Context: an optimization exercise on an open-source flow, tuned for small area, a short achievable clock period and few clock cycles. The choices shown serve that exercise and are no tape-out recipe.
In this exercise RTL edits were held to simulation tests only and were not proved equivalent to the original.
Some runs may be left out. An edit can pass the tests and still lose a function that they never use.
Power is estimated from default activity; no workload was simulated.

**Run 1: signal wires on met1**

The bar under the picture is 50 um long. Supply wires on this layer in gray.
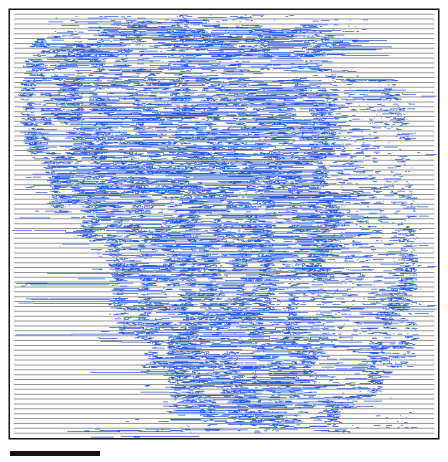
**Run 1: critical path on the layout**

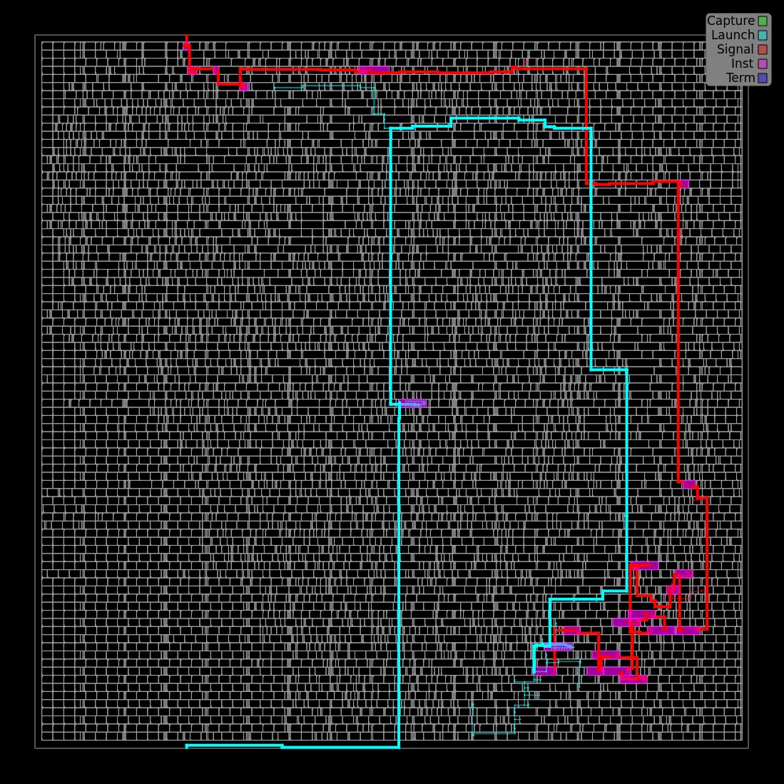
**Run 1: clock network drawn from the DEF**

The bar under the picture is 50 um long.
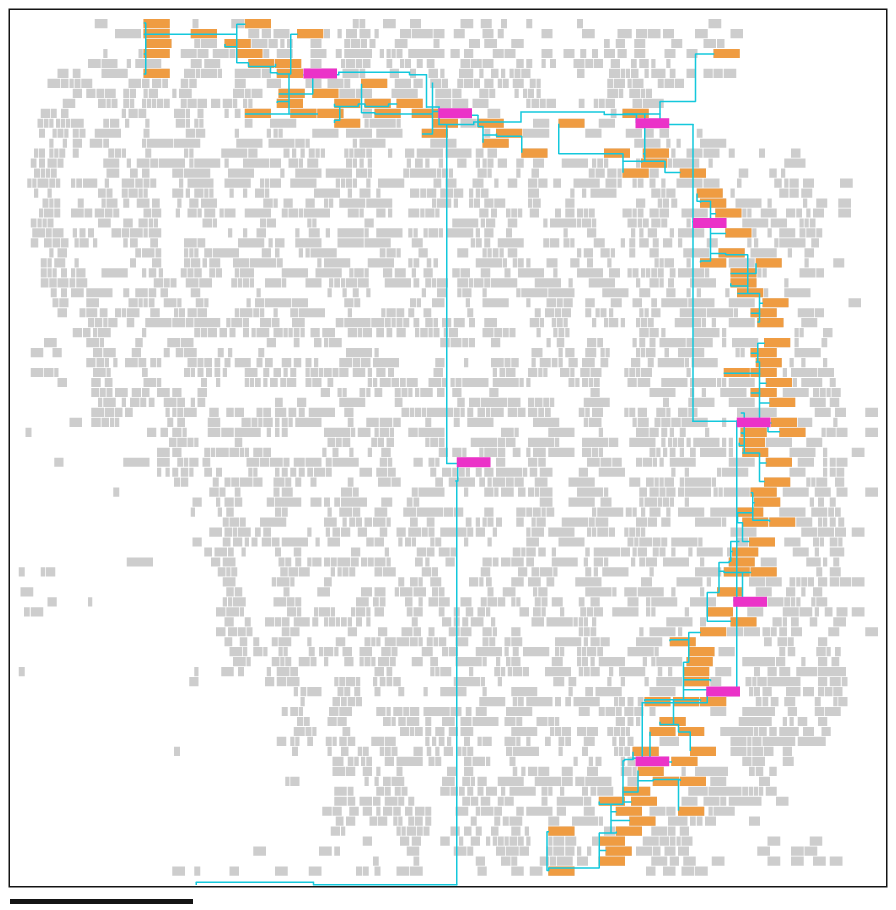
### design/flow/config.mk
export PLATFORM = sky130hd
export DESIGN_NAME = booth_mul
export DESIGN_NICKNAME = booth_mul
export VERILOG_FILES = /design/flow/design.v
export SDC_FILE = /design/flow/constraint.sdc
export NUM_CORES = 4
export LEC_CHECK = 0
export CAP_MARGIN = 20
export CORE_MARGIN = 2
export CORE_UTILIZATION = 40
export SLEW_MARGIN = 20
### design/flow/constraint.sdc
create_clock -name core_clock -period 6.0 [get_ports {CLK}]
set_input_delay 1.2000 -clock core_clock [delete_from_list [all_inputs] [get_ports {CLK}]]
set_output_delay 1.2000 -clock core_clock [all_outputs]
set_load 0.01 [all_outputs]
### design/flow/design.v
module booth (res, m1, m2, CLK, BREQ, BACK, RSTn);
output [47:0] res;
input  [23:0] m1, m2;
input  CLK, BREQ, RSTn;
output BACK;
reg busy;
always @(posedge CLK) busy <= RSTn & BREQ;
assign BACK = busy;
wire one1;
wire two2;
wire pp3;
wire pp4;
wire pp5;
wire pp6;
wire pp7;
wire pp8;
wire pp9;
wire pp10;
wire pp11;
wire pp12;
wire pp13;
wire pp14;
wire pp15;
wire pp16;
wire pp17;
wire pp18;
wire pp19;
wire pp20;
wire pp21;
wire pp22;
wire pp23;
wire pp24;
wire pp25;
wire pp26;
wire pp27;
wire one28;
wire two29;
wire pp30;
wire pp31;
wire pp32;
wire pp33;
wire pp34;
wire pp35;
wire pp36;
wire pp37;
wire pp38;
wire pp39;
wire pp40;
wire pp41;
wire pp42;
wire pp43;
wire pp44;
wire pp45;
wire pp46;
wire pp47;
wire pp48;
wire pp49;
wire pp50;
wire pp51;
wire pp52;
wire pp53;
wire pp54;
wire one55;
wire two56;
wire pp57;
wire pp58;
wire pp59;
wire pp60;
wire pp61;
wire pp62;
wire pp63;
wire pp64;
wire pp65;
wire pp66;
wire pp67;
wire pp68;
wire pp69;
wire pp70;
wire pp71;
wire pp72;
wire pp73;
wire pp74;
wire pp75;
wire pp76;
wire pp77;
wire pp78;
wire pp79;
wire pp80;
wire pp81;
wire one82;
wire two83;
wire pp84;
wire pp85;
wire pp86;
wire pp87;
wire pp88;
wire pp89;
wire pp90;
wire pp91;
wire pp92;
wire pp93;
wire pp94;
wire pp95;
wire pp96;
wire pp97;
wire pp98;
wire pp99;
wire pp100;
wire pp101;
wire pp102;
wire pp103;
wire pp104;
wire pp105;
wire pp106;
wire pp107;
wire pp108;
wire one109;
wire two110;
wire pp111;
wire pp112;
wire pp113;
wire pp114;
wire pp115;
wire pp116;
wire pp117;
wire pp118;
wire pp119;
wire pp120;
wire pp121;
wire pp122;
wire pp123;
wire pp124;
wire pp125;
wire pp126;
wire pp127;
wire pp128;
wire pp129;
wire pp130;
wire pp131;
wire pp132;
wire pp133;
wire pp134;
wire pp135;
wire one136;
wire two137;
wire pp138;
wire pp139;
wire pp140;
wire pp141;
wire pp142;
wire pp143;
wire pp144;
wire pp145;
wire pp146;
wire pp147;
wire pp148;
wire pp149;
wire pp150;
wire pp151;
wire pp152;
wire pp153;
wire pp154;
wire pp155;
wire pp156;
wire pp157;
wire pp158;
wire pp159;
wire pp160;
wire pp161;
wire pp162;
wire one163;
wire two164;
wire pp165;
wire pp166;
wire pp167;
wire pp168;
wire pp169;
wire pp170;
wire pp171;
wire pp172;
wire pp173;
wire pp174;
wire pp175;
wire pp176;
wire pp177;
wire pp178;
wire pp179;
wire pp180;
wire pp181;
wire pp182;
wire pp183;
wire pp184;
wire pp185;
wire pp186;
wire pp187;
wire pp188;
wire pp189;
wire one190;
wire two191;
wire pp192;
wire pp193;
wire pp194;
wire pp195;
wire pp196;
wire pp197;
wire pp198;
wire pp199;
wire pp200;
wire pp201;
wire pp202;
wire pp203;
wire pp204;
wire pp205;
wire pp206;
wire pp207;
wire pp208;
wire pp209;
wire pp210;
wire pp211;
wire pp212;
wire pp213;
wire pp214;
wire pp215;
wire pp216;
wire one217;
wire two218;
wire pp219;
wire pp220;
wire pp221;
wire pp222;
wire pp223;
wire pp224;
wire pp225;
wire pp226;
wire pp227;
wire pp228;
wire pp229;
wire pp230;
wire pp231;
wire pp232;
wire pp233;
wire pp234;
wire pp235;
wire pp236;
wire pp237;
wire pp238;
wire pp239;
wire pp240;
wire pp241;
wire pp242;
wire pp243;
wire one244;
wire two245;
wire pp246;
wire pp247;
wire pp248;
wire pp249;
wire pp250;
wire pp251;
wire pp252;
wire pp253;
wire pp254;
wire pp255;
wire pp256;
wire pp257;
wire pp258;
wire pp259;
wire pp260;
wire pp261;
wire pp262;
wire pp263;
wire pp264;
wire pp265;
wire pp266;
wire pp267;
wire pp268;
wire pp269;
wire pp270;
wire one271;
wire two272;
wire pp273;
wire pp274;
wire pp275;
wire pp276;
wire pp277;
wire pp278;
wire pp279;
wire pp280;
wire pp281;
wire pp282;
wire pp283;
wire pp284;
wire pp285;
wire pp286;
wire pp287;
wire pp288;
wire pp289;
wire pp290;
wire pp291;
wire pp292;
wire pp293;
wire pp294;
wire pp295;
wire pp296;
wire pp297;
wire one298;
wire two299;
wire pp300;
wire pp301;
wire pp302;
wire pp303;
wire pp304;
wire pp305;
wire pp306;
wire pp307;
wire pp308;
wire pp309;
wire pp310;
wire pp311;
wire pp312;
wire pp313;
wire pp314;
wire pp315;
wire pp316;
wire pp317;
wire pp318;
wire pp319;
wire pp320;
wire pp321;
wire pp322;
wire pp323;
wire pp324;
wire s325;
wire c326;
wire s327;
wire c328;
wire s329;
wire c330;
wire s331;
wire c332;
wire s333;
wire c334;
wire s335;
wire c336;
wire s337;
wire c338;
wire s339;
wire c340;
wire s341;
wire c342;
wire s343;
wire c344;
wire s345;
wire c346;
wire s347;
wire c348;
wire s349;
wire c350;
wire s351;
wire c352;
wire s353;
wire c354;
wire s355;
wire c356;
wire s357;
wire c358;
wire s359;
wire c360;
wire s361;
wire c362;
wire s363;
wire c364;
wire s365;
wire c366;
wire s367;
wire c368;
wire s369;
wire c370;
wire s371;
wire c372;
wire s373;
wire c374;
wire s375;
wire c376;
wire s377;
wire c378;
wire s379;
wire c380;
wire s381;
wire c382;
wire s383;
wire c384;
wire s385;
wire c386;
wire s387;
wire c388;
wire s389;
wire c390;
wire s391;
wire c392;
wire s393;
wire c394;
wire s395;
wire c396;
wire s397;
wire c398;
wire s399;
wire c400;
wire s401;
wire c402;
wire s403;
wire c404;
wire s405;
wire c406;
wire s407;
wire c408;
wire s409;
wire c410;
wire s411;
wire c412;
wire s413;
wire c414;
wire s415;
wire c416;
wire s417;
wire c418;
wire s419;
wire c420;
wire s421;
wire c422;
wire s423;
wire c424;
wire s425;
wire c426;
wire s427;
wire c428;
wire s429;
wire c430;
wire s431;
wire c432;
wire s433;
wire c434;
wire s435;
wire c436;
wire s437;
wire c438;
wire s439;
wire c440;
wire s441;
wire c442;
wire s443;
wire c444;
wire s445;
wire c446;
wire s447;
wire c448;
wire s449;
wire c450;
wire s451;
wire c452;
wire s453;
wire c454;
wire s455;
wire c456;
wire s457;
wire c458;
wire s459;
wire c460;
wire s461;
wire c462;
wire s463;
wire c464;
wire s465;
wire c466;
wire s467;
wire c468;
wire s469;
wire c470;
wire s471;
wire c472;
wire s473;
wire c474;
wire s475;
wire c476;
wire s477;
wire c478;
wire s479;
wire c480;
wire s481;
wire c482;
wire s483;
wire c484;
wire s485;
wire c486;
wire s487;
wire c488;
wire s489;
wire c490;
wire s491;
wire c492;
wire s493;
wire c494;
wire s495;
wire c496;
wire s497;
wire c498;
wire s499;
wire c500;
wire s501;
wire c502;
wire s503;
wire c504;
wire s505;
wire c506;
wire s507;
wire c508;
wire s509;
wire c510;
wire s511;
wire c512;
wire s513;
wire c514;
wire s515;
wire c516;
wire s517;
wire c518;
wire s519;
wire c520;
wire s521;
wire c522;
wire s523;
wire c524;
wire s525;
wire c526;
wire s527;
wire c528;
wire s529;
wire c530;
wire s531;
wire c532;
wire s533;
wire c534;
wire s535;
wire c536;
wire s537;
wire c538;
wire s539;
wire c540;
wire s541;
wire c542;
wire s543;
wire c544;
wire s545;
wire c546;
wire s547;
wire c548;
wire s549;
wire c550;
wire s551;
wire c552;
wire s553;
wire c554;
wire s555;
wire c556;
wire s557;
wire c558;
wire s559;
wire c560;
wire s561;
wire c562;
wire s563;
wire c564;
wire s565;
wire c566;
wire s567;
wire c568;
wire s569;
wire c570;
wire s571;
wire c572;
wire s573;
wire c574;
wire s575;
wire c576;
wire s577;
wire c578;
wire s579;
wire c580;
wire s581;
wire c582;
wire s583;
wire c584;
wire s585;
wire c586;
wire s587;
wire c588;
wire s589;
wire c590;
wire s591;
wire c592;
wire s593;
wire c594;
wire s595;
wire c596;
wire s597;
wire c598;
wire s599;
wire c600;
wire s601;
wire c602;
wire s603;
wire c604;
wire s605;
wire c606;
wire s607;
wire c608;
wire s609;
wire c610;
wire s611;
wire c612;
wire s613;
wire c614;
wire s615;
wire c616;
wire s617;
wire c618;
wire s619;
wire c620;
wire s621;
wire c622;
wire s623;
wire c624;
wire s625;
wire c626;
wire s627;
wire c628;
wire s629;
wire c630;
wire s631;
wire c632;
wire s633;
wire c634;
wire s635;
wire c636;
wire s637;
wire c638;
wire s639;
wire c640;
wire s641;
wire c642;
wire s643;
wire c644;
wire s645;
wire c646;
wire s647;
wire c648;
wire s649;
wire c650;
wire s651;
wire c652;
wire s653;
wire c654;
wire s655;
wire c656;
wire s657;
wire c658;
wire s659;
wire c660;
wire s661;
wire c662;
wire s663;
wire c664;
wire s665;
wire c666;
wire s667;
wire c668;
wire s669;
wire c670;
wire s671;
wire c672;
wire s673;
wire c674;
wire s675;
wire c676;
wire s677;
wire c678;
wire s679;
wire c680;
wire s681;
wire c682;
wire s683;
wire c684;
wire s685;
wire c686;
wire s687;
wire c688;
wire s689;
wire c690;
wire s691;
wire c692;
wire s693;
wire c694;
wire s695;
wire c696;
wire s697;
wire c698;
wire s699;
wire c700;
wire s701;
wire c702;
wire s703;
wire c704;
wire s705;
wire c706;
wire s707;
wire c708;
wire s709;
wire c710;
wire s711;
wire c712;
wire s713;
wire c714;
wire s715;
wire c716;
wire s717;
wire c718;
wire s719;
wire c720;
wire s721;
wire c722;
wire s723;
wire c724;
wire s725;
wire c726;
wire s727;
wire c728;
wire s729;
wire c730;
wire s731;
wire c732;
wire s733;
wire c734;
wire s735;
wire c736;
wire s737;
wire c738;
wire s739;
wire c740;
wire s741;
wire c742;
wire s743;
wire c744;
wire s745;
wire c746;
wire s747;
wire c748;
wire s749;
wire c750;
wire s751;
wire c752;
wire s753;
wire c754;
wire s755;
wire c756;
wire s757;
wire c758;
wire s759;
wire c760;
wire s761;
wire c762;
wire s763;
wire c764;
wire s765;
wire c766;
wire s767;
wire c768;
wire s769;
wire c770;
wire s771;
wire c772;
wire s773;
wire c774;
wire s775;
wire c776;
wire s777;
wire c778;
wire s779;
wire c780;
wire s781;
wire c782;
wire s783;
wire c784;
wire s785;
wire c786;
wire s787;
wire c788;
wire s789;
wire c790;
wire s791;
wire c792;
wire s793;
wire c794;
wire s795;
wire c796;
wire s797;
wire c798;
wire s799;
wire c800;
wire s801;
wire c802;
wire s803;
wire c804;
wire s805;
wire c806;
wire s807;
wire c808;
wire s809;
wire c810;
wire s811;
wire c812;
wire s813;
wire c814;
wire s815;
wire c816;
wire s817;
wire c818;
wire s819;
wire c820;
wire s821;
wire c822;
wire s823;
wire c824;
wire s825;
wire c826;
wire s827;
wire c828;
wire s829;
wire c830;
wire s831;
wire c832;
wire s833;
wire c834;
wire s835;
wire c836;
wire s837;
wire c838;
wire s839;
wire c840;
wire s841;
wire c842;
wire s843;
wire c844;
wire s845;
wire c846;
wire s847;
wire c848;
wire s849;
wire c850;
wire s851;
wire c852;
wire g853;
wire p854;
wire g855;
wire p856;
wire g857;
wire p858;
wire g859;
wire p860;
wire g861;
wire p862;
wire g863;
wire p864;
wire g865;
wire p866;
wire g867;
wire p868;
wire g869;
wire p870;
wire g871;
wire p872;
wire g873;
wire p874;
wire g875;
wire p876;
wire g877;
wire p878;
wire g879;
wire p880;
wire g881;
wire p882;
wire g883;
wire p884;
wire g885;
wire p886;
wire g887;
wire p888;
wire g889;
wire p890;
wire g891;
wire p892;
wire g893;
wire p894;
wire g895;
wire p896;
wire g897;
wire p898;
wire g899;
wire p900;
wire g901;
wire p902;
wire g903;
wire p904;
wire g905;
wire p906;
wire g907;
wire p908;
wire g909;
wire p910;
wire g911;
wire p912;
wire g913;
wire p914;
wire g915;
wire p916;
wire g917;
wire p918;
wire g919;
wire p920;
wire g921;
wire p922;
wire g923;
wire p924;
wire g925;
wire p926;
wire g927;
wire p928;
wire g929;
wire p930;
wire g931;
wire p932;
wire g933;
wire p934;
wire g935;
wire p936;
wire g937;
wire p938;
wire g939;
wire p940;
wire g941;
wire p942;
wire g943;
wire p944;
wire G945;
wire P947;
wire G948;
wire P949;
wire G950;
wire P951;
wire G952;
wire P953;
wire G954;
wire P955;
wire G956;
wire P957;
wire G958;
wire P959;
wire G960;
wire P961;
wire G962;
wire P963;
wire G964;
wire P965;
wire G966;
wire P967;
wire G968;
wire P969;
wire G970;
wire P971;
wire G972;
wire P973;
wire G974;
wire P975;
wire G976;
wire P977;
wire G978;
wire P979;
wire G980;
wire P981;
wire G982;
wire P983;
wire G984;
wire P985;
wire G986;
wire P987;
wire G988;
wire P989;
wire G990;
wire P991;
wire G992;
wire P993;
wire G994;
wire P995;
wire G996;
wire P997;
wire G998;
wire P999;
wire G1000;
wire P1001;
wire G1002;
wire P1003;
wire G1004;
wire P1005;
wire G1006;
wire P1007;
wire G1008;
wire P1009;
wire G1010;
wire P1011;
wire G1012;
wire P1013;
wire G1014;
wire P1015;
wire G1016;
wire P1017;
wire G1018;
wire P1019;
wire G1020;
wire P1021;
wire G1022;
wire P1023;
wire G1024;
wire P1025;
wire G1026;
wire P1027;
wire G1028;
wire P1029;
wire G1030;
wire P1031;
wire G1032;
wire P1033;
wire G1034;
wire P1035;
wire G1038;
wire G1040;
wire G1042;
wire P1043;
wire G1044;
wire P1045;
wire G1046;
wire P1047;
wire G1048;
wire P1049;
wire G1050;
wire P1051;
wire G1052;
wire P1053;
wire G1054;
wire P1055;
wire G1056;
wire P1057;
wire G1058;
wire P1059;
wire G1060;
wire P1061;
wire G1062;
wire P1063;
wire G1064;
wire P1065;
wire G1066;
wire P1067;
wire G1068;
wire P1069;
wire G1070;
wire P1071;
wire G1072;
wire P1073;
wire G1074;
wire P1075;
wire G1076;
wire P1077;
wire G1078;
wire P1079;
wire G1080;
wire P1081;
wire G1082;
wire P1083;
wire G1084;
wire P1085;
wire G1086;
wire P1087;
wire G1088;
wire P1089;
wire G1090;
wire P1091;
wire G1092;
wire P1093;
wire G1094;
wire P1095;
wire G1096;
wire P1097;
wire G1098;
wire P1099;
wire G1100;
wire P1101;
wire G1102;
wire P1103;
wire G1104;
wire P1105;
wire G1106;
wire P1107;
wire G1108;
wire P1109;
wire G1110;
wire P1111;
wire G1112;
wire P1113;
wire G1114;
wire P1115;
wire G1116;
wire P1117;
wire G1118;
wire P1119;
wire G1120;
wire P1121;
wire G1122;
wire P1123;
wire G1124;
wire P1125;
wire G1126;
wire P1127;
wire G1130;
wire G1132;
wire G1134;
wire G1136;
wire G1138;
wire P1139;
wire G1140;
wire P1141;
wire G1142;
wire P1143;
wire G1144;
wire P1145;
wire G1146;
wire P1147;
wire G1148;
wire P1149;
wire G1150;
wire P1151;
wire G1152;
wire P1153;
wire G1154;
wire P1155;
wire G1156;
wire P1157;
wire G1158;
wire P1159;
wire G1160;
wire P1161;
wire G1162;
wire P1163;
wire G1164;
wire P1165;
wire G1166;
wire P1167;
wire G1168;
wire P1169;
wire G1170;
wire P1171;
wire G1172;
wire P1173;
wire G1174;
wire P1175;
wire G1176;
wire P1177;
wire G1178;
wire P1179;
wire G1180;
wire P1181;
wire G1182;
wire P1183;
wire G1184;
wire P1185;
wire G1186;
wire P1187;
wire G1188;
wire P1189;
wire G1190;
wire P1191;
wire G1192;
wire P1193;
wire G1194;
wire P1195;
wire G1196;
wire P1197;
wire G1198;
wire P1199;
wire G1200;
wire P1201;
wire G1202;
wire P1203;
wire G1204;
wire P1205;
wire G1206;
wire P1207;
wire G1208;
wire P1209;
wire G1210;
wire P1211;
wire G1212;
wire P1213;
wire G1214;
wire P1215;
wire G1218;
wire G1220;
wire G1222;
wire G1224;
wire G1226;
wire G1228;
wire G1230;
wire G1232;
wire G1234;
wire P1235;
wire G1236;
wire P1237;
wire G1238;
wire P1239;
wire G1240;
wire P1241;
wire G1242;
wire P1243;
wire G1244;
wire P1245;
wire G1246;
wire P1247;
wire G1248;
wire P1249;
wire G1250;
wire P1251;
wire G1252;
wire P1253;
wire G1254;
wire P1255;
wire G1256;
wire P1257;
wire G1258;
wire P1259;
wire G1260;
wire P1261;
wire G1262;
wire P1263;
wire G1264;
wire P1265;
wire G1266;
wire P1267;
wire G1268;
wire P1269;
wire G1270;
wire P1271;
wire G1272;
wire P1273;
wire G1274;
wire P1275;
wire G1276;
wire P1277;
wire G1278;
wire P1279;
wire G1280;
wire P1281;
wire G1282;
wire P1283;
wire G1284;
wire P1285;
wire G1286;
wire P1287;
wire G1288;
wire P1289;
wire G1290;
wire P1291;
wire G1292;
wire P1293;
wire G1294;
wire P1295;
wire G1298;
wire G1300;
wire G1302;
wire G1304;
wire G1306;
wire G1308;
wire G1310;
wire G1312;
wire G1314;
wire G1316;
wire G1318;
wire G1320;
wire G1322;
wire G1324;
wire G1326;
wire G1328;
wire G1330;
wire P1331;
wire G1332;
wire P1333;
wire G1334;
wire P1335;
wire G1336;
wire P1337;
wire G1338;
wire P1339;
wire G1340;
wire P1341;
wire G1342;
wire P1343;
wire G1344;
wire P1345;
wire G1346;
wire P1347;
wire G1348;
wire P1349;
wire G1350;
wire P1351;
wire G1352;
wire P1353;
wire G1354;
wire P1355;
wire G1356;
wire P1357;
wire G1358;
wire P1359;
wire G1362;
wire G1364;
wire G1366;
wire G1368;
wire G1370;
wire G1372;
wire G1374;
wire G1376;
wire G1378;
wire G1380;
wire G1382;
wire G1384;
wire G1386;
wire G1388;
wire G1390;
wire r1394;
wire r1395;
wire r1396;
wire r1397;
wire r1398;
wire r1399;
wire r1400;
wire r1401;
wire r1402;
wire r1403;
wire r1404;
wire r1405;
wire r1406;
wire r1407;
wire r1408;
wire r1409;
wire r1410;
wire r1411;
wire r1412;
wire r1413;
wire r1414;
wire r1415;
wire r1416;
wire r1417;
wire r1418;
wire r1419;
wire r1420;
wire r1421;
wire r1422;
wire r1423;
wire r1424;
wire r1425;
wire r1426;
wire r1427;
wire r1428;
wire r1429;
wire r1430;
wire r1431;
wire r1432;
wire r1433;
wire r1434;
wire r1435;
wire r1436;
wire r1437;
wire r1438;
wire r1439;
wire r1440;
reg q_m2_3;
reg q_pp5;
reg q_pp57;
reg q_c328;
reg q_c330;
reg q_s337;
reg q_c340;
reg q_c346;
reg q_s359;
reg q_c362;
reg q_c372;
reg q_c382;
reg q_s393;
reg q_c394;
reg q_c406;
reg q_c420;
reg q_s433;
reg q_c434;
reg q_s449;
reg q_c450;
reg q_s465;
reg q_c466;
reg q_s483;
reg q_c482;
reg q_s497;
reg q_s499;
reg q_c484;
reg q_s517;
reg q_c500;
reg q_s519;
reg q_s537;
reg q_c520;
reg q_s539;
reg q_s559;
reg q_c540;
reg q_s561;
reg q_s581;
reg q_c562;
reg q_s583;
reg q_c582;
reg q_s603;
reg q_c584;
reg q_s605;
reg q_s625;
reg q_c606;
reg q_s627;
reg q_c626;
reg q_s645;
reg q_c628;
reg q_s647;
reg q_s665;
reg q_c648;
reg q_s667;
reg q_c666;
reg q_s683;
reg q_s685;
reg q_c668;
reg q_s701;
reg q_c686;
reg q_s703;
reg q_c704;
reg q_s721;
reg q_c722;
reg q_s737;
reg q_s749;
reg q_c738;
reg q_s751;
reg q_c752;
reg q_s765;
reg q_c764;
reg q_s777;
reg q_c766;
reg q_c778;
reg q_s789;
reg q_c788;
reg q_s799;
reg q_c790;
reg q_c800;
reg q_s809;
reg q_c818;
reg q_s825;
reg q_c832;
reg q_s837;
reg q_s845;
reg q_c842;
reg q_pp323;
reg q_m2_1;
reg q_pp3;
reg q_pp30;
reg q_s327;
reg q_s329;
reg q_s333;
reg q_s339;
reg q_s345;
reg q_s353;
reg q_s361;
reg q_s371;
reg q_s381;
reg q_s405;
reg q_s419;
reg q_s819;
reg q_c820;
reg q_s833;
reg q_c834;
reg q_s843;
reg q_c844;
reg q_s849;
reg q_c850;
reg q_pp324;
reg q_pp4;
always @(posedge CLK) begin
	q_m2_3 <= m2[3];
	q_pp5 <= pp5;
	q_pp57 <= pp57;
	q_c328 <= c328;
	q_c330 <= c330;
	q_s337 <= s337;
	q_c340 <= c340;
	q_c346 <= c346;
	q_s359 <= s359;
	q_c362 <= c362;
	q_c372 <= c372;
	q_c382 <= c382;
	q_s393 <= s393;
	q_c394 <= c394;
	q_c406 <= c406;
	q_c420 <= c420;
	q_s433 <= s433;
	q_c434 <= c434;
	q_s449 <= s449;
	q_c450 <= c450;
	q_s465 <= s465;
	q_c466 <= c466;
	q_s483 <= s483;
	q_c482 <= c482;
	q_s497 <= s497;
	q_s499 <= s499;
	q_c484 <= c484;
	q_s517 <= s517;
	q_c500 <= c500;
	q_s519 <= s519;
	q_s537 <= s537;
	q_c520 <= c520;
	q_s539 <= s539;
	q_s559 <= s559;
	q_c540 <= c540;
	q_s561 <= s561;
	q_s581 <= s581;
	q_c562 <= c562;
	q_s583 <= s583;
	q_c582 <= c582;
	q_s603 <= s603;
	q_c584 <= c584;
	q_s605 <= s605;
	q_s625 <= s625;
	q_c606 <= c606;
	q_s627 <= s627;
	q_c626 <= c626;
	q_s645 <= s645;
	q_c628 <= c628;
	q_s647 <= s647;
	q_s665 <= s665;
	q_c648 <= c648;
	q_s667 <= s667;
	q_c666 <= c666;
	q_s683 <= s683;
	q_s685 <= s685;
	q_c668 <= c668;
	q_s701 <= s701;
	q_c686 <= c686;
	q_s703 <= s703;
	q_c704 <= c704;
	q_s721 <= s721;
	q_c722 <= c722;
	q_s737 <= s737;
	q_s749 <= s749;
	q_c738 <= c738;
	q_s751 <= s751;
	q_c752 <= c752;
	q_s765 <= s765;
	q_c764 <= c764;
	q_s777 <= s777;
	q_c766 <= c766;
	q_c778 <= c778;
	q_s789 <= s789;
	q_c788 <= c788;
	q_s799 <= s799;
	q_c790 <= c790;
	q_c800 <= c800;
	q_s809 <= s809;
	q_c818 <= c818;
	q_s825 <= s825;
	q_c832 <= c832;
	q_s837 <= s837;
	q_s845 <= s845;
	q_c842 <= c842;
	q_pp323 <= pp323;
	q_m2_1 <= m2[1];
	q_pp3 <= pp3;
	q_pp30 <= pp30;
	q_s327 <= s327;
	q_s329 <= s329;
	q_s333 <= s333;
	q_s339 <= s339;
	q_s345 <= s345;
	q_s353 <= s353;
	q_s361 <= s361;
	q_s371 <= s371;
	q_s381 <= s381;
	q_s405 <= s405;
	q_s419 <= s419;
	q_s819 <= s819;
	q_c820 <= c820;
	q_s833 <= s833;
	q_c834 <= c834;
	q_s843 <= s843;
	q_c844 <= c844;
	q_s849 <= s849;
	q_c850 <= c850;
	q_pp324 <= pp324;
	q_pp4 <= pp4;
end
assign one1 = m2[0];
assign two2 = m2[1] & ~m2[0];
assign pp3 = (one1 & m1[0]) ^ m2[1];
assign pp4 = ((one1 & m1[1]) | (two2 & m1[0])) ^ m2[1];
assign pp5 = ((one1 & m1[2]) | (two2 & m1[1])) ^ m2[1];
assign pp6 = ((one1 & m1[3]) | (two2 & m1[2])) ^ m2[1];
assign pp7 = ((one1 & m1[4]) | (two2 & m1[3])) ^ m2[1];
assign pp8 = ((one1 & m1[5]) | (two2 & m1[4])) ^ m2[1];
assign pp9 = ((one1 & m1[6]) | (two2 & m1[5])) ^ m2[1];
assign pp10 = ((one1 & m1[7]) | (two2 & m1[6])) ^ m2[1];
assign pp11 = ((one1 & m1[8]) | (two2 & m1[7])) ^ m2[1];
assign pp12 = ((one1 & m1[9]) | (two2 & m1[8])) ^ m2[1];
assign pp13 = ((one1 & m1[10]) | (two2 & m1[9])) ^ m2[1];
assign pp14 = ((one1 & m1[11]) | (two2 & m1[10])) ^ m2[1];
assign pp15 = ((one1 & m1[12]) | (two2 & m1[11])) ^ m2[1];
assign pp16 = ((one1 & m1[13]) | (two2 & m1[12])) ^ m2[1];
assign pp17 = ((one1 & m1[14]) | (two2 & m1[13])) ^ m2[1];
assign pp18 = ((one1 & m1[15]) | (two2 & m1[14])) ^ m2[1];
assign pp19 = ((one1 & m1[16]) | (two2 & m1[15])) ^ m2[1];
assign pp20 = ((one1 & m1[17]) | (two2 & m1[16])) ^ m2[1];
assign pp21 = ((one1 & m1[18]) | (two2 & m1[17])) ^ m2[1];
assign pp22 = ((one1 & m1[19]) | (two2 & m1[18])) ^ m2[1];
assign pp23 = ((one1 & m1[20]) | (two2 & m1[19])) ^ m2[1];
assign pp24 = ((one1 & m1[21]) | (two2 & m1[20])) ^ m2[1];
assign pp25 = ((one1 & m1[22]) | (two2 & m1[21])) ^ m2[1];
assign pp26 = ((one1 & m1[23]) | (two2 & m1[22])) ^ m2[1];
assign pp27 = ~(((one1 & m1[23]) | (two2 & m1[23])) ^ m2[1]);
assign one28 = m2[2] ^ m2[1];
assign two29 = (m2[3] & ~m2[2] & ~m2[1]) | (~m2[3] & m2[2] & m2[1]);
assign pp30 = (one28 & m1[0]) ^ m2[3];
assign pp31 = ((one28 & m1[1]) | (two29 & m1[0])) ^ m2[3];
assign pp32 = ((one28 & m1[2]) | (two29 & m1[1])) ^ m2[3];
assign pp33 = ((one28 & m1[3]) | (two29 & m1[2])) ^ m2[3];
assign pp34 = ((one28 & m1[4]) | (two29 & m1[3])) ^ m2[3];
assign pp35 = ((one28 & m1[5]) | (two29 & m1[4])) ^ m2[3];
assign pp36 = ((one28 & m1[6]) | (two29 & m1[5])) ^ m2[3];
assign pp37 = ((one28 & m1[7]) | (two29 & m1[6])) ^ m2[3];
assign pp38 = ((one28 & m1[8]) | (two29 & m1[7])) ^ m2[3];
assign pp39 = ((one28 & m1[9]) | (two29 & m1[8])) ^ m2[3];
assign pp40 = ((one28 & m1[10]) | (two29 & m1[9])) ^ m2[3];
assign pp41 = ((one28 & m1[11]) | (two29 & m1[10])) ^ m2[3];
assign pp42 = ((one28 & m1[12]) | (two29 & m1[11])) ^ m2[3];
assign pp43 = ((one28 & m1[13]) | (two29 & m1[12])) ^ m2[3];
assign pp44 = ((one28 & m1[14]) | (two29 & m1[13])) ^ m2[3];
assign pp45 = ((one28 & m1[15]) | (two29 & m1[14])) ^ m2[3];
assign pp46 = ((one28 & m1[16]) | (two29 & m1[15])) ^ m2[3];
assign pp47 = ((one28 & m1[17]) | (two29 & m1[16])) ^ m2[3];
assign pp48 = ((one28 & m1[18]) | (two29 & m1[17])) ^ m2[3];
assign pp49 = ((one28 & m1[19]) | (two29 & m1[18])) ^ m2[3];
assign pp50 = ((one28 & m1[20]) | (two29 & m1[19])) ^ m2[3];
assign pp51 = ((one28 & m1[21]) | (two29 & m1[20])) ^ m2[3];
assign pp52 = ((one28 & m1[22]) | (two29 & m1[21])) ^ m2[3];
assign pp53 = ((one28 & m1[23]) | (two29 & m1[22])) ^ m2[3];
assign pp54 = ~(((one28 & m1[23]) | (two29 & m1[23])) ^ m2[3]);
assign one55 = m2[4] ^ m2[3];
assign two56 = (m2[5] & ~m2[4] & ~m2[3]) | (~m2[5] & m2[4] & m2[3]);
assign pp57 = (one55 & m1[0]) ^ m2[5];
assign pp58 = ((one55 & m1[1]) | (two56 & m1[0])) ^ m2[5];
assign pp59 = ((one55 & m1[2]) | (two56 & m1[1])) ^ m2[5];
assign pp60 = ((one55 & m1[3]) | (two56 & m1[2])) ^ m2[5];
assign pp61 = ((one55 & m1[4]) | (two56 & m1[3])) ^ m2[5];
assign pp62 = ((one55 & m1[5]) | (two56 & m1[4])) ^ m2[5];
assign pp63 = ((one55 & m1[6]) | (two56 & m1[5])) ^ m2[5];
assign pp64 = ((one55 & m1[7]) | (two56 & m1[6])) ^ m2[5];
assign pp65 = ((one55 & m1[8]) | (two56 & m1[7])) ^ m2[5];
assign pp66 = ((one55 & m1[9]) | (two56 & m1[8])) ^ m2[5];
assign pp67 = ((one55 & m1[10]) | (two56 & m1[9])) ^ m2[5];
assign pp68 = ((one55 & m1[11]) | (two56 & m1[10])) ^ m2[5];
assign pp69 = ((one55 & m1[12]) | (two56 & m1[11])) ^ m2[5];
assign pp70 = ((one55 & m1[13]) | (two56 & m1[12])) ^ m2[5];
assign pp71 = ((one55 & m1[14]) | (two56 & m1[13])) ^ m2[5];
assign pp72 = ((one55 & m1[15]) | (two56 & m1[14])) ^ m2[5];
assign pp73 = ((one55 & m1[16]) | (two56 & m1[15])) ^ m2[5];
assign pp74 = ((one55 & m1[17]) | (two56 & m1[16])) ^ m2[5];
assign pp75 = ((one55 & m1[18]) | (two56 & m1[17])) ^ m2[5];
assign pp76 = ((one55 & m1[19]) | (two56 & m1[18])) ^ m2[5];
assign pp77 = ((one55 & m1[20]) | (two56 & m1[19])) ^ m2[5];
assign pp78 = ((one55 & m1[21]) | (two56 & m1[20])) ^ m2[5];
assign pp79 = ((one55 & m1[22]) | (two56 & m1[21])) ^ m2[5];
assign pp80 = ((one55 & m1[23]) | (two56 & m1[22])) ^ m2[5];
assign pp81 = ~(((one55 & m1[23]) | (two56 & m1[23])) ^ m2[5]);
assign one82 = m2[6] ^ m2[5];
assign two83 = (m2[7] & ~m2[6] & ~m2[5]) | (~m2[7] & m2[6] & m2[5]);
assign pp84 = (one82 & m1[0]) ^ m2[7];
assign pp85 = ((one82 & m1[1]) | (two83 & m1[0])) ^ m2[7];
assign pp86 = ((one82 & m1[2]) | (two83 & m1[1])) ^ m2[7];
assign pp87 = ((one82 & m1[3]) | (two83 & m1[2])) ^ m2[7];
assign pp88 = ((one82 & m1[4]) | (two83 & m1[3])) ^ m2[7];
assign pp89 = ((one82 & m1[5]) | (two83 & m1[4])) ^ m2[7];
assign pp90 = ((one82 & m1[6]) | (two83 & m1[5])) ^ m2[7];
assign pp91 = ((one82 & m1[7]) | (two83 & m1[6])) ^ m2[7];
assign pp92 = ((one82 & m1[8]) | (two83 & m1[7])) ^ m2[7];
assign pp93 = ((one82 & m1[9]) | (two83 & m1[8])) ^ m2[7];
assign pp94 = ((one82 & m1[10]) | (two83 & m1[9])) ^ m2[7];
assign pp95 = ((one82 & m1[11]) | (two83 & m1[10])) ^ m2[7];
assign pp96 = ((one82 & m1[12]) | (two83 & m1[11])) ^ m2[7];
assign pp97 = ((one82 & m1[13]) | (two83 & m1[12])) ^ m2[7];
assign pp98 = ((one82 & m1[14]) | (two83 & m1[13])) ^ m2[7];
assign pp99 = ((one82 & m1[15]) | (two83 & m1[14])) ^ m2[7];
assign pp100 = ((one82 & m1[16]) | (two83 & m1[15])) ^ m2[7];
assign pp101 = ((one82 & m1[17]) | (two83 & m1[16])) ^ m2[7];
assign pp102 = ((one82 & m1[18]) | (two83 & m1[17])) ^ m2[7];
assign pp103 = ((one82 & m1[19]) | (two83 & m1[18])) ^ m2[7];
assign pp104 = ((one82 & m1[20]) | (two83 & m1[19])) ^ m2[7];
assign pp105 = ((one82 & m1[21]) | (two83 & m1[20])) ^ m2[7];
assign pp106 = ((one82 & m1[22]) | (two83 & m1[21])) ^ m2[7];
assign pp107 = ((one82 & m1[23]) | (two83 & m1[22])) ^ m2[7];
assign pp108 = ~(((one82 & m1[23]) | (two83 & m1[23])) ^ m2[7]);
assign one109 = m2[8] ^ m2[7];
assign two110 = (m2[9] & ~m2[8] & ~m2[7]) | (~m2[9] & m2[8] & m2[7]);
assign pp111 = (one109 & m1[0]) ^ m2[9];
assign pp112 = ((one109 & m1[1]) | (two110 & m1[0])) ^ m2[9];
assign pp113 = ((one109 & m1[2]) | (two110 & m1[1])) ^ m2[9];
assign pp114 = ((one109 & m1[3]) | (two110 & m1[2])) ^ m2[9];
assign pp115 = ((one109 & m1[4]) | (two110 & m1[3])) ^ m2[9];
assign pp116 = ((one109 & m1[5]) | (two110 & m1[4])) ^ m2[9];
assign pp117 = ((one109 & m1[6]) | (two110 & m1[5])) ^ m2[9];
assign pp118 = ((one109 & m1[7]) | (two110 & m1[6])) ^ m2[9];
assign pp119 = ((one109 & m1[8]) | (two110 & m1[7])) ^ m2[9];
assign pp120 = ((one109 & m1[9]) | (two110 & m1[8])) ^ m2[9];
assign pp121 = ((one109 & m1[10]) | (two110 & m1[9])) ^ m2[9];
assign pp122 = ((one109 & m1[11]) | (two110 & m1[10])) ^ m2[9];
assign pp123 = ((one109 & m1[12]) | (two110 & m1[11])) ^ m2[9];
assign pp124 = ((one109 & m1[13]) | (two110 & m1[12])) ^ m2[9];
assign pp125 = ((one109 & m1[14]) | (two110 & m1[13])) ^ m2[9];
assign pp126 = ((one109 & m1[15]) | (two110 & m1[14])) ^ m2[9];
assign pp127 = ((one109 & m1[16]) | (two110 & m1[15])) ^ m2[9];
assign pp128 = ((one109 & m1[17]) | (two110 & m1[16])) ^ m2[9];
assign pp129 = ((one109 & m1[18]) | (two110 & m1[17])) ^ m2[9];
assign pp130 = ((one109 & m1[19]) | (two110 & m1[18])) ^ m2[9];
assign pp131 = ((one109 & m1[20]) | (two110 & m1[19])) ^ m2[9];
assign pp132 = ((one109 & m1[21]) | (two110 & m1[20])) ^ m2[9];
assign pp133 = ((one109 & m1[22]) | (two110 & m1[21])) ^ m2[9];
assign pp134 = ((one109 & m1[23]) | (two110 & m1[22])) ^ m2[9];
assign pp135 = ~(((one109 & m1[23]) | (two110 & m1[23])) ^ m2[9]);
assign one136 = m2[10] ^ m2[9];
assign two137 = (m2[11] & ~m2[10] & ~m2[9]) | (~m2[11] & m2[10] & m2[9]);
assign pp138 = (one136 & m1[0]) ^ m2[11];
assign pp139 = ((one136 & m1[1]) | (two137 & m1[0])) ^ m2[11];
assign pp140 = ((one136 & m1[2]) | (two137 & m1[1])) ^ m2[11];
assign pp141 = ((one136 & m1[3]) | (two137 & m1[2])) ^ m2[11];
assign pp142 = ((one136 & m1[4]) | (two137 & m1[3])) ^ m2[11];
assign pp143 = ((one136 & m1[5]) | (two137 & m1[4])) ^ m2[11];
assign pp144 = ((one136 & m1[6]) | (two137 & m1[5])) ^ m2[11];
assign pp145 = ((one136 & m1[7]) | (two137 & m1[6])) ^ m2[11];
assign pp146 = ((one136 & m1[8]) | (two137 & m1[7])) ^ m2[11];
assign pp147 = ((one136 & m1[9]) | (two137 & m1[8])) ^ m2[11];
assign pp148 = ((one136 & m1[10]) | (two137 & m1[9])) ^ m2[11];
assign pp149 = ((one136 & m1[11]) | (two137 & m1[10])) ^ m2[11];
assign pp150 = ((one136 & m1[12]) | (two137 & m1[11])) ^ m2[11];
assign pp151 = ((one136 & m1[13]) | (two137 & m1[12])) ^ m2[11];
assign pp152 = ((one136 & m1[14]) | (two137 & m1[13])) ^ m2[11];
assign pp153 = ((one136 & m1[15]) | (two137 & m1[14])) ^ m2[11];
assign pp154 = ((one136 & m1[16]) | (two137 & m1[15])) ^ m2[11];
assign pp155 = ((one136 & m1[17]) | (two137 & m1[16])) ^ m2[11];
assign pp156 = ((one136 & m1[18]) | (two137 & m1[17])) ^ m2[11];
assign pp157 = ((one136 & m1[19]) | (two137 & m1[18])) ^ m2[11];
assign pp158 = ((one136 & m1[20]) | (two137 & m1[19])) ^ m2[11];
assign pp159 = ((one136 & m1[21]) | (two137 & m1[20])) ^ m2[11];
assign pp160 = ((one136 & m1[22]) | (two137 & m1[21])) ^ m2[11];
assign pp161 = ((one136 & m1[23]) | (two137 & m1[22])) ^ m2[11];
assign pp162 = ~(((one136 & m1[23]) | (two137 & m1[23])) ^ m2[11]);
assign one163 = m2[12] ^ m2[11];
assign two164 = (m2[13] & ~m2[12] & ~m2[11]) | (~m2[13] & m2[12] & m2[11]);
assign pp165 = (one163 & m1[0]) ^ m2[13];
assign pp166 = ((one163 & m1[1]) | (two164 & m1[0])) ^ m2[13];
assign pp167 = ((one163 & m1[2]) | (two164 & m1[1])) ^ m2[13];
assign pp168 = ((one163 & m1[3]) | (two164 & m1[2])) ^ m2[13];
assign pp169 = ((one163 & m1[4]) | (two164 & m1[3])) ^ m2[13];
assign pp170 = ((one163 & m1[5]) | (two164 & m1[4])) ^ m2[13];
assign pp171 = ((one163 & m1[6]) | (two164 & m1[5])) ^ m2[13];
assign pp172 = ((one163 & m1[7]) | (two164 & m1[6])) ^ m2[13];
assign pp173 = ((one163 & m1[8]) | (two164 & m1[7])) ^ m2[13];
assign pp174 = ((one163 & m1[9]) | (two164 & m1[8])) ^ m2[13];
assign pp175 = ((one163 & m1[10]) | (two164 & m1[9])) ^ m2[13];
assign pp176 = ((one163 & m1[11]) | (two164 & m1[10])) ^ m2[13];
assign pp177 = ((one163 & m1[12]) | (two164 & m1[11])) ^ m2[13];
assign pp178 = ((one163 & m1[13]) | (two164 & m1[12])) ^ m2[13];
assign pp179 = ((one163 & m1[14]) | (two164 & m1[13])) ^ m2[13];
assign pp180 = ((one163 & m1[15]) | (two164 & m1[14])) ^ m2[13];
assign pp181 = ((one163 & m1[16]) | (two164 & m1[15])) ^ m2[13];
assign pp182 = ((one163 & m1[17]) | (two164 & m1[16])) ^ m2[13];
assign pp183 = ((one163 & m1[18]) | (two164 & m1[17])) ^ m2[13];
assign pp184 = ((one163 & m1[19]) | (two164 & m1[18])) ^ m2[13];
assign pp185 = ((one163 & m1[20]) | (two164 & m1[19])) ^ m2[13];
assign pp186 = ((one163 & m1[21]) | (two164 & m1[20])) ^ m2[13];
assign pp187 = ((one163 & m1[22]) | (two164 & m1[21])) ^ m2[13];
assign pp188 = ((one163 & m1[23]) | (two164 & m1[22])) ^ m2[13];
assign pp189 = ~(((one163 & m1[23]) | (two164 & m1[23])) ^ m2[13]);
assign one190 = m2[14] ^ m2[13];
assign two191 = (m2[15] & ~m2[14] & ~m2[13]) | (~m2[15] & m2[14] & m2[13]);
assign pp192 = (one190 & m1[0]) ^ m2[15];
assign pp193 = ((one190 & m1[1]) | (two191 & m1[0])) ^ m2[15];
assign pp194 = ((one190 & m1[2]) | (two191 & m1[1])) ^ m2[15];
assign pp195 = ((one190 & m1[3]) | (two191 & m1[2])) ^ m2[15];
assign pp196 = ((one190 & m1[4]) | (two191 & m1[3])) ^ m2[15];
assign pp197 = ((one190 & m1[5]) | (two191 & m1[4])) ^ m2[15];
assign pp198 = ((one190 & m1[6]) | (two191 & m1[5])) ^ m2[15];
assign pp199 = ((one190 & m1[7]) | (two191 & m1[6])) ^ m2[15];
assign pp200 = ((one190 & m1[8]) | (two191 & m1[7])) ^ m2[15];
assign pp201 = ((one190 & m1[9]) | (two191 & m1[8])) ^ m2[15];
assign pp202 = ((one190 & m1[10]) | (two191 & m1[9])) ^ m2[15];
assign pp203 = ((one190 & m1[11]) | (two191 & m1[10])) ^ m2[15];
assign pp204 = ((one190 & m1[12]) | (two191 & m1[11])) ^ m2[15];
assign pp205 = ((one190 & m1[13]) | (two191 & m1[12])) ^ m2[15];
assign pp206 = ((one190 & m1[14]) | (two191 & m1[13])) ^ m2[15];
assign pp207 = ((one190 & m1[15]) | (two191 & m1[14])) ^ m2[15];
assign pp208 = ((one190 & m1[16]) | (two191 & m1[15])) ^ m2[15];
assign pp209 = ((one190 & m1[17]) | (two191 & m1[16])) ^ m2[15];
assign pp210 = ((one190 & m1[18]) | (two191 & m1[17])) ^ m2[15];
assign pp211 = ((one190 & m1[19]) | (two191 & m1[18])) ^ m2[15];
assign pp212 = ((one190 & m1[20]) | (two191 & m1[19])) ^ m2[15];
assign pp213 = ((one190 & m1[21]) | (two191 & m1[20])) ^ m2[15];
assign pp214 = ((one190 & m1[22]) | (two191 & m1[21])) ^ m2[15];
assign pp215 = ((one190 & m1[23]) | (two191 & m1[22])) ^ m2[15];
assign pp216 = ~(((one190 & m1[23]) | (two191 & m1[23])) ^ m2[15]);
assign one217 = m2[16] ^ m2[15];
assign two218 = (m2[17] & ~m2[16] & ~m2[15]) | (~m2[17] & m2[16] & m2[15]);
assign pp219 = (one217 & m1[0]) ^ m2[17];
assign pp220 = ((one217 & m1[1]) | (two218 & m1[0])) ^ m2[17];
assign pp221 = ((one217 & m1[2]) | (two218 & m1[1])) ^ m2[17];
assign pp222 = ((one217 & m1[3]) | (two218 & m1[2])) ^ m2[17];
assign pp223 = ((one217 & m1[4]) | (two218 & m1[3])) ^ m2[17];
assign pp224 = ((one217 & m1[5]) | (two218 & m1[4])) ^ m2[17];
assign pp225 = ((one217 & m1[6]) | (two218 & m1[5])) ^ m2[17];
assign pp226 = ((one217 & m1[7]) | (two218 & m1[6])) ^ m2[17];
assign pp227 = ((one217 & m1[8]) | (two218 & m1[7])) ^ m2[17];
assign pp228 = ((one217 & m1[9]) | (two218 & m1[8])) ^ m2[17];
assign pp229 = ((one217 & m1[10]) | (two218 & m1[9])) ^ m2[17];
assign pp230 = ((one217 & m1[11]) | (two218 & m1[10])) ^ m2[17];
assign pp231 = ((one217 & m1[12]) | (two218 & m1[11])) ^ m2[17];
assign pp232 = ((one217 & m1[13]) | (two218 & m1[12])) ^ m2[17];
assign pp233 = ((one217 & m1[14]) | (two218 & m1[13])) ^ m2[17];
assign pp234 = ((one217 & m1[15]) | (two218 & m1[14])) ^ m2[17];
assign pp235 = ((one217 & m1[16]) | (two218 & m1[15])) ^ m2[17];
assign pp236 = ((one217 & m1[17]) | (two218 & m1[16])) ^ m2[17];
assign pp237 = ((one217 & m1[18]) | (two218 & m1[17])) ^ m2[17];
assign pp238 = ((one217 & m1[19]) | (two218 & m1[18])) ^ m2[17];
assign pp239 = ((one217 & m1[20]) | (two218 & m1[19])) ^ m2[17];
assign pp240 = ((one217 & m1[21]) | (two218 & m1[20])) ^ m2[17];
assign pp241 = ((one217 & m1[22]) | (two218 & m1[21])) ^ m2[17];
assign pp242 = ((one217 & m1[23]) | (two218 & m1[22])) ^ m2[17];
assign pp243 = ~(((one217 & m1[23]) | (two218 & m1[23])) ^ m2[17]);
assign one244 = m2[18] ^ m2[17];
assign two245 = (m2[19] & ~m2[18] & ~m2[17]) | (~m2[19] & m2[18] & m2[17]);
assign pp246 = (one244 & m1[0]) ^ m2[19];
assign pp247 = ((one244 & m1[1]) | (two245 & m1[0])) ^ m2[19];
assign pp248 = ((one244 & m1[2]) | (two245 & m1[1])) ^ m2[19];
assign pp249 = ((one244 & m1[3]) | (two245 & m1[2])) ^ m2[19];
assign pp250 = ((one244 & m1[4]) | (two245 & m1[3])) ^ m2[19];
assign pp251 = ((one244 & m1[5]) | (two245 & m1[4])) ^ m2[19];
assign pp252 = ((one244 & m1[6]) | (two245 & m1[5])) ^ m2[19];
assign pp253 = ((one244 & m1[7]) | (two245 & m1[6])) ^ m2[19];
assign pp254 = ((one244 & m1[8]) | (two245 & m1[7])) ^ m2[19];
assign pp255 = ((one244 & m1[9]) | (two245 & m1[8])) ^ m2[19];
assign pp256 = ((one244 & m1[10]) | (two245 & m1[9])) ^ m2[19];
assign pp257 = ((one244 & m1[11]) | (two245 & m1[10])) ^ m2[19];
assign pp258 = ((one244 & m1[12]) | (two245 & m1[11])) ^ m2[19];
assign pp259 = ((one244 & m1[13]) | (two245 & m1[12])) ^ m2[19];
assign pp260 = ((one244 & m1[14]) | (two245 & m1[13])) ^ m2[19];
assign pp261 = ((one244 & m1[15]) | (two245 & m1[14])) ^ m2[19];
assign pp262 = ((one244 & m1[16]) | (two245 & m1[15])) ^ m2[19];
assign pp263 = ((one244 & m1[17]) | (two245 & m1[16])) ^ m2[19];
assign pp264 = ((one244 & m1[18]) | (two245 & m1[17])) ^ m2[19];
assign pp265 = ((one244 & m1[19]) | (two245 & m1[18])) ^ m2[19];
assign pp266 = ((one244 & m1[20]) | (two245 & m1[19])) ^ m2[19];
assign pp267 = ((one244 & m1[21]) | (two245 & m1[20])) ^ m2[19];
assign pp268 = ((one244 & m1[22]) | (two245 & m1[21])) ^ m2[19];
assign pp269 = ((one244 & m1[23]) | (two245 & m1[22])) ^ m2[19];
assign pp270 = ~(((one244 & m1[23]) | (two245 & m1[23])) ^ m2[19]);
assign one271 = m2[20] ^ m2[19];
assign two272 = (m2[21] & ~m2[20] & ~m2[19]) | (~m2[21] & m2[20] & m2[19]);
assign pp273 = (one271 & m1[0]) ^ m2[21];
assign pp274 = ((one271 & m1[1]) | (two272 & m1[0])) ^ m2[21];
assign pp275 = ((one271 & m1[2]) | (two272 & m1[1])) ^ m2[21];
assign pp276 = ((one271 & m1[3]) | (two272 & m1[2])) ^ m2[21];
assign pp277 = ((one271 & m1[4]) | (two272 & m1[3])) ^ m2[21];
assign pp278 = ((one271 & m1[5]) | (two272 & m1[4])) ^ m2[21];
assign pp279 = ((one271 & m1[6]) | (two272 & m1[5])) ^ m2[21];
assign pp280 = ((one271 & m1[7]) | (two272 & m1[6])) ^ m2[21];
assign pp281 = ((one271 & m1[8]) | (two272 & m1[7])) ^ m2[21];
assign pp282 = ((one271 & m1[9]) | (two272 & m1[8])) ^ m2[21];
assign pp283 = ((one271 & m1[10]) | (two272 & m1[9])) ^ m2[21];
assign pp284 = ((one271 & m1[11]) | (two272 & m1[10])) ^ m2[21];
assign pp285 = ((one271 & m1[12]) | (two272 & m1[11])) ^ m2[21];
assign pp286 = ((one271 & m1[13]) | (two272 & m1[12])) ^ m2[21];
assign pp287 = ((one271 & m1[14]) | (two272 & m1[13])) ^ m2[21];
assign pp288 = ((one271 & m1[15]) | (two272 & m1[14])) ^ m2[21];
assign pp289 = ((one271 & m1[16]) | (two272 & m1[15])) ^ m2[21];
assign pp290 = ((one271 & m1[17]) | (two272 & m1[16])) ^ m2[21];
assign pp291 = ((one271 & m1[18]) | (two272 & m1[17])) ^ m2[21];
assign pp292 = ((one271 & m1[19]) | (two272 & m1[18])) ^ m2[21];
assign pp293 = ((one271 & m1[20]) | (two272 & m1[19])) ^ m2[21];
assign pp294 = ((one271 & m1[21]) | (two272 & m1[20])) ^ m2[21];
assign pp295 = ((one271 & m1[22]) | (two272 & m1[21])) ^ m2[21];
assign pp296 = ((one271 & m1[23]) | (two272 & m1[22])) ^ m2[21];
assign pp297 = ~(((one271 & m1[23]) | (two272 & m1[23])) ^ m2[21]);
assign one298 = m2[22] ^ m2[21];
assign two299 = (m2[23] & ~m2[22] & ~m2[21]) | (~m2[23] & m2[22] & m2[21]);
assign pp300 = (one298 & m1[0]) ^ m2[23];
assign pp301 = ((one298 & m1[1]) | (two299 & m1[0])) ^ m2[23];
assign pp302 = ((one298 & m1[2]) | (two299 & m1[1])) ^ m2[23];
assign pp303 = ((one298 & m1[3]) | (two299 & m1[2])) ^ m2[23];
assign pp304 = ((one298 & m1[4]) | (two299 & m1[3])) ^ m2[23];
assign pp305 = ((one298 & m1[5]) | (two299 & m1[4])) ^ m2[23];
assign pp306 = ((one298 & m1[6]) | (two299 & m1[5])) ^ m2[23];
assign pp307 = ((one298 & m1[7]) | (two299 & m1[6])) ^ m2[23];
assign pp308 = ((one298 & m1[8]) | (two299 & m1[7])) ^ m2[23];
assign pp309 = ((one298 & m1[9]) | (two299 & m1[8])) ^ m2[23];
assign pp310 = ((one298 & m1[10]) | (two299 & m1[9])) ^ m2[23];
assign pp311 = ((one298 & m1[11]) | (two299 & m1[10])) ^ m2[23];
assign pp312 = ((one298 & m1[12]) | (two299 & m1[11])) ^ m2[23];
assign pp313 = ((one298 & m1[13]) | (two299 & m1[12])) ^ m2[23];
assign pp314 = ((one298 & m1[14]) | (two299 & m1[13])) ^ m2[23];
assign pp315 = ((one298 & m1[15]) | (two299 & m1[14])) ^ m2[23];
assign pp316 = ((one298 & m1[16]) | (two299 & m1[15])) ^ m2[23];
assign pp317 = ((one298 & m1[17]) | (two299 & m1[16])) ^ m2[23];
assign pp318 = ((one298 & m1[18]) | (two299 & m1[17])) ^ m2[23];
assign pp319 = ((one298 & m1[19]) | (two299 & m1[18])) ^ m2[23];
assign pp320 = ((one298 & m1[20]) | (two299 & m1[19])) ^ m2[23];
assign pp321 = ((one298 & m1[21]) | (two299 & m1[20])) ^ m2[23];
assign pp322 = ((one298 & m1[22]) | (two299 & m1[21])) ^ m2[23];
assign pp323 = ((one298 & m1[23]) | (two299 & m1[22])) ^ m2[23];
assign pp324 = ~(((one298 & m1[23]) | (two299 & m1[23])) ^ m2[23]);
assign s325 = q_m2_3 ^ q_pp5;
assign c326 = q_m2_3 & q_pp5;
assign s327 = pp6 ^ pp31;
assign c328 = pp6 & pp31;
assign s329 = m2[5] ^ pp7 ^ pp32;
assign c330 = (m2[5] & pp7) | (pp32 & (m2[5] ^ pp7));
assign s331 = q_pp57 ^ q_c328;
assign c332 = q_pp57 & q_c328;
assign s333 = pp8 ^ pp33 ^ pp58;
assign c334 = (pp8 & pp33) | (pp58 & (pp8 ^ pp33));
assign s335 = c332 ^ q_c330;
assign c336 = c332 & q_c330;
assign s337 = m2[7] ^ pp9 ^ pp34;
assign c338 = (m2[7] & pp9) | (pp34 & (m2[7] ^ pp9));
assign s339 = pp59 ^ pp84 ^ c334;
assign c340 = (pp59 & pp84) | (c334 & (pp59 ^ pp84));
assign s341 = q_s337 ^ c336;
assign c342 = q_s337 & c336;
assign s343 = pp10 ^ pp35 ^ pp60;
assign c344 = (pp10 & pp35) | (pp60 & (pp10 ^ pp35));
assign s345 = pp85 ^ c338 ^ s343;
assign c346 = (pp85 & c338) | (s343 & (pp85 ^ c338));
assign s347 = c342 ^ q_c340;
assign c348 = c342 & q_c340;
assign s349 = m2[9] ^ pp11 ^ pp36;
assign c350 = (m2[9] & pp11) | (pp36 & (m2[9] ^ pp11));
assign s351 = pp61 ^ pp86 ^ pp111;
assign c352 = (pp61 & pp86) | (pp111 & (pp61 ^ pp86));
assign s353 = c344 ^ s349 ^ s351;
assign c354 = (c344 & s349) | (s351 & (c344 ^ s349));
assign s355 = q_c346 ^ c348;
assign c356 = q_c346 & c348;
assign s357 = pp12 ^ pp37 ^ pp62;
assign c358 = (pp12 & pp37) | (pp62 & (pp12 ^ pp37));
assign s359 = pp87 ^ pp112 ^ c350;
assign c360 = (pp87 & pp112) | (c350 & (pp87 ^ pp112));
assign s361 = c352 ^ s357 ^ c354;
assign c362 = (c352 & s357) | (c354 & (c352 ^ s357));
assign s363 = q_s359 ^ c356;
assign c364 = q_s359 & c356;
assign s365 = m2[11] ^ pp13 ^ pp38;
assign c366 = (m2[11] & pp13) | (pp38 & (m2[11] ^ pp13));
assign s367 = pp63 ^ pp88 ^ pp113;
assign c368 = (pp63 & pp88) | (pp113 & (pp63 ^ pp88));
assign s369 = pp138 ^ c358 ^ s365;
assign c370 = (pp138 & c358) | (s365 & (pp138 ^ c358));
assign s371 = s367 ^ c360 ^ s369;
assign c372 = (s367 & c360) | (s369 & (s367 ^ c360));
assign s373 = c364 ^ q_c362;
assign c374 = c364 & q_c362;
assign s375 = pp14 ^ pp39 ^ pp64;
assign c376 = (pp14 & pp39) | (pp64 & (pp14 ^ pp39));
assign s377 = pp89 ^ pp114 ^ pp139;
assign c378 = (pp89 & pp114) | (pp139 & (pp89 ^ pp114));
assign s379 = c366 ^ c368 ^ s375;
assign c380 = (c366 & c368) | (s375 & (c366 ^ c368));
assign s381 = s377 ^ c370 ^ s379;
assign c382 = (s377 & c370) | (s379 & (s377 ^ c370));
assign s383 = q_c372 ^ c374;
assign c384 = q_c372 & c374;
assign s385 = m2[13] ^ pp15 ^ pp40;
assign c386 = (m2[13] & pp15) | (pp40 & (m2[13] ^ pp15));
assign s387 = pp65 ^ pp90 ^ pp115;
assign c388 = (pp65 & pp90) | (pp115 & (pp65 ^ pp90));
assign s389 = pp140 ^ pp165 ^ c376;
assign c390 = (pp140 & pp165) | (c376 & (pp140 ^ pp165));
assign s391 = c378 ^ s385 ^ s387;
assign c392 = (c378 & s385) | (s387 & (c378 ^ s385));
assign s393 = c380 ^ s389 ^ s391;
assign c394 = (c380 & s389) | (s391 & (c380 ^ s389));
assign s395 = q_c382 ^ q_s393;
assign c396 = q_c382 & q_s393;
assign s397 = pp16 ^ pp41 ^ pp66;
assign c398 = (pp16 & pp41) | (pp66 & (pp16 ^ pp41));
assign s399 = pp91 ^ pp116 ^ pp141;
assign c400 = (pp91 & pp116) | (pp141 & (pp91 ^ pp116));
assign s401 = pp166 ^ c386 ^ c388;
assign c402 = (pp166 & c386) | (c388 & (pp166 ^ c386));
assign s403 = s397 ^ s399 ^ c390;
assign c404 = (s397 & s399) | (c390 & (s397 ^ s399));
assign s405 = c392 ^ s401 ^ s403;
assign c406 = (c392 & s401) | (s403 & (c392 ^ s401));
assign s407 = q_c394 ^ c396;
assign c408 = q_c394 & c396;
assign s409 = m2[15] ^ pp17 ^ pp42;
assign c410 = (m2[15] & pp17) | (pp42 & (m2[15] ^ pp17));
assign s411 = pp67 ^ pp92 ^ pp117;
assign c412 = (pp67 & pp92) | (pp117 & (pp67 ^ pp92));
assign s413 = pp142 ^ pp167 ^ pp192;
assign c414 = (pp142 & pp167) | (pp192 & (pp142 ^ pp167));
assign s415 = c398 ^ c400 ^ s409;
assign c416 = (c398 & c400) | (s409 & (c398 ^ c400));
assign s417 = s411 ^ s413 ^ c402;
assign c418 = (s411 & s413) | (c402 & (s411 ^ s413));
assign s419 = s415 ^ c404 ^ s417;
assign c420 = (s415 & c404) | (s417 & (s415 ^ c404));
assign s421 = q_c406 ^ c408;
assign c422 = q_c406 & c408;
assign s423 = pp18 ^ pp43 ^ pp68;
assign c424 = (pp18 & pp43) | (pp68 & (pp18 ^ pp43));
assign s425 = pp93 ^ pp118 ^ pp143;
assign c426 = (pp93 & pp118) | (pp143 & (pp93 ^ pp118));
assign s427 = pp168 ^ pp193 ^ c410;
assign c428 = (pp168 & pp193) | (c410 & (pp168 ^ pp193));
assign s429 = c412 ^ c414 ^ s423;
assign c430 = (c412 & c414) | (s423 & (c412 ^ c414));
assign s431 = s425 ^ c416 ^ s427;
assign c432 = (s425 & c416) | (s427 & (s425 ^ c416));
assign s433 = s429 ^ c418 ^ s431;
assign c434 = (s429 & c418) | (s431 & (s429 ^ c418));
assign s435 = q_c420 ^ q_s433;
assign c436 = q_c420 & q_s433;
assign s437 = m2[17] ^ pp19 ^ pp44;
assign c438 = (m2[17] & pp19) | (pp44 & (m2[17] ^ pp19));
assign s439 = pp69 ^ pp94 ^ pp119;
assign c440 = (pp69 & pp94) | (pp119 & (pp69 ^ pp94));
assign s441 = pp144 ^ pp169 ^ pp194;
assign c442 = (pp144 & pp169) | (pp194 & (pp144 ^ pp169));
assign s443 = pp219 ^ c424 ^ c426;
assign c444 = (pp219 & c424) | (c426 & (pp219 ^ c424));
assign s445 = s437 ^ s439 ^ s441;
assign c446 = (s437 & s439) | (s441 & (s437 ^ s439));
assign s447 = c428 ^ c430 ^ s443;
assign c448 = (c428 & c430) | (s443 & (c428 ^ c430));
assign s449 = s445 ^ c432 ^ s447;
assign c450 = (s445 & c432) | (s447 & (s445 ^ c432));
assign s451 = q_c434 ^ q_s449;
assign c452 = q_c434 & q_s449;
assign s453 = pp20 ^ pp45 ^ pp70;
assign c454 = (pp20 & pp45) | (pp70 & (pp20 ^ pp45));
assign s455 = pp95 ^ pp120 ^ pp145;
assign c456 = (pp95 & pp120) | (pp145 & (pp95 ^ pp120));
assign s457 = pp170 ^ pp195 ^ pp220;
assign c458 = (pp170 & pp195) | (pp220 & (pp170 ^ pp195));
assign s459 = c438 ^ c440 ^ c442;
assign c460 = (c438 & c440) | (c442 & (c438 ^ c440));
assign s461 = s453 ^ s455 ^ s457;
assign c462 = (s453 & s455) | (s457 & (s453 ^ s455));
assign s463 = c444 ^ c446 ^ s459;
assign c464 = (c444 & c446) | (s459 & (c444 ^ c446));
assign s465 = s461 ^ c448 ^ s463;
assign c466 = (s461 & c448) | (s463 & (s461 ^ c448));
assign s467 = q_c450 ^ q_s465;
assign c468 = q_c450 & q_s465;
assign s469 = m2[19] ^ pp21 ^ pp46;
assign c470 = (m2[19] & pp21) | (pp46 & (m2[19] ^ pp21));
assign s471 = pp71 ^ pp96 ^ pp121;
assign c472 = (pp71 & pp96) | (pp121 & (pp71 ^ pp96));
assign s473 = pp146 ^ pp171 ^ pp196;
assign c474 = (pp146 & pp171) | (pp196 & (pp146 ^ pp171));
assign s475 = pp221 ^ pp246 ^ c454;
assign c476 = (pp221 & pp246) | (c454 & (pp221 ^ pp246));
assign s477 = c456 ^ c458 ^ s469;
assign c478 = (c456 & c458) | (s469 & (c456 ^ c458));
assign s479 = s471 ^ s473 ^ c460;
assign c480 = (s471 & s473) | (c460 & (s471 ^ s473));
assign s481 = c462 ^ s475 ^ s477;
assign c482 = (c462 & s475) | (s477 & (c462 ^ s475));
assign s483 = c464 ^ s479 ^ s481;
assign c484 = (c464 & s479) | (s481 & (c464 ^ s479));
assign s485 = q_c466 ^ q_s483;
assign c486 = q_c466 & q_s483;
assign s487 = pp22 ^ pp47 ^ pp72;
assign c488 = (pp22 & pp47) | (pp72 & (pp22 ^ pp47));
assign s489 = pp97 ^ pp122 ^ pp147;
assign c490 = (pp97 & pp122) | (pp147 & (pp97 ^ pp122));
assign s491 = pp172 ^ pp197 ^ pp222;
assign c492 = (pp172 & pp197) | (pp222 & (pp172 ^ pp197));
assign s493 = pp247 ^ c470 ^ c472;
assign c494 = (pp247 & c470) | (c472 & (pp247 ^ c470));
assign s495 = c474 ^ s487 ^ s489;
assign c496 = (c474 & s487) | (s489 & (c474 ^ s487));
assign s497 = s491 ^ c476 ^ c478;
assign c498 = (s491 & c476) | (c478 & (s491 ^ c476));
assign s499 = s493 ^ s495 ^ c480;
assign c500 = (s493 & s495) | (c480 & (s493 ^ s495));
assign s501 = q_c482 ^ q_s497 ^ q_s499;
assign c502 = (q_c482 & q_s497) | (q_s499 & (q_c482 ^ q_s497));
assign s503 = q_c484 ^ c486;
assign c504 = q_c484 & c486;
assign s505 = m2[21] ^ pp23 ^ pp48;
assign c506 = (m2[21] & pp23) | (pp48 & (m2[21] ^ pp23));
assign s507 = pp73 ^ pp98 ^ pp123;
assign c508 = (pp73 & pp98) | (pp123 & (pp73 ^ pp98));
assign s509 = pp148 ^ pp173 ^ pp198;
assign c510 = (pp148 & pp173) | (pp198 & (pp148 ^ pp173));
assign s511 = pp223 ^ pp248 ^ pp273;
assign c512 = (pp223 & pp248) | (pp273 & (pp223 ^ pp248));
assign s513 = c488 ^ c490 ^ c492;
assign c514 = (c488 & c490) | (c492 & (c488 ^ c490));
assign s515 = s505 ^ s507 ^ s509;
assign c516 = (s505 & s507) | (s509 & (s505 ^ s507));
assign s517 = s511 ^ c494 ^ c496;
assign c518 = (s511 & c494) | (c496 & (s511 ^ c494));
assign s519 = s513 ^ s515 ^ c498;
assign c520 = (s513 & s515) | (c498 & (s513 ^ s515));
assign s521 = q_s517 ^ q_c500 ^ q_s519;
assign c522 = (q_s517 & q_c500) | (q_s519 & (q_s517 ^ q_c500));
assign s523 = c502 ^ c504;
assign c524 = c502 & c504;
assign s525 = pp24 ^ pp49 ^ pp74;
assign c526 = (pp24 & pp49) | (pp74 & (pp24 ^ pp49));
assign s527 = pp99 ^ pp124 ^ pp149;
assign c528 = (pp99 & pp124) | (pp149 & (pp99 ^ pp124));
assign s529 = pp174 ^ pp199 ^ pp224;
assign c530 = (pp174 & pp199) | (pp224 & (pp174 ^ pp199));
assign s531 = pp249 ^ pp274 ^ c506;
assign c532 = (pp249 & pp274) | (c506 & (pp249 ^ pp274));
assign s533 = c508 ^ c510 ^ c512;
assign c534 = (c508 & c510) | (c512 & (c508 ^ c510));
assign s535 = s525 ^ s527 ^ s529;
assign c536 = (s525 & s527) | (s529 & (s525 ^ s527));
assign s537 = c514 ^ c516 ^ s531;
assign c538 = (c514 & c516) | (s531 & (c514 ^ c516));
assign s539 = s533 ^ s535 ^ c518;
assign c540 = (s533 & s535) | (c518 & (s533 ^ s535));
assign s541 = q_s537 ^ q_c520 ^ q_s539;
assign c542 = (q_s537 & q_c520) | (q_s539 & (q_s537 ^ q_c520));
assign s543 = c522 ^ s541;
assign c544 = c522 & s541;
assign s545 = m2[23] ^ pp25 ^ pp50;
assign c546 = (m2[23] & pp25) | (pp50 & (m2[23] ^ pp25));
assign s547 = pp75 ^ pp100 ^ pp125;
assign c548 = (pp75 & pp100) | (pp125 & (pp75 ^ pp100));
assign s549 = pp150 ^ pp175 ^ pp200;
assign c550 = (pp150 & pp175) | (pp200 & (pp150 ^ pp175));
assign s551 = pp225 ^ pp250 ^ pp275;
assign c552 = (pp225 & pp250) | (pp275 & (pp225 ^ pp250));
assign s553 = pp300 ^ c526 ^ c528;
assign c554 = (pp300 & c526) | (c528 & (pp300 ^ c526));
assign s555 = c530 ^ s545 ^ s547;
assign c556 = (c530 & s545) | (s547 & (c530 ^ s545));
assign s557 = s549 ^ s551 ^ c532;
assign c558 = (s549 & s551) | (c532 & (s549 ^ s551));
assign s559 = c534 ^ c536 ^ s553;
assign c560 = (c534 & c536) | (s553 & (c534 ^ c536));
assign s561 = s555 ^ c538 ^ s557;
assign c562 = (s555 & c538) | (s557 & (s555 ^ c538));
assign s563 = q_s559 ^ q_c540 ^ q_s561;
assign c564 = (q_s559 & q_c540) | (q_s561 & (q_s559 ^ q_c540));
assign s565 = c542 ^ s563;
assign c566 = c542 & s563;
assign s567 = pp26 ^ pp51 ^ pp76;
assign c568 = (pp26 & pp51) | (pp76 & (pp26 ^ pp51));
assign s569 = pp101 ^ pp126 ^ pp151;
assign c570 = (pp101 & pp126) | (pp151 & (pp101 ^ pp126));
assign s571 = pp176 ^ pp201 ^ pp226;
assign c572 = (pp176 & pp201) | (pp226 & (pp176 ^ pp201));
assign s573 = pp251 ^ pp276 ^ pp301;
assign c574 = (pp251 & pp276) | (pp301 & (pp251 ^ pp276));
assign s575 = c546 ^ c548 ^ c550;
assign c576 = (c546 & c548) | (c550 & (c546 ^ c548));
assign s577 = c552 ^ s567 ^ s569;
assign c578 = (c552 & s567) | (s569 & (c552 ^ s567));
assign s579 = s571 ^ s573 ^ c554;
assign c580 = (s571 & s573) | (c554 & (s571 ^ s573));
assign s581 = c556 ^ s575 ^ s577;
assign c582 = (c556 & s575) | (s577 & (c556 ^ s575));
assign s583 = c558 ^ c560 ^ s579;
assign c584 = (c558 & c560) | (s579 & (c558 ^ c560));
assign s585 = q_s581 ^ q_c562 ^ q_s583;
assign c586 = (q_s581 & q_c562) | (q_s583 & (q_s581 ^ q_c562));
assign s587 = c564 ^ s585;
assign c588 = c564 & s585;
assign s589 = ~(pp27 ^ pp52);
assign c590 = pp27 | pp52;
assign s591 = pp77 ^ pp102 ^ pp127;
assign c592 = (pp77 & pp102) | (pp127 & (pp77 ^ pp102));
assign s593 = pp152 ^ pp177 ^ pp202;
assign c594 = (pp152 & pp177) | (pp202 & (pp152 ^ pp177));
assign s595 = pp227 ^ pp252 ^ pp277;
assign c596 = (pp227 & pp252) | (pp277 & (pp227 ^ pp252));
assign s597 = pp302 ^ s589 ^ c568;
assign c598 = (pp302 & s589) | (c568 & (pp302 ^ s589));
assign s599 = c570 ^ c572 ^ c574;
assign c600 = (c570 & c572) | (c574 & (c570 ^ c572));
assign s601 = s591 ^ s593 ^ s595;
assign c602 = (s591 & s593) | (s595 & (s591 ^ s593));
assign s603 = c576 ^ c578 ^ s597;
assign c604 = (c576 & c578) | (s597 & (c576 ^ c578));
assign s605 = s599 ^ s601 ^ c580;
assign c606 = (s599 & s601) | (c580 & (s599 ^ s601));
assign s607 = q_c582 ^ q_s603 ^ q_c584;
assign c608 = (q_c582 & q_s603) | (q_c584 & (q_c582 ^ q_s603));
assign s609 = q_s605 ^ c586 ^ s607;
assign c610 = (q_s605 & c586) | (s607 & (q_s605 ^ c586));
assign s611 = ~(pp53 ^ pp78);
assign c612 = pp53 | pp78;
assign s613 = pp103 ^ pp128 ^ pp153;
assign c614 = (pp103 & pp128) | (pp153 & (pp103 ^ pp128));
assign s615 = pp178 ^ pp203 ^ pp228;
assign c616 = (pp178 & pp203) | (pp228 & (pp178 ^ pp203));
assign s617 = pp253 ^ pp278 ^ pp303;
assign c618 = (pp253 & pp278) | (pp303 & (pp253 ^ pp278));
assign s619 = c590 ^ s611 ^ c592;
assign c620 = (c590 & s611) | (c592 & (c590 ^ s611));
assign s621 = c594 ^ c596 ^ s613;
assign c622 = (c594 & c596) | (s613 & (c594 ^ c596));
assign s623 = s615 ^ s617 ^ c598;
assign c624 = (s615 & s617) | (c598 & (s615 ^ s617));
assign s625 = c600 ^ c602 ^ s619;
assign c626 = (c600 & c602) | (s619 & (c600 ^ c602));
assign s627 = s621 ^ c604 ^ s623;
assign c628 = (s621 & c604) | (s623 & (s621 ^ c604));
assign s629 = q_s625 ^ q_c606 ^ q_s627;
assign c630 = (q_s625 & q_c606) | (q_s627 & (q_s625 ^ q_c606));
assign s631 = c608 ^ s629;
assign c632 = c608 & s629;
assign s633 = pp54 ^ pp79 ^ pp104;
assign c634 = (pp54 & pp79) | (pp104 & (pp54 ^ pp79));
assign s635 = pp129 ^ pp154 ^ pp179;
assign c636 = (pp129 & pp154) | (pp179 & (pp129 ^ pp154));
assign s637 = pp204 ^ pp229 ^ pp254;
assign c638 = (pp204 & pp229) | (pp254 & (pp204 ^ pp229));
assign s639 = pp279 ^ pp304 ^ c612;
assign c640 = (pp279 & pp304) | (c612 & (pp279 ^ pp304));
assign s641 = c614 ^ c616 ^ c618;
assign c642 = (c614 & c616) | (c618 & (c614 ^ c616));
assign s643 = s633 ^ s635 ^ s637;
assign c644 = (s633 & s635) | (s637 & (s633 ^ s635));
assign s645 = s639 ^ c620 ^ c622;
assign c646 = (s639 & c620) | (c622 & (s639 ^ c620));
assign s647 = s641 ^ s643 ^ c624;
assign c648 = (s641 & s643) | (c624 & (s641 ^ s643));
assign s649 = q_c626 ^ q_s645 ^ q_c628;
assign c650 = (q_c626 & q_s645) | (q_c628 & (q_c626 ^ q_s645));
assign s651 = q_s647 ^ c630 ^ s649;
assign c652 = (q_s647 & c630) | (s649 & (q_s647 ^ c630));
assign s653 = ~(pp80 ^ pp105);
assign c654 = pp80 | pp105;
assign s655 = pp130 ^ pp155 ^ pp180;
assign c656 = (pp130 & pp155) | (pp180 & (pp130 ^ pp155));
assign s657 = pp205 ^ pp230 ^ pp255;
assign c658 = (pp205 & pp230) | (pp255 & (pp205 ^ pp230));
assign s659 = pp280 ^ pp305 ^ s653;
assign c660 = (pp280 & pp305) | (s653 & (pp280 ^ pp305));
assign s661 = c634 ^ c636 ^ c638;
assign c662 = (c634 & c636) | (c638 & (c634 ^ c636));
assign s663 = s655 ^ s657 ^ c640;
assign c664 = (s655 & s657) | (c640 & (s655 ^ s657));
assign s665 = c642 ^ s659 ^ c644;
assign c666 = (c642 & s659) | (c644 & (c642 ^ s659));
assign s667 = s661 ^ s663 ^ c646;
assign c668 = (s661 & s663) | (c646 & (s661 ^ s663));
assign s669 = q_s665 ^ q_c648 ^ q_s667;
assign c670 = (q_s665 & q_c648) | (q_s667 & (q_s665 ^ q_c648));
assign s671 = c650 ^ s669;
assign c672 = c650 & s669;
assign s673 = pp81 ^ pp106 ^ pp131;
assign c674 = (pp81 & pp106) | (pp131 & (pp81 ^ pp106));
assign s675 = pp156 ^ pp181 ^ pp206;
assign c676 = (pp156 & pp181) | (pp206 & (pp156 ^ pp181));
assign s677 = pp231 ^ pp256 ^ pp281;
assign c678 = (pp231 & pp256) | (pp281 & (pp231 ^ pp256));
assign s679 = pp306 ^ c654 ^ c656;
assign c680 = (pp306 & c654) | (c656 & (pp306 ^ c654));
assign s681 = c658 ^ s673 ^ s675;
assign c682 = (c658 & s673) | (s675 & (c658 ^ s673));
assign s683 = s677 ^ c660 ^ c662;
assign c684 = (s677 & c660) | (c662 & (s677 ^ c660));
assign s685 = s679 ^ s681 ^ c664;
assign c686 = (s679 & s681) | (c664 & (s679 ^ s681));
assign s687 = q_c666 ^ q_s683 ^ q_s685;
assign c688 = (q_c666 & q_s683) | (q_s685 & (q_c666 ^ q_s683));
assign s689 = q_c668 ^ s687 ^ c670;
assign c690 = (q_c668 & s687) | (c670 & (q_c668 ^ s687));
assign s691 = ~(pp107 ^ pp132);
assign c692 = pp107 | pp132;
assign s693 = pp157 ^ pp182 ^ pp207;
assign c694 = (pp157 & pp182) | (pp207 & (pp157 ^ pp182));
assign s695 = pp232 ^ pp257 ^ pp282;
assign c696 = (pp232 & pp257) | (pp282 & (pp232 ^ pp257));
assign s697 = pp307 ^ s691 ^ c674;
assign c698 = (pp307 & s691) | (c674 & (pp307 ^ s691));
assign s699 = c676 ^ c678 ^ s693;
assign c700 = (c676 & c678) | (s693 & (c676 ^ c678));
assign s701 = s695 ^ c680 ^ c682;
assign c702 = (s695 & c680) | (c682 & (s695 ^ c680));
assign s703 = s697 ^ s699 ^ c684;
assign c704 = (s697 & s699) | (c684 & (s697 ^ s699));
assign s705 = q_s701 ^ q_c686 ^ q_s703;
assign c706 = (q_s701 & q_c686) | (q_s703 & (q_s701 ^ q_c686));
assign s707 = c688 ^ s705;
assign c708 = c688 & s705;
assign s709 = pp108 ^ pp133 ^ pp158;
assign c710 = (pp108 & pp133) | (pp158 & (pp108 ^ pp133));
assign s711 = pp183 ^ pp208 ^ pp233;
assign c712 = (pp183 & pp208) | (pp233 & (pp183 ^ pp208));
assign s713 = pp258 ^ pp283 ^ pp308;
assign c714 = (pp258 & pp283) | (pp308 & (pp258 ^ pp283));
assign s715 = c692 ^ c694 ^ c696;
assign c716 = (c692 & c694) | (c696 & (c692 ^ c694));
assign s717 = s709 ^ s711 ^ s713;
assign c718 = (s709 & s711) | (s713 & (s709 ^ s711));
assign s719 = c698 ^ c700 ^ s715;
assign c720 = (c698 & c700) | (s715 & (c698 ^ c700));
assign s721 = s717 ^ c702 ^ s719;
assign c722 = (s717 & c702) | (s719 & (s717 ^ c702));
assign s723 = q_c704 ^ q_s721 ^ c706;
assign c724 = (q_c704 & q_s721) | (c706 & (q_c704 ^ q_s721));
assign s725 = ~(pp134 ^ pp159);
assign c726 = pp134 | pp159;
assign s727 = pp184 ^ pp209 ^ pp234;
assign c728 = (pp184 & pp209) | (pp234 & (pp184 ^ pp209));
assign s729 = pp259 ^ pp284 ^ pp309;
assign c730 = (pp259 & pp284) | (pp309 & (pp259 ^ pp284));
assign s731 = s725 ^ c710 ^ c712;
assign c732 = (s725 & c710) | (c712 & (s725 ^ c710));
assign s733 = c714 ^ s727 ^ s729;
assign c734 = (c714 & s727) | (s729 & (c714 ^ s727));
assign s735 = c716 ^ c718 ^ s731;
assign c736 = (c716 & c718) | (s731 & (c716 ^ c718));
assign s737 = s733 ^ c720 ^ s735;
assign c738 = (s733 & c720) | (s735 & (s733 ^ c720));
assign s739 = q_c722 ^ q_s737;
assign c740 = q_c722 & q_s737;
assign s741 = pp135 ^ pp160 ^ pp185;
assign c742 = (pp135 & pp160) | (pp185 & (pp135 ^ pp160));
assign s743 = pp210 ^ pp235 ^ pp260;
assign c744 = (pp210 & pp235) | (pp260 & (pp210 ^ pp235));
assign s745 = pp285 ^ pp310 ^ c726;
assign c746 = (pp285 & pp310) | (c726 & (pp285 ^ pp310));
assign s747 = c728 ^ c730 ^ s741;
assign c748 = (c728 & c730) | (s741 & (c728 ^ c730));
assign s749 = s743 ^ s745 ^ c732;
assign c750 = (s743 & s745) | (c732 & (s743 ^ s745));
assign s751 = c734 ^ s747 ^ c736;
assign c752 = (c734 & s747) | (c736 & (c734 ^ s747));
assign s753 = q_s749 ^ q_c738 ^ q_s751;
assign c754 = (q_s749 & q_c738) | (q_s751 & (q_s749 ^ q_c738));
assign s755 = ~(pp161 ^ pp186);
assign c756 = pp161 | pp186;
assign s757 = pp211 ^ pp236 ^ pp261;
assign c758 = (pp211 & pp236) | (pp261 & (pp211 ^ pp236));
assign s759 = pp286 ^ pp311 ^ s755;
assign c760 = (pp286 & pp311) | (s755 & (pp286 ^ pp311));
assign s761 = c742 ^ c744 ^ s757;
assign c762 = (c742 & c744) | (s757 & (c742 ^ c744));
assign s763 = c746 ^ s759 ^ c748;
assign c764 = (c746 & s759) | (c748 & (c746 ^ s759));
assign s765 = s761 ^ c750 ^ s763;
assign c766 = (s761 & c750) | (s763 & (s761 ^ c750));
assign s767 = q_c752 ^ q_s765;
assign c768 = q_c752 & q_s765;
assign s769 = pp162 ^ pp187 ^ pp212;
assign c770 = (pp162 & pp187) | (pp212 & (pp162 ^ pp187));
assign s771 = pp237 ^ pp262 ^ pp287;
assign c772 = (pp237 & pp262) | (pp287 & (pp237 ^ pp262));
assign s773 = pp312 ^ c756 ^ c758;
assign c774 = (pp312 & c756) | (c758 & (pp312 ^ c756));
assign s775 = s769 ^ s771 ^ c760;
assign c776 = (s769 & s771) | (c760 & (s769 ^ s771));
assign s777 = c762 ^ s773 ^ s775;
assign c778 = (c762 & s773) | (s775 & (c762 ^ s773));
assign s779 = q_c764 ^ q_s777 ^ q_c766;
assign c780 = (q_c764 & q_s777) | (q_c766 & (q_c764 ^ q_s777));
assign s781 = ~(pp188 ^ pp213);
assign c782 = pp188 | pp213;
assign s783 = pp238 ^ pp263 ^ pp288;
assign c784 = (pp238 & pp263) | (pp288 & (pp238 ^ pp263));
assign s785 = pp313 ^ s781 ^ c770;
assign c786 = (pp313 & s781) | (c770 & (pp313 ^ s781));
assign s787 = c772 ^ s783 ^ c774;
assign c788 = (c772 & s783) | (c774 & (c772 ^ s783));
assign s789 = s785 ^ c776 ^ s787;
assign c790 = (s785 & c776) | (s787 & (s785 ^ c776));
assign s791 = q_c778 ^ q_s789;
assign c792 = q_c778 & q_s789;
assign s793 = pp189 ^ pp214 ^ pp239;
assign c794 = (pp189 & pp214) | (pp239 & (pp189 ^ pp214));
assign s795 = pp264 ^ pp289 ^ pp314;
assign c796 = (pp264 & pp289) | (pp314 & (pp264 ^ pp289));
assign s797 = c782 ^ c784 ^ s793;
assign c798 = (c782 & c784) | (s793 & (c782 ^ c784));
assign s799 = s795 ^ c786 ^ s797;
assign c800 = (s795 & c786) | (s797 & (s795 ^ c786));
assign s801 = q_c788 ^ q_s799 ^ q_c790;
assign c802 = (q_c788 & q_s799) | (q_c790 & (q_c788 ^ q_s799));
assign s803 = ~(pp215 ^ pp240);
assign c804 = pp215 | pp240;
assign s805 = pp265 ^ pp290 ^ pp315;
assign c806 = (pp265 & pp290) | (pp315 & (pp265 ^ pp290));
assign s807 = s803 ^ c794 ^ c796;
assign c808 = (s803 & c794) | (c796 & (s803 ^ c794));
assign s809 = s805 ^ c798 ^ s807;
assign c810 = (s805 & c798) | (s807 & (s805 ^ c798));
assign s811 = q_c800 ^ q_s809;
assign c812 = q_c800 & q_s809;
assign s813 = pp216 ^ pp241 ^ pp266;
assign c814 = (pp216 & pp241) | (pp266 & (pp216 ^ pp241));
assign s815 = pp291 ^ pp316 ^ c804;
assign c816 = (pp291 & pp316) | (c804 & (pp291 ^ pp316));
assign s817 = c806 ^ s813 ^ s815;
assign c818 = (c806 & s813) | (s815 & (c806 ^ s813));
assign s819 = c808 ^ s817 ^ c810;
assign c820 = (c808 & s817) | (c810 & (c808 ^ s817));
assign s821 = ~(pp242 ^ pp267);
assign c822 = pp242 | pp267;
assign s823 = pp292 ^ pp317 ^ s821;
assign c824 = (pp292 & pp317) | (s821 & (pp292 ^ pp317));
assign s825 = c814 ^ c816 ^ s823;
assign c826 = (c814 & c816) | (s823 & (c814 ^ c816));
assign s827 = q_c818 ^ q_s825;
assign c828 = q_c818 & q_s825;
assign s829 = pp243 ^ pp268 ^ pp293;
assign c830 = (pp243 & pp268) | (pp293 & (pp243 ^ pp268));
assign s831 = pp318 ^ c822 ^ s829;
assign c832 = (pp318 & c822) | (s829 & (pp318 ^ c822));
assign s833 = c824 ^ s831 ^ c826;
assign c834 = (c824 & s831) | (c826 & (c824 ^ s831));
assign s835 = ~(pp269 ^ pp294);
assign c836 = pp269 | pp294;
assign s837 = pp319 ^ s835 ^ c830;
assign c838 = (pp319 & s835) | (c830 & (pp319 ^ s835));
assign s839 = q_c832 ^ q_s837;
assign c840 = q_c832 & q_s837;
assign s841 = pp270 ^ pp295 ^ pp320;
assign c842 = (pp270 & pp295) | (pp320 & (pp270 ^ pp295));
assign s843 = c836 ^ s841 ^ c838;
assign c844 = (c836 & s841) | (c838 & (c836 ^ s841));
assign s845 = ~(pp296 ^ pp321);
assign c846 = pp296 | pp321;
assign s847 = q_s845 ^ q_c842;
assign c848 = q_s845 & q_c842;
assign s849 = pp297 ^ pp322 ^ c846;
assign c850 = (pp297 & pp322) | (c846 & (pp297 ^ pp322));
assign s851 = 1'b1 ^ q_pp323;
assign c852 = 1'b1 & q_pp323;
assign g853 = q_m2_1 & q_pp3;
assign p854 = q_m2_1 ^ q_pp3;
assign g855 = q_pp30 & s325;
assign p856 = q_pp30 ^ s325;
assign g857 = c326 & q_s327;
assign p858 = c326 ^ q_s327;
assign g859 = s331 & q_s329;
assign p860 = s331 ^ q_s329;
assign g861 = q_s333 & s335;
assign p862 = q_s333 ^ s335;
assign g863 = s341 & q_s339;
assign p864 = s341 ^ q_s339;
assign g865 = s347 & q_s345;
assign p866 = s347 ^ q_s345;
assign g867 = q_s353 & s355;
assign p868 = q_s353 ^ s355;
assign g869 = s363 & q_s361;
assign p870 = s363 ^ q_s361;
assign g871 = q_s371 & s373;
assign p872 = q_s371 ^ s373;
assign g873 = q_s381 & s383;
assign p874 = q_s381 ^ s383;
assign g875 = c384 & s395;
assign p876 = c384 ^ s395;
assign g877 = q_s405 & s407;
assign p878 = q_s405 ^ s407;
assign g879 = q_s419 & s421;
assign p880 = q_s419 ^ s421;
assign g881 = c422 & s435;
assign p882 = c422 ^ s435;
assign g883 = c436 & s451;
assign p884 = c436 ^ s451;
assign g885 = c452 & s467;
assign p886 = c452 ^ s467;
assign g887 = c468 & s485;
assign p888 = c468 ^ s485;
assign g889 = s501 & s503;
assign p890 = s501 ^ s503;
assign g891 = s521 & s523;
assign p892 = s521 ^ s523;
assign g893 = c524 & s543;
assign p894 = c524 ^ s543;
assign g895 = c544 & s565;
assign p896 = c544 ^ s565;
assign g897 = c566 & s587;
assign p898 = c566 ^ s587;
assign g899 = c588 & s609;
assign p900 = c588 ^ s609;
assign g901 = s631 & c610;
assign p902 = s631 ^ c610;
assign g903 = c632 & s651;
assign p904 = c632 ^ s651;
assign g905 = s671 & c652;
assign p906 = s671 ^ c652;
assign g907 = c672 & s689;
assign p908 = c672 ^ s689;
assign g909 = s707 & c690;
assign p910 = s707 ^ c690;
assign g911 = c708 & s723;
assign p912 = c708 ^ s723;
assign g913 = s739 & c724;
assign p914 = s739 ^ c724;
assign g915 = c740 & s753;
assign p916 = c740 ^ s753;
assign g917 = s767 & c754;
assign p918 = s767 ^ c754;
assign g919 = c768 & s779;
assign p920 = c768 ^ s779;
assign g921 = s791 & c780;
assign p922 = s791 ^ c780;
assign g923 = c792 & s801;
assign p924 = c792 ^ s801;
assign g925 = s811 & c802;
assign p926 = s811 ^ c802;
assign g927 = c812 & q_s819;
assign p928 = c812 ^ q_s819;
assign g929 = s827 & q_c820;
assign p930 = s827 ^ q_c820;
assign g931 = c828 & q_s833;
assign p932 = c828 ^ q_s833;
assign g933 = s839 & q_c834;
assign p934 = s839 ^ q_c834;
assign g935 = c840 & q_s843;
assign p936 = c840 ^ q_s843;
assign g937 = s847 & q_c844;
assign p938 = s847 ^ q_c844;
assign g939 = c848 & q_s849;
assign p940 = c848 ^ q_s849;
assign g941 = s851 & q_c850;
assign p942 = s851 ^ q_c850;
assign g943 = q_pp324 & c852;
assign p944 = q_pp324 ^ c852;
assign G945 = 1'b0 | (q_pp4 & g853);
assign P947 = p856 & q_pp4;
assign G948 = g857 | (p858 & g855);
assign P949 = p858 & p856;
assign G950 = g859 | (p860 & g857);
assign P951 = p860 & p858;
assign G952 = g861 | (p862 & g859);
assign P953 = p862 & p860;
assign G954 = g863 | (p864 & g861);
assign P955 = p864 & p862;
assign G956 = g865 | (p866 & g863);
assign P957 = p866 & p864;
assign G958 = g867 | (p868 & g865);
assign P959 = p868 & p866;
assign G960 = g869 | (p870 & g867);
assign P961 = p870 & p868;
assign G962 = g871 | (p872 & g869);
assign P963 = p872 & p870;
assign G964 = g873 | (p874 & g871);
assign P965 = p874 & p872;
assign G966 = g875 | (p876 & g873);
assign P967 = p876 & p874;
assign G968 = g877 | (p878 & g875);
assign P969 = p878 & p876;
assign G970 = g879 | (p880 & g877);
assign P971 = p880 & p878;
assign G972 = g881 | (p882 & g879);
assign P973 = p882 & p880;
assign G974 = g883 | (p884 & g881);
assign P975 = p884 & p882;
assign G976 = g885 | (p886 & g883);
assign P977 = p886 & p884;
assign G978 = g887 | (p888 & g885);
assign P979 = p888 & p886;
assign G980 = g889 | (p890 & g887);
assign P981 = p890 & p888;
assign G982 = g891 | (p892 & g889);
assign P983 = p892 & p890;
assign G984 = g893 | (p894 & g891);
assign P985 = p894 & p892;
assign G986 = g895 | (p896 & g893);
assign P987 = p896 & p894;
assign G988 = g897 | (p898 & g895);
assign P989 = p898 & p896;
assign G990 = g899 | (p900 & g897);
assign P991 = p900 & p898;
assign G992 = g901 | (p902 & g899);
assign P993 = p902 & p900;
assign G994 = g903 | (p904 & g901);
assign P995 = p904 & p902;
assign G996 = g905 | (p906 & g903);
assign P997 = p906 & p904;
assign G998 = g907 | (p908 & g905);
assign P999 = p908 & p906;
assign G1000 = g909 | (p910 & g907);
assign P1001 = p910 & p908;
assign G1002 = g911 | (p912 & g909);
assign P1003 = p912 & p910;
assign G1004 = g913 | (p914 & g911);
assign P1005 = p914 & p912;
assign G1006 = g915 | (p916 & g913);
assign P1007 = p916 & p914;
assign G1008 = g917 | (p918 & g915);
assign P1009 = p918 & p916;
assign G1010 = g919 | (p920 & g917);
assign P1011 = p920 & p918;
assign G1012 = g921 | (p922 & g919);
assign P1013 = p922 & p920;
assign G1014 = g923 | (p924 & g921);
assign P1015 = p924 & p922;
assign G1016 = g925 | (p926 & g923);
assign P1017 = p926 & p924;
assign G1018 = g927 | (p928 & g925);
assign P1019 = p928 & p926;
assign G1020 = g929 | (p930 & g927);
assign P1021 = p930 & p928;
assign G1022 = g931 | (p932 & g929);
assign P1023 = p932 & p930;
assign G1024 = g933 | (p934 & g931);
assign P1025 = p934 & p932;
assign G1026 = g935 | (p936 & g933);
assign P1027 = p936 & p934;
assign G1028 = g937 | (p938 & g935);
assign P1029 = p938 & p936;
assign G1030 = g939 | (p940 & g937);
assign P1031 = p940 & p938;
assign G1032 = g941 | (p942 & g939);
assign P1033 = p942 & p940;
assign G1034 = g943 | (p944 & g941);
assign P1035 = p944 & p942;
assign G1038 = g855 | (P947 & g853);
assign G1040 = G948 | (P949 & G945);
assign G1042 = G950 | (P951 & g855);
assign P1043 = P951 & P947;
assign G1044 = G952 | (P953 & G948);
assign P1045 = P953 & P949;
assign G1046 = G954 | (P955 & G950);
assign P1047 = P955 & P951;
assign G1048 = G956 | (P957 & G952);
assign P1049 = P957 & P953;
assign G1050 = G958 | (P959 & G954);
assign P1051 = P959 & P955;
assign G1052 = G960 | (P961 & G956);
assign P1053 = P961 & P957;
assign G1054 = G962 | (P963 & G958);
assign P1055 = P963 & P959;
assign G1056 = G964 | (P965 & G960);
assign P1057 = P965 & P961;
assign G1058 = G966 | (P967 & G962);
assign P1059 = P967 & P963;
assign G1060 = G968 | (P969 & G964);
assign P1061 = P969 & P965;
assign G1062 = G970 | (P971 & G966);
assign P1063 = P971 & P967;
assign G1064 = G972 | (P973 & G968);
assign P1065 = P973 & P969;
assign G1066 = G974 | (P975 & G970);
assign P1067 = P975 & P971;
assign G1068 = G976 | (P977 & G972);
assign P1069 = P977 & P973;
assign G1070 = G978 | (P979 & G974);
assign P1071 = P979 & P975;
assign G1072 = G980 | (P981 & G976);
assign P1073 = P981 & P977;
assign G1074 = G982 | (P983 & G978);
assign P1075 = P983 & P979;
assign G1076 = G984 | (P985 & G980);
assign P1077 = P985 & P981;
assign G1078 = G986 | (P987 & G982);
assign P1079 = P987 & P983;
assign G1080 = G988 | (P989 & G984);
assign P1081 = P989 & P985;
assign G1082 = G990 | (P991 & G986);
assign P1083 = P991 & P987;
assign G1084 = G992 | (P993 & G988);
assign P1085 = P993 & P989;
assign G1086 = G994 | (P995 & G990);
assign P1087 = P995 & P991;
assign G1088 = G996 | (P997 & G992);
assign P1089 = P997 & P993;
assign G1090 = G998 | (P999 & G994);
assign P1091 = P999 & P995;
assign G1092 = G1000 | (P1001 & G996);
assign P1093 = P1001 & P997;
assign G1094 = G1002 | (P1003 & G998);
assign P1095 = P1003 & P999;
assign G1096 = G1004 | (P1005 & G1000);
assign P1097 = P1005 & P1001;
assign G1098 = G1006 | (P1007 & G1002);
assign P1099 = P1007 & P1003;
assign G1100 = G1008 | (P1009 & G1004);
assign P1101 = P1009 & P1005;
assign G1102 = G1010 | (P1011 & G1006);
assign P1103 = P1011 & P1007;
assign G1104 = G1012 | (P1013 & G1008);
assign P1105 = P1013 & P1009;
assign G1106 = G1014 | (P1015 & G1010);
assign P1107 = P1015 & P1011;
assign G1108 = G1016 | (P1017 & G1012);
assign P1109 = P1017 & P1013;
assign G1110 = G1018 | (P1019 & G1014);
assign P1111 = P1019 & P1015;
assign G1112 = G1020 | (P1021 & G1016);
assign P1113 = P1021 & P1017;
assign G1114 = G1022 | (P1023 & G1018);
assign P1115 = P1023 & P1019;
assign G1116 = G1024 | (P1025 & G1020);
assign P1117 = P1025 & P1021;
assign G1118 = G1026 | (P1027 & G1022);
assign P1119 = P1027 & P1023;
assign G1120 = G1028 | (P1029 & G1024);
assign P1121 = P1029 & P1025;
assign G1122 = G1030 | (P1031 & G1026);
assign P1123 = P1031 & P1027;
assign G1124 = G1032 | (P1033 & G1028);
assign P1125 = P1033 & P1029;
assign G1126 = G1034 | (P1035 & G1030);
assign P1127 = P1035 & P1031;
assign G1130 = G1042 | (P1043 & g853);
assign G1132 = G1044 | (P1045 & G945);
assign G1134 = G1046 | (P1047 & G1038);
assign G1136 = G1048 | (P1049 & G1040);
assign G1138 = G1050 | (P1051 & G1042);
assign P1139 = P1051 & P1043;
assign G1140 = G1052 | (P1053 & G1044);
assign P1141 = P1053 & P1045;
assign G1142 = G1054 | (P1055 & G1046);
assign P1143 = P1055 & P1047;
assign G1144 = G1056 | (P1057 & G1048);
assign P1145 = P1057 & P1049;
assign G1146 = G1058 | (P1059 & G1050);
assign P1147 = P1059 & P1051;
assign G1148 = G1060 | (P1061 & G1052);
assign P1149 = P1061 & P1053;
assign G1150 = G1062 | (P1063 & G1054);
assign P1151 = P1063 & P1055;
assign G1152 = G1064 | (P1065 & G1056);
assign P1153 = P1065 & P1057;
assign G1154 = G1066 | (P1067 & G1058);
assign P1155 = P1067 & P1059;
assign G1156 = G1068 | (P1069 & G1060);
assign P1157 = P1069 & P1061;
assign G1158 = G1070 | (P1071 & G1062);
assign P1159 = P1071 & P1063;
assign G1160 = G1072 | (P1073 & G1064);
assign P1161 = P1073 & P1065;
assign G1162 = G1074 | (P1075 & G1066);
assign P1163 = P1075 & P1067;
assign G1164 = G1076 | (P1077 & G1068);
assign P1165 = P1077 & P1069;
assign G1166 = G1078 | (P1079 & G1070);
assign P1167 = P1079 & P1071;
assign G1168 = G1080 | (P1081 & G1072);
assign P1169 = P1081 & P1073;
assign G1170 = G1082 | (P1083 & G1074);
assign P1171 = P1083 & P1075;
assign G1172 = G1084 | (P1085 & G1076);
assign P1173 = P1085 & P1077;
assign G1174 = G1086 | (P1087 & G1078);
assign P1175 = P1087 & P1079;
assign G1176 = G1088 | (P1089 & G1080);
assign P1177 = P1089 & P1081;
assign G1178 = G1090 | (P1091 & G1082);
assign P1179 = P1091 & P1083;
assign G1180 = G1092 | (P1093 & G1084);
assign P1181 = P1093 & P1085;
assign G1182 = G1094 | (P1095 & G1086);
assign P1183 = P1095 & P1087;
assign G1184 = G1096 | (P1097 & G1088);
assign P1185 = P1097 & P1089;
assign G1186 = G1098 | (P1099 & G1090);
assign P1187 = P1099 & P1091;
assign G1188 = G1100 | (P1101 & G1092);
assign P1189 = P1101 & P1093;
assign G1190 = G1102 | (P1103 & G1094);
assign P1191 = P1103 & P1095;
assign G1192 = G1104 | (P1105 & G1096);
assign P1193 = P1105 & P1097;
assign G1194 = G1106 | (P1107 & G1098);
assign P1195 = P1107 & P1099;
assign G1196 = G1108 | (P1109 & G1100);
assign P1197 = P1109 & P1101;
assign G1198 = G1110 | (P1111 & G1102);
assign P1199 = P1111 & P1103;
assign G1200 = G1112 | (P1113 & G1104);
assign P1201 = P1113 & P1105;
assign G1202 = G1114 | (P1115 & G1106);
assign P1203 = P1115 & P1107;
assign G1204 = G1116 | (P1117 & G1108);
assign P1205 = P1117 & P1109;
assign G1206 = G1118 | (P1119 & G1110);
assign P1207 = P1119 & P1111;
assign G1208 = G1120 | (P1121 & G1112);
assign P1209 = P1121 & P1113;
assign G1210 = G1122 | (P1123 & G1114);
assign P1211 = P1123 & P1115;
assign G1212 = G1124 | (P1125 & G1116);
assign P1213 = P1125 & P1117;
assign G1214 = G1126 | (P1127 & G1118);
assign P1215 = P1127 & P1119;
assign G1218 = G1138 | (P1139 & g853);
assign G1220 = G1140 | (P1141 & G945);
assign G1222 = G1142 | (P1143 & G1038);
assign G1224 = G1144 | (P1145 & G1040);
assign G1226 = G1146 | (P1147 & G1130);
assign G1228 = G1148 | (P1149 & G1132);
assign G1230 = G1150 | (P1151 & G1134);
assign G1232 = G1152 | (P1153 & G1136);
assign G1234 = G1154 | (P1155 & G1138);
assign P1235 = P1155 & P1139;
assign G1236 = G1156 | (P1157 & G1140);
assign P1237 = P1157 & P1141;
assign G1238 = G1158 | (P1159 & G1142);
assign P1239 = P1159 & P1143;
assign G1240 = G1160 | (P1161 & G1144);
assign P1241 = P1161 & P1145;
assign G1242 = G1162 | (P1163 & G1146);
assign P1243 = P1163 & P1147;
assign G1244 = G1164 | (P1165 & G1148);
assign P1245 = P1165 & P1149;
assign G1246 = G1166 | (P1167 & G1150);
assign P1247 = P1167 & P1151;
assign G1248 = G1168 | (P1169 & G1152);
assign P1249 = P1169 & P1153;
assign G1250 = G1170 | (P1171 & G1154);
assign P1251 = P1171 & P1155;
assign G1252 = G1172 | (P1173 & G1156);
assign P1253 = P1173 & P1157;
assign G1254 = G1174 | (P1175 & G1158);
assign P1255 = P1175 & P1159;
assign G1256 = G1176 | (P1177 & G1160);
assign P1257 = P1177 & P1161;
assign G1258 = G1178 | (P1179 & G1162);
assign P1259 = P1179 & P1163;
assign G1260 = G1180 | (P1181 & G1164);
assign P1261 = P1181 & P1165;
assign G1262 = G1182 | (P1183 & G1166);
assign P1263 = P1183 & P1167;
assign G1264 = G1184 | (P1185 & G1168);
assign P1265 = P1185 & P1169;
assign G1266 = G1186 | (P1187 & G1170);
assign P1267 = P1187 & P1171;
assign G1268 = G1188 | (P1189 & G1172);
assign P1269 = P1189 & P1173;
assign G1270 = G1190 | (P1191 & G1174);
assign P1271 = P1191 & P1175;
assign G1272 = G1192 | (P1193 & G1176);
assign P1273 = P1193 & P1177;
assign G1274 = G1194 | (P1195 & G1178);
assign P1275 = P1195 & P1179;
assign G1276 = G1196 | (P1197 & G1180);
assign P1277 = P1197 & P1181;
assign G1278 = G1198 | (P1199 & G1182);
assign P1279 = P1199 & P1183;
assign G1280 = G1200 | (P1201 & G1184);
assign P1281 = P1201 & P1185;
assign G1282 = G1202 | (P1203 & G1186);
assign P1283 = P1203 & P1187;
assign G1284 = G1204 | (P1205 & G1188);
assign P1285 = P1205 & P1189;
assign G1286 = G1206 | (P1207 & G1190);
assign P1287 = P1207 & P1191;
assign G1288 = G1208 | (P1209 & G1192);
assign P1289 = P1209 & P1193;
assign G1290 = G1210 | (P1211 & G1194);
assign P1291 = P1211 & P1195;
assign G1292 = G1212 | (P1213 & G1196);
assign P1293 = P1213 & P1197;
assign G1294 = G1214 | (P1215 & G1198);
assign P1295 = P1215 & P1199;
assign G1298 = G1234 | (P1235 & g853);
assign G1300 = G1236 | (P1237 & G945);
assign G1302 = G1238 | (P1239 & G1038);
assign G1304 = G1240 | (P1241 & G1040);
assign G1306 = G1242 | (P1243 & G1130);
assign G1308 = G1244 | (P1245 & G1132);
assign G1310 = G1246 | (P1247 & G1134);
assign G1312 = G1248 | (P1249 & G1136);
assign G1314 = G1250 | (P1251 & G1218);
assign G1316 = G1252 | (P1253 & G1220);
assign G1318 = G1254 | (P1255 & G1222);
assign G1320 = G1256 | (P1257 & G1224);
assign G1322 = G1258 | (P1259 & G1226);
assign G1324 = G1260 | (P1261 & G1228);
assign G1326 = G1262 | (P1263 & G1230);
assign G1328 = G1264 | (P1265 & G1232);
assign G1330 = G1266 | (P1267 & G1234);
assign P1331 = P1267 & P1235;
assign G1332 = G1268 | (P1269 & G1236);
assign P1333 = P1269 & P1237;
assign G1334 = G1270 | (P1271 & G1238);
assign P1335 = P1271 & P1239;
assign G1336 = G1272 | (P1273 & G1240);
assign P1337 = P1273 & P1241;
assign G1338 = G1274 | (P1275 & G1242);
assign P1339 = P1275 & P1243;
assign G1340 = G1276 | (P1277 & G1244);
assign P1341 = P1277 & P1245;
assign G1342 = G1278 | (P1279 & G1246);
assign P1343 = P1279 & P1247;
assign G1344 = G1280 | (P1281 & G1248);
assign P1345 = P1281 & P1249;
assign G1346 = G1282 | (P1283 & G1250);
assign P1347 = P1283 & P1251;
assign G1348 = G1284 | (P1285 & G1252);
assign P1349 = P1285 & P1253;
assign G1350 = G1286 | (P1287 & G1254);
assign P1351 = P1287 & P1255;
assign G1352 = G1288 | (P1289 & G1256);
assign P1353 = P1289 & P1257;
assign G1354 = G1290 | (P1291 & G1258);
assign P1355 = P1291 & P1259;
assign G1356 = G1292 | (P1293 & G1260);
assign P1357 = P1293 & P1261;
assign G1358 = G1294 | (P1295 & G1262);
assign P1359 = P1295 & P1263;
assign G1362 = G1330 | (P1331 & g853);
assign G1364 = G1332 | (P1333 & G945);
assign G1366 = G1334 | (P1335 & G1038);
assign G1368 = G1336 | (P1337 & G1040);
assign G1370 = G1338 | (P1339 & G1130);
assign G1372 = G1340 | (P1341 & G1132);
assign G1374 = G1342 | (P1343 & G1134);
assign G1376 = G1344 | (P1345 & G1136);
assign G1378 = G1346 | (P1347 & G1218);
assign G1380 = G1348 | (P1349 & G1220);
assign G1382 = G1350 | (P1351 & G1222);
assign G1384 = G1352 | (P1353 & G1224);
assign G1386 = G1354 | (P1355 & G1226);
assign G1388 = G1356 | (P1357 & G1228);
assign G1390 = G1358 | (P1359 & G1230);
assign r1394 = q_pp4 ^ g853;
assign r1395 = p856 ^ G945;
assign r1396 = p858 ^ G1038;
assign r1397 = p860 ^ G1040;
assign r1398 = p862 ^ G1130;
assign r1399 = p864 ^ G1132;
assign r1400 = p866 ^ G1134;
assign r1401 = p868 ^ G1136;
assign r1402 = p870 ^ G1218;
assign r1403 = p872 ^ G1220;
assign r1404 = p874 ^ G1222;
assign r1405 = p876 ^ G1224;
assign r1406 = p878 ^ G1226;
assign r1407 = p880 ^ G1228;
assign r1408 = p882 ^ G1230;
assign r1409 = p884 ^ G1232;
assign r1410 = p886 ^ G1298;
assign r1411 = p888 ^ G1300;
assign r1412 = p890 ^ G1302;
assign r1413 = p892 ^ G1304;
assign r1414 = p894 ^ G1306;
assign r1415 = p896 ^ G1308;
assign r1416 = p898 ^ G1310;
assign r1417 = p900 ^ G1312;
assign r1418 = p902 ^ G1314;
assign r1419 = p904 ^ G1316;
assign r1420 = p906 ^ G1318;
assign r1421 = p908 ^ G1320;
assign r1422 = p910 ^ G1322;
assign r1423 = p912 ^ G1324;
assign r1424 = p914 ^ G1326;
assign r1425 = p916 ^ G1328;
assign r1426 = p918 ^ G1362;
assign r1427 = p920 ^ G1364;
assign r1428 = p922 ^ G1366;
assign r1429 = p924 ^ G1368;
assign r1430 = p926 ^ G1370;
assign r1431 = p928 ^ G1372;
assign r1432 = p930 ^ G1374;
assign r1433 = p932 ^ G1376;
assign r1434 = p934 ^ G1378;
assign r1435 = p936 ^ G1380;
assign r1436 = p938 ^ G1382;
assign r1437 = p940 ^ G1384;
assign r1438 = p942 ^ G1386;
assign r1439 = p944 ^ G1388;
assign r1440 = 1'b1 ^ G1390;
assign res = {r1440, r1439, r1438, r1437, r1436, r1435, r1434, r1433, r1432, r1431, r1430, r1429, r1428, r1427, r1426, r1425, r1424, r1423, r1422, r1421, r1420, r1419, r1418, r1417, r1416, r1415, r1414, r1413, r1412, r1411, r1410, r1409, r1408, r1407, r1406, r1405, r1404, r1403, r1402, r1401, r1400, r1399, r1398, r1397, r1396, r1395, r1394, p854};
endmodule
module booth_mul (
    input             CLK ,
    input             RSTn ,
    input      [23:0] m1 ,
    input      [23:0] m2 ,
    input             BREQ ,
    output     [47:0] res ,
    output            BACK
);
booth u_booth (
    .res  (res),
    .m1   (m1),
    .m2   (m2),
    .CLK  (CLK),
    .BREQ (BREQ),
    .BACK (BACK),
    .RSTn (RSTn)
);
endmodule
### design/flow/run.sh
#!/bin/bash
# synth_recipe.tcl (not shown) runs the flow's synth.tcl, then flattens the netlist and writes it again
# the make line also repeats each setting of config.mk as NAME=value (left out here)
make -C /OpenROAD-flow-scripts/flow DESIGN_CONFIG=/design/flow/config.mk WORK_HOME=/design/flow/orfs CLKGATE_MAP_FILE= SYNTH_SCRIPT=/design/flow/synth_recipe.tcl finish
==> out/metrics.yaml, run 1 <==
grt_pass1_wl_mm: 121.6
vias_per_cell: 6.254
yosysMostFrequentCell: "a21oi_1"
setup_viol: 0
area_delta_synth_final_pct: 6.866
antenna_found_initial: 0
dp_hpwl_mm: 58.72
postCtsHoldBufs: 0
startpoint_type: "flip-flop"
cts_made_buffers: 9
fillCellCount: 5549
final_hold_viol_count: 0
dr.pass1.iters: 8
drtIter0Drc: 3076
cts_root_buf: "clkbuf_16"
vdd_drop_max_uv: 795.4
slowest_delay_ns: 0.50
postRouteAntennaNets: 0
portBuffers: 99
crit_type: "reg2out"
synth.net_count: 3383
status: "no timing/DRC/antenna violations"
seq_area_frac_synth_pct: 10.06
ys_seq_elements: 111
grt.total_usage_pct: 27.34
end_kind: "output port"
syn-cell-area_um2: 22090
fp.dieW_um: 239.0
required_ns: 4.80
cp.depth: 19
vias: 22219
die_h_um: 239.0
grt_max_degree: 142
ys_async_sr_fraction_pct: 0
worst_ep_arrival_time_ns: 4.68
drv_slew: 0
placementRows: 86
p_leak_nw: 9.339
first_global_vias: 20142
nNetsFinal: 3205
synth_edf_count: 0
cpMostUsedCell: "ha_4"
yosys.area.top_type: "fa_1"
Testbench counts for the RTL of run 1, summed over its fixed seeds: cycles 32,000.
Notes on 'signal wires on met1' above:
share of all routed wire: 44%
main direction: horizontal
wire length on this layer: 34.8 mm
longest straight run: 77.7 um
nets with wire on the layer: 2974

Notes on 'critical path on the layout' above:
non-filler instance count after layout: 3553
final core utilization: 43.01%
post-route minimum period: 5.878 ns
Final WS setup: 0.1223 ns
final setup TNS: 0 ns

Notes on 'clock network drawn from the DEF' above:
[magenta] clock drivers | count: 9
[cyan] clock wires | length: 1460 um
[orange] flip-flops | count: 111
routed clock nets: 10

run 1: through the flow:
step / area, um^2 / hold slack [ns] / utilization [%]
floorplan: 22090 / 1.228 / -
global placement: 23070 / 1.585 / 42.04
detailed placement: 23070 / 1.588 / 42.04
CTS: 23520 / 1.156 / 42.86
global route: 23600 / 1.195 / 43.01
finish: 23600 / 1.186 / 43.01
run 1: layout make-up:
type                       instances  area [um^2]  share of cell area [%]
clock buffer                      10        229.0                  0.9701
clock inverter                     6        81.33                  0.3446
inverter                         230        863.3                   3.658
multi-input combinational       2263        17470                   74.02
sequential                       111         2223                   9.420
tap                              704        880.8                   3.732
timing repair buffer             229         1854                   7.856
run 1: cells by family after synthesis:
group / share of synthesized area [%]
adder cells (fa/ha/maj): 28.62
flip-flops: 10.06
XOR/XNOR: 3.529
buffers and inverters: 11.84
AND/OR/NAND/NOR: 12.84
AO/OA/AOI/OAI: 33.11
run 1: layer usage:
| metal | global-route usage (%) | routed length (um) |
|---|---|---|
| met1 | 39.80 | 34760 |
| met2 | 41.45 | 34650 |
| met3 | 4.296 | 7655 |
| met4 | 8.144 | 2023 |
| met5 | 0 | 0 |
run 1: path summary, 6_finish.rpt:
path           start             end
min            m2[3]  u_booth.q_m2_3
max   u_booth.q_c328         res[43]
run 1: power by group:
group,leakage (nW),switching (mW),total (mW),internal (mW)
logic,8.25,6.56,12.1,5.50
registers,0.937,0.145,1.27,1.12
clock network,0.150,0.290,0.620,0.330
run 1: timing repair:
action,4_1_cts,5_1_grt
pin swaps,12,13
hold endpoints to repair,0,0
endpoints found under the setup margin,23,16
setup buffers,6,1
gates resized for setup,54,22
**Run 1: sizing map**

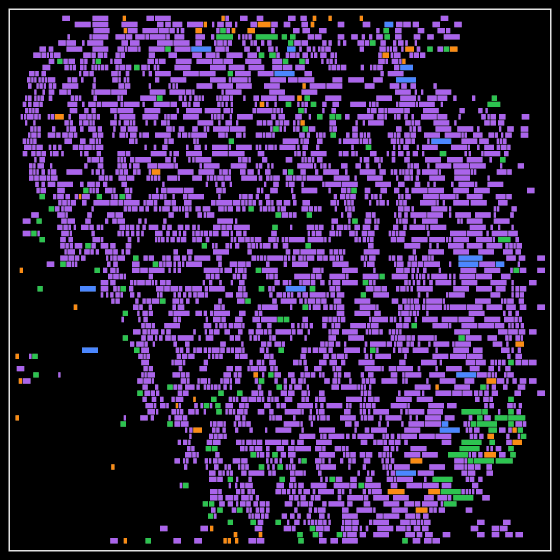

## Run 2: what changed since run 1
--- a/design/flow/design.v
+++ b/design/flow/design.v
@@ -1391,8 +1391,6 @@
 reg q_m2_3;
 reg q_pp5;
-reg q_pp57;
-reg q_c328;
-reg q_c330;
 reg q_s337;
+reg q_c336;
 reg q_c340;
 reg q_c346;
@@ -1412,58 +1410,36 @@
 reg q_c466;
 reg q_s483;
-reg q_c482;
-reg q_s497;
-reg q_s499;
 reg q_c484;
-reg q_s517;
-reg q_c500;
-reg q_s519;
-reg q_s537;
-reg q_c520;
-reg q_s539;
-reg q_s559;
-reg q_c540;
-reg q_s561;
-reg q_s581;
-reg q_c562;
-reg q_s583;
-reg q_c582;
-reg q_s603;
-reg q_c584;
+reg q_c502;
+reg q_c522;
+reg q_s541;
+reg q_c542;
+reg q_s563;
+reg q_c564;
+reg q_s585;
 reg q_s605;
-reg q_s625;
-reg q_c606;
-reg q_s627;
-reg q_c626;
-reg q_s645;
-reg q_c628;
+reg q_c586;
+reg q_s607;
+reg q_c608;
+reg q_s629;
 reg q_s647;
-reg q_s665;
-reg q_c648;
-reg q_s667;
-reg q_c666;
-reg q_s683;
-reg q_s685;
+reg q_c630;
+reg q_s649;
+reg q_c650;
+reg q_s669;
 reg q_c668;
-reg q_s701;
-reg q_c686;
-reg q_s703;
+reg q_s687;
+reg q_c670;
+reg q_c688;
+reg q_s705;
 reg q_c704;
 reg q_s721;
+reg q_c706;
 reg q_c722;
 reg q_s737;
-reg q_s749;
-reg q_c738;
-reg q_s751;
 reg q_c752;
 reg q_s765;
-reg q_c764;
-reg q_s777;
-reg q_c766;
 reg q_c778;
 reg q_s789;
-reg q_c788;
-reg q_s799;
-reg q_c790;
 reg q_c800;
 reg q_s809;
@@ -1479,6 +1455,8 @@
 reg q_pp30;
 reg q_s327;
+reg q_s331;
 reg q_s329;
 reg q_s333;
+reg q_s335;
 reg q_s339;
 reg q_s345;
@@ -1489,4 +1467,12 @@
 reg q_s405;
 reg q_s419;
+reg q_s501;
+reg q_s521;
+reg q_s753;
+reg q_c754;
+reg q_s779;
+reg q_c780;
+reg q_s801;
+reg q_c802;
 reg q_s819;
 reg q_c820;
@@ -1502,8 +1488,6 @@
 	q_m2_3 <= m2[3];
 	q_pp5 <= pp5;
-	q_pp57 <= pp57;
-	q_c328 <= c328;
-	q_c330 <= c330;
 	q_s337 <= s337;
+	q_c336 <= c336;
 	q_c340 <= c340;
 	q_c346 <= c346;
@@ -1523,58 +1507,36 @@
 	q_c466 <= c466;
 	q_s483 <= s483;
-	q_c482 <= c482;
-	q_s497 <= s497;
-	q_s499 <= s499;
 	q_c484 <= c484;
-	q_s517 <= s517;
-	q_c500 <= c500;
-	q_s519 <= s519;
-	q_s537 <= s537;
-	q_c520 <= c520;
-	q_s539 <= s539;
-	q_s559 <= s559;
-	q_c540 <= c540;
-	q_s561 <= s561;
-	q_s581 <= s581;
-	q_c562 <= c562;
-	q_s583 <= s583;
-	q_c582 <= c582;
-	q_s603 <= s603;
-	q_c584 <= c584;
+	q_c502 <= c502;
+	q_c522 <= c522;
+	q_s541 <= s541;
+	q_c542 <= c542;
+	q_s563 <= s563;
+	q_c564 <= c564;
+	q_s585 <= s585;
 	q_s605 <= s605;
-	q_s625 <= s625;
-	q_c606 <= c606;
-	q_s627 <= s627;
-	q_c626 <= c626;
-	q_s645 <= s645;
-	q_c628 <= c628;
+	q_c586 <= c586;
+	q_s607 <= s607;
+	q_c608 <= c608;
+	q_s629 <= s629;
 	q_s647 <= s647;
-	q_s665 <= s665;
-	q_c648 <= c648;
-	q_s667 <= s667;
-	q_c666 <= c666;
-	q_s683 <= s683;
-	q_s685 <= s685;
+	q_c630 <= c630;
+	q_s649 <= s649;
+	q_c650 <= c650;
+	q_s669 <= s669;
 	q_c668 <= c668;
-	q_s701 <= s701;
-	q_c686 <= c686;
-	q_s703 <= s703;
+	q_s687 <= s687;
+	q_c670 <= c670;
+	q_c688 <= c688;
+	q_s705 <= s705;
 	q_c704 <= c704;
 	q_s721 <= s721;
+	q_c706 <= c706;
 	q_c722 <= c722;
 	q_s737 <= s737;
-	q_s749 <= s749;
-	q_c738 <= c738;
-	q_s751 <= s751;
 	q_c752 <= c752;
 	q_s765 <= s765;
-	q_c764 <= c764;
-	q_s777 <= s777;
-	q_c766 <= c766;
 	q_c778 <= c778;
 	q_s789 <= s789;
-	q_c788 <= c788;
-	q_s799 <= s799;
-	q_c790 <= c790;
 	q_c800 <= c800;
 	q_s809 <= s809;
@@ -1590,6 +1552,8 @@
 	q_pp30 <= pp30;
 	q_s327 <= s327;
+	q_s331 <= s331;
 	q_s329 <= s329;
 	q_s333 <= s333;
+	q_s335 <= s335;
 	q_s339 <= s339;
 	q_s345 <= s345;
@@ -1600,4 +1564,12 @@
 	q_s405 <= s405;
 	q_s419 <= s419;
+	q_s501 <= s501;
+	q_s521 <= s521;
+	q_s753 <= s753;
+	q_c754 <= c754;
+	q_s779 <= s779;
+	q_c780 <= c780;
+	q_s801 <= s801;
+	q_c802 <= c802;
 	q_s819 <= s819;
 	q_c820 <= c820;
@@ -1941,16 +1913,16 @@
 assign s329 = m2[5] ^ pp7 ^ pp32;
 assign c330 = (m2[5] & pp7) | (pp32 & (m2[5] ^ pp7));
-assign s331 = q_pp57 ^ q_c328;
-assign c332 = q_pp57 & q_c328;
+assign s331 = pp57 ^ c328;
+assign c332 = pp57 & c328;
 assign s333 = pp8 ^ pp33 ^ pp58;
 assign c334 = (pp8 & pp33) | (pp58 & (pp8 ^ pp33));
-assign s335 = c332 ^ q_c330;
-assign c336 = c332 & q_c330;
+assign s335 = c332 ^ c330;
+assign c336 = c332 & c330;
 assign s337 = m2[7] ^ pp9 ^ pp34;
 assign c338 = (m2[7] & pp9) | (pp34 & (m2[7] ^ pp9));
 assign s339 = pp59 ^ pp84 ^ c334;
 assign c340 = (pp59 & pp84) | (c334 & (pp59 ^ pp84));
-assign s341 = q_s337 ^ c336;
-assign c342 = q_s337 & c336;
+assign s341 = q_s337 ^ q_c336;
+assign c342 = q_s337 & q_c336;
 assign s343 = pp10 ^ pp35 ^ pp60;
 assign c344 = (pp10 & pp35) | (pp60 & (pp10 ^ pp35));
@@ -2111,6 +2083,6 @@
 assign s499 = s493 ^ s495 ^ c480;
 assign c500 = (s493 & s495) | (c480 & (s493 ^ s495));
-assign s501 = q_c482 ^ q_s497 ^ q_s499;
-assign c502 = (q_c482 & q_s497) | (q_s499 & (q_c482 ^ q_s497));
+assign s501 = c482 ^ s497 ^ s499;
+assign c502 = (c482 & s497) | (s499 & (c482 ^ s497));
 assign s503 = q_c484 ^ c486;
 assign c504 = q_c484 & c486;
@@ -2131,8 +2103,8 @@
 assign s519 = s513 ^ s515 ^ c498;
 assign c520 = (s513 & s515) | (c498 & (s513 ^ s515));
-assign s521 = q_s517 ^ q_c500 ^ q_s519;
-assign c522 = (q_s517 & q_c500) | (q_s519 & (q_s517 ^ q_c500));
-assign s523 = c502 ^ c504;
-assign c524 = c502 & c504;
+assign s521 = s517 ^ c500 ^ s519;
+assign c522 = (s517 & c500) | (s519 & (s517 ^ c500));
+assign s523 = q_c502 ^ c504;
+assign c524 = q_c502 & c504;
 assign s525 = pp24 ^ pp49 ^ pp74;
 assign c526 = (pp24 & pp49) | (pp74 & (pp24 ^ pp49));
@@ -2151,8 +2123,8 @@
 assign s539 = s533 ^ s535 ^ c518;
 assign c540 = (s533 & s535) | (c518 & (s533 ^ s535));
-assign s541 = q_s537 ^ q_c520 ^ q_s539;
-assign c542 = (q_s537 & q_c520) | (q_s539 & (q_s537 ^ q_c520));
-assign s543 = c522 ^ s541;
-assign c544 = c522 & s541;
+assign s541 = s537 ^ c520 ^ s539;
+assign c542 = (s537 & c520) | (s539 & (s537 ^ c520));
+assign s543 = q_c522 ^ q_s541;
+assign c544 = q_c522 & q_s541;
 assign s545 = m2[23] ^ pp25 ^ pp50;
 assign c546 = (m2[23] & pp25) | (pp50 & (m2[23] ^ pp25));
@@ -2173,8 +2145,8 @@
 assign s561 = s555 ^ c538 ^ s557;
 assign c562 = (s555 & c538) | (s557 & (s555 ^ c538));
-assign s563 = q_s559 ^ q_c540 ^ q_s561;
-assign c564 = (q_s559 & q_c540) | (q_s561 & (q_s559 ^ q_c540));
-assign s565 = c542 ^ s563;
-assign c566 = c542 & s563;
+assign s563 = s559 ^ c540 ^ s561;
+assign c564 = (s559 & c540) | (s561 & (s559 ^ c540));
+assign s565 = q_c542 ^ q_s563;
+assign c566 = q_c542 & q_s563;
 assign s567 = pp26 ^ pp51 ^ pp76;
 assign c568 = (pp26 & pp51) | (pp76 & (pp26 ^ pp51));
@@ -2195,8 +2167,8 @@
 assign s583 = c558 ^ c560 ^ s579;
 assign c584 = (c558 & c560) | (s579 & (c558 ^ c560));
-assign s585 = q_s581 ^ q_c562 ^ q_s583;
-assign c586 = (q_s581 & q_c562) | (q_s583 & (q_s581 ^ q_c562));
-assign s587 = c564 ^ s585;
-assign c588 = c564 & s585;
+assign s585 = s581 ^ c562 ^ s583;
+assign c586 = (s581 & c562) | (s583 & (s581 ^ c562));
+assign s587 = q_c564 ^ q_s585;
+assign c588 = q_c564 & q_s585;
 assign s589 = ~(pp27 ^ pp52);
 assign c590 = pp27 | pp52;
@@ -2217,8 +2189,8 @@
 assign s605 = s599 ^ s601 ^ c580;
 assign c606 = (s599 & s601) | (c580 & (s599 ^ s601));
-assign s607 = q_c582 ^ q_s603 ^ q_c584;
-assign c608 = (q_c582 & q_s603) | (q_c584 & (q_c582 ^ q_s603));
-assign s609 = q_s605 ^ c586 ^ s607;
-assign c610 = (q_s605 & c586) | (s607 & (q_s605 ^ c586));
+assign s607 = c582 ^ s603 ^ c584;
+assign c608 = (c582 & s603) | (c584 & (c582 ^ s603));
+assign s609 = q_s605 ^ q_c586 ^ q_s607;
+assign c610 = (q_s605 & q_c586) | (q_s607 & (q_s605 ^ q_c586));
 assign s611 = ~(pp53 ^ pp78);
 assign c612 = pp53 | pp78;
@@ -2239,8 +2211,8 @@
 assign s627 = s621 ^ c604 ^ s623;
 assign c628 = (s621 & c604) | (s623 & (s621 ^ c604));
-assign s629 = q_s625 ^ q_c606 ^ q_s627;
-assign c630 = (q_s625 & q_c606) | (q_s627 & (q_s625 ^ q_c606));
-assign s631 = c608 ^ s629;
-assign c632 = c608 & s629;
+assign s629 = s625 ^ c606 ^ s627;
+assign c630 = (s625 & c606) | (s627 & (s625 ^ c606));
+assign s631 = q_c608 ^ q_s629;
+assign c632 = q_c608 & q_s629;
 assign s633 = pp54 ^ pp79 ^ pp104;
 assign c634 = (pp54 & pp79) | (pp104 & (pp54 ^ pp79));
@@ -2259,8 +2231,8 @@
 assign s647 = s641 ^ s643 ^ c624;
 assign c648 = (s641 & s643) | (c624 & (s641 ^ s643));
-assign s649 = q_c626 ^ q_s645 ^ q_c628;
-assign c650 = (q_c626 & q_s645) | (q_c628 & (q_c626 ^ q_s645));
-assign s651 = q_s647 ^ c630 ^ s649;
-assign c652 = (q_s647 & c630) | (s649 & (q_s647 ^ c630));
+assign s649 = c626 ^ s645 ^ c628;
+assign c650 = (c626 & s645) | (c628 & (c626 ^ s645));
+assign s651 = q_s647 ^ q_c630 ^ q_s649;
+assign c652 = (q_s647 & q_c630) | (q_s649 & (q_s647 ^ q_c630));
 assign s653 = ~(pp80 ^ pp105);
 assign c654 = pp80 | pp105;
@@ -2279,8 +2251,8 @@
 assign s667 = s661 ^ s663 ^ c646;
 assign c668 = (s661 & s663) | (c646 & (s661 ^ s663));
-assign s669 = q_s665 ^ q_c648 ^ q_s667;
-assign c670 = (q_s665 & q_c648) | (q_s667 & (q_s665 ^ q_c648));
-assign s671 = c650 ^ s669;
-assign c672 = c650 & s669;
+assign s669 = s665 ^ c648 ^ s667;
+assign c670 = (s665 & c648) | (s667 & (s665 ^ c648));
+assign s671 = q_c650 ^ q_s669;
+assign c672 = q_c650 & q_s669;
 assign s673 = pp81 ^ pp106 ^ pp131;
 assign c674 = (pp81 & pp106) | (pp131 & (pp81 ^ pp106));
@@ -2297,8 +2269,8 @@
 assign s685 = s679 ^ s681 ^ c664;
 assign c686 = (s679 & s681) | (c664 & (s679 ^ s681));
-assign s687 = q_c666 ^ q_s683 ^ q_s685;
-assign c688 = (q_c666 & q_s683) | (q_s685 & (q_c666 ^ q_s683));
-assign s689 = q_c668 ^ s687 ^ c670;
-assign c690 = (q_c668 & s687) | (c670 & (q_c668 ^ s687));
+assign s687 = c666 ^ s683 ^ s685;
+assign c688 = (c666 & s683) | (s685 & (c666 ^ s683));
+assign s689 = q_c668 ^ q_s687 ^ q_c670;
+assign c690 = (q_c668 & q_s687) | (q_c670 & (q_c668 ^ q_s687));
 assign s691 = ~(pp107 ^ pp132);
 assign c692 = pp107 | pp132;
@@ -2315,8 +2287,8 @@
 assign s703 = s697 ^ s699 ^ c684;
 assign c704 = (s697 & s699) | (c684 & (s697 ^ s699));
-assign s705 = q_s701 ^ q_c686 ^ q_s703;
-assign c706 = (q_s701 & q_c686) | (q_s703 & (q_s701 ^ q_c686));
-assign s707 = c688 ^ s705;
-assign c708 = c688 & s705;
+assign s705 = s701 ^ c686 ^ s703;
+assign c706 = (s701 & c686) | (s703 & (s701 ^ c686));
+assign s707 = q_c688 ^ q_s705;
+assign c708 = q_c688 & q_s705;
 assign s709 = pp108 ^ pp133 ^ pp158;
 assign c710 = (pp108 & pp133) | (pp158 & (pp108 ^ pp133));
@@ -2333,6 +2305,6 @@
 assign s721 = s717 ^ c702 ^ s719;
 assign c722 = (s717 & c702) | (s719 & (s717 ^ c702));
-assign s723 = q_c704 ^ q_s721 ^ c706;
-assign c724 = (q_c704 & q_s721) | (c706 & (q_c704 ^ q_s721));
+assign s723 = q_c704 ^ q_s721 ^ q_c706;
+assign c724 = (q_c704 & q_s721) | (q_c706 & (q_c704 ^ q_s721));
 assign s725 = ~(pp134 ^ pp159);
 assign c726 = pp134 | pp159;
@@ -2363,6 +2335,6 @@
 assign s751 = c734 ^ s747 ^ c736;
 assign c752 = (c734 & s747) | (c736 & (c734 ^ s747));
-assign s753 = q_s749 ^ q_c738 ^ q_s751;
-assign c754 = (q_s749 & q_c738) | (q_s751 & (q_s749 ^ q_c738));
+assign s753 = s749 ^ c738 ^ s751;
+assign c754 = (s749 & c738) | (s751 & (s749 ^ c738));
 assign s755 = ~(pp161 ^ pp186);
 assign c756 = pp161 | pp186;
@@ -2389,6 +2361,6 @@
 assign s777 = c762 ^ s773 ^ s775;
 assign c778 = (c762 & s773) | (s775 & (c762 ^ s773));
-assign s779 = q_c764 ^ q_s777 ^ q_c766;
-assign c780 = (q_c764 & q_s777) | (q_c766 & (q_c764 ^ q_s777));
+assign s779 = c764 ^ s777 ^ c766;
+assign c780 = (c764 & s777) | (c766 & (c764 ^ s777));
 assign s781 = ~(pp188 ^ pp213);
 assign c782 = pp188 | pp213;
@@ -2411,6 +2383,6 @@
 assign s799 = s795 ^ c786 ^ s797;
 assign c800 = (s795 & c786) | (s797 & (s795 ^ c786));
-assign s801 = q_c788 ^ q_s799 ^ q_c790;
-assign c802 = (q_c788 & q_s799) | (q_c790 & (q_c788 ^ q_s799));
+assign s801 = c788 ^ s799 ^ c790;
+assign c802 = (c788 & s799) | (c790 & (c788 ^ s799));
 assign s803 = ~(pp215 ^ pp240);
 assign c804 = pp215 | pp240;
@@ -2469,8 +2441,8 @@
 assign g857 = c326 & q_s327;
 assign p858 = c326 ^ q_s327;
-assign g859 = s331 & q_s329;
-assign p860 = s331 ^ q_s329;
-assign g861 = q_s333 & s335;
-assign p862 = q_s333 ^ s335;
+assign g859 = q_s331 & q_s329;
+assign p860 = q_s331 ^ q_s329;
+assign g861 = q_s333 & q_s335;
+assign p862 = q_s333 ^ q_s335;
 assign g863 = s341 & q_s339;
 assign p864 = s341 ^ q_s339;
@@ -2499,8 +2471,8 @@
 assign g887 = c468 & s485;
 assign p888 = c468 ^ s485;
-assign g889 = s501 & s503;
-assign p890 = s501 ^ s503;
-assign g891 = s521 & s523;
-assign p892 = s521 ^ s523;
+assign g889 = q_s501 & s503;
+assign p890 = q_s501 ^ s503;
+assign g891 = q_s521 & s523;
+assign p892 = q_s521 ^ s523;
 assign g893 = c524 & s543;
 assign p894 = c524 ^ s543;
@@ -2525,16 +2497,16 @@
 assign g913 = s739 & c724;
 assign p914 = s739 ^ c724;
-assign g915 = c740 & s753;
-assign p916 = c740 ^ s753;
-assign g917 = s767 & c754;
-assign p918 = s767 ^ c754;
-assign g919 = c768 & s779;
-assign p920 = c768 ^ s779;
-assign g921 = s791 & c780;
-assign p922 = s791 ^ c780;
-assign g923 = c792 & s801;
-assign p924 = c792 ^ s801;
-assign g925 = s811 & c802;
-assign p926 = s811 ^ c802;
+assign g915 = c740 & q_s753;
+assign p916 = c740 ^ q_s753;
+assign g917 = s767 & q_c754;
+assign p918 = s767 ^ q_c754;
+assign g919 = c768 & q_s779;
+assign p920 = c768 ^ q_s779;
+assign g921 = s791 & q_c780;
+assign p922 = s791 ^ q_c780;
+assign g923 = c792 & q_s801;
+assign p924 = c792 ^ q_s801;
+assign g925 = s811 & q_c802;
+assign p926 = s811 ^ q_c802;
 assign g927 = c812 & q_s819;
 assign p928 = c812 ^ q_s819;
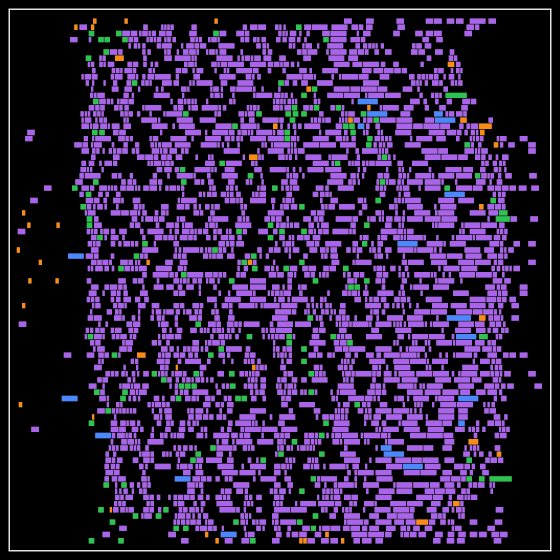
**Above:** run 2 (sizing map).
[purple] _0 and _1 cells | cells: 2635 | share: 93% | most used: nand2_1
[green] _3 and _4 cells | cells: 147 | share: 5.2% | most used: buf_4
[blue] _6 and larger | cells: 19 | share: 0.67% | most used: clkbuf_16
[orange] _2 cells | cells: 44 | share: 1.5% | most used: buf_2

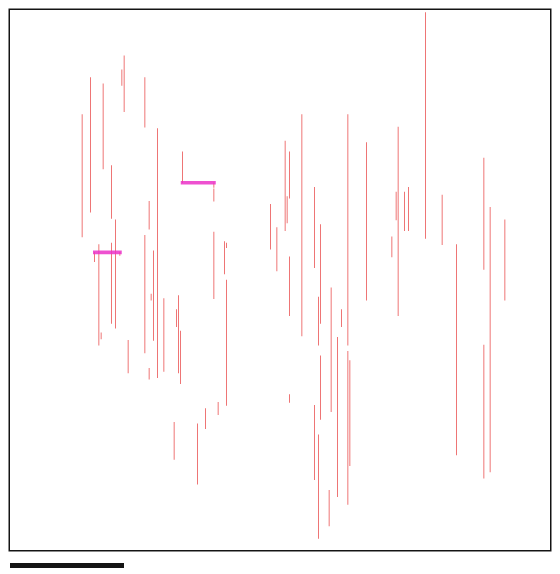
**Above:** run 2 (metal layers overlaid).
The bar under the picture is 50 um long. Only two layers are drawn.
[red] metal 4 | wire length: 2360 um
[magenta] metal 5 | wire length: 24.8 um

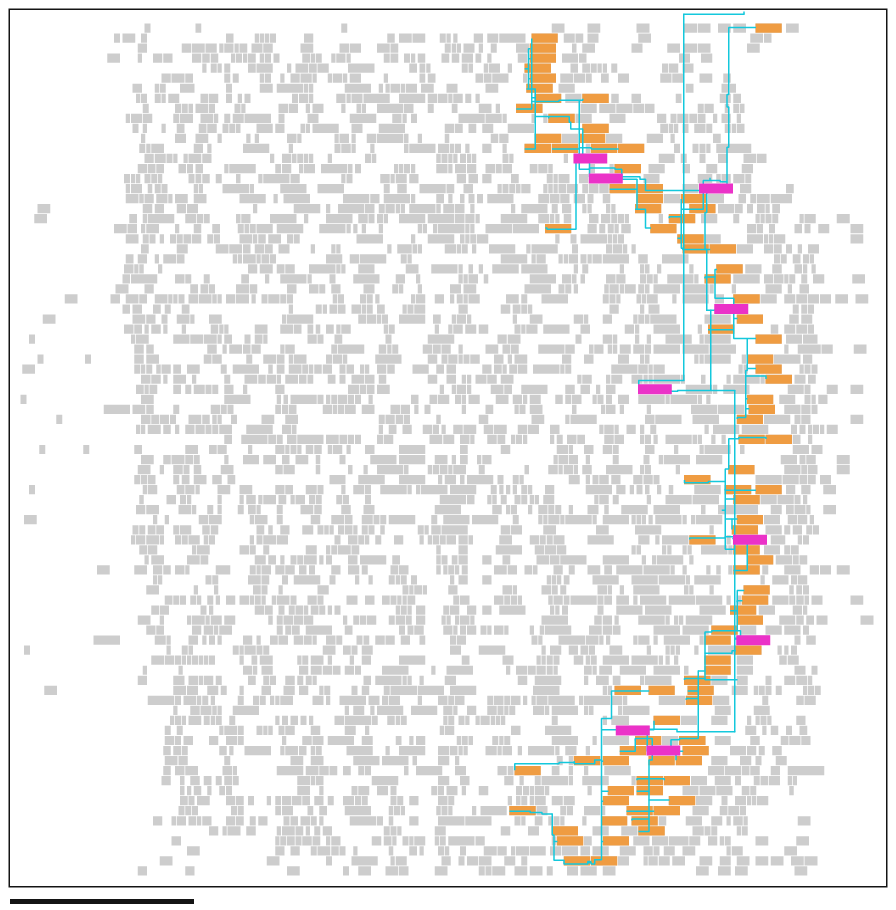
**Above:** run 2 (clock network drawn from the DEF).
The bar under the picture is 50 um long.
[orange] flip-flops | count: 97
[magenta] clock drivers | count: 9
[cyan] clock wires | length: 1210 um
routed clock nets: 10

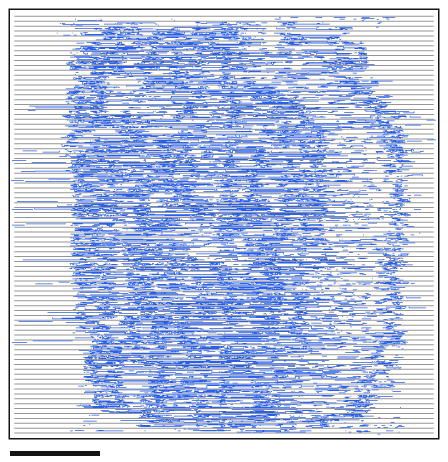
**Above:** run 2 (signal wires on met1).
The bar under the picture is 50 um long. Supply wires on this layer in gray.
main direction: horizontal
longest straight run: 75.7 um

==> run 2 against run 1 <==
Compared with the run above:
- combinational power shrank 22%
- first-iteration DRC count grew 8.5%
- via count up 0.17%
- fmax barely moved
- synthesized cell count fell by 0.46%
- sequential power is 13% lower
- clock power fell by 4.4%
- cell area down 1.5%
- synthesized area is 1.3% lower
==> out/metrics.yaml, run 2 <==
status: "no timing/DRC/antenna violations"
grt_max_degree: 144  # +1.4%
postCtsHoldBufs: 0  # unchanged
p_sw_share_pct: 50.51  # +0.38 points
p_sw_mw: 5.648  # -19%
synth_top_family_by_area: "compound AO/OA/AOI/OAI gates"
drtIter0Drc: 3336  # +8.5%
post-cts-setup-buffers: 0  # -6
antenna_found_initial: 3  # +3
grt_pass1_wl_mm: 124.5  # +2.4%
period_needed_ns: 5.882  # +0.004549 ns
dp_hpwl_mm: 61.51  # +4.8%
yosysMostFrequentCell: "nand2_1"
tns_ns: 0  # unchanged
syn-cell-area_um2: 21800  # -1.3%
synth_adder_area_share_pct: 29.09  # +0.47 points
die_h_um: 237.5  # -0.64%
nNetsFinal: 3201  # -0.12%
synth_compound_area_share_pct: 32.24  # -0.87 points
dr.pass1.iters: 6  # -2
yosys.area.top_type: "fa_1"
instances_no_fill: 3541  # -0.34%
grt.total_usage_pct: 28.29  # +0.95 points
layout_setup_ws_ns: 0.1177  # -0.004549 ns
postLayoutCellArea_um2: 23250  # -1.5%
post-route-util_pct: 43.20  # +0.19 points
synth.net_count: 3369  # -0.41%
area_delta_synth_final_pct: 6.646
yosys.area_share.simple_pct: 13.97  # +1.1 points
p_leak_nw: 9.275  # -0.68%
seq_area_frac_synth_pct: 8.908  # -1.2 points
Testbench counts for the RTL of run 2, summed over its fixed seeds: cycles 32,000.
## run 2: repair_timing
action / in CTS / in global routing
endpoints found under the setup margin: 2 / 7
gates resized for setup: 1 / 7
pin swaps: 0 / 1
## run 2: per-layer routing
layer,up-vias,routed length [um]
met4,4,2358
met1,10678,35120
met5,-,24
met2,1262,34080
li1,10169,-
met3,143,10030
## run 2: path summary, 6_finish.rpt
check / from / end / depth (start not counted)
worst max-delay path: u_booth.q_c336 / res[42] / 15
worst min-delay path: m2[3] / u_booth.q_m2_3 / 1
## run 2: cell type report
type                            instances  area (um^2)
Fill cell                            5419        30570
Multi-Input combinational cell       2252        17230
Timing Repair Buffer                  241         1999
Sequential cell                        97         1942
Inverter                              239        897.1
Tap cell                              696        870.8
Clock buffer                           10        239.0
Clock inverter                          6        71.32
## run 2: cells by family after synthesis
kind of cell / after synthesis
AND/OR/NAND/NOR: 700
flip-flops: 97
AO/OA/AOI/OAI: 1072
XOR/XNOR: 89
buffers and inverters: 659
adder cells (fa/ha/maj): 391
## run 2: worst max-delay path, stage by stage, from the launching register on
cell             delay [ns]
dfxtp_1                0.31
ha_1                   0.19
ha_1                   0.19
ha_1                   0.19
ha_1                   0.20
ha_1                   0.20
ha_1                   0.29
ha_1                   0.31
buf_4                  0.16
and2_1                 0.19
a2111oi_4              0.57
or2_2                  0.24
o211ai_1               0.24
a211oi_1               0.32
xnor2_1                0.17
clkdlybuf4s50_1        0.56
## run 2: power by group through the flow
stage / Combinational (mW) / Clock [mW] / Sequential [mW]
floorplan: 6.65 / 0 / 1.09
global placement: 9.25 / 0 / 1.12
detailed placement: 9.34 / 0 / 1.13
CTS: 9.41 / 0.612 / 1.11
global route: 10.4 / 0.636 / 1.14
finish: 9.48 / 0.593 / 1.11
**Run 2: critical path on the layout**

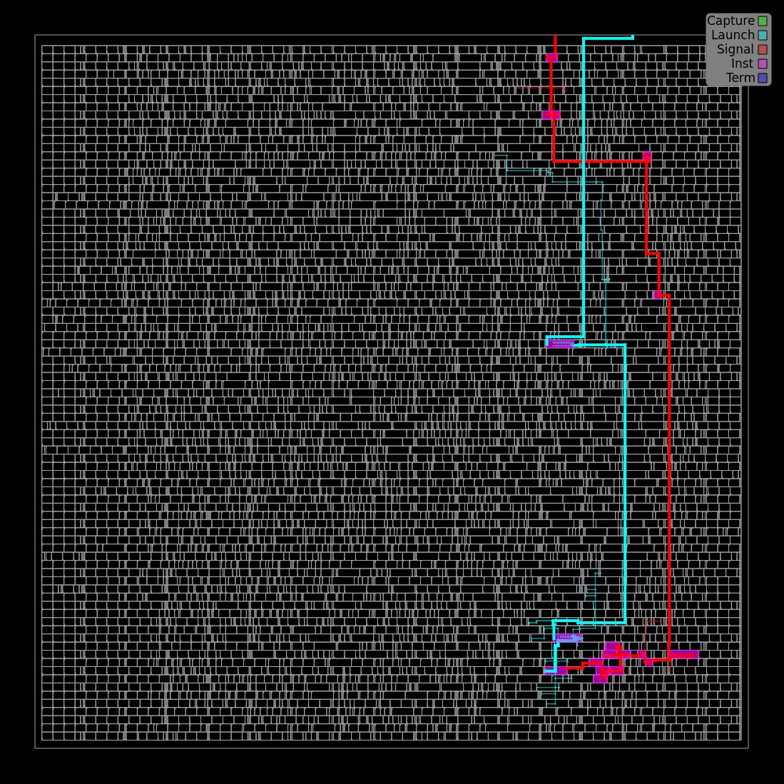

## Run 3: what changed since run 2
--- a/design/flow/config.mk
+++ b/design/flow/config.mk
@@ -9,3 +9,4 @@
 export CORE_MARGIN = 2
 export CORE_UTILIZATION = 40
+export SETUP_SLACK_MARGIN = 1.0
 export SLEW_MARGIN = 20
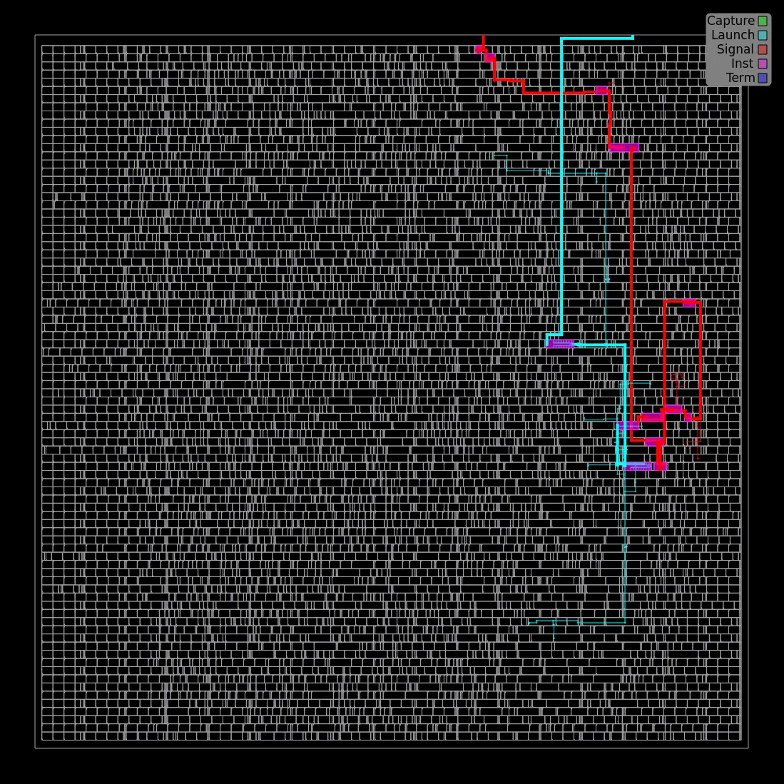
**Above:** run 3 (critical path on the layout).
final core utilization: 44.45%
Final WS setup: 1.083 ns
post-route minimum period: 4.917 ns
non-filler instance count after layout: 3560

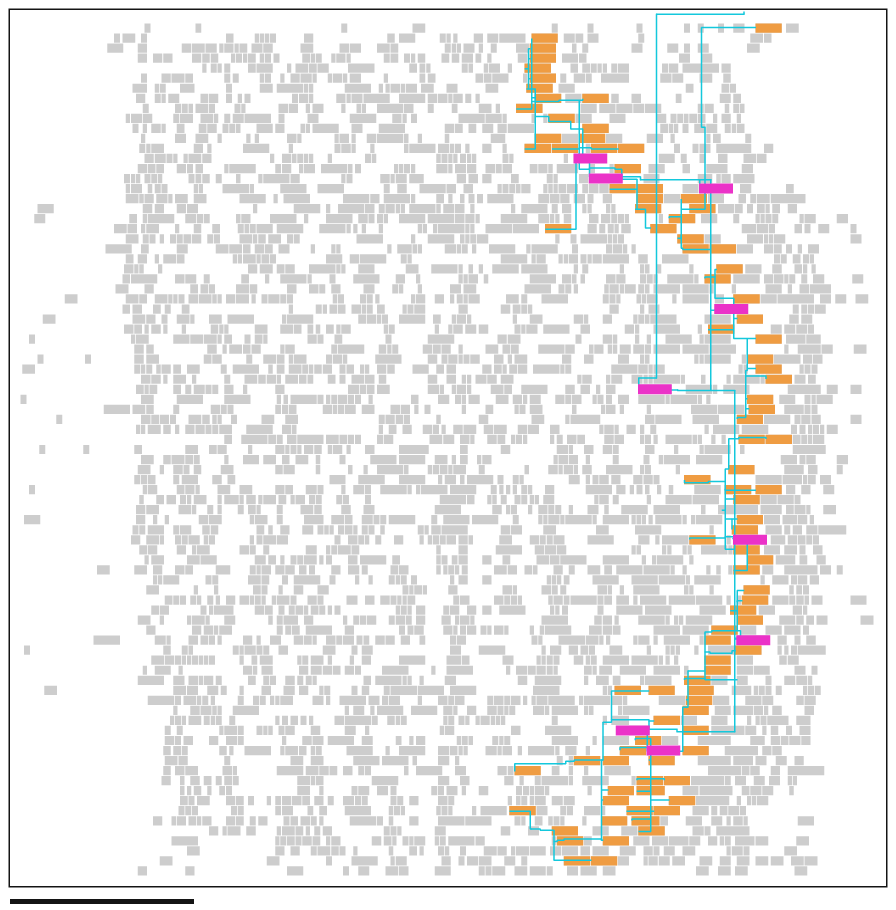
**Above:** run 3 (clock network drawn from the DEF).
The bar under the picture is 50 um long.
[orange] flip-flops | count: 97
[magenta] clock drivers | count: 9
[cyan] clock wires | length: 1210 um
routed clock nets: 10

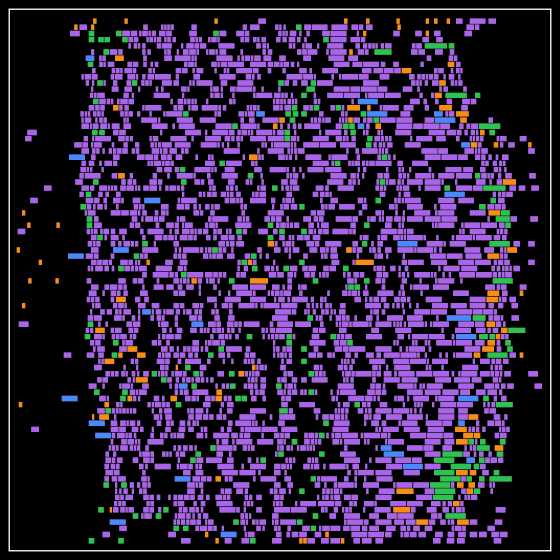
**Above:** run 3 (sizing map).
[orange] _2 cells | cells: 107 | share: 3.7% | most used: buf_2
[blue] _6 and larger | cells: 31 | share: 1.1% | most used: buf_12
[purple] _0 and _1 cells | cells: 2543 | share: 89% | most used: nand2_1
[green] _3 and _4 cells | cells: 183 | share: 6.4% | most used: buf_4

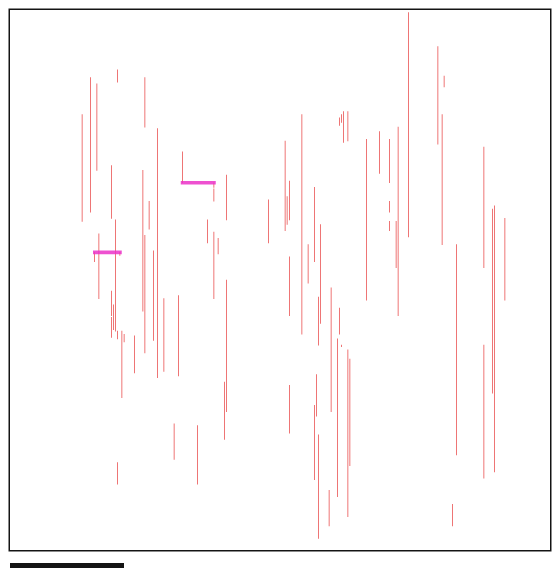
**Above:** run 3 (metal layers overlaid).
The bar under the picture is 50 um long. Only two layers are drawn.
[magenta] metal 5 | wire length: 24.8 um
[red] metal 4 | wire length: 2540 um

==> run 3 against run 2 <==
Compared with the run above:
- still clean on timing, DRC and antenna
- setup slack improved by 0.97 ns
- synthesized cell count unchanged
- global-route usage increased by 0.19 points
- sequential power hardly changed
- power increased by 3.4%
- hold slack worse by 0.0020 ns
- largest power group unchanged
==> out/metrics.yaml, run 3 <==
status: "no timing/DRC/antenna violations"
p_leak_nw: 9.567  # +3.1%
crit_type: "reg2out"
met3_length_mm: 9.663  # -3.6%
required_ns: 4.80
io_pins: 100
seq_area_frac_synth_pct: 8.908  # unchanged
grt-ovfl-total: 0
met2_length_mm: 34.66  # +1.7%
tns_ns: 0  # unchanged
setup_viol: 0
yosysMostFrequentCell: "nand2_1"
yosys.area.top_type: "fa_1"
drt-met1-wl_mm: 35.83  # +2.0%
startpoint_type: "flip-flop"
drc: 0
area_delta_synth_final_pct: 9.740
mostFrequentLayoutCells: "nand2_1, a21oi_1, inv_1"
synth.net_count: 3369  # unchanged
portBuffers: 99
syn-cell-area_um2: 21800  # unchanged
rsz0062_at_grt: "true"
cts_made_buffers: 9
vias_per_cell: 6.295
crit_fanout: 8
drtIter0Drc: 3336  # unchanged
tritoncts: "yes"
max_cap_viol_count: 0
hold_path_class: "in2reg"
antenna_found_initial: 3  # unchanged
die_h_um: 237.5  # unchanged
nNetsFinal: 3220  # +0.59%
grt_pass1_wl_mm: 125.2  # +0.60%
postCtsHoldBufs: 0  # unchanged
dr.pass1.iters: 6  # unchanged
timing.final.crit_share_pct: 81.94
grt_max_degree: 144  # unchanged
grt.total_usage_pct: 28.48  # +0.19 points
dp_hpwl_mm: 61.51  # unchanged
highest_layer: "met5"
run 3: where the power goes:
part	internal, mW	total [mW]	switching [mW]	leakage, nW
Clock	0.340	0.595	0.255	0.151
Combinational	4.23	9.84	5.60	8.60
Sequential	1.01	1.12	0.116	0.818
Total	5.58	11.6	5.98	9.57
run 3: layout make-up:
type / count / area (um^2)
inverter: 239 / 912.1
multi-input combinational: 2252 / 17710
tap: 696 / 870.8
clock buffer: 10 / 239.0
clock inverter: 6 / 71.32
timing repair buffer: 260 / 2176
fill: 5375 / 29890
sequential: 97 / 1944
run 3: what timing repair did:
| action | CTS | global route |
|---|---|---|
| hold endpoints to repair | 0 | 0 |
| resized for setup | 121 | 83 |
| endpoints found under the setup margin | 46 | 52 |
| buffers inserted | 13 | 6 |
| pin swaps | 29 | 16 |
run 3: critical path, cell delays in order, from the launching register on:
cell       delay (ns)
dfxtp_1          0.32
fa_1             0.43
ha_2             0.45
nand4_1          0.22
or4_4            0.51
or4_4            0.55
o21ai_4          0.12
a2bb2oi_4        0.18
a311o_1          0.28
xor2_1           0.16
buf_2            0.15
run 3: worst paths after layout:
kind	from	to	slack (ns)	cells past startpoint
worst max-delay path	u_booth.q_s607	res[43]	1.08	10
worst min-delay path	m2[3]	u_booth.q_m2_3	1.21	1
run 3: per-layer routing:
layer / vias to the layer above / GRT usage, %
li1: 10213 / -
met1: 10716 / 41.09
met2: 1310 / 42.04
met3: 168 / 6.503
met4: 4 / 8.767
met5: - / 0
run 3: cell families after synthesis:
group / after synthesis / share of synthesized area (%)
fa+ha+maj: 391 / 29.09
compound gates: 1072 / 32.24
simple gates: 700 / 13.97
buf+inv: 659 / 12.22
flops: 97 / 8.908
xor+xnor: 89 / 3.576
run 3: metrics by stage:
step | instances | worst slack, ns | cell area (um^2) | utilization (%) | total power [mW]
2_1_floorplan | 3008 | 1.031 | 21800 | - | 7.737
3_3_place_gp | 3525 | 0.3138 | 22910 | 42.58 | 10.37
3_5_place_dp | 3525 | 0.3135 | 22910 | 42.58 | 10.47
4_1_cts | 3554 | 0.9971 | 23580 | 43.81 | 11.27
5_1_grt | 3560 | 0.9045 | 23920 | 44.45 | 12.57
6_report | 3560 | 1.083 | 23920 | 44.45 | 11.56
**Run 3: signal wires on met1**

The bar under the picture is 50 um long. Supply wires on this layer in gray.
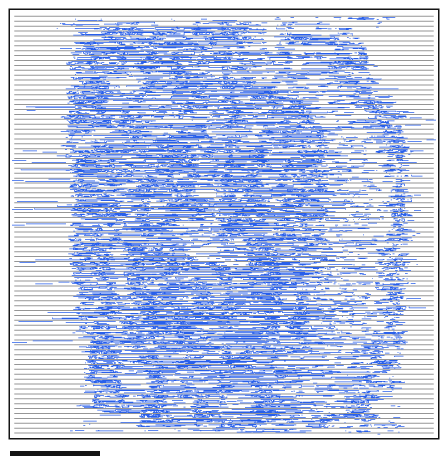

## Run 4: what changed since run 3
--- a/design/flow/config.mk
+++ b/design/flow/config.mk
@@ -9,4 +9,4 @@
 export CORE_MARGIN = 2
 export CORE_UTILIZATION = 40
-export SETUP_SLACK_MARGIN = 1.0
+export SETUP_SLACK_MARGIN = 2.0
 export SLEW_MARGIN = 20
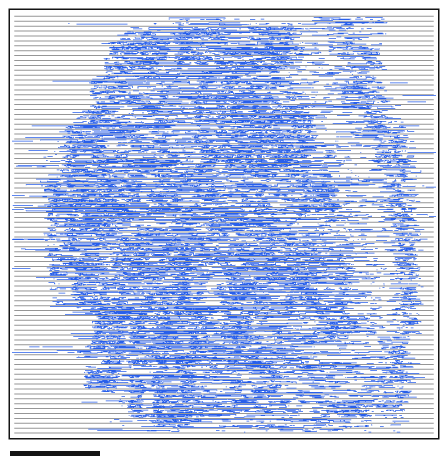
**Above:** run 4 (signal wires on met1).
The bar under the picture is 50 um long. Supply wires on this layer in gray.
main direction: horizontal
wire length on this layer: 38.7 mm
share of all routed wire: 39%
nets with wire on the layer: 3175
longest straight run: 92.9 um

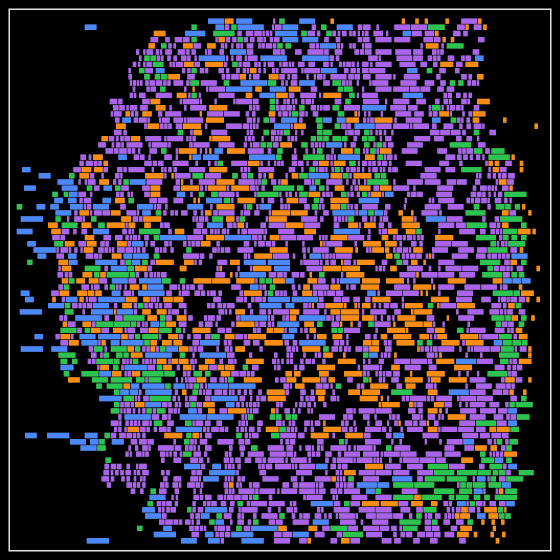
**Above:** run 4 (sizing map).
[blue] _6 and larger | cells: 212 | share: 6.9% | most used: buf_6
[purple] _0 and _1 cells | cells: 2064 | share: 68% | most used: nand2_1
[orange] _2 cells | cells: 434 | share: 14% | most used: fa_2
[green] _3 and _4 cells | cells: 347 | share: 11% | most used: buf_4

==> run 4 against run 3 <==
Compared with the run above:
- combinational power is 16% higher
- power is 14% higher
- fmax is 0.45% lower
- synthesized area stayed put
- setup slack worse by 0.022 ns
- final cell count is 5.6% higher
- wire length is 19% higher
- die area stayed put
- sequential power is 4% higher
- cell area is 24% higher
- critical path depth is 7 higher
- critical path type unchanged
- largest power group unchanged
==> out/metrics.yaml, run 4 <==
slowest_delay_ns: 0.33  # -0.22 ns
finalPower_mw: 13.20  # +14%
synth.net_count: 3369  # unchanged
status: "no timing/DRC/antenna violations"
cts_made_buffers: 9  # unchanged
yosysMostFrequentCell: "nand2_1"
drtIter0Drc: 3909  # +17%
tns_ns: 0  # unchanged
rsz0062_at_grt: "true"
power_frac_seq_pct: 8.8  # -0.9 points
preCtsSetupSlack_ns: 0.5360  # +0.2225 ns
hold_path_class: "in2reg"
syn-cell-area_um2: 21800  # unchanged
p_leak_nw: 11.81  # +23%
dr.pass1.iters: 10  # +4
grt_max_degree: 72  # -50%
p_sw_share_pct: 50.59  # -1.1 points
startpoint_type: "flip-flop"
setup_viol: 0  # unchanged
nNetsFinal: 3414  # +6.0%
timing.final.crit_share_pct: 82.31  # +0.37 points
tritoncts: "yes"
postLayoutCellArea_um2: 29700  # +24%
hold-path-cell-count: 2  # +1
dp_hpwl_mm: 60.44  # -1.8%
holdPathEnd: "u_booth.q_pp323"
required_ns: 4.80  # about the same
portBuffers: 99  # unchanged
crit_type: "reg2out"
io_pins: 100  # unchanged
cp_num_buf_inv: 4  # +3
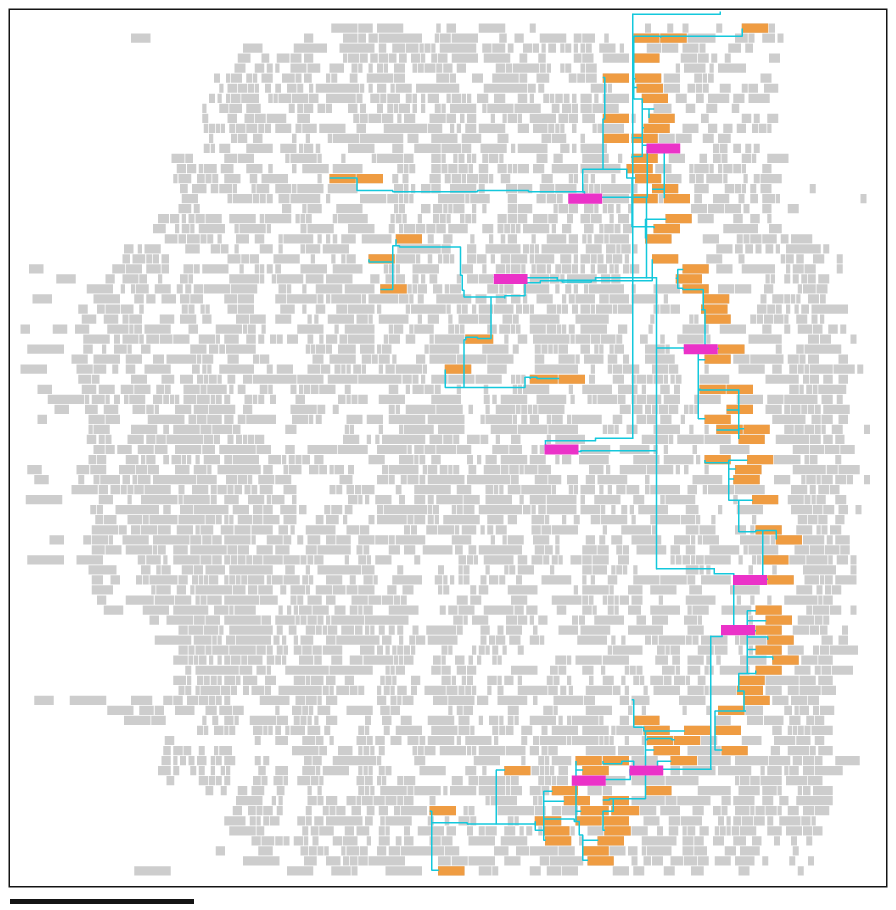
**Above:** run 4 (clock network drawn from the DEF).
The bar under the picture is 50 um long.
[orange] flip-flops | count: 97
[cyan] clock wires | length: 1430 um
[magenta] clock drivers | count: 9
routed clock nets: 10

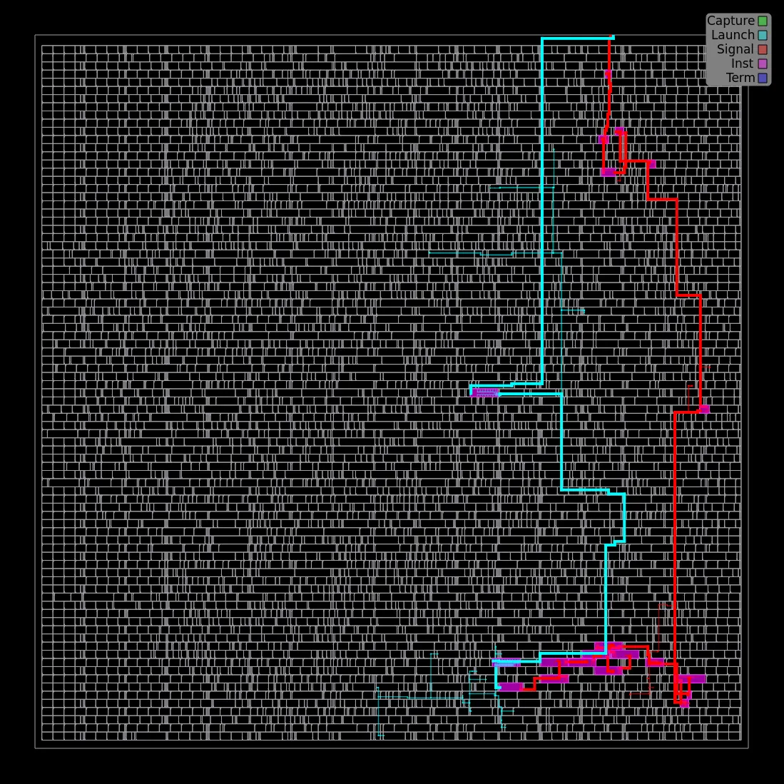
**Above:** run 4 (critical path on the layout).
post-route minimum period: 4.939 ns
non-filler instance count after layout: 3758
final core utilization: 55.19%

run 4: worst max path at each step:
stage                                 to  cells past startpoint  slack [ns]           start
after floorplan           u_booth.q_s753                     13        1.60          m2[10]
after global placement    u_booth.q_s753                     12        0.58          m2[18]
after detailed placement  u_booth.q_s753                     12        0.54          m2[18]
after CTS                        res[42]                     17        1.08  u_booth.q_s337
after global routing             res[42]                     17        0.95  u_booth.q_s337
final                            res[42]                     17        1.06  u_booth.q_s337
run 4: final cells by class:
type | instances | area [um^2] | share of cell area, %
multi-input cells | 2258 | 19940 | 67.14
repair inverters | 2 | 16.27 | 0.05477
flip-flops and latches | 97 | 1947 | 6.555
clock buffers | 12 | 266.5 | 0.8974
inverters | 239 | 1001 | 3.370
well taps | 696 | 870.8 | 2.932
repair buffers | 446 | 5598 | 18.85
diodes | 5 | 12.51 | 0.04213
clock inverters | 3 | 47.55 | 0.1601
run 4: kinds of logic after synthesis:
logic type,Yosys count,share of synthesized area [%]
xor+xnor,89,3.576
compound gates,1072,32.24
fa+ha+maj,391,29.09
flops,97,8.908
buf+inv,659,12.22
simple gates,700,13.97
run 4: repair_timing:
item,CTS,global route
setup endpoints to repair,108,82
gates cloned,50,4
pin swaps,204,169
hold buffers,0,0
setup buffers,163,44
resized for setup,863,258
run 4: power by group through the flow:
stage / clock network, mW / registers, mW / logic [mW]
global route: 0.655 / 1.19 / 12.4
floorplan: 0 / 1.10 / 7.00
finish: 0.619 / 1.17 / 11.4
global placement: 0 / 1.16 / 9.26
CTS: 0.629 / 1.16 / 10.5
detailed placement: 0 / 1.17 / 9.41
run 4: routing by layer:
metal,wire (um),track usage (%),vias up,part of all wire (%)
li1,-,-,10659,-
met1,38680,45.69,11851,39
met2,40820,49.05,1881,42
met3,13700,9.859,376,14
met4,5028,11.97,2,5.1
met5,13,0,-,0.013
**Run 4: metal layers overlaid**

The bar under the picture is 50 um long. Only two layers are drawn.
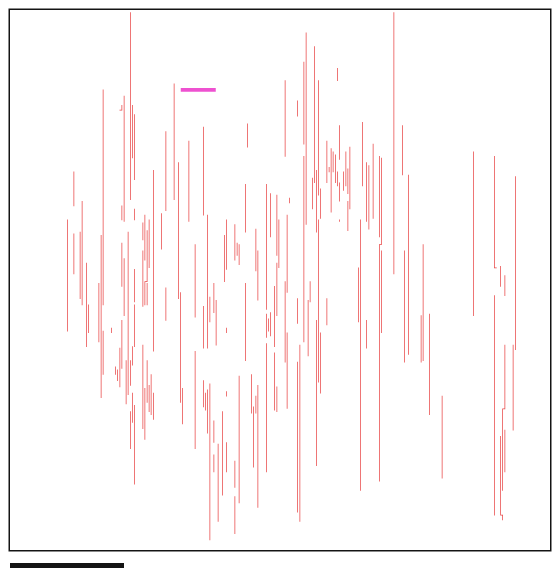

==> run 5: too many edits to list; what changed since run 4 <==
design/flow/design.v: 2987 -> 3013 lines; modules unchanged: 1
  booth: edited, 2968 -> 2994 lines
--- a/design/flow/config.mk
+++ b/design/flow/config.mk
@@ -9,4 +9,4 @@
 export CORE_MARGIN = 2
 export CORE_UTILIZATION = 40
-export SETUP_SLACK_MARGIN = 2.0
+export SETUP_SLACK_MARGIN = 1.5
 export SLEW_MARGIN = 20
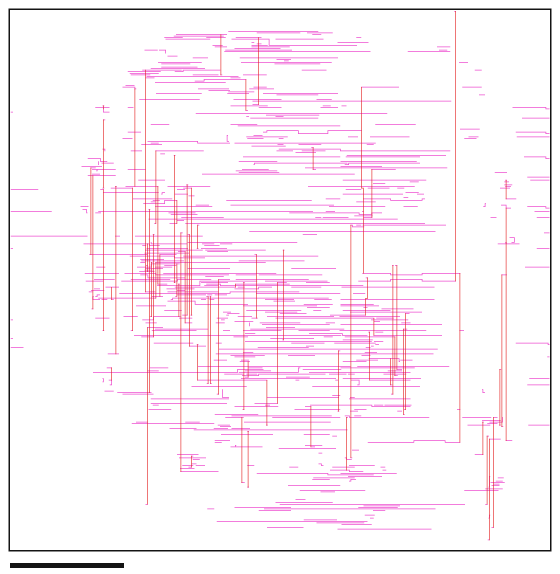
**Above:** run 5 (metal layers overlaid).
The bar under the picture is 50 um long. Only two layers are drawn.
[magenta] metal 3 | wire length: 8960 um
[red] metal 4 | wire length: 2760 um

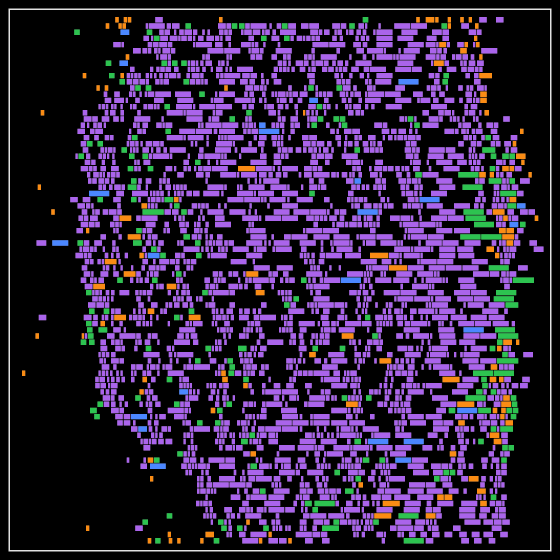
**Above:** run 5 (sizing map).
[blue] _6 and larger | cells: 24 | share: 0.83% | most used: clkbuf_16
[purple] _0 and _1 cells | cells: 2533 | share: 88% | most used: nand2_1
[green] _3 and _4 cells | cells: 190 | share: 6.6% | most used: buf_4
[orange] _2 cells | cells: 128 | share: 4.5% | most used: buf_2

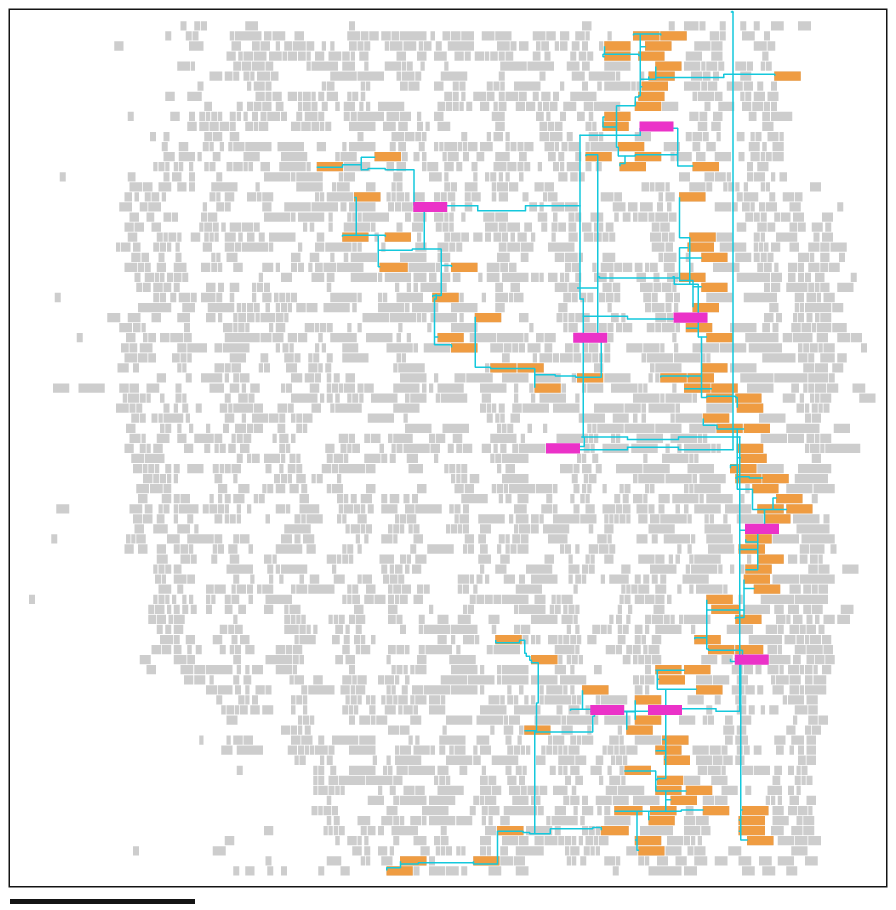
**Above:** run 5 (clock network drawn from the DEF).
The bar under the picture is 50 um long.
[orange] flip-flops | count: 110
[cyan] clock wires | length: 1630 um
[magenta] clock drivers | count: 9
routed clock nets: 10

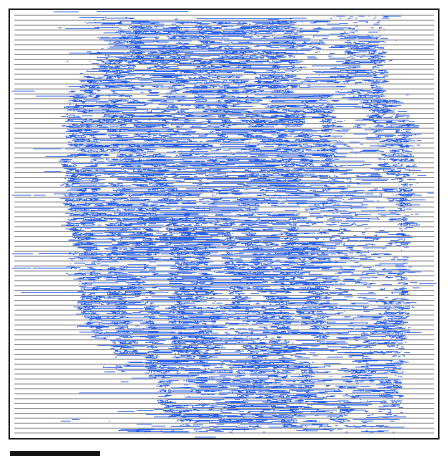
**Above:** run 5 (signal wires on met1).
The bar under the picture is 50 um long. Supply wires on this layer in gray.
share of all routed wire: 43%
longest straight run: 89.2 um
main direction: horizontal
wire length on this layer: 35.8 mm

==> run 5 against run 4 <==
Compared with the run above:
- synthesized cell count increased by 0.63%
- via count decreased by 10%
- sequential share of layout area increased by 2.7 points
- largest power group unchanged
- final cell count down 5.0%
- fmax grew 7.4%
- combinational power hardly changed
- die area is 0.50% lower
==> out/metrics.yaml, run 5 <==
status: "no timing/DRC/antenna violations"
setup_viol: 0  # unchanged
grt_pass1_wl_mm: 124.6
initial_core_util_pct: 40.38
finalPower_mw: 13.62  # +3.2%
routedWlPerCell_um: 23.05
post-route-util_pct: 44.22  # -11 points
cts_made_buffers: 9  # unchanged
synth.net_count: 3384  # +0.45%
required_ns: 4.80  # about the same
tritoncts: "yes"
syn-cell-area_um2: 21690  # -0.51%
drtIter0Drc: 2869  # -27%
layout_setup_ws_ns: 1.400
period_needed_ns: 4.600  # -0.3384 ns
io_pins: 100  # unchanged
powerDensity_nw_per_um2: 573.7
crit_type: "reg2out"
postCtsHoldBufs: 0  # unchanged
postLayoutCellArea_um2: 23750  # -20%
dp_hpwl_mm: 60.48  # about the same
portBuffers: 99  # unchanged
rsz0062_at_grt: "true"
hold-path-cell-count: 4  # +2
preCtsSetupSlack_ns: 0.6249  # +0.08897 ns
clockBufferDepth: 2
startpoint_type: "flip-flop"
dr.pass1.iters: 6  # -4
post_synth_num_cell_types: 67
yosysMostFrequentCell: "nand2_1"
diodes: 0  # -5
timing.final.crit_share_pct: 76.67  # -5.6 points
hold_path_class: "in2reg"
nNetsFinal: 3228  # -5.4%
drc: 0
grt_max_degree: 98  # +36%
clock-sinks: 110
Testbench counts for the RTL of run 5, summed over its fixed seeds: cycles 32,000.
[run 5: changes by cell type after synthesis, sizes merged, moves of 13 or more]
cell    delta
dfxtp     +13
a211oi    -67
o22ai     +19
o311a     -37
o21ai     +30
o221ai    -18
a21oi     +31
a221oi    +14
nand2     +36
[run 5: stage by stage]
| stage | std cells | hold WS [ns] |
|---|---|---|
| after floorplan | 3027 | 1.228 |
| after detailed placement | 3515 | 1.790 |
| final | 3571 | 1.338 |
| after CTS | 3555 | 1.379 |
| after global routing | 3571 | 1.384 |
| after global placement | 3515 | 1.772 |
[run 5: cell families after synthesis]
group           Yosys count  synth area share (%)
simple gates            714                 13.88
mux                       1               0.05192
fa+ha+maj               392                 29.38
flops                   110                 10.15
buf+inv                 659                 12.26
compound gates         1062                 30.69
xor+xnor                 89                 3.594
[run 5: cell type report]
type	count	area, um^2	area share [%]
Clock buffer	10	229.0	0.9642
Clock inverter	5	43.79	0.1844
Inverter	249	952.2	4.009
Multi-Input combinational cell	2258	17510	73.74
Sequential cell	110	2208	9.299
Tap cell	696	870.8	3.667
Timing Repair Buffer	242	1926	8.109
Timing Repair inverter	1	7.507	0.03161
[run 5: per-layer routing]
layer	vias up	track usage, %	part of all wire, %
li1	10086	-	-
met1	10772	41.55	43
met2	1225	42.49	42
met3	157	5.666	11
met4	0	9.513	3.4
met5	-	0	0
[run 5: final timing paths]
path | start | end | slack, ns
setup / recovery | u_booth.q_s727 | res[43] | 1.40
hold / removal | m2[2] | u_booth.q_pp30 | 1.34
[run 5: critical path: stages, from the launching register on]
cell	delay [ns]
dfxtp_1	0.32
fa_1	0.52
ha_4	0.35
nand2_2	0.09
o21ai_2	0.20
nor2_1	0.08
o21ai_0	0.18
a21bo_2	0.29
o41a_1	0.35
buf_4	0.16
o211ai_2	0.17
xor2_1	0.18
clkbuf_2	0.16
[run 5: what timing repair did]
item,in CTS,in global routing
buffers inserted,25,14
pin swaps,33,24
setup endpoints to repair,102,68
gates cloned,0,2
gates resized for setup,173,102
[run 5: report_power, final]
| part | switching, mW | total, mW | internal (mW) | leakage [nW] |
|---|---|---|---|---|
| Clock | 0.301 | 0.586 | 0.285 | 0.134 |
| Combinational | 6.39 | 11.7 | 5.31 | 8.50 |
| Sequential | 0.211 | 1.34 | 1.13 | 0.928 |
**Run 5: critical path on the layout**

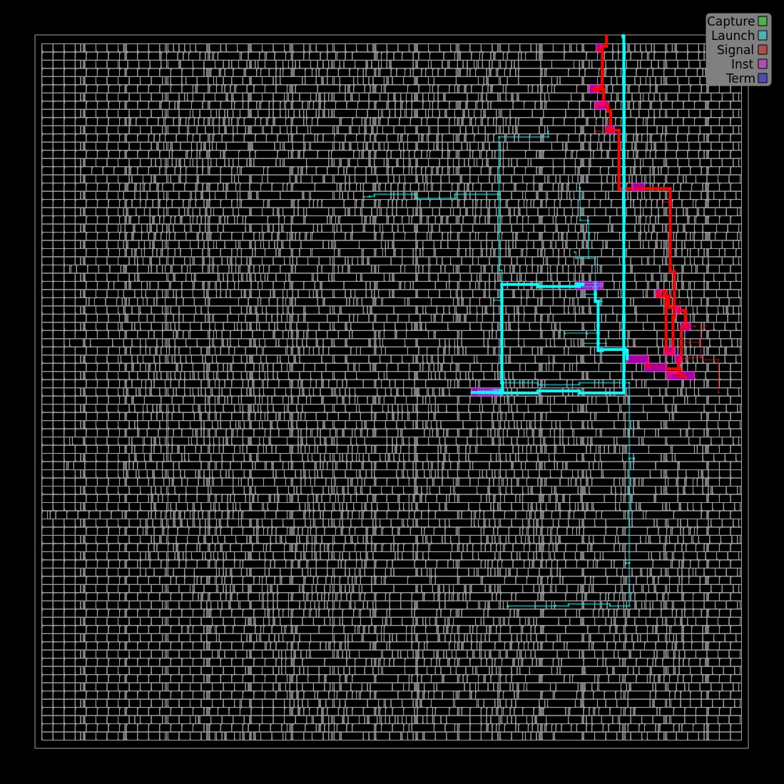

## Run 6: what changed since run 5
--- a/design/flow/config.mk
+++ b/design/flow/config.mk
@@ -6,4 +6,5 @@
 export NUM_CORES = 4
 export LEC_CHECK = 0
+export ABC_AREA = 1
 export CAP_MARGIN = 20
 export CORE_MARGIN = 2
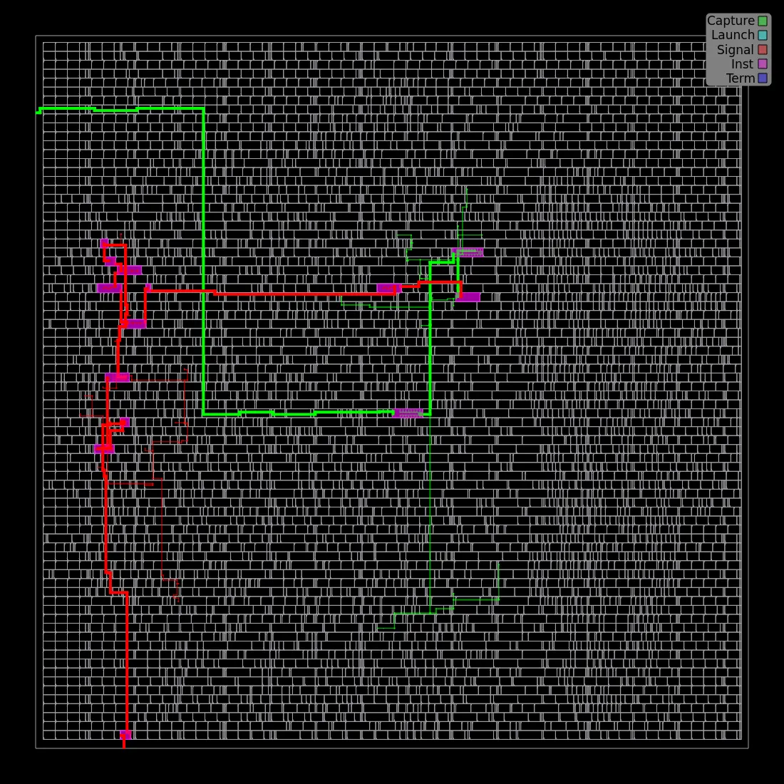
**Above:** run 6 (critical path on the layout).
post-route minimum period: 4.448 ns
non-filler instance count after layout: 3012
final core utilization: 46.63%

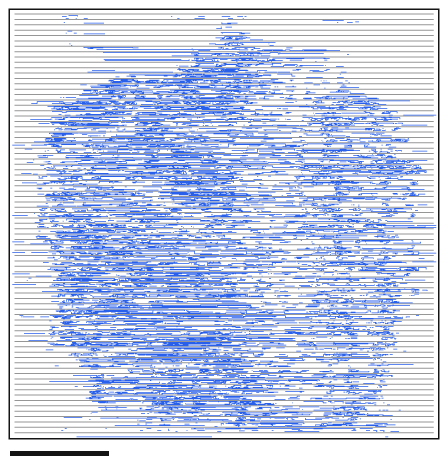
**Above:** run 6 (signal wires on met1).
The bar under the picture is 50 um long. Supply wires on this layer in gray.
nets with wire on the layer: 2604
longest straight run: 75.0 um
wire length on this layer: 27.0 mm

==> run 6 against run 5 <==
Compared with the run above:
- non-clock buffer count is 1 lower
- sequential share of layout area is 1.2 points higher
- cell area shrank 11%
- largest power group unchanged
- clock power is essentially flat
- synthesized cell count is 23% lower
- sequential power hardly changed
- sequential cell count unchanged
- setup slack better by 0.15 ns
- combinational power increased by 3%
- still clean
- global-route usage is 3.1 points lower
- critical path depth fell by 1
- wire length decreased by 26%
==> out/metrics.yaml, run 6 <==
status: "no timing/DRC/antenna violations"
crit_type: "in2reg"
ys.warnings.count: 1
diodes: 0  # unchanged
min_from: "m2[1]"
synth_edf_count: 0
initial_core_util_pct: 40.23  # -0.16 points
fp.dieW_um: 216.9
nNetsFinal: 2764  # -14%
hold_path_class: "in2reg"
final_common_cell: "inv_1"
rsz0062_at_grt: "true"
drc: 0  # unchanged
powerDensity_nw_per_um2: 668.0  # +16%
synth.net_count: 2688  # -21%
area_delta_synth_final_pct: 15.91
multi_input_area_um2: 13580  # -22%
final_hold_viol_count: 0
synth.area.top_cells: "fa_1, xor2_1, dfxtp_1"
dr.pass1.iters: 8  # +2
yosysMostFrequentCell: "inv_1"
clock-sinks: 110  # unchanged
io_pins: 100  # unchanged
avgSynthCellArea_um2: 7.781
timing.final.crit_share_pct: 74.13  # -2.5 points
tritoncts: "yes"
placementRows: 78
clockBufferDepth: 2  # unchanged
post_synth_num_cell_types: 35  # -48%
tns_ns: 0
portBuffers: 99  # unchanged
die_h_um: 216.9
syn-cell-area_um2: 18140  # -16%
setup_viol: 0  # unchanged
grt-ovfl-total: 0
dp_hpwl_mm: 48.04  # -21%
hold-path-cell-count: 2  # -2
grt_max_degree: 25  # -74%
cts_made_buffers: 9  # unchanged
startpoint_type: "input port"
routedWlPerCell_um: 20.20  # -12%
postRouteAntennaNets: 0
required_ns: 6.22  # +1.42 ns
postLayoutCellArea_um2: 21020  # -11%
holdPathEnd: "u_booth.q_m2_1"
seqCellArea_um2: 2202  # -0.28%
drtIter0Drc: 1448  # -50%
grt_pass1_wl_mm: 92.20  # -26%
syn_inst: 2331
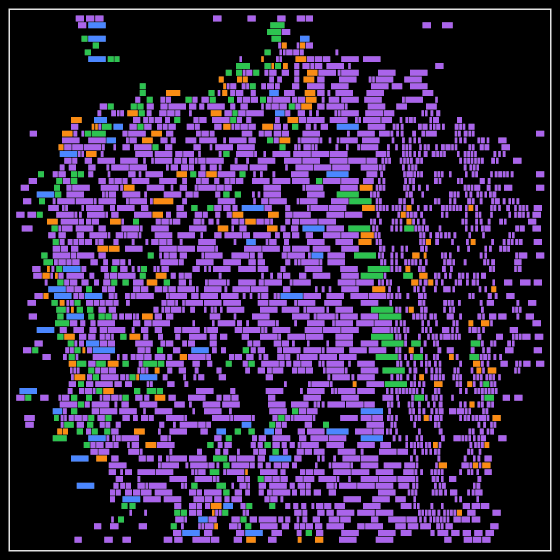
**Above:** run 6 (sizing map).
[purple] _0 and _1 cells | cells: 2079 | share: 86% | most used: inv_1
[green] _3 and _4 cells | cells: 172 | share: 7.1% | most used: buf_4
[orange] _2 cells | cells: 116 | share: 4.8% | most used: o22ai_2
[blue] _6 and larger | cells: 45 | share: 1.9% | most used: buf_12

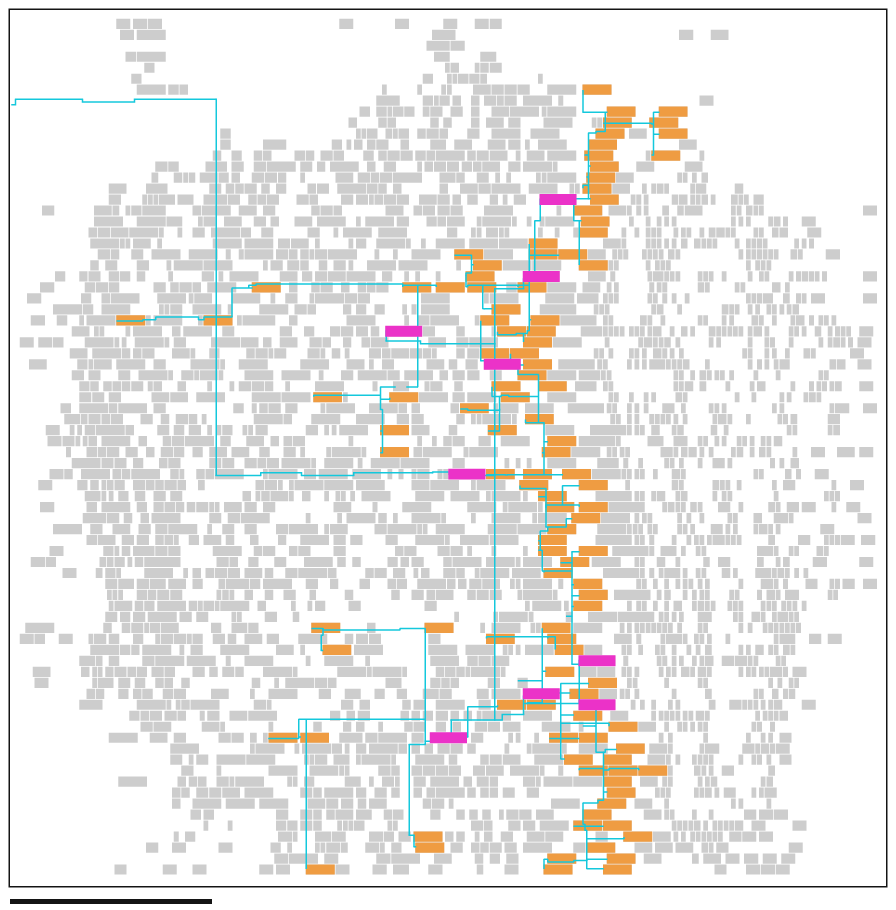
**Above:** run 6 (clock network drawn from the DEF).
The bar under the picture is 50 um long.
[orange] flip-flops | count: 110
[magenta] clock drivers | count: 9
[cyan] clock wires | length: 1420 um
routed clock nets: 10

## run 6: cell type report
class	instances	area share, %
Timing Repair Buffer	241	11.23
Clock buffer	11	1.155
Multi-Input combinational cell	1574	64.60
Sequential cell	110	10.47
Inverter	471	8.767
Clock inverter	5	0.2024
Tap cell	600	3.571
## run 6: power by group
group	switching (mW)	total, mW	internal (mW)
combinational	7.01	12.1	5.10
sequential	0.190	1.36	1.17
clock	0.285	0.584	0.299
## run 6: cells by family after synthesis
logic type                 after synthesis  synth area share (%)
buffers and inverters                  649                 15.51
and+or+nand+nor                        615                 13.82
AOI/OAI and AO/OA                      338                 13.02
xor gates and xnor gates               313                 15.11
adders and majority gates              306                 30.38
DFF                                    110                 12.14
## run 6: timing repair
action,CTS,global route
buffers inserted,8,49
gates cloned,0,4
gates resized for setup,55,111
hold buffers,0,0
pin swaps,0,10
endpoints found under the setup margin,65,56
## run 6: worst max-delay path by stage
stage / startpoint / to / slack [ns] / depth (start not counted)
2_1_floorplan: m2[11] / u_booth.q_s829 / 1.85 / 12
6_report: m2[11] / u_booth.q_s735 / 1.55 / 11
3_3_place_gp: m2[3] / u_booth.q_s787 / 0.71 / 12
3_5_place_dp: m2[3] / u_booth.q_s787 / 0.68 / 12
5_1_grt: u_booth.q_c740 / res[44] / 1.47 / 13
4_1_cts: m2[9] / u_booth.q_s735 / 1.51 / 12
## run 6: through the flow
stage               hold WS (ns)  setup WS [ns]  power [mW]  instances  utilization [%]
finish                     1.326          1.552       14.04       3012            46.63
global placement           1.726         0.7092       12.47       2935            43.16
detailed placement         1.735         0.6783       12.64       2935            43.16
CTS                        1.349          1.507       13.28       2959            44.36
global route               1.344          1.468       15.47       3012            46.63
floorplan                  1.228          1.848       9.263       2331                -
## run 6: per-layer routing
metal  track usage (%)  share of wire, %
met1             36.28                44
met2             39.93                44
met3             3.508               8.0
met4             8.950               3.5
met5                 0                 0
## run 6: critical path: stages
cell           delay (ns)
dlygate4sd2_1        0.45
clkinvlp_4           0.23
o21ai_4              0.27
buf_12               0.18
o22ai_1              0.08
xor2_1               0.20
fa_1                 0.44
fa_1                 0.53
fa_1                 0.43
inv_1                0.17
fa_1                 0.46
**Run 6: metal layers overlaid**

The bar under the picture is 50 um long. Only two layers are drawn.
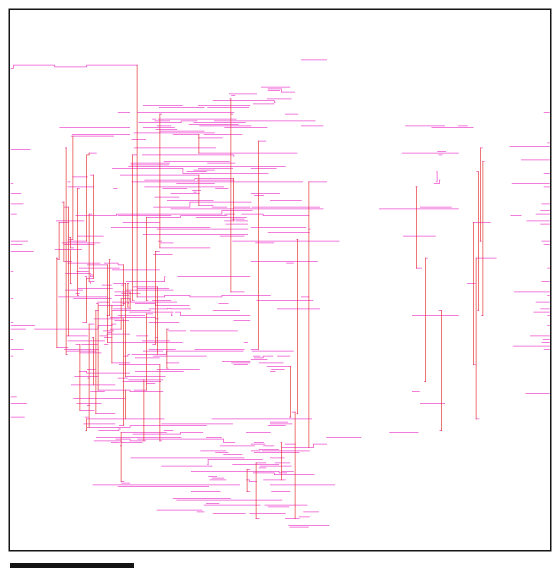

## Run 7: what changed since run 6
--- a/design/flow/config.mk
+++ b/design/flow/config.mk
@@ -10,4 +10,4 @@
 export CORE_MARGIN = 2
 export CORE_UTILIZATION = 40
-export SETUP_SLACK_MARGIN = 1.5
+export SETUP_SLACK_MARGIN = 2.0
 export SLEW_MARGIN = 20
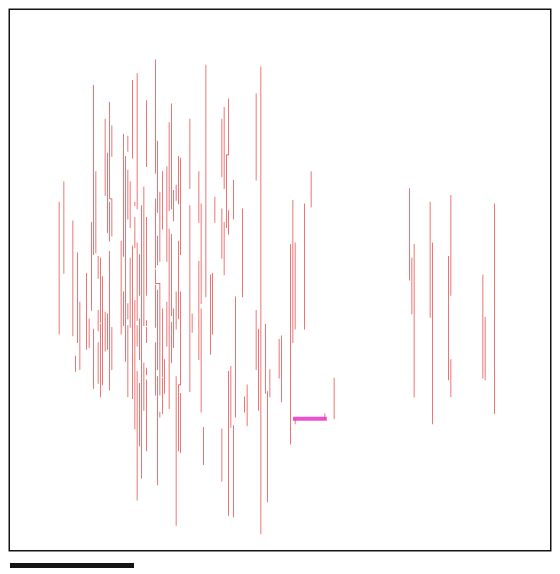
**Above:** run 7 (metal layers overlaid).
The bar under the picture is 50 um long. Only two layers are drawn.
[magenta] metal 5 | wire length: 12.0 um
[red] metal 4 | wire length: 4650 um

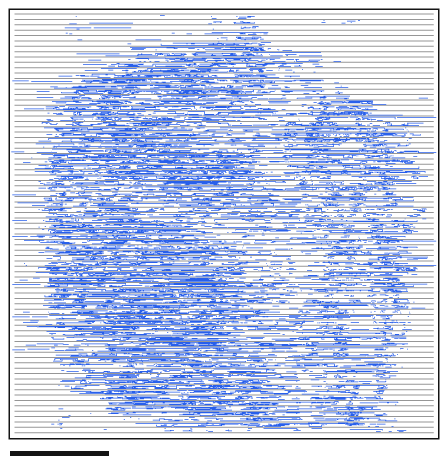
**Above:** run 7 (signal wires on met1).
The bar under the picture is 50 um long. Supply wires on this layer in gray.
share of all routed wire: 39%
main direction: horizontal
longest straight run: 68.5 um
nets with wire on the layer: 2696

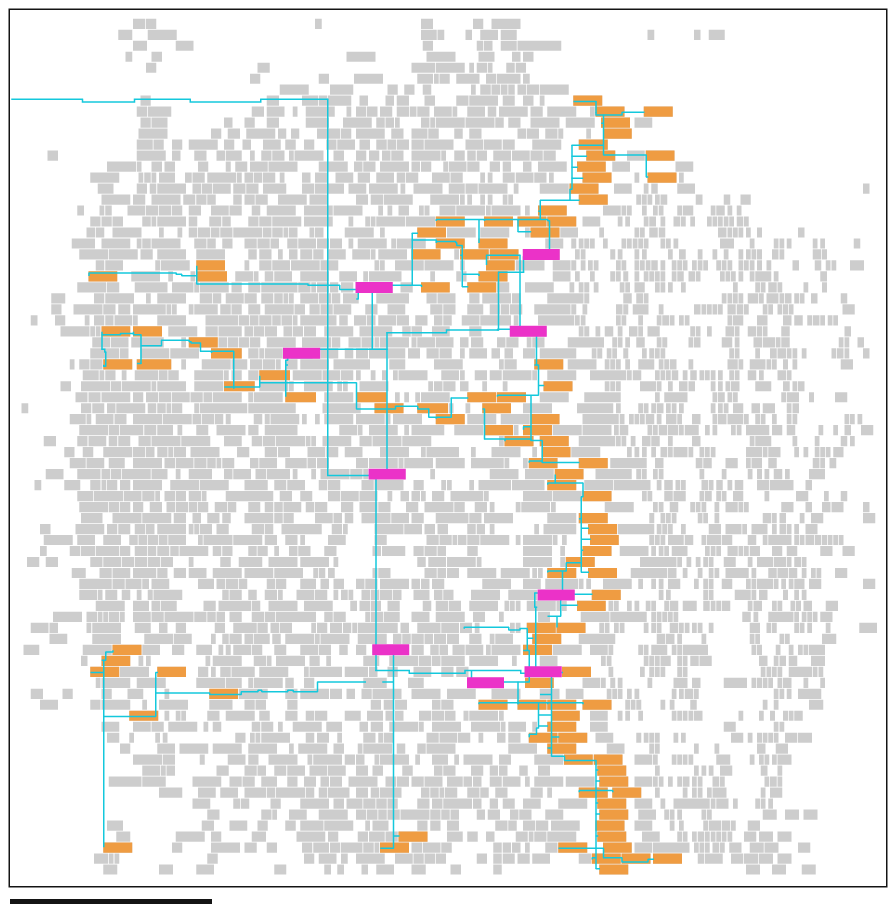
**Above:** run 7 (clock network drawn from the DEF).
The bar under the picture is 50 um long.
[cyan] clock wires | length: 1480 um
[orange] flip-flops | count: 110
[magenta] clock drivers | count: 9
routed clock nets: 10

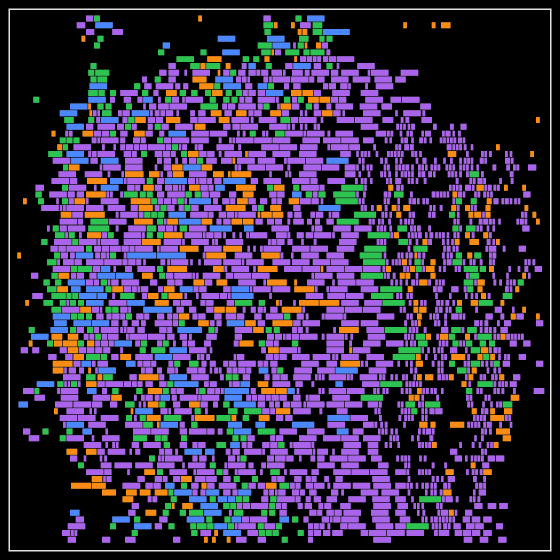
**Above:** run 7 (sizing map).
[orange] _2 cells | cells: 268 | share: 11% | most used: o22ai_2
[purple] _0 and _1 cells | cells: 1840 | share: 72% | most used: inv_1
[blue] _6 and larger | cells: 115 | share: 4.5% | most used: buf_12
[green] _3 and _4 cells | cells: 320 | share: 13% | most used: buf_4

==> run 7 against run 6 <==
Compared with the run above:
- still clean on timing, DRC and antenna
- non-clock buffer count up 121
- combinational power up 8%
- sequential power up 4%
- synthesized cell count unchanged
- clock power up 4.8%
- critical path depth up 3
- count of clock-buffer cells in the layout down 1
- global-route usage up 3.7 points
- die area unchanged
- critical endpoint unchanged
- highest routed layer is now met5
==> out/metrics.yaml, run 7 <==
grt_pass1_wl_mm: 103.4  # +12%
final_common_cell: "inv_1"
slowest_delay_ns: 0.50  # -0.03 ns
comb_power_share_pct: 86.6  # +0.4 points
grt_max_degree: 25  # unchanged
clockBufferDepth: 2  # unchanged
p_sw_share_pct: 54.59  # +1.3 points
initial_core_util_pct: 40.23  # unchanged
p_sw_mw: 8.239  # +10%
period_needed_ns: 4.016  # -0.4322 ns
cpMostUsedCell: "fa_1"
tritoncts: "yes"
setup_viol: 0  # unchanged
placementRows: 78  # unchanged
final_hold_viol_count: 0  # unchanged
avgSynthCellArea_um2: 7.781  # unchanged
hold_path_class: "in2reg"
status: "no timing/DRC/antenna violations"
die_h_um: 216.9  # unchanged
drtIter0Drc: 1768  # +22%
synth.area.top_cells: "fa_1, xor2_1, dfxtp_1"
dr.pass1.iters: 7  # -1
met2_length_mm: 30.85  # +15%
cp_num_buf_inv: 6  # +2
powerDensity_nw_per_um2: 634.8  # -5.0%
post_synth_num_cell_types: 35  # unchanged
area_delta_synth_final_pct: 31.08
yosysMostFrequentCell: "inv_1"
postCtsHoldBufs: 0  # unchanged
crit_path_top_delay_cell: "fa_1"
synth.net_count: 2688  # unchanged
post-route-util_pct: 52.73  # +6.1 points
portBuffers: 99  # unchanged
required_ns: 6.25  # +0.03 ns
diodes: 0  # unchanged
finalPower_mw: 15.09  # +7.5%
grt-ovfl-total: 0  # unchanged
ys.warnings.count: 1  # unchanged
timing.final.crit_share_pct: 66.93  # -7.2 points
dp_hpwl_mm: 48.10  # +0.14%
cts_made_buffers: 9  # unchanged
drc: 0  # unchanged
power_frac_seq_pct: 9.3  # -0.4 points
clock-sinks: 110  # unchanged
critPathTopFamily: "adder cells"
instances_no_fill: 3143  # +4.3%
## run 7: changes by cell type in the layout (fill, tap and decap cells not counted), sizes merged, moves of 6 or more
cell / previous run / this run
inv: 455 / 447
buf: 141 / 270
clkinvlp: 20 / 28
dlygate4sd2: 4 / 22
clkbuf: 14 / 40
nand2: 431 / 437
clkdlybuf4s50: 87 / 20
dlymetal6s2s: 4 / 11
## run 7: per-stage QoR
| stage | setup slack [ns] | hold WS (ns) | cell area, um^2 |
|---|---|---|---|
| 4_1_cts | 1.957 | 1.274 | 22680 |
| 5_1_grt | 1.893 | 1.165 | 23770 |
| 6_report | 1.984 | 1.165 | 23770 |
| 2_1_floorplan | 1.984 | 1.228 | 18500 |
| 3_3_place_gp | 0.5555 | 1.724 | 19650 |
| 3_5_place_dp | 0.4912 | 1.735 | 19650 |
## run 7: cells by family after synthesis
group | Yosys count | share of synthesized area (%)
and+or+nand+nor | 615 | 13.82
adders and majority gates | 306 | 30.38
DFF | 110 | 12.14
buffers and inverters | 649 | 15.51
xor gates and xnor gates | 313 | 15.11
AOI/OAI and AO/OA | 338 | 13.02
## run 7: power by group through the flow
stage	Sequential, mW	Combinational (mW)	Clock [mW]
floorplan	1.30	8.00	0
global placement	1.40	11.1	0
detailed placement	1.40	11.2	0
CTS	1.40	12.3	0.621
global route	1.43	14.4	0.648
finish	1.41	13.1	0.612
## run 7: final cells by class
| class | count | area, um^2 |
|---|---|---|
| multi-input cells | 1582 | 14860 |
| repair buffers | 362 | 3705 |
| repair inverters | 2 | 15.01 |
| well taps | 600 | 750.7 |
| clock buffers | 10 | 239.0 |
| flip-flops and latches | 110 | 2215 |
| fillers | 4224 | 21310 |
| clock inverters | 6 | 62.56 |
| inverters | 471 | 1929 |
## run 7: routing by layer
layer  track usage (%)  vias up
li1                  -     7603
met1             38.16     8064
met2             45.42     1059
met3             6.457      318
met4             15.32        2
met5                 0        -
## run 7: final timing paths
kind,depth (start not counted),endpoint,slack (ns),from
worst min-delay path,3,u_booth.q_pp3,1.16,m2[0]
worst max-delay path,14,u_booth.q_s735,1.98,m2[7]
## run 7: repair_timing
item                       in CTS  in global routing
resized for setup             401                227
setup endpoints to repair     122                 71
setup buffers                 130                 45
pin swaps                      68                103
cloned                         13                  8
## run 7: tightest hold or removal path, cell delays in order
cell and delay, ns:
clkbuf_2 0.14, nand2_1 0.10, xor2_1 0.06
**Run 7: critical path on the layout**

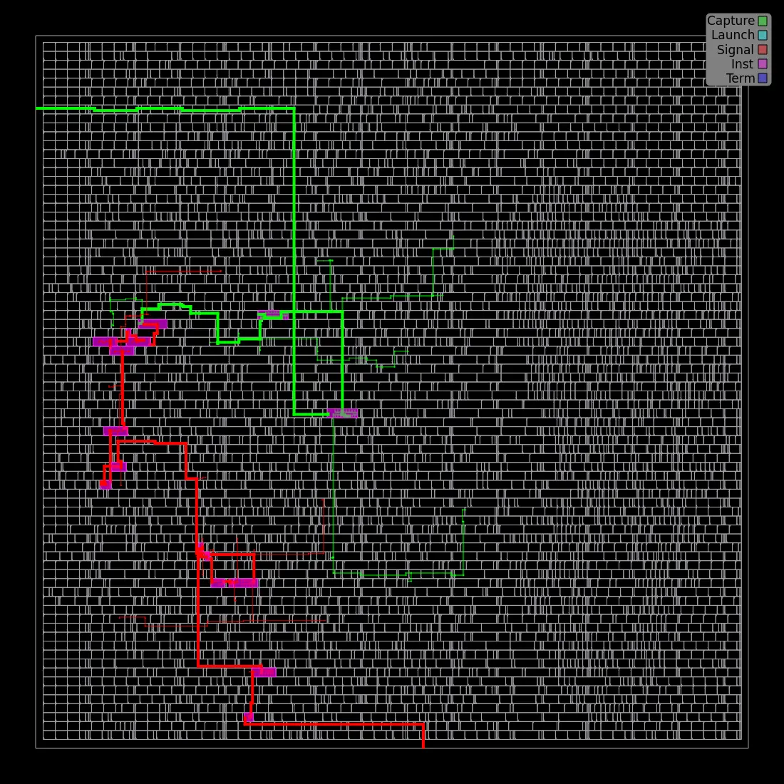

## Run 8: what changed since run 7
--- a/design/flow/config.mk
+++ b/design/flow/config.mk
@@ -9,5 +9,5 @@
 export CAP_MARGIN = 20
 export CORE_MARGIN = 2
-export CORE_UTILIZATION = 40
-export SETUP_SLACK_MARGIN = 2.0
+export CORE_UTILIZATION = 55
+export SETUP_SLACK_MARGIN = 1.5
 export SLEW_MARGIN = 20
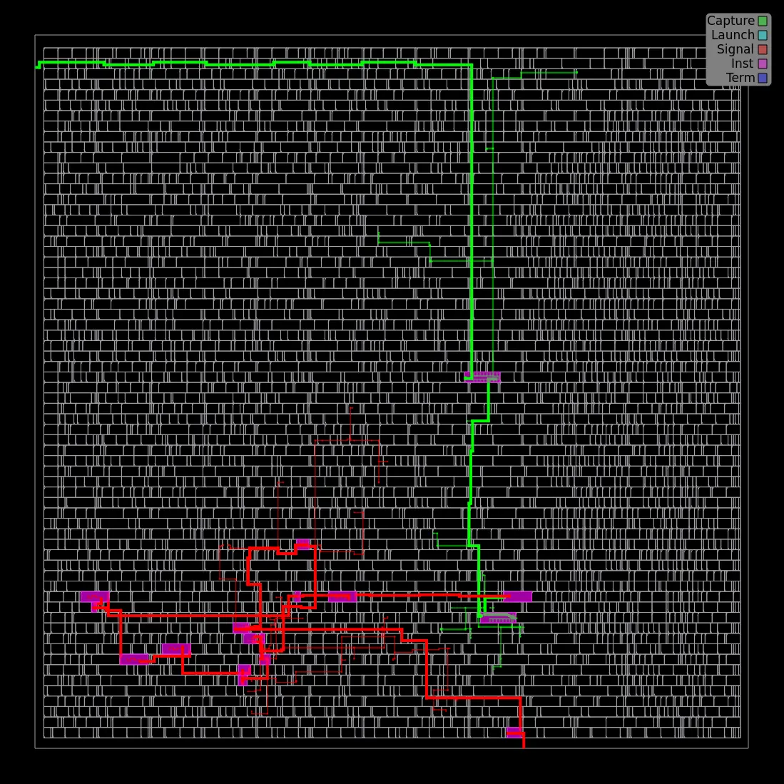
**Above:** run 8 (critical path on the layout).
Final WS setup: 1.504 ns
non-filler instance count after layout: 2841
post-route minimum period: 4.496 ns
final core utilization: 62.67%

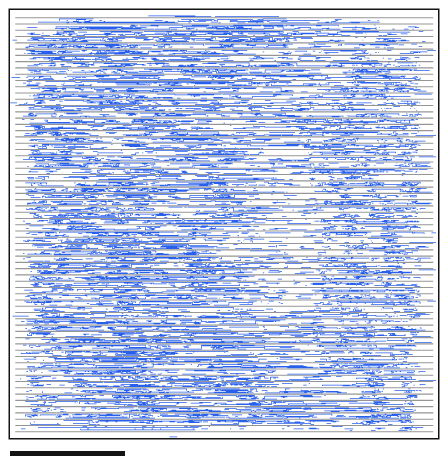
**Above:** run 8 (signal wires on met1).
The bar under the picture is 50 um long. Supply wires on this layer in gray.
nets with wire on the layer: 2561
longest straight run: 69.5 um

==> run 8 against run 7 <==
Compared with the run above:
- still clean
- count of clock-buffer cells in the layout unchanged
- synthesized area unchanged
- hold slack improved by 0.19 ns
- via count decreased by 6.6%
- clock power decreased by 7.4%
- critical path depth unchanged
- synthesized cell count unchanged
- die area decreased by 27%
- wire length decreased by 17%
- setup slack got worse by 0.48 ns
- non-clock buffer count decreased by 133
- power decreased by 9.5%
==> out/metrics.yaml, run 8 <==
area_delta_synth_final_pct: 12.42
yosysMostFrequentCell: "inv_1"
grt-ovfl-total: 0  # unchanged
required_ns: 6.21  # -0.04 ns
cp_num_buf_inv: 6  # unchanged
dp_hpwl_mm: 47.38  # -1.5%
crit_path_top_delay_cell: "fa_1"
final_hold_viol_count: 0  # unchanged
grt_max_degree: 25  # unchanged
placementRows: 66  # -15%
synth.area.top_cells: "fa_1, xor2_1, dfxtp_1"
post_synth_num_cell_types: 35  # unchanged
setup_viol: 0  # unchanged
ys.warnings.count: 1  # unchanged
synth_mux_area_share_pct: 0  # unchanged
powerDensity_nw_per_um2: 670.0  # +5.6%
cts_made_buffers: 9  # unchanged
critPathTopFamily: "adder cells"
die_h_um: 185.6  # -14%
synth_compound_area_share_pct: 13.02  # unchanged
avgSynthCellArea_um2: 7.781  # unchanged
dr.pass1.iters: 6  # -1
grt_pass1_wl_mm: 88.91  # -14%
status: "no timing/DRC/antenna violations"
clockBufferDepth: 2  # unchanged
postCtsHoldBufs: 0  # unchanged
synth_xor_area_share_pct: 15.11  # unchanged
initial_core_util_pct: 55.75  # +16 points
final_common_cell: "inv_1"
preCtsSetupSlack_ns: 0.7228  # +0.2316 ns
synth.net_count: 2688  # unchanged
diodes: 0  # unchanged
clock-sinks: 110  # unchanged
synth_top_family_by_area: "adder cells"
tritoncts: "yes"
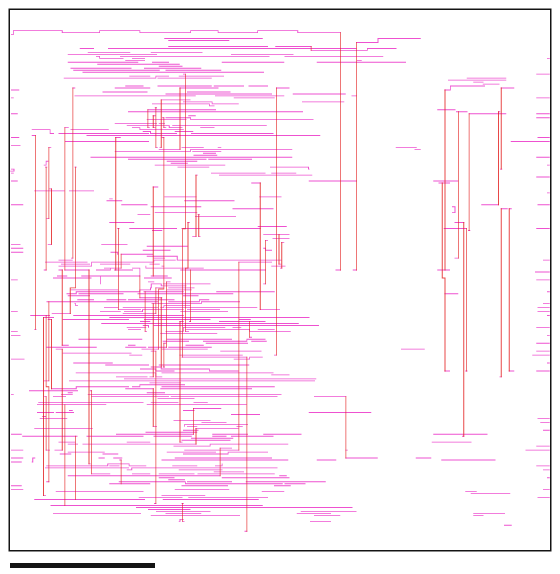
**Above:** run 8 (metal layers overlaid).
The bar under the picture is 50 um long. Only two layers are drawn.
[magenta] metal 3 | wire length: 6450 um
[red] metal 4 | wire length: 2390 um

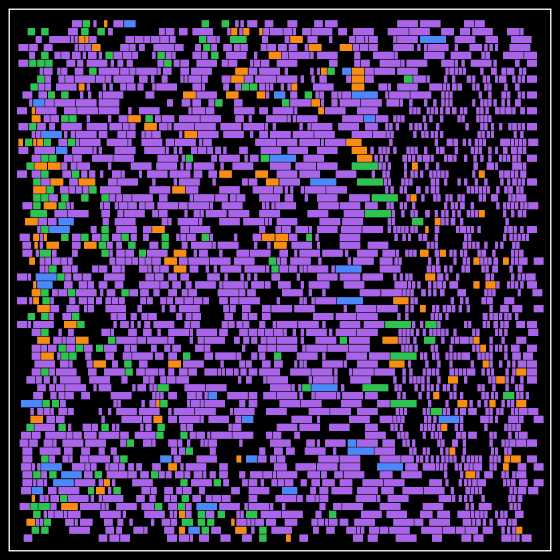
**Above:** run 8 (sizing map).
[orange] _2 cells | cells: 118 | share: 4.9% | most used: o22ai_2
[green] _3 and _4 cells | cells: 151 | share: 6.3% | most used: buf_4
[blue] _6 and larger | cells: 34 | share: 1.4%
[purple] _0 and _1 cells | cells: 2096 | share: 87% | most used: inv_1

run 8: cell counts after synthesis:
No cell type changed its count.
run 8: repair_timing:
item | CTS | global route
setup endpoints to repair | 62 | 55
endpoints found under the hold margin | 0 | 0
gates resized for setup | 39 | 78
gates cloned | 0 | 1
setup buffers | 3 | 48
pin swaps | 0 | 6
run 8: final cells by class:
cell class	instances	area, um^2	area share [%]
clock buffer	10	229.0	1.123
timing repair inverter	1	5.005	0.02454
inverter	471	1839	9.020
sequential	110	2202	10.80
timing repair buffer	229	2108	10.34
multi-input combinational	1572	13400	65.72
tap	442	553.0	2.712
clock inverter	6	53.80	0.2639
run 8: cells by family (layout without fill, tap and decap cells):
logic type,Yosys count,count (layout)
compound gates,338,338
xor+xnor,313,313
fa+ha+maj,306,306
buf+inv,649,717
flops,110,110
simple gates,615,615
run 8: per-layer routing:
metal | global-route usage, % | up-vias | part of all wire (%)
met5 | 0 | - | 0
met4 | 13.04 | 0 | 4.0
met3 | 8.668 | 152 | 11
met2 | 52.94 | 878 | 43
met1 | 47.64 | 7569 | 42
li1 | - | 7323 | -
run 8: path summary, 6_finish.rpt:
kind              slack, ns              to  cells past startpoint  start
setup / recovery       1.50  u_booth.q_s787                     14  m2[3]
hold / removal         1.36    u_booth.busy                      3   BREQ
run 8: power breakdown:
part	total, mW	internal [mW]	switching (mW)
clock	0.567	0.289	0.278
combinational	11.7	4.95	6.80
sequential	1.35	1.17	0.182
total	13.7	6.41	7.26
run 8: per-stage QoR:
step	area [um^2]	utilization, %	total power, mW
2_1_floorplan	18140	-	9.263
3_3_place_gp	19230	59.11	12.32
3_5_place_dp	19230	59.11	12.49
4_1_cts	19640	60.37	13.10
5_1_grt	20390	62.67	15.06
6_report	20390	62.67	13.66
**Run 8: clock network drawn from the DEF**

The bar under the picture is 50 um long.
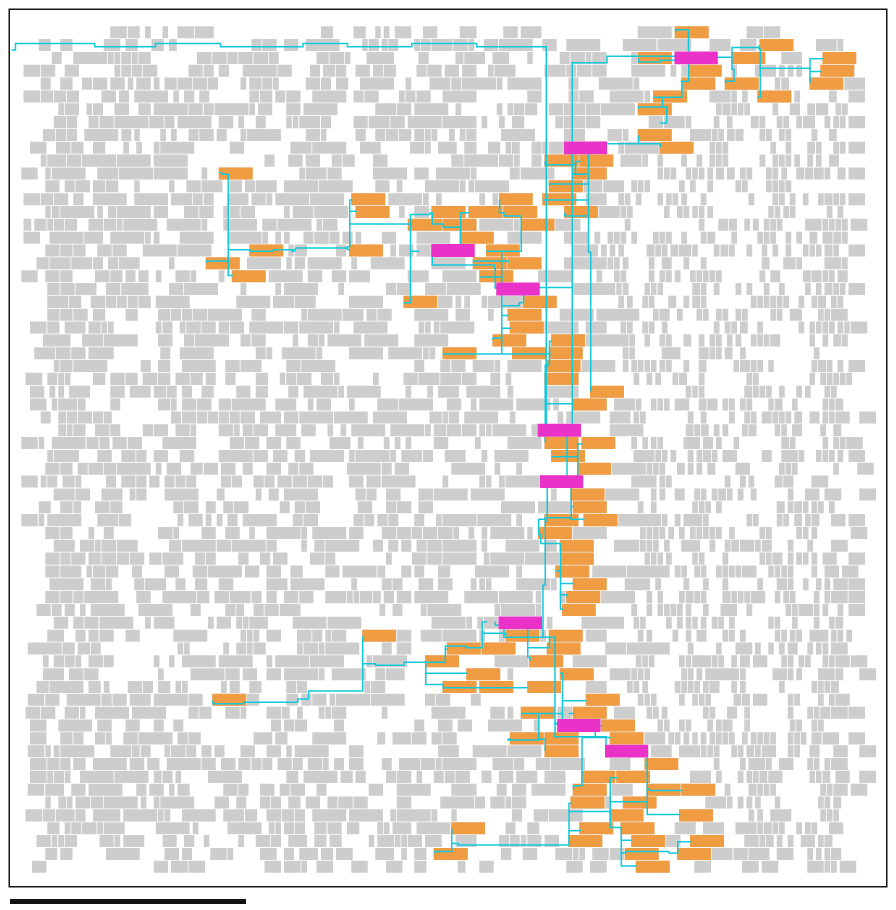

## Run 9: large edit since run 8, in outline
design/flow/design.v: 3013 -> 2619 lines; modules unchanged: 1
  booth: edited, 2994 -> 2600 lines
--- a/design/flow/config.mk
+++ b/design/flow/config.mk
@@ -9,5 +9,5 @@
 export CAP_MARGIN = 20
 export CORE_MARGIN = 2
-export CORE_UTILIZATION = 55
+export CORE_UTILIZATION = 40
 export SETUP_SLACK_MARGIN = 1.5
 export SLEW_MARGIN = 20
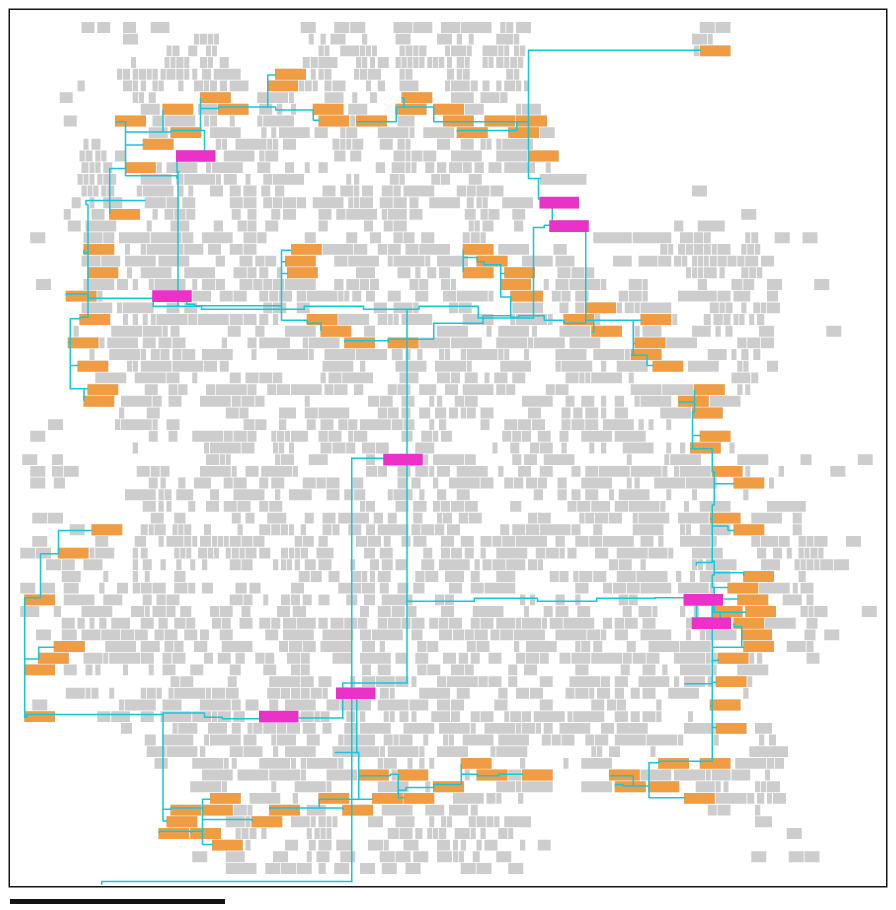
**Above:** run 9 (clock network drawn from the DEF).
The bar under the picture is 50 um long.
[magenta] clock drivers | count: 9
[cyan] clock wires | length: 1660 um
[orange] flip-flops | count: 104
flops lie: spread over the die

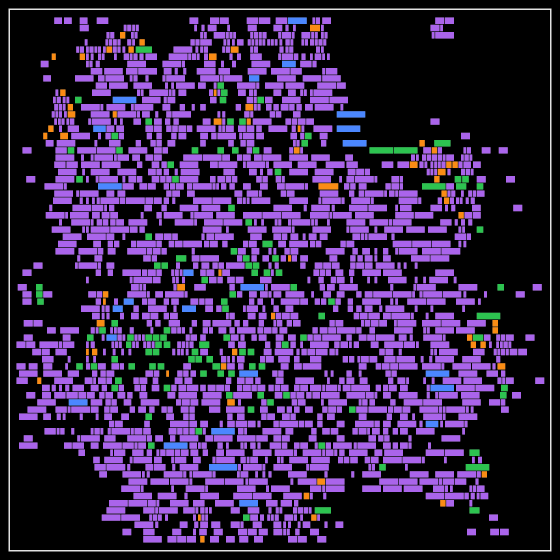
**Above:** run 9 (sizing map).
[green] _3 and _4 cells | cells: 115 | share: 6.0% | most used: buf_4
[blue] _6 and larger | cells: 24 | share: 1.3% | most used: clkbuf_16
[orange] _2 cells | cells: 60 | share: 3.1% | most used: nand2_2
[purple] _0 and _1 cells | cells: 1710 | share: 90% | most used: inv_1

==> run 9 against run 8 <==
Compared with the run above:
- sequential share of layout area up 0.72 points
- count of clock-buffer cells in the layout up 2
- utilization down 17 points
- still clean
- hold slack worse by 0.010 ns
==> out/metrics.yaml, run 9 <==
hold_path_class: "in2reg"
grt_max_degree: 25  # unchanged
grt_pass1_wl_mm: 79.02  # -11%
cts.reportedPaths.clkPinSlew_ns: 0.07
dr.pass1.iters: 6  # unchanged
core_area_um2: 39640
critPathTopFamily: "adder cells"
yosys-top-cells-count: "inv_1, xor2_1, o22ai_1, fa_1, nand2_1"
rsz0062_at_grt: "true"
synth_largest_type_area_fraction_pct: 28.65
synth.net_count: 2235  # -17%
antenna_found_initial: 2
gp_congestion: 0.9245
drtIter0Drc: 1212
yosysMostFrequentCell: "inv_1"
clockBufferDepth: 2  # unchanged
max_slew_margin_pct: 33.83
h-tree-depth: 3
crit_path_top_delay_cell: "fa_1"
area_delta_synth_final_pct: 13.07
die_h_um: 204.0  # +9.9%
finalPower_mw: 11.22  # -18%
final_common_cell: "inv_1"
drv_slew: 0
fmax_mhz: 221.1
ys_async_sr_fraction_pct: 0
postRouteAntennaNets: 0
clock-sinks: 104  # -5.5%
grt.total_usage_pct: 24.78
io_pins: 100
cts_made_buffers: 9  # unchanged
required_ns: 6.25  # +0.04 ns
dp_hpwl_mm: 37.11  # -22%
initial_core_util_pct: 40.36  # -15 points
end_kind: "flip-flop"
ys.warnings.count: 1  # unchanged
vias: 13443
grt-ovfl-total: 0  # unchanged
status: "no timing/DRC/antenna violations"
drive_gt1_share_pct: 10.42
placementRows: 73  # +11%
avgSynthCellArea_um2: 8.542  # +9.8%
post_synth_num_cell_types: 38  # +8.6%
postLayoutCellArea_um2: 18090  # -11%
final_hold_viol_count: 0  # unchanged
setup_viol: 0  # unchanged
dpl-instance-area_um2: 17280  # -10%
synth.area.top_cells: "fa_1, xor2_1, dfxtp_1"
powerDensity_nw_per_um2: 620.1  # -7.4%
cp_num_buf_inv: 5  # -1
startpoint_type: "input port"
tritoncts: "yes"
Testbench counts for the RTL of run 9, summed over its fixed seeds: cycles 32,000.
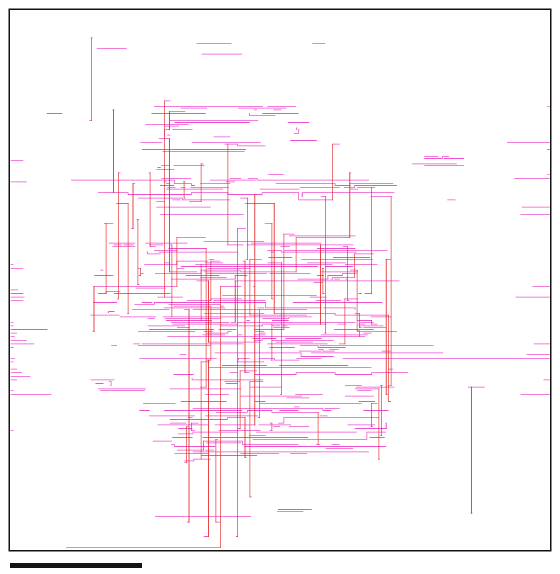
**Above:** run 9 (metal layers overlaid).
The bar under the picture is 50 um long. Only two layers are drawn.
[red] metal 4 | wire length: 2110 um
[magenta] metal 3 | wire length: 5250 um

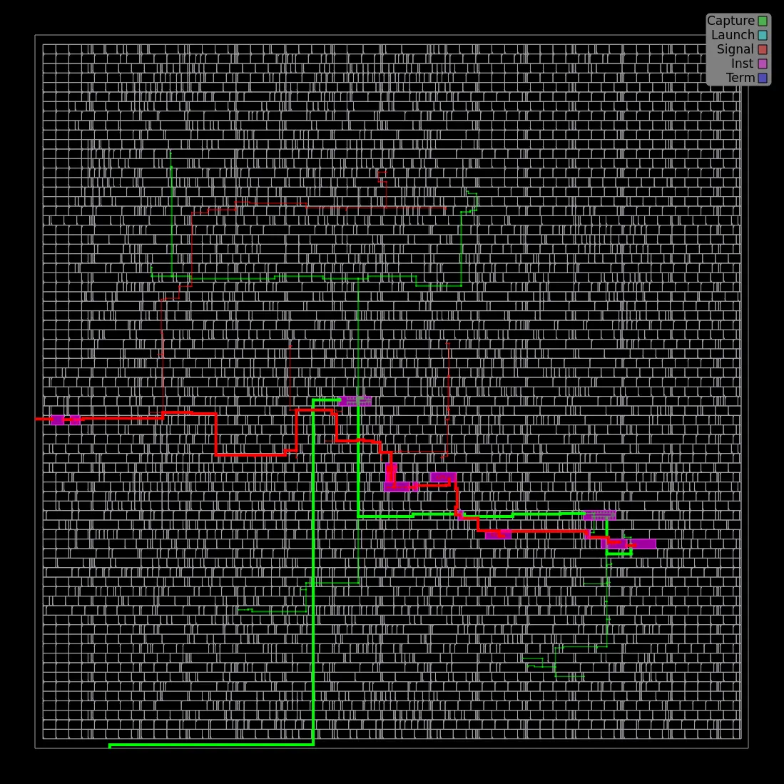
**Above:** run 9 (critical path on the layout).
post-route minimum period: 4.522 ns
Final WS setup: 1.478 ns
non-filler instance count after layout: 2436

[run 9: logic make-up after synthesis]
group	synth area share [%]
buffers and inverters	13.93
AO/OA/AOI/OAI	13.80
XOR/XNOR	17.13
adder cells (fa/ha/maj)	35.07
AND/OR/NAND/NOR	7.062
flip-flops	13.01
[run 9: cell type report]
type,instances,area [um^2]
Timing Repair inverter,2,15.01
Timing Repair Buffer,198,1803
Clock inverter,3,65.06
Fill cell,3866,21550
Sequential cell,104,2083
Tap cell,525,656.9
Clock buffer,12,256.5
Inverter,339,1321
Antenna cell,2,5.005
Multi-Input combinational cell,1251,11880
[run 9: final timing paths]
kind / from / to / slack [ns] / depth (start not counted)
worst max-delay path: m1[19] / u_booth.q_s717 / 1.48 / 11
worst min-delay path: BREQ / u_booth.busy / 1.35 / 3
[run 9: through the flow]
stage / hold slack [ns] / util [%] / setup slack (ns)
5_1_grt: 1.336 / 45.63 / 1.439
3_5_place_dp: 1.739 / 43.60 / 0.6980
4_1_cts: 1.334 / 44.81 / 1.445
6_report: 1.348 / 45.63 / 1.478
2_1_floorplan: 1.293 / - / 1.796
3_3_place_gp: 1.727 / 43.60 / 0.8062
[run 9: report_power, final]
part | switching, mW | internal, mW | leakage [nW]
logic | 5.01 | 4.26 | 7.62
registers | 0.161 | 1.13 | 0.877
clock network | 0.273 | 0.386 | 0.159
[run 9: per-layer routing]
layer / global-route usage (%) / up-vias / wire, um
met4: 10.33 / 0 / 2105
met5: 0 / - / 0
li1: - / 6002 / -
met1: 32.68 / 6529 / 20610
met2: 39.15 / 761 / 22720
met3: 5.724 / 151 / 5249
[run 9: what timing repair did]
item | 4_1_cts | 5_1_grt
resized for setup | 52 | 56
buffers inserted | 5 | 12
gates cloned | 2 | 3
pin swaps | 4 | 4
setup endpoints to repair | 77 | 57
hold buffers | 0 | 0
[run 9: tightest hold or removal path, cell delays in order]
cell	delay (ns)
clkdlybuf4s50_1	0.39
nand2_1	0.06
inv_1	0.03
**Run 9: signal wires on met1**

The bar under the picture is 50 um long. Supply wires on this layer in gray.
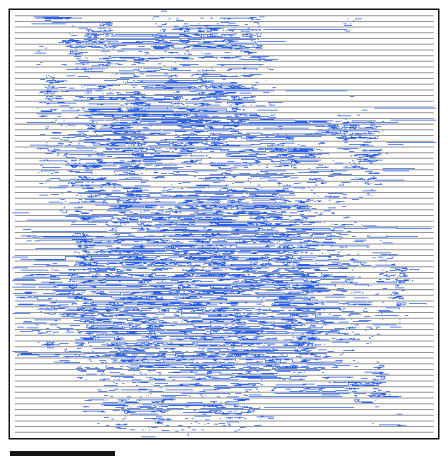

## Run 10: what changed since run 9
--- a/design/flow/config.mk
+++ b/design/flow/config.mk
@@ -9,5 +9,5 @@
 export CAP_MARGIN = 20
 export CORE_MARGIN = 2
-export CORE_UTILIZATION = 40
+export CORE_UTILIZATION = 55
 export SETUP_SLACK_MARGIN = 1.5
 export SLEW_MARGIN = 20
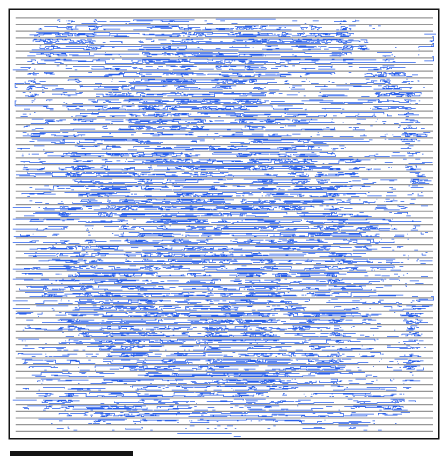
**Above:** run 10 (signal wires on met1).
The bar under the picture is 50 um long. Supply wires on this layer in gray.
longest straight run: 70.4 um
share of all routed wire: 43%
wire length on this layer: 20.4 mm
nets with wire on the layer: 2105

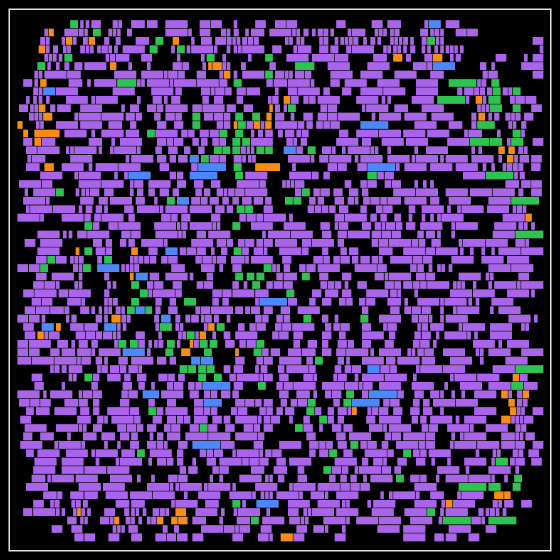
**Above:** run 10 (sizing map).
[orange] _2 cells | cells: 60 | share: 3.1% | most used: nand2_2
[purple] _0 and _1 cells | cells: 1703 | share: 89% | most used: inv_1
[blue] _6 and larger | cells: 30 | share: 1.6% | most used: clkbuf_16
[green] _3 and _4 cells | cells: 128 | share: 6.7% | most used: buf_4

==> run 10 against run 9 <==
Compared with the run above:
- highest routed layer unchanged
- hold slack worse by 0.0017 ns
- die area decreased by 27%
- clock power shrank 5.5%
- critical endpoint is now u_booth.q_s735
- critical path depth fell by 1
==> out/metrics.yaml, run 10 <==
synth_largest_type_area_fraction_pct: 28.65  # unchanged
h-tree-depth: 3  # unchanged
grt-ovfl-total: 0  # unchanged
min_from: "BREQ"
final_common_cell: "inv_1"
dp_hpwl_mm: 34.52  # -7.0%
drv_slew: 0  # unchanged
required_ns: 6.24  # about the same
postRouteAntennaNets: 0  # unchanged
antenna_found_initial: 0  # -2
synth.area.top_cells: "fa_1, xor2_1, dfxtp_1"
core_area_um2: 28700  # -28%
end_kind: "flip-flop"
diodes: 0  # -2
setup_viol: 0  # unchanged
cts.reportedPaths.clkPinSlew_ns: 0.09  # +0.02 ns
rsz0062_at_grt: "true"
tritoncts: "yes"
seqCellArea_um2: 2082  # about the same
synth.net_count: 2235  # unchanged
io_pins: 100  # unchanged
yosysMostFrequentCell: "inv_1"
grt_max_degree: 25  # unchanged
max_slew_margin_pct: 39.90  # +6.1 points
hold-path-cell-count: 3  # unchanged
status: "no timing/DRC/antenna violations"
top_usage_layer: "met2"
avgSynthCellArea_um2: 8.542  # unchanged
multi_input_area_um2: 11960  # +0.66%
grt_pass1_wl_mm: 72.92  # -7.7%
area_delta_synth_final_pct: 12.79
grt_use_met3_pct: 5.862  # +0.14 points
hold_path_class: "in2reg"
clock-sinks: 104  # unchanged
postCtsHoldBufs: 0  # unchanged
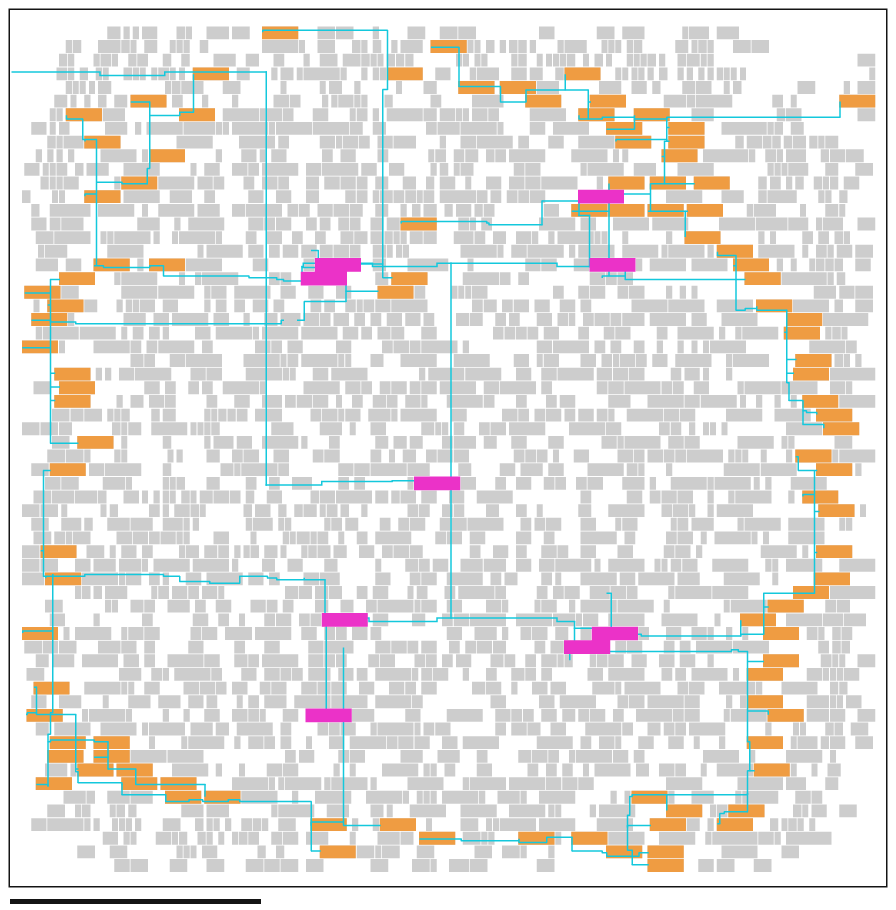
**Above:** run 10 (clock network drawn from the DEF).
The bar under the picture is 50 um long.
[orange] flip-flops | count: 104
[magenta] clock drivers | count: 9
[cyan] clock wires | length: 1740 um
flops lie: spread over the die
routed clock nets: 10

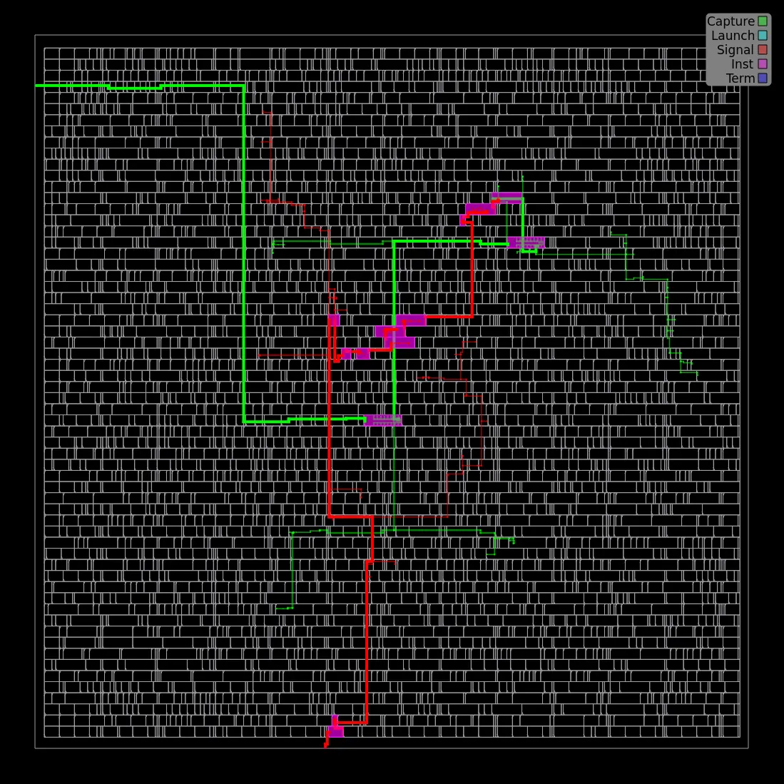
**Above:** run 10 (critical path on the layout).
post-route minimum period: 4.476 ns
Final WS setup: 1.524 ns
non-filler instance count after layout: 2305

-- run 10: cell counts after synthesis --
No cell type changed its count.
-- run 10: kinds of logic after synthesis --
| group | share of synthesized area [%] |
|---|---|
| buf+inv | 13.93 |
| simple gates | 7.062 |
| fa+ha+maj | 35.07 |
| compound gates | 13.80 |
| flops | 13.01 |
| xor+xnor | 17.13 |
-- run 10: metrics by stage --
| stage | cells | hold WS [ns] | power (mW) | utilization, % | instance area (um^2) |
|---|---|---|---|---|---|
| floorplan | 1873 | 1.293 | 7.917 | - | 16000 |
| global placement | 2255 | 1.734 | 9.827 | 59.62 | 17110 |
| detailed placement | 2255 | 1.745 | 9.947 | 59.62 | 17110 |
| CTS | 2281 | 1.341 | 10.89 | 61.18 | 17560 |
| global route | 2305 | 1.362 | 12.83 | 62.87 | 18050 |
| finish | 2305 | 1.346 | 11.56 | 62.87 | 18050 |
-- run 10: layout make-up --
cell class,count,area share (%)
clock inverter,7,0.3883
sequential,104,11.54
inverter,339,7.287
timing repair inverter,4,0.1525
clock buffer,9,1.248
tap,384,2.662
multi-input combinational,1252,66.29
timing repair buffer,206,10.43
-- run 10: how the worst max path moves through the flow --
stage	slack (ns)	cells past startpoint	endpoint	start
6_report	1.52	10	u_booth.q_s735	m1[15]
5_1_grt	1.46	10	u_booth.q_s735	m1[15]
4_1_cts	1.36	16	res[33]	u_booth.q_s715
3_5_place_dp	0.74	11	u_booth.q_s829	m2[19]
3_3_place_gp	0.78	11	u_booth.q_s829	m2[19]
2_1_floorplan	1.80	11	u_booth.q_s829	m2[17]
-- run 10: what timing repair did --
item,CTS,global route
pin swaps,1,8
endpoints found under the setup margin,63,58
setup buffers,8,20
resized for setup,45,77
gates cloned,2,4
-- run 10: worst max-delay path: stages --
cell and delay [ns]:
clkdlybuf4s50_1 0.40, inv_1 0.65, buf_4 0.26, o22ai_1 0.09, xor2_1 0.18, fa_1 0.42
fa_1 0.46, fa_1 0.56, inv_1 0.06, fa_1 0.42
-- run 10: layer usage --
layer / part of all wire, % / vias to the layer above
met3: 9.4 / 103
met5: 0 / -
met2: 44 / 687
met1: 43 / 6431
met4: 3.5 / 0
li1: - / 6021
-- run 10: power breakdown --
group | switching, mW | leakage, nW | internal, mW
clock | 0.326 | 0.147 | 0.296
sequential | 0.160 | 0.877 | 1.13
combinational | 5.08 | 7.68 | 4.57
total | 5.57 | 8.71 | 5.99
**Run 10: metal layers overlaid**

The bar under the picture is 50 um long. Only two layers are drawn.
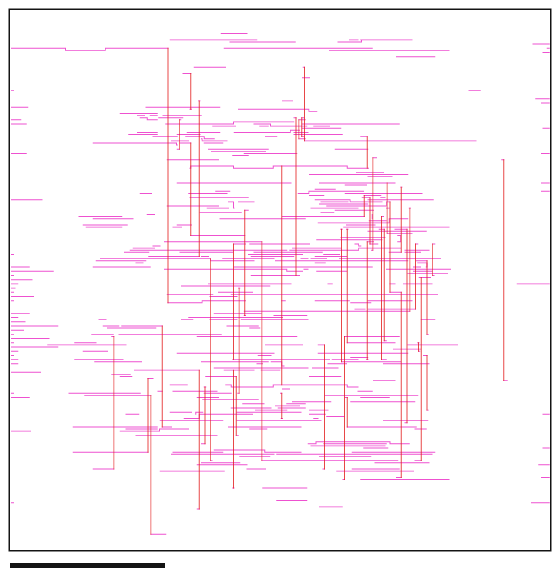

## Run 11: what changed since run 10
==> design/flow/flow/run.sh (new file) <==
#!/bin/bash
# The standard layout (standard.sh, which runs ORFS with the standard flow's settings), with one
# change: the ports get plain buffers (buf_2, which the resizer may size up) instead
# of the delay cells buffer_ports picks on its own.
set -euo pipefail
bash standard.sh 'BUFFER_PORTS_ARGS=-buffer_cell sky130_fd_sc_hd__buf_2' finish > standard_make.log 2>&1
==> design/flow/standard.sh (new file) <==
#!/bin/bash
# synth_recipe.tcl (not shown) runs the flow's synth.tcl, then flattens the netlist and writes it again
# the make line also repeats each setting of config.mk as NAME=value (left out here)
make -C /OpenROAD-flow-scripts/flow DESIGN_CONFIG=/design/flow/config.mk WORK_HOME=/design/flow/orfs CLKGATE_MAP_FILE= SYNTH_SCRIPT=/design/flow/synth_recipe.tcl "${@:-finish}"
removed: design/flow/run.sh
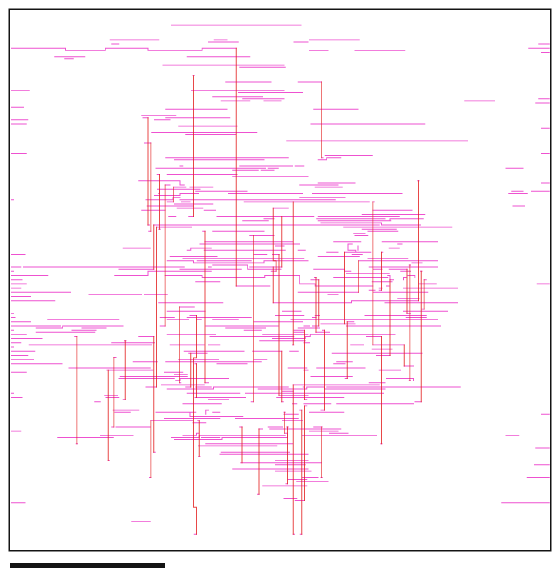
**Above:** run 11 (metal layers overlaid).
The bar under the picture is 50 um long. Only two layers are drawn.
[red] metal 4 | wire length: 1490 um
[magenta] metal 3 | wire length: 4560 um

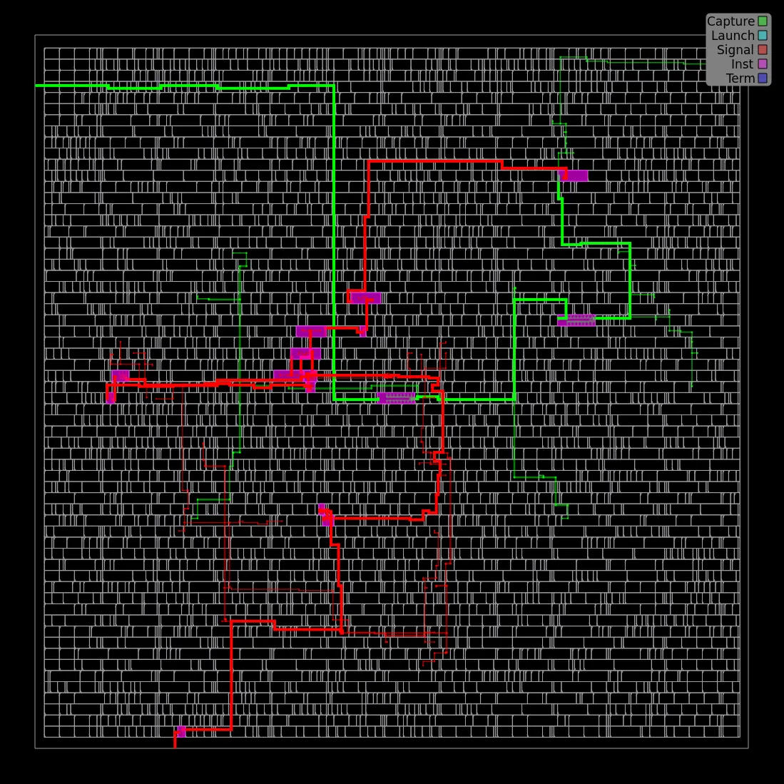
**Above:** run 11 (critical path on the layout).
Final WS setup: 1.574 ns
post-route minimum period: 4.426 ns

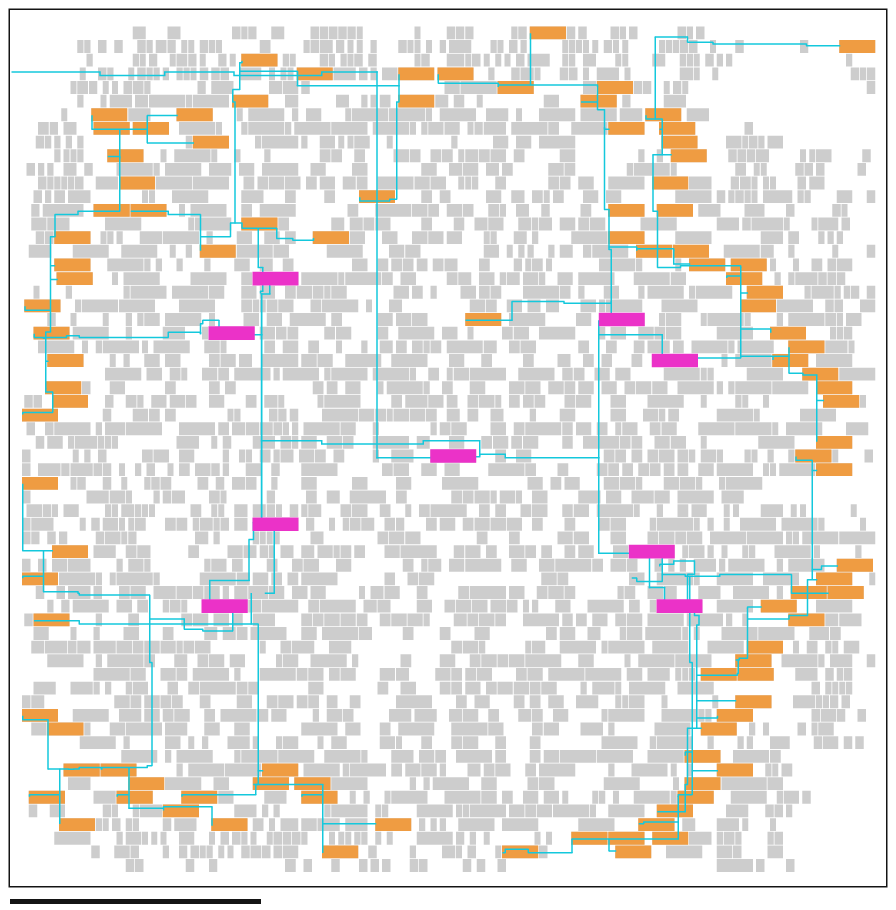
**Above:** run 11 (clock network drawn from the DEF).
The bar under the picture is 50 um long.
[cyan] clock wires | length: 1800 um
[magenta] clock drivers | count: 9
[orange] flip-flops | count: 104
flops lie: spread over the die

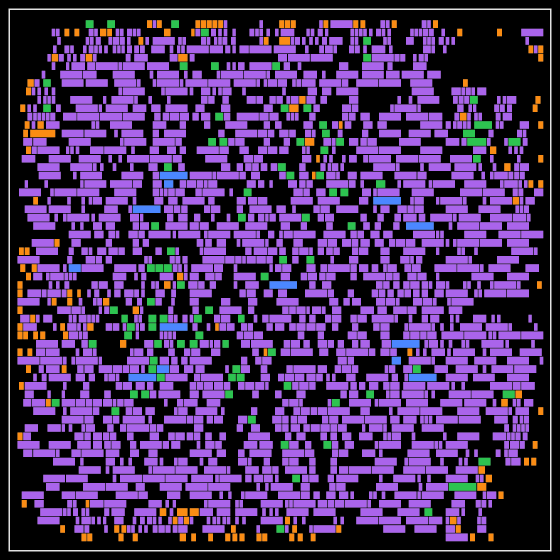
**Above:** run 11 (sizing map).
[green] _3 and _4 cells | cells: 89 | share: 4.7% | most used: buf_4
[blue] _6 and larger | cells: 13 | share: 0.69% | most used: clkbuf_16
[purple] _0 and _1 cells | cells: 1646 | share: 87% | most used: inv_1
[orange] _2 cells | cells: 139 | share: 7.4% | most used: buf_2

==> run 11 against run 10 <==
Compared with the run above:
- critical path type unchanged
- sequential power is essentially flat
- utilization decreased by 3.8 points
- synthesized area unchanged
- fmax increased by 1.1%
==> out/metrics.yaml, run 11 <==
yosys-top-cells-count: "inv_1, xor2_1, o22ai_1, fa_1, nand2_1"
comb_power_share_pct: 81.3  # -2.2 points
avgSynthCellArea_um2: 8.542  # unchanged
hold-path-cell-count: 3  # unchanged
min_from: "BREQ"
max_slew_margin_pct: 30.15  # -9.7 points
end_kind: "flip-flop"
tritoncts: "yes"
synth_largest_type_area_fraction_pct: 28.65  # unchanged
dr.pass1.iters: 6
synth.net_count: 2235  # unchanged
grt_pass1_wl_mm: 74.00  # +1.5%
setup_viol: 0  # unchanged
clock-sinks: 104  # unchanged
finalPower_mw: 10.11  # -13%
rsz0062_at_grt: "true"
grt-ovfl-total: 0  # unchanged
required_ns: 6.22  # -0.02 ns
status: "no timing/DRC/antenna violations"
internal_power_mw: 4.805  # -20%
p_sw_mw: 5.304  # -4.8%
area_delta_synth_final_pct: 6.053
hold_path_class: "in2reg"
grt_max_degree: 25  # unchanged
drv_slew: 0  # unchanged
synth.area.top_cells: "fa_1, xor2_1, dfxtp_1"
ys.flop_type: "dfxtp_1"
antenna_found_initial: 0  # unchanged
instances_no_fill: 2271  # -1.5%
power_frac_seq_pct: 12.8  # +1.7 points
crit_fanout: 23
p_sw_share_pct: 52.47  # +4.3 points
final_common_cell: "inv_1"
ys_async_sr_fraction_pct: 0
cts.reportedPaths.clkPinSlew_ns: 0.08  # about the same
setup.worst_path.start: "m2[9]"
dp_hpwl_mm: 34.93  # +1.2%
diodes: 0  # unchanged
ys_seq_elements: 104
yosysMostFrequentCell: "inv_1"
io_pins: 100  # unchanged
dp.cells: 2245  # -0.44%
tns_ns: 0
core_area_um2: 28700  # unchanged
h-tree-depth: 3  # unchanged
clkPwrFrac_pct: 6.0  # +0.6 points
## run 11: critical path, stage by stage
cell,delay [ns]
buf_2,0.34
inv_1,0.11
buf_4,0.24
o21ai_1,0.19
buf_6,0.26
o22ai_1,0.12
xor2_1,0.21
fa_1,0.40
fa_1,0.50
fa_1,0.53
inv_1,0.05
fa_1,0.46
## run 11: area by class of cell
type	count	share of cell area, %
Clock buffer	10	1.349
Clock inverter	6	0.2950
Inverter	339	7.544
Multi-Input combinational cell	1252	69.35
Sequential cell	104	12.27
Tap cell	384	2.832
Timing Repair Buffer	176	6.364
## run 11: power by group through the flow
stage | logic, mW | registers, mW | clock network (mW)
2_1_floorplan | 6.66 | 1.26 | 0
3_3_place_gp | 7.63 | 1.30 | 0
3_5_place_dp | 7.80 | 1.31 | 0
4_1_cts | 7.86 | 1.29 | 0.619
5_1_grt | 9.39 | 1.33 | 0.643
6_report | 8.21 | 1.29 | 0.605
## run 11: timing repair
action / in CTS / in global routing
pin swaps: 0 / 4
hold buffers: 0 / 0
gates cloned: 0 / 1
buffers inserted: 0 / 9
endpoints found under the setup margin: 17 / 36
resized for setup: 3 / 21
## run 11: worst max-delay path by stage
stage / depth (start not counted) / slack, ns / end
floorplan: 11 / 1.80 / u_booth.q_s829
global placement: 11 / 1.03 / u_booth.q_s727
detailed placement: 11 / 0.97 / u_booth.q_s727
CTS: 11 / 1.50 / u_booth.q_s731
global route: 13 / 1.44 / u_booth.q_s829
finish: 12 / 1.57 / u_booth.q_c736
## run 11: cell families after synthesis
group / Yosys count / share of synthesized area [%]
buffers and inverters: 518 / 13.93
AO/OA/AOI/OAI: 364 / 13.80
XOR/XNOR: 313 / 17.13
adder cells (fa/ha/maj): 311 / 35.07
AND/OR/NAND/NOR: 263 / 7.062
flip-flops: 104 / 13.01
## run 11: through the flow
step	hold slack (ns)	cell area, um^2	setup WS, ns	util (%)
after floorplan	1.293	16000	1.796	-
after global placement	1.382	16530	1.033	57.59
after detailed placement	1.385	16530	0.9655	57.59
after CTS	1.002	16820	1.496	58.59
after global routing	1.016	16970	1.440	59.12
final	1.005	16970	1.574	59.12
## run 11: layer usage
| metal | wire (um) | vias up | global-route usage (%) |
|---|---|---|---|
| li1 | - | 5945 | - |
| met1 | 20400 | 6381 | 45.46 |
| met2 | 20470 | 716 | 47.75 |
| met3 | 4556 | 121 | 5.162 |
| met4 | 1487 | 0 | 9.826 |
| met5 | 0 | - | 0 |
**Run 11: signal wires on met1**

The bar under the picture is 50 um long. Supply wires on this layer in gray.
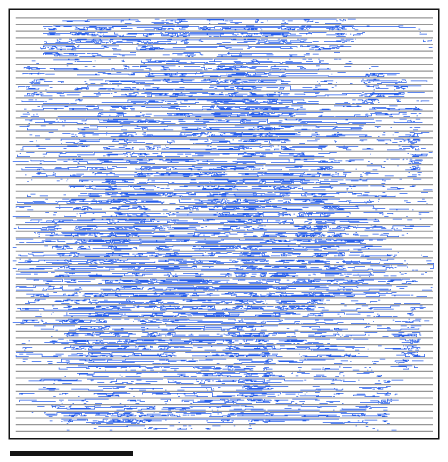

## Run 12: what changed since run 11
--- a/design/flow/config.mk
+++ b/design/flow/config.mk
@@ -10,4 +10,4 @@
 export CORE_MARGIN = 2
 export CORE_UTILIZATION = 55
-export SETUP_SLACK_MARGIN = 1.5
+export SETUP_SLACK_MARGIN = 1.25
 export SLEW_MARGIN = 20
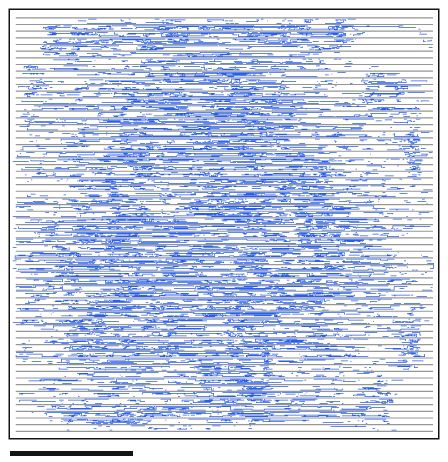
**Above:** run 12 (signal wires on met1).
The bar under the picture is 50 um long. Supply wires on this layer in gray.
share of all routed wire: 44%
nets with wire on the layer: 2062

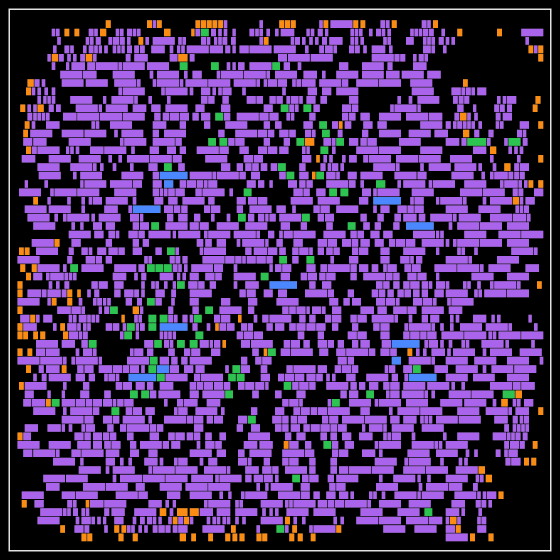
**Above:** run 12 (sizing map).
[green] _3 and _4 cells | cells: 73 | share: 3.9% | most used: buf_4
[purple] _0 and _1 cells | cells: 1658 | share: 88% | most used: inv_1
[blue] _6 and larger | cells: 12 | share: 0.64% | most used: clkbuf_16
[orange] _2 cells | cells: 134 | share: 7.1% | most used: buf_2

==> run 12 against run 11 <==
Compared with the run above:
- critical path type unchanged
- die area stayed put
- non-clock buffer count decreased by 9
- highest routed layer unchanged
- cell area down 0.90%
- sequential share of layout area rose by 0.11 points
- critical endpoint is now u_booth.q_s723
==> out/metrics.yaml, run 12 <==
crit_fanout: 18  # -22%
dpl-instance-area_um2: 16530  # unchanged
post-cts-setup-buffers: 0  # unchanged
area_delta_synth_final_pct: 5.099
core_area_um2: 28700  # unchanged
tns_ns: 0  # unchanged
hold_path_class: "in2reg"
grt_pass1_wl_mm: 74.00  # unchanged
grt-ovfl-total: 0  # unchanged
endpoint: "u_booth.q_s723"
postLayoutCellArea_um2: 16810  # -0.90%
grt_max_degree: 25  # unchanged
max_slew_margin_pct: 32.24  # +2.1 points
required_ns: 6.25  # +0.03 ns
synth.area.top_cells: "fa_1, xor2_1, dfxtp_1"
yosys.area_share.simple_pct: 7.062  # unchanged
final_common_cell: "inv_1"
ys.flop_type: "dfxtp_1"
drv_slew: 0  # unchanged
yosys-top-cells-count: "inv_1, xor2_1, o22ai_1, fa_1, nand2_1"
synth_adder_area_share_pct: 35.07  # unchanged
h-tree-depth: 3  # unchanged
synth_xor_area_share_pct: 17.13  # unchanged
cts.reportedPaths.clkPinSlew_ns: 0.08  # about the same
clock-sinks: 104  # unchanged
setup_viol: 0  # unchanged
synth_compound_area_share_pct: 13.80  # unchanged
diodes: 0  # unchanged
status: "no timing/DRC/antenna violations"
synth_top_family_by_area: "adder cells"
synth.net_count: 2235  # unchanged
setup.worst_path.start: "m2[1]"
rsz0062_at_grt: "false"
tritoncts: "yes"
avgSynthCellArea_um2: 8.542  # unchanged
dp_hpwl_mm: 34.93  # unchanged
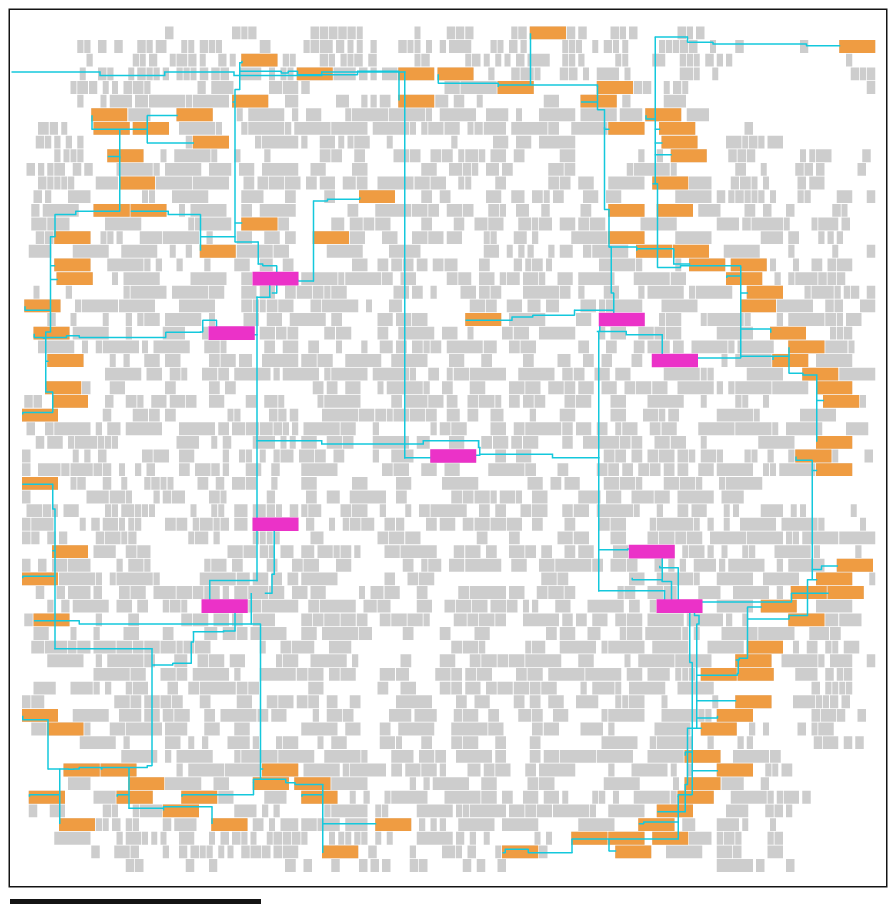
**Above:** run 12 (clock network drawn from the DEF).
The bar under the picture is 50 um long.
[orange] flip-flops | count: 104
[cyan] clock wires | length: 1780 um
[magenta] clock drivers | count: 9
flops lie: spread over the die
routed clock nets: 10

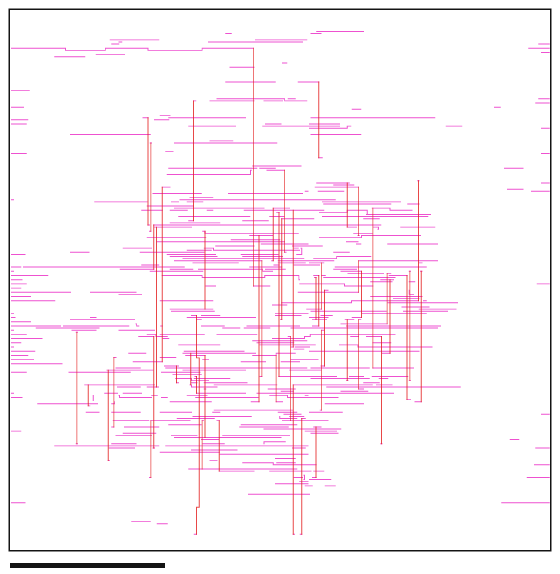
**Above:** run 12 (metal layers overlaid).
The bar under the picture is 50 um long. Only two layers are drawn.
[red] metal 4 | wire length: 1540 um
[magenta] metal 3 | wire length: 4500 um

## run 12: cell count changes in the layout (fill, tap and decap cells not counted), moves of 2 or more
cell | before | now
buf_4 | 76 | 68
nand2_1 | 138 | 145
nand2_2 | 19 | 13
inv_2 | 8 | 11
inv_4 | 3 | 0
a21oi_1 | 48 | 50
## run 12: metal layers
metal / track usage [%] / share of wire [%] / vias to the layer above
met2: 47.75 / 43 / 753
met1: 45.43 / 44 / 6316
li1: - / - / 5924
met4: 9.896 / 3.3 / 0
met3: 5.162 / 9.7 / 123
met5: 0 / 0 / -
## run 12: worst min-delay path by stage
stage,cells after the start,slack (ns),from,endpoint
after global placement,3,1.38,BREQ,u_booth.busy
after global routing,3,1.02,BREQ,u_booth.busy
final,3,1.00,BREQ,u_booth.busy
after CTS,3,1.00,BREQ,u_booth.busy
after floorplan,2,1.29,BREQ,u_booth.busy
after detailed placement,3,1.39,BREQ,u_booth.busy
## run 12: where the power goes
| group | internal [mW] | total [mW] | switching, mW |
|---|---|---|---|
| registers | 1.13 | 1.29 | 0.161 |
| logic | 3.15 | 7.78 | 4.64 |
| clock network | 0.289 | 0.604 | 0.315 |
## run 12: worst max-delay path, cell delays in order
cell     delay, ns
buf_2         0.36
nor2_1        0.14
inv_1         0.07
nand2_1       0.48
o22ai_1       0.42
xor2_1        0.13
fa_1          0.58
inv_1         0.08
fa_1          0.50
fa_1          0.40
fa_1          0.43
## run 12: stage by stage
step	setup slack [ns]	util, %	power (mW)	hold WS [ns]	std cells
floorplan	1.796	-	7.917	1.293	1873
global placement	1.033	57.59	8.930	1.382	2245
detailed placement	0.9655	57.59	9.103	1.385	2245
CTS	1.351	58.56	9.770	1.002	2261
global route	1.275	58.58	10.92	1.016	2261
finish	1.413	58.58	9.678	1.002	2261
## run 12: cell type report
cell class                 count  share of cell area (%)
clock inverter                 6                  0.2976
sequential                   104                   12.38
tap                          384                   2.857
multi-input combinational   1251                   69.55
clock buffer                  10                   1.362
inverter                     339                   7.568
timing repair buffer         167                   5.983
## run 12: repair_timing
| item | 4_1_cts | 5_1_grt |
|---|---|---|
| hold buffers | 0 | 0 |
| setup endpoints to repair | 0 | 12 |
| endpoints found under the hold margin | 0 | 0 |
| gates resized for setup | 0 | 2 |

==> afterwards: timing with drivers on the ports <==
The results above use ideal ports. As a check the final layouts listed here were re-extracted and re-timed, cells and wires unchanged. Step 1 (the two cells are an assumption about what drives the block):
set clk [get_ports {CLK}]
set_driving_cell -lib_cell sky130_fd_sc_hd__clkbuf_16 $clk
set_driving_cell -lib_cell sky130_fd_sc_hd__buf_2 [delete_from_list [all_inputs] $clk]
Step 2 moves the port delays by t, midway between the first and last clock arrival at a register: inputs arrive t later, outputs are due t later. That takes back most of the time a late clock gives input paths. a / b / c = no drivers / after step 1 / after step 2; a / b = the first two.
| run | t (ns) | slack for setup (ns) | worst slew at a driven data input, ns |
|---|---|---|---|
| run 1 | 0.441 | 0.122 / 0.069 / 0.510 | 0.06 |
| run 2 | 0.392 | 0.118 / 0.071 / 0.428 | 0.08 |
| run 3 | 0.393 | 1.083 / 1.039 / 0.732 | 0.08 |
| run 4 | 0.416 | 1.061 / 1.009 / 1.327 | 0.27 |
| run 5 | 0.426 | 1.400 / 1.348 / 1.177 | 0.05 |
| run 6 | 0.412 | 1.552 / 1.572 / 1.180 | 0.05 |
| run 7 | 0.419 | 1.984 / 1.987 / 1.568 | 0.06 |
| run 8 | 0.408 | 1.504 / 1.541 / 1.133 | 0.08 |
| run 9 | 0.422 | 1.478 / 1.504 / 1.082 | 0.09 |
| run 10 | 0.419 | 1.524 / 1.558 / 1.138 | 0.07 |
| run 11 | 0.418 | 1.574 / 1.582 / 1.187 | 0.05 |
| run 12 | 0.420 | 1.413 / 1.444 / 1.023 | 0.05 |
After both steps every run listed still meets setup and hold. The setup slack of run 7, which loses most, moves by +0.003 ns with the drivers and by -0.416 ns with both steps.
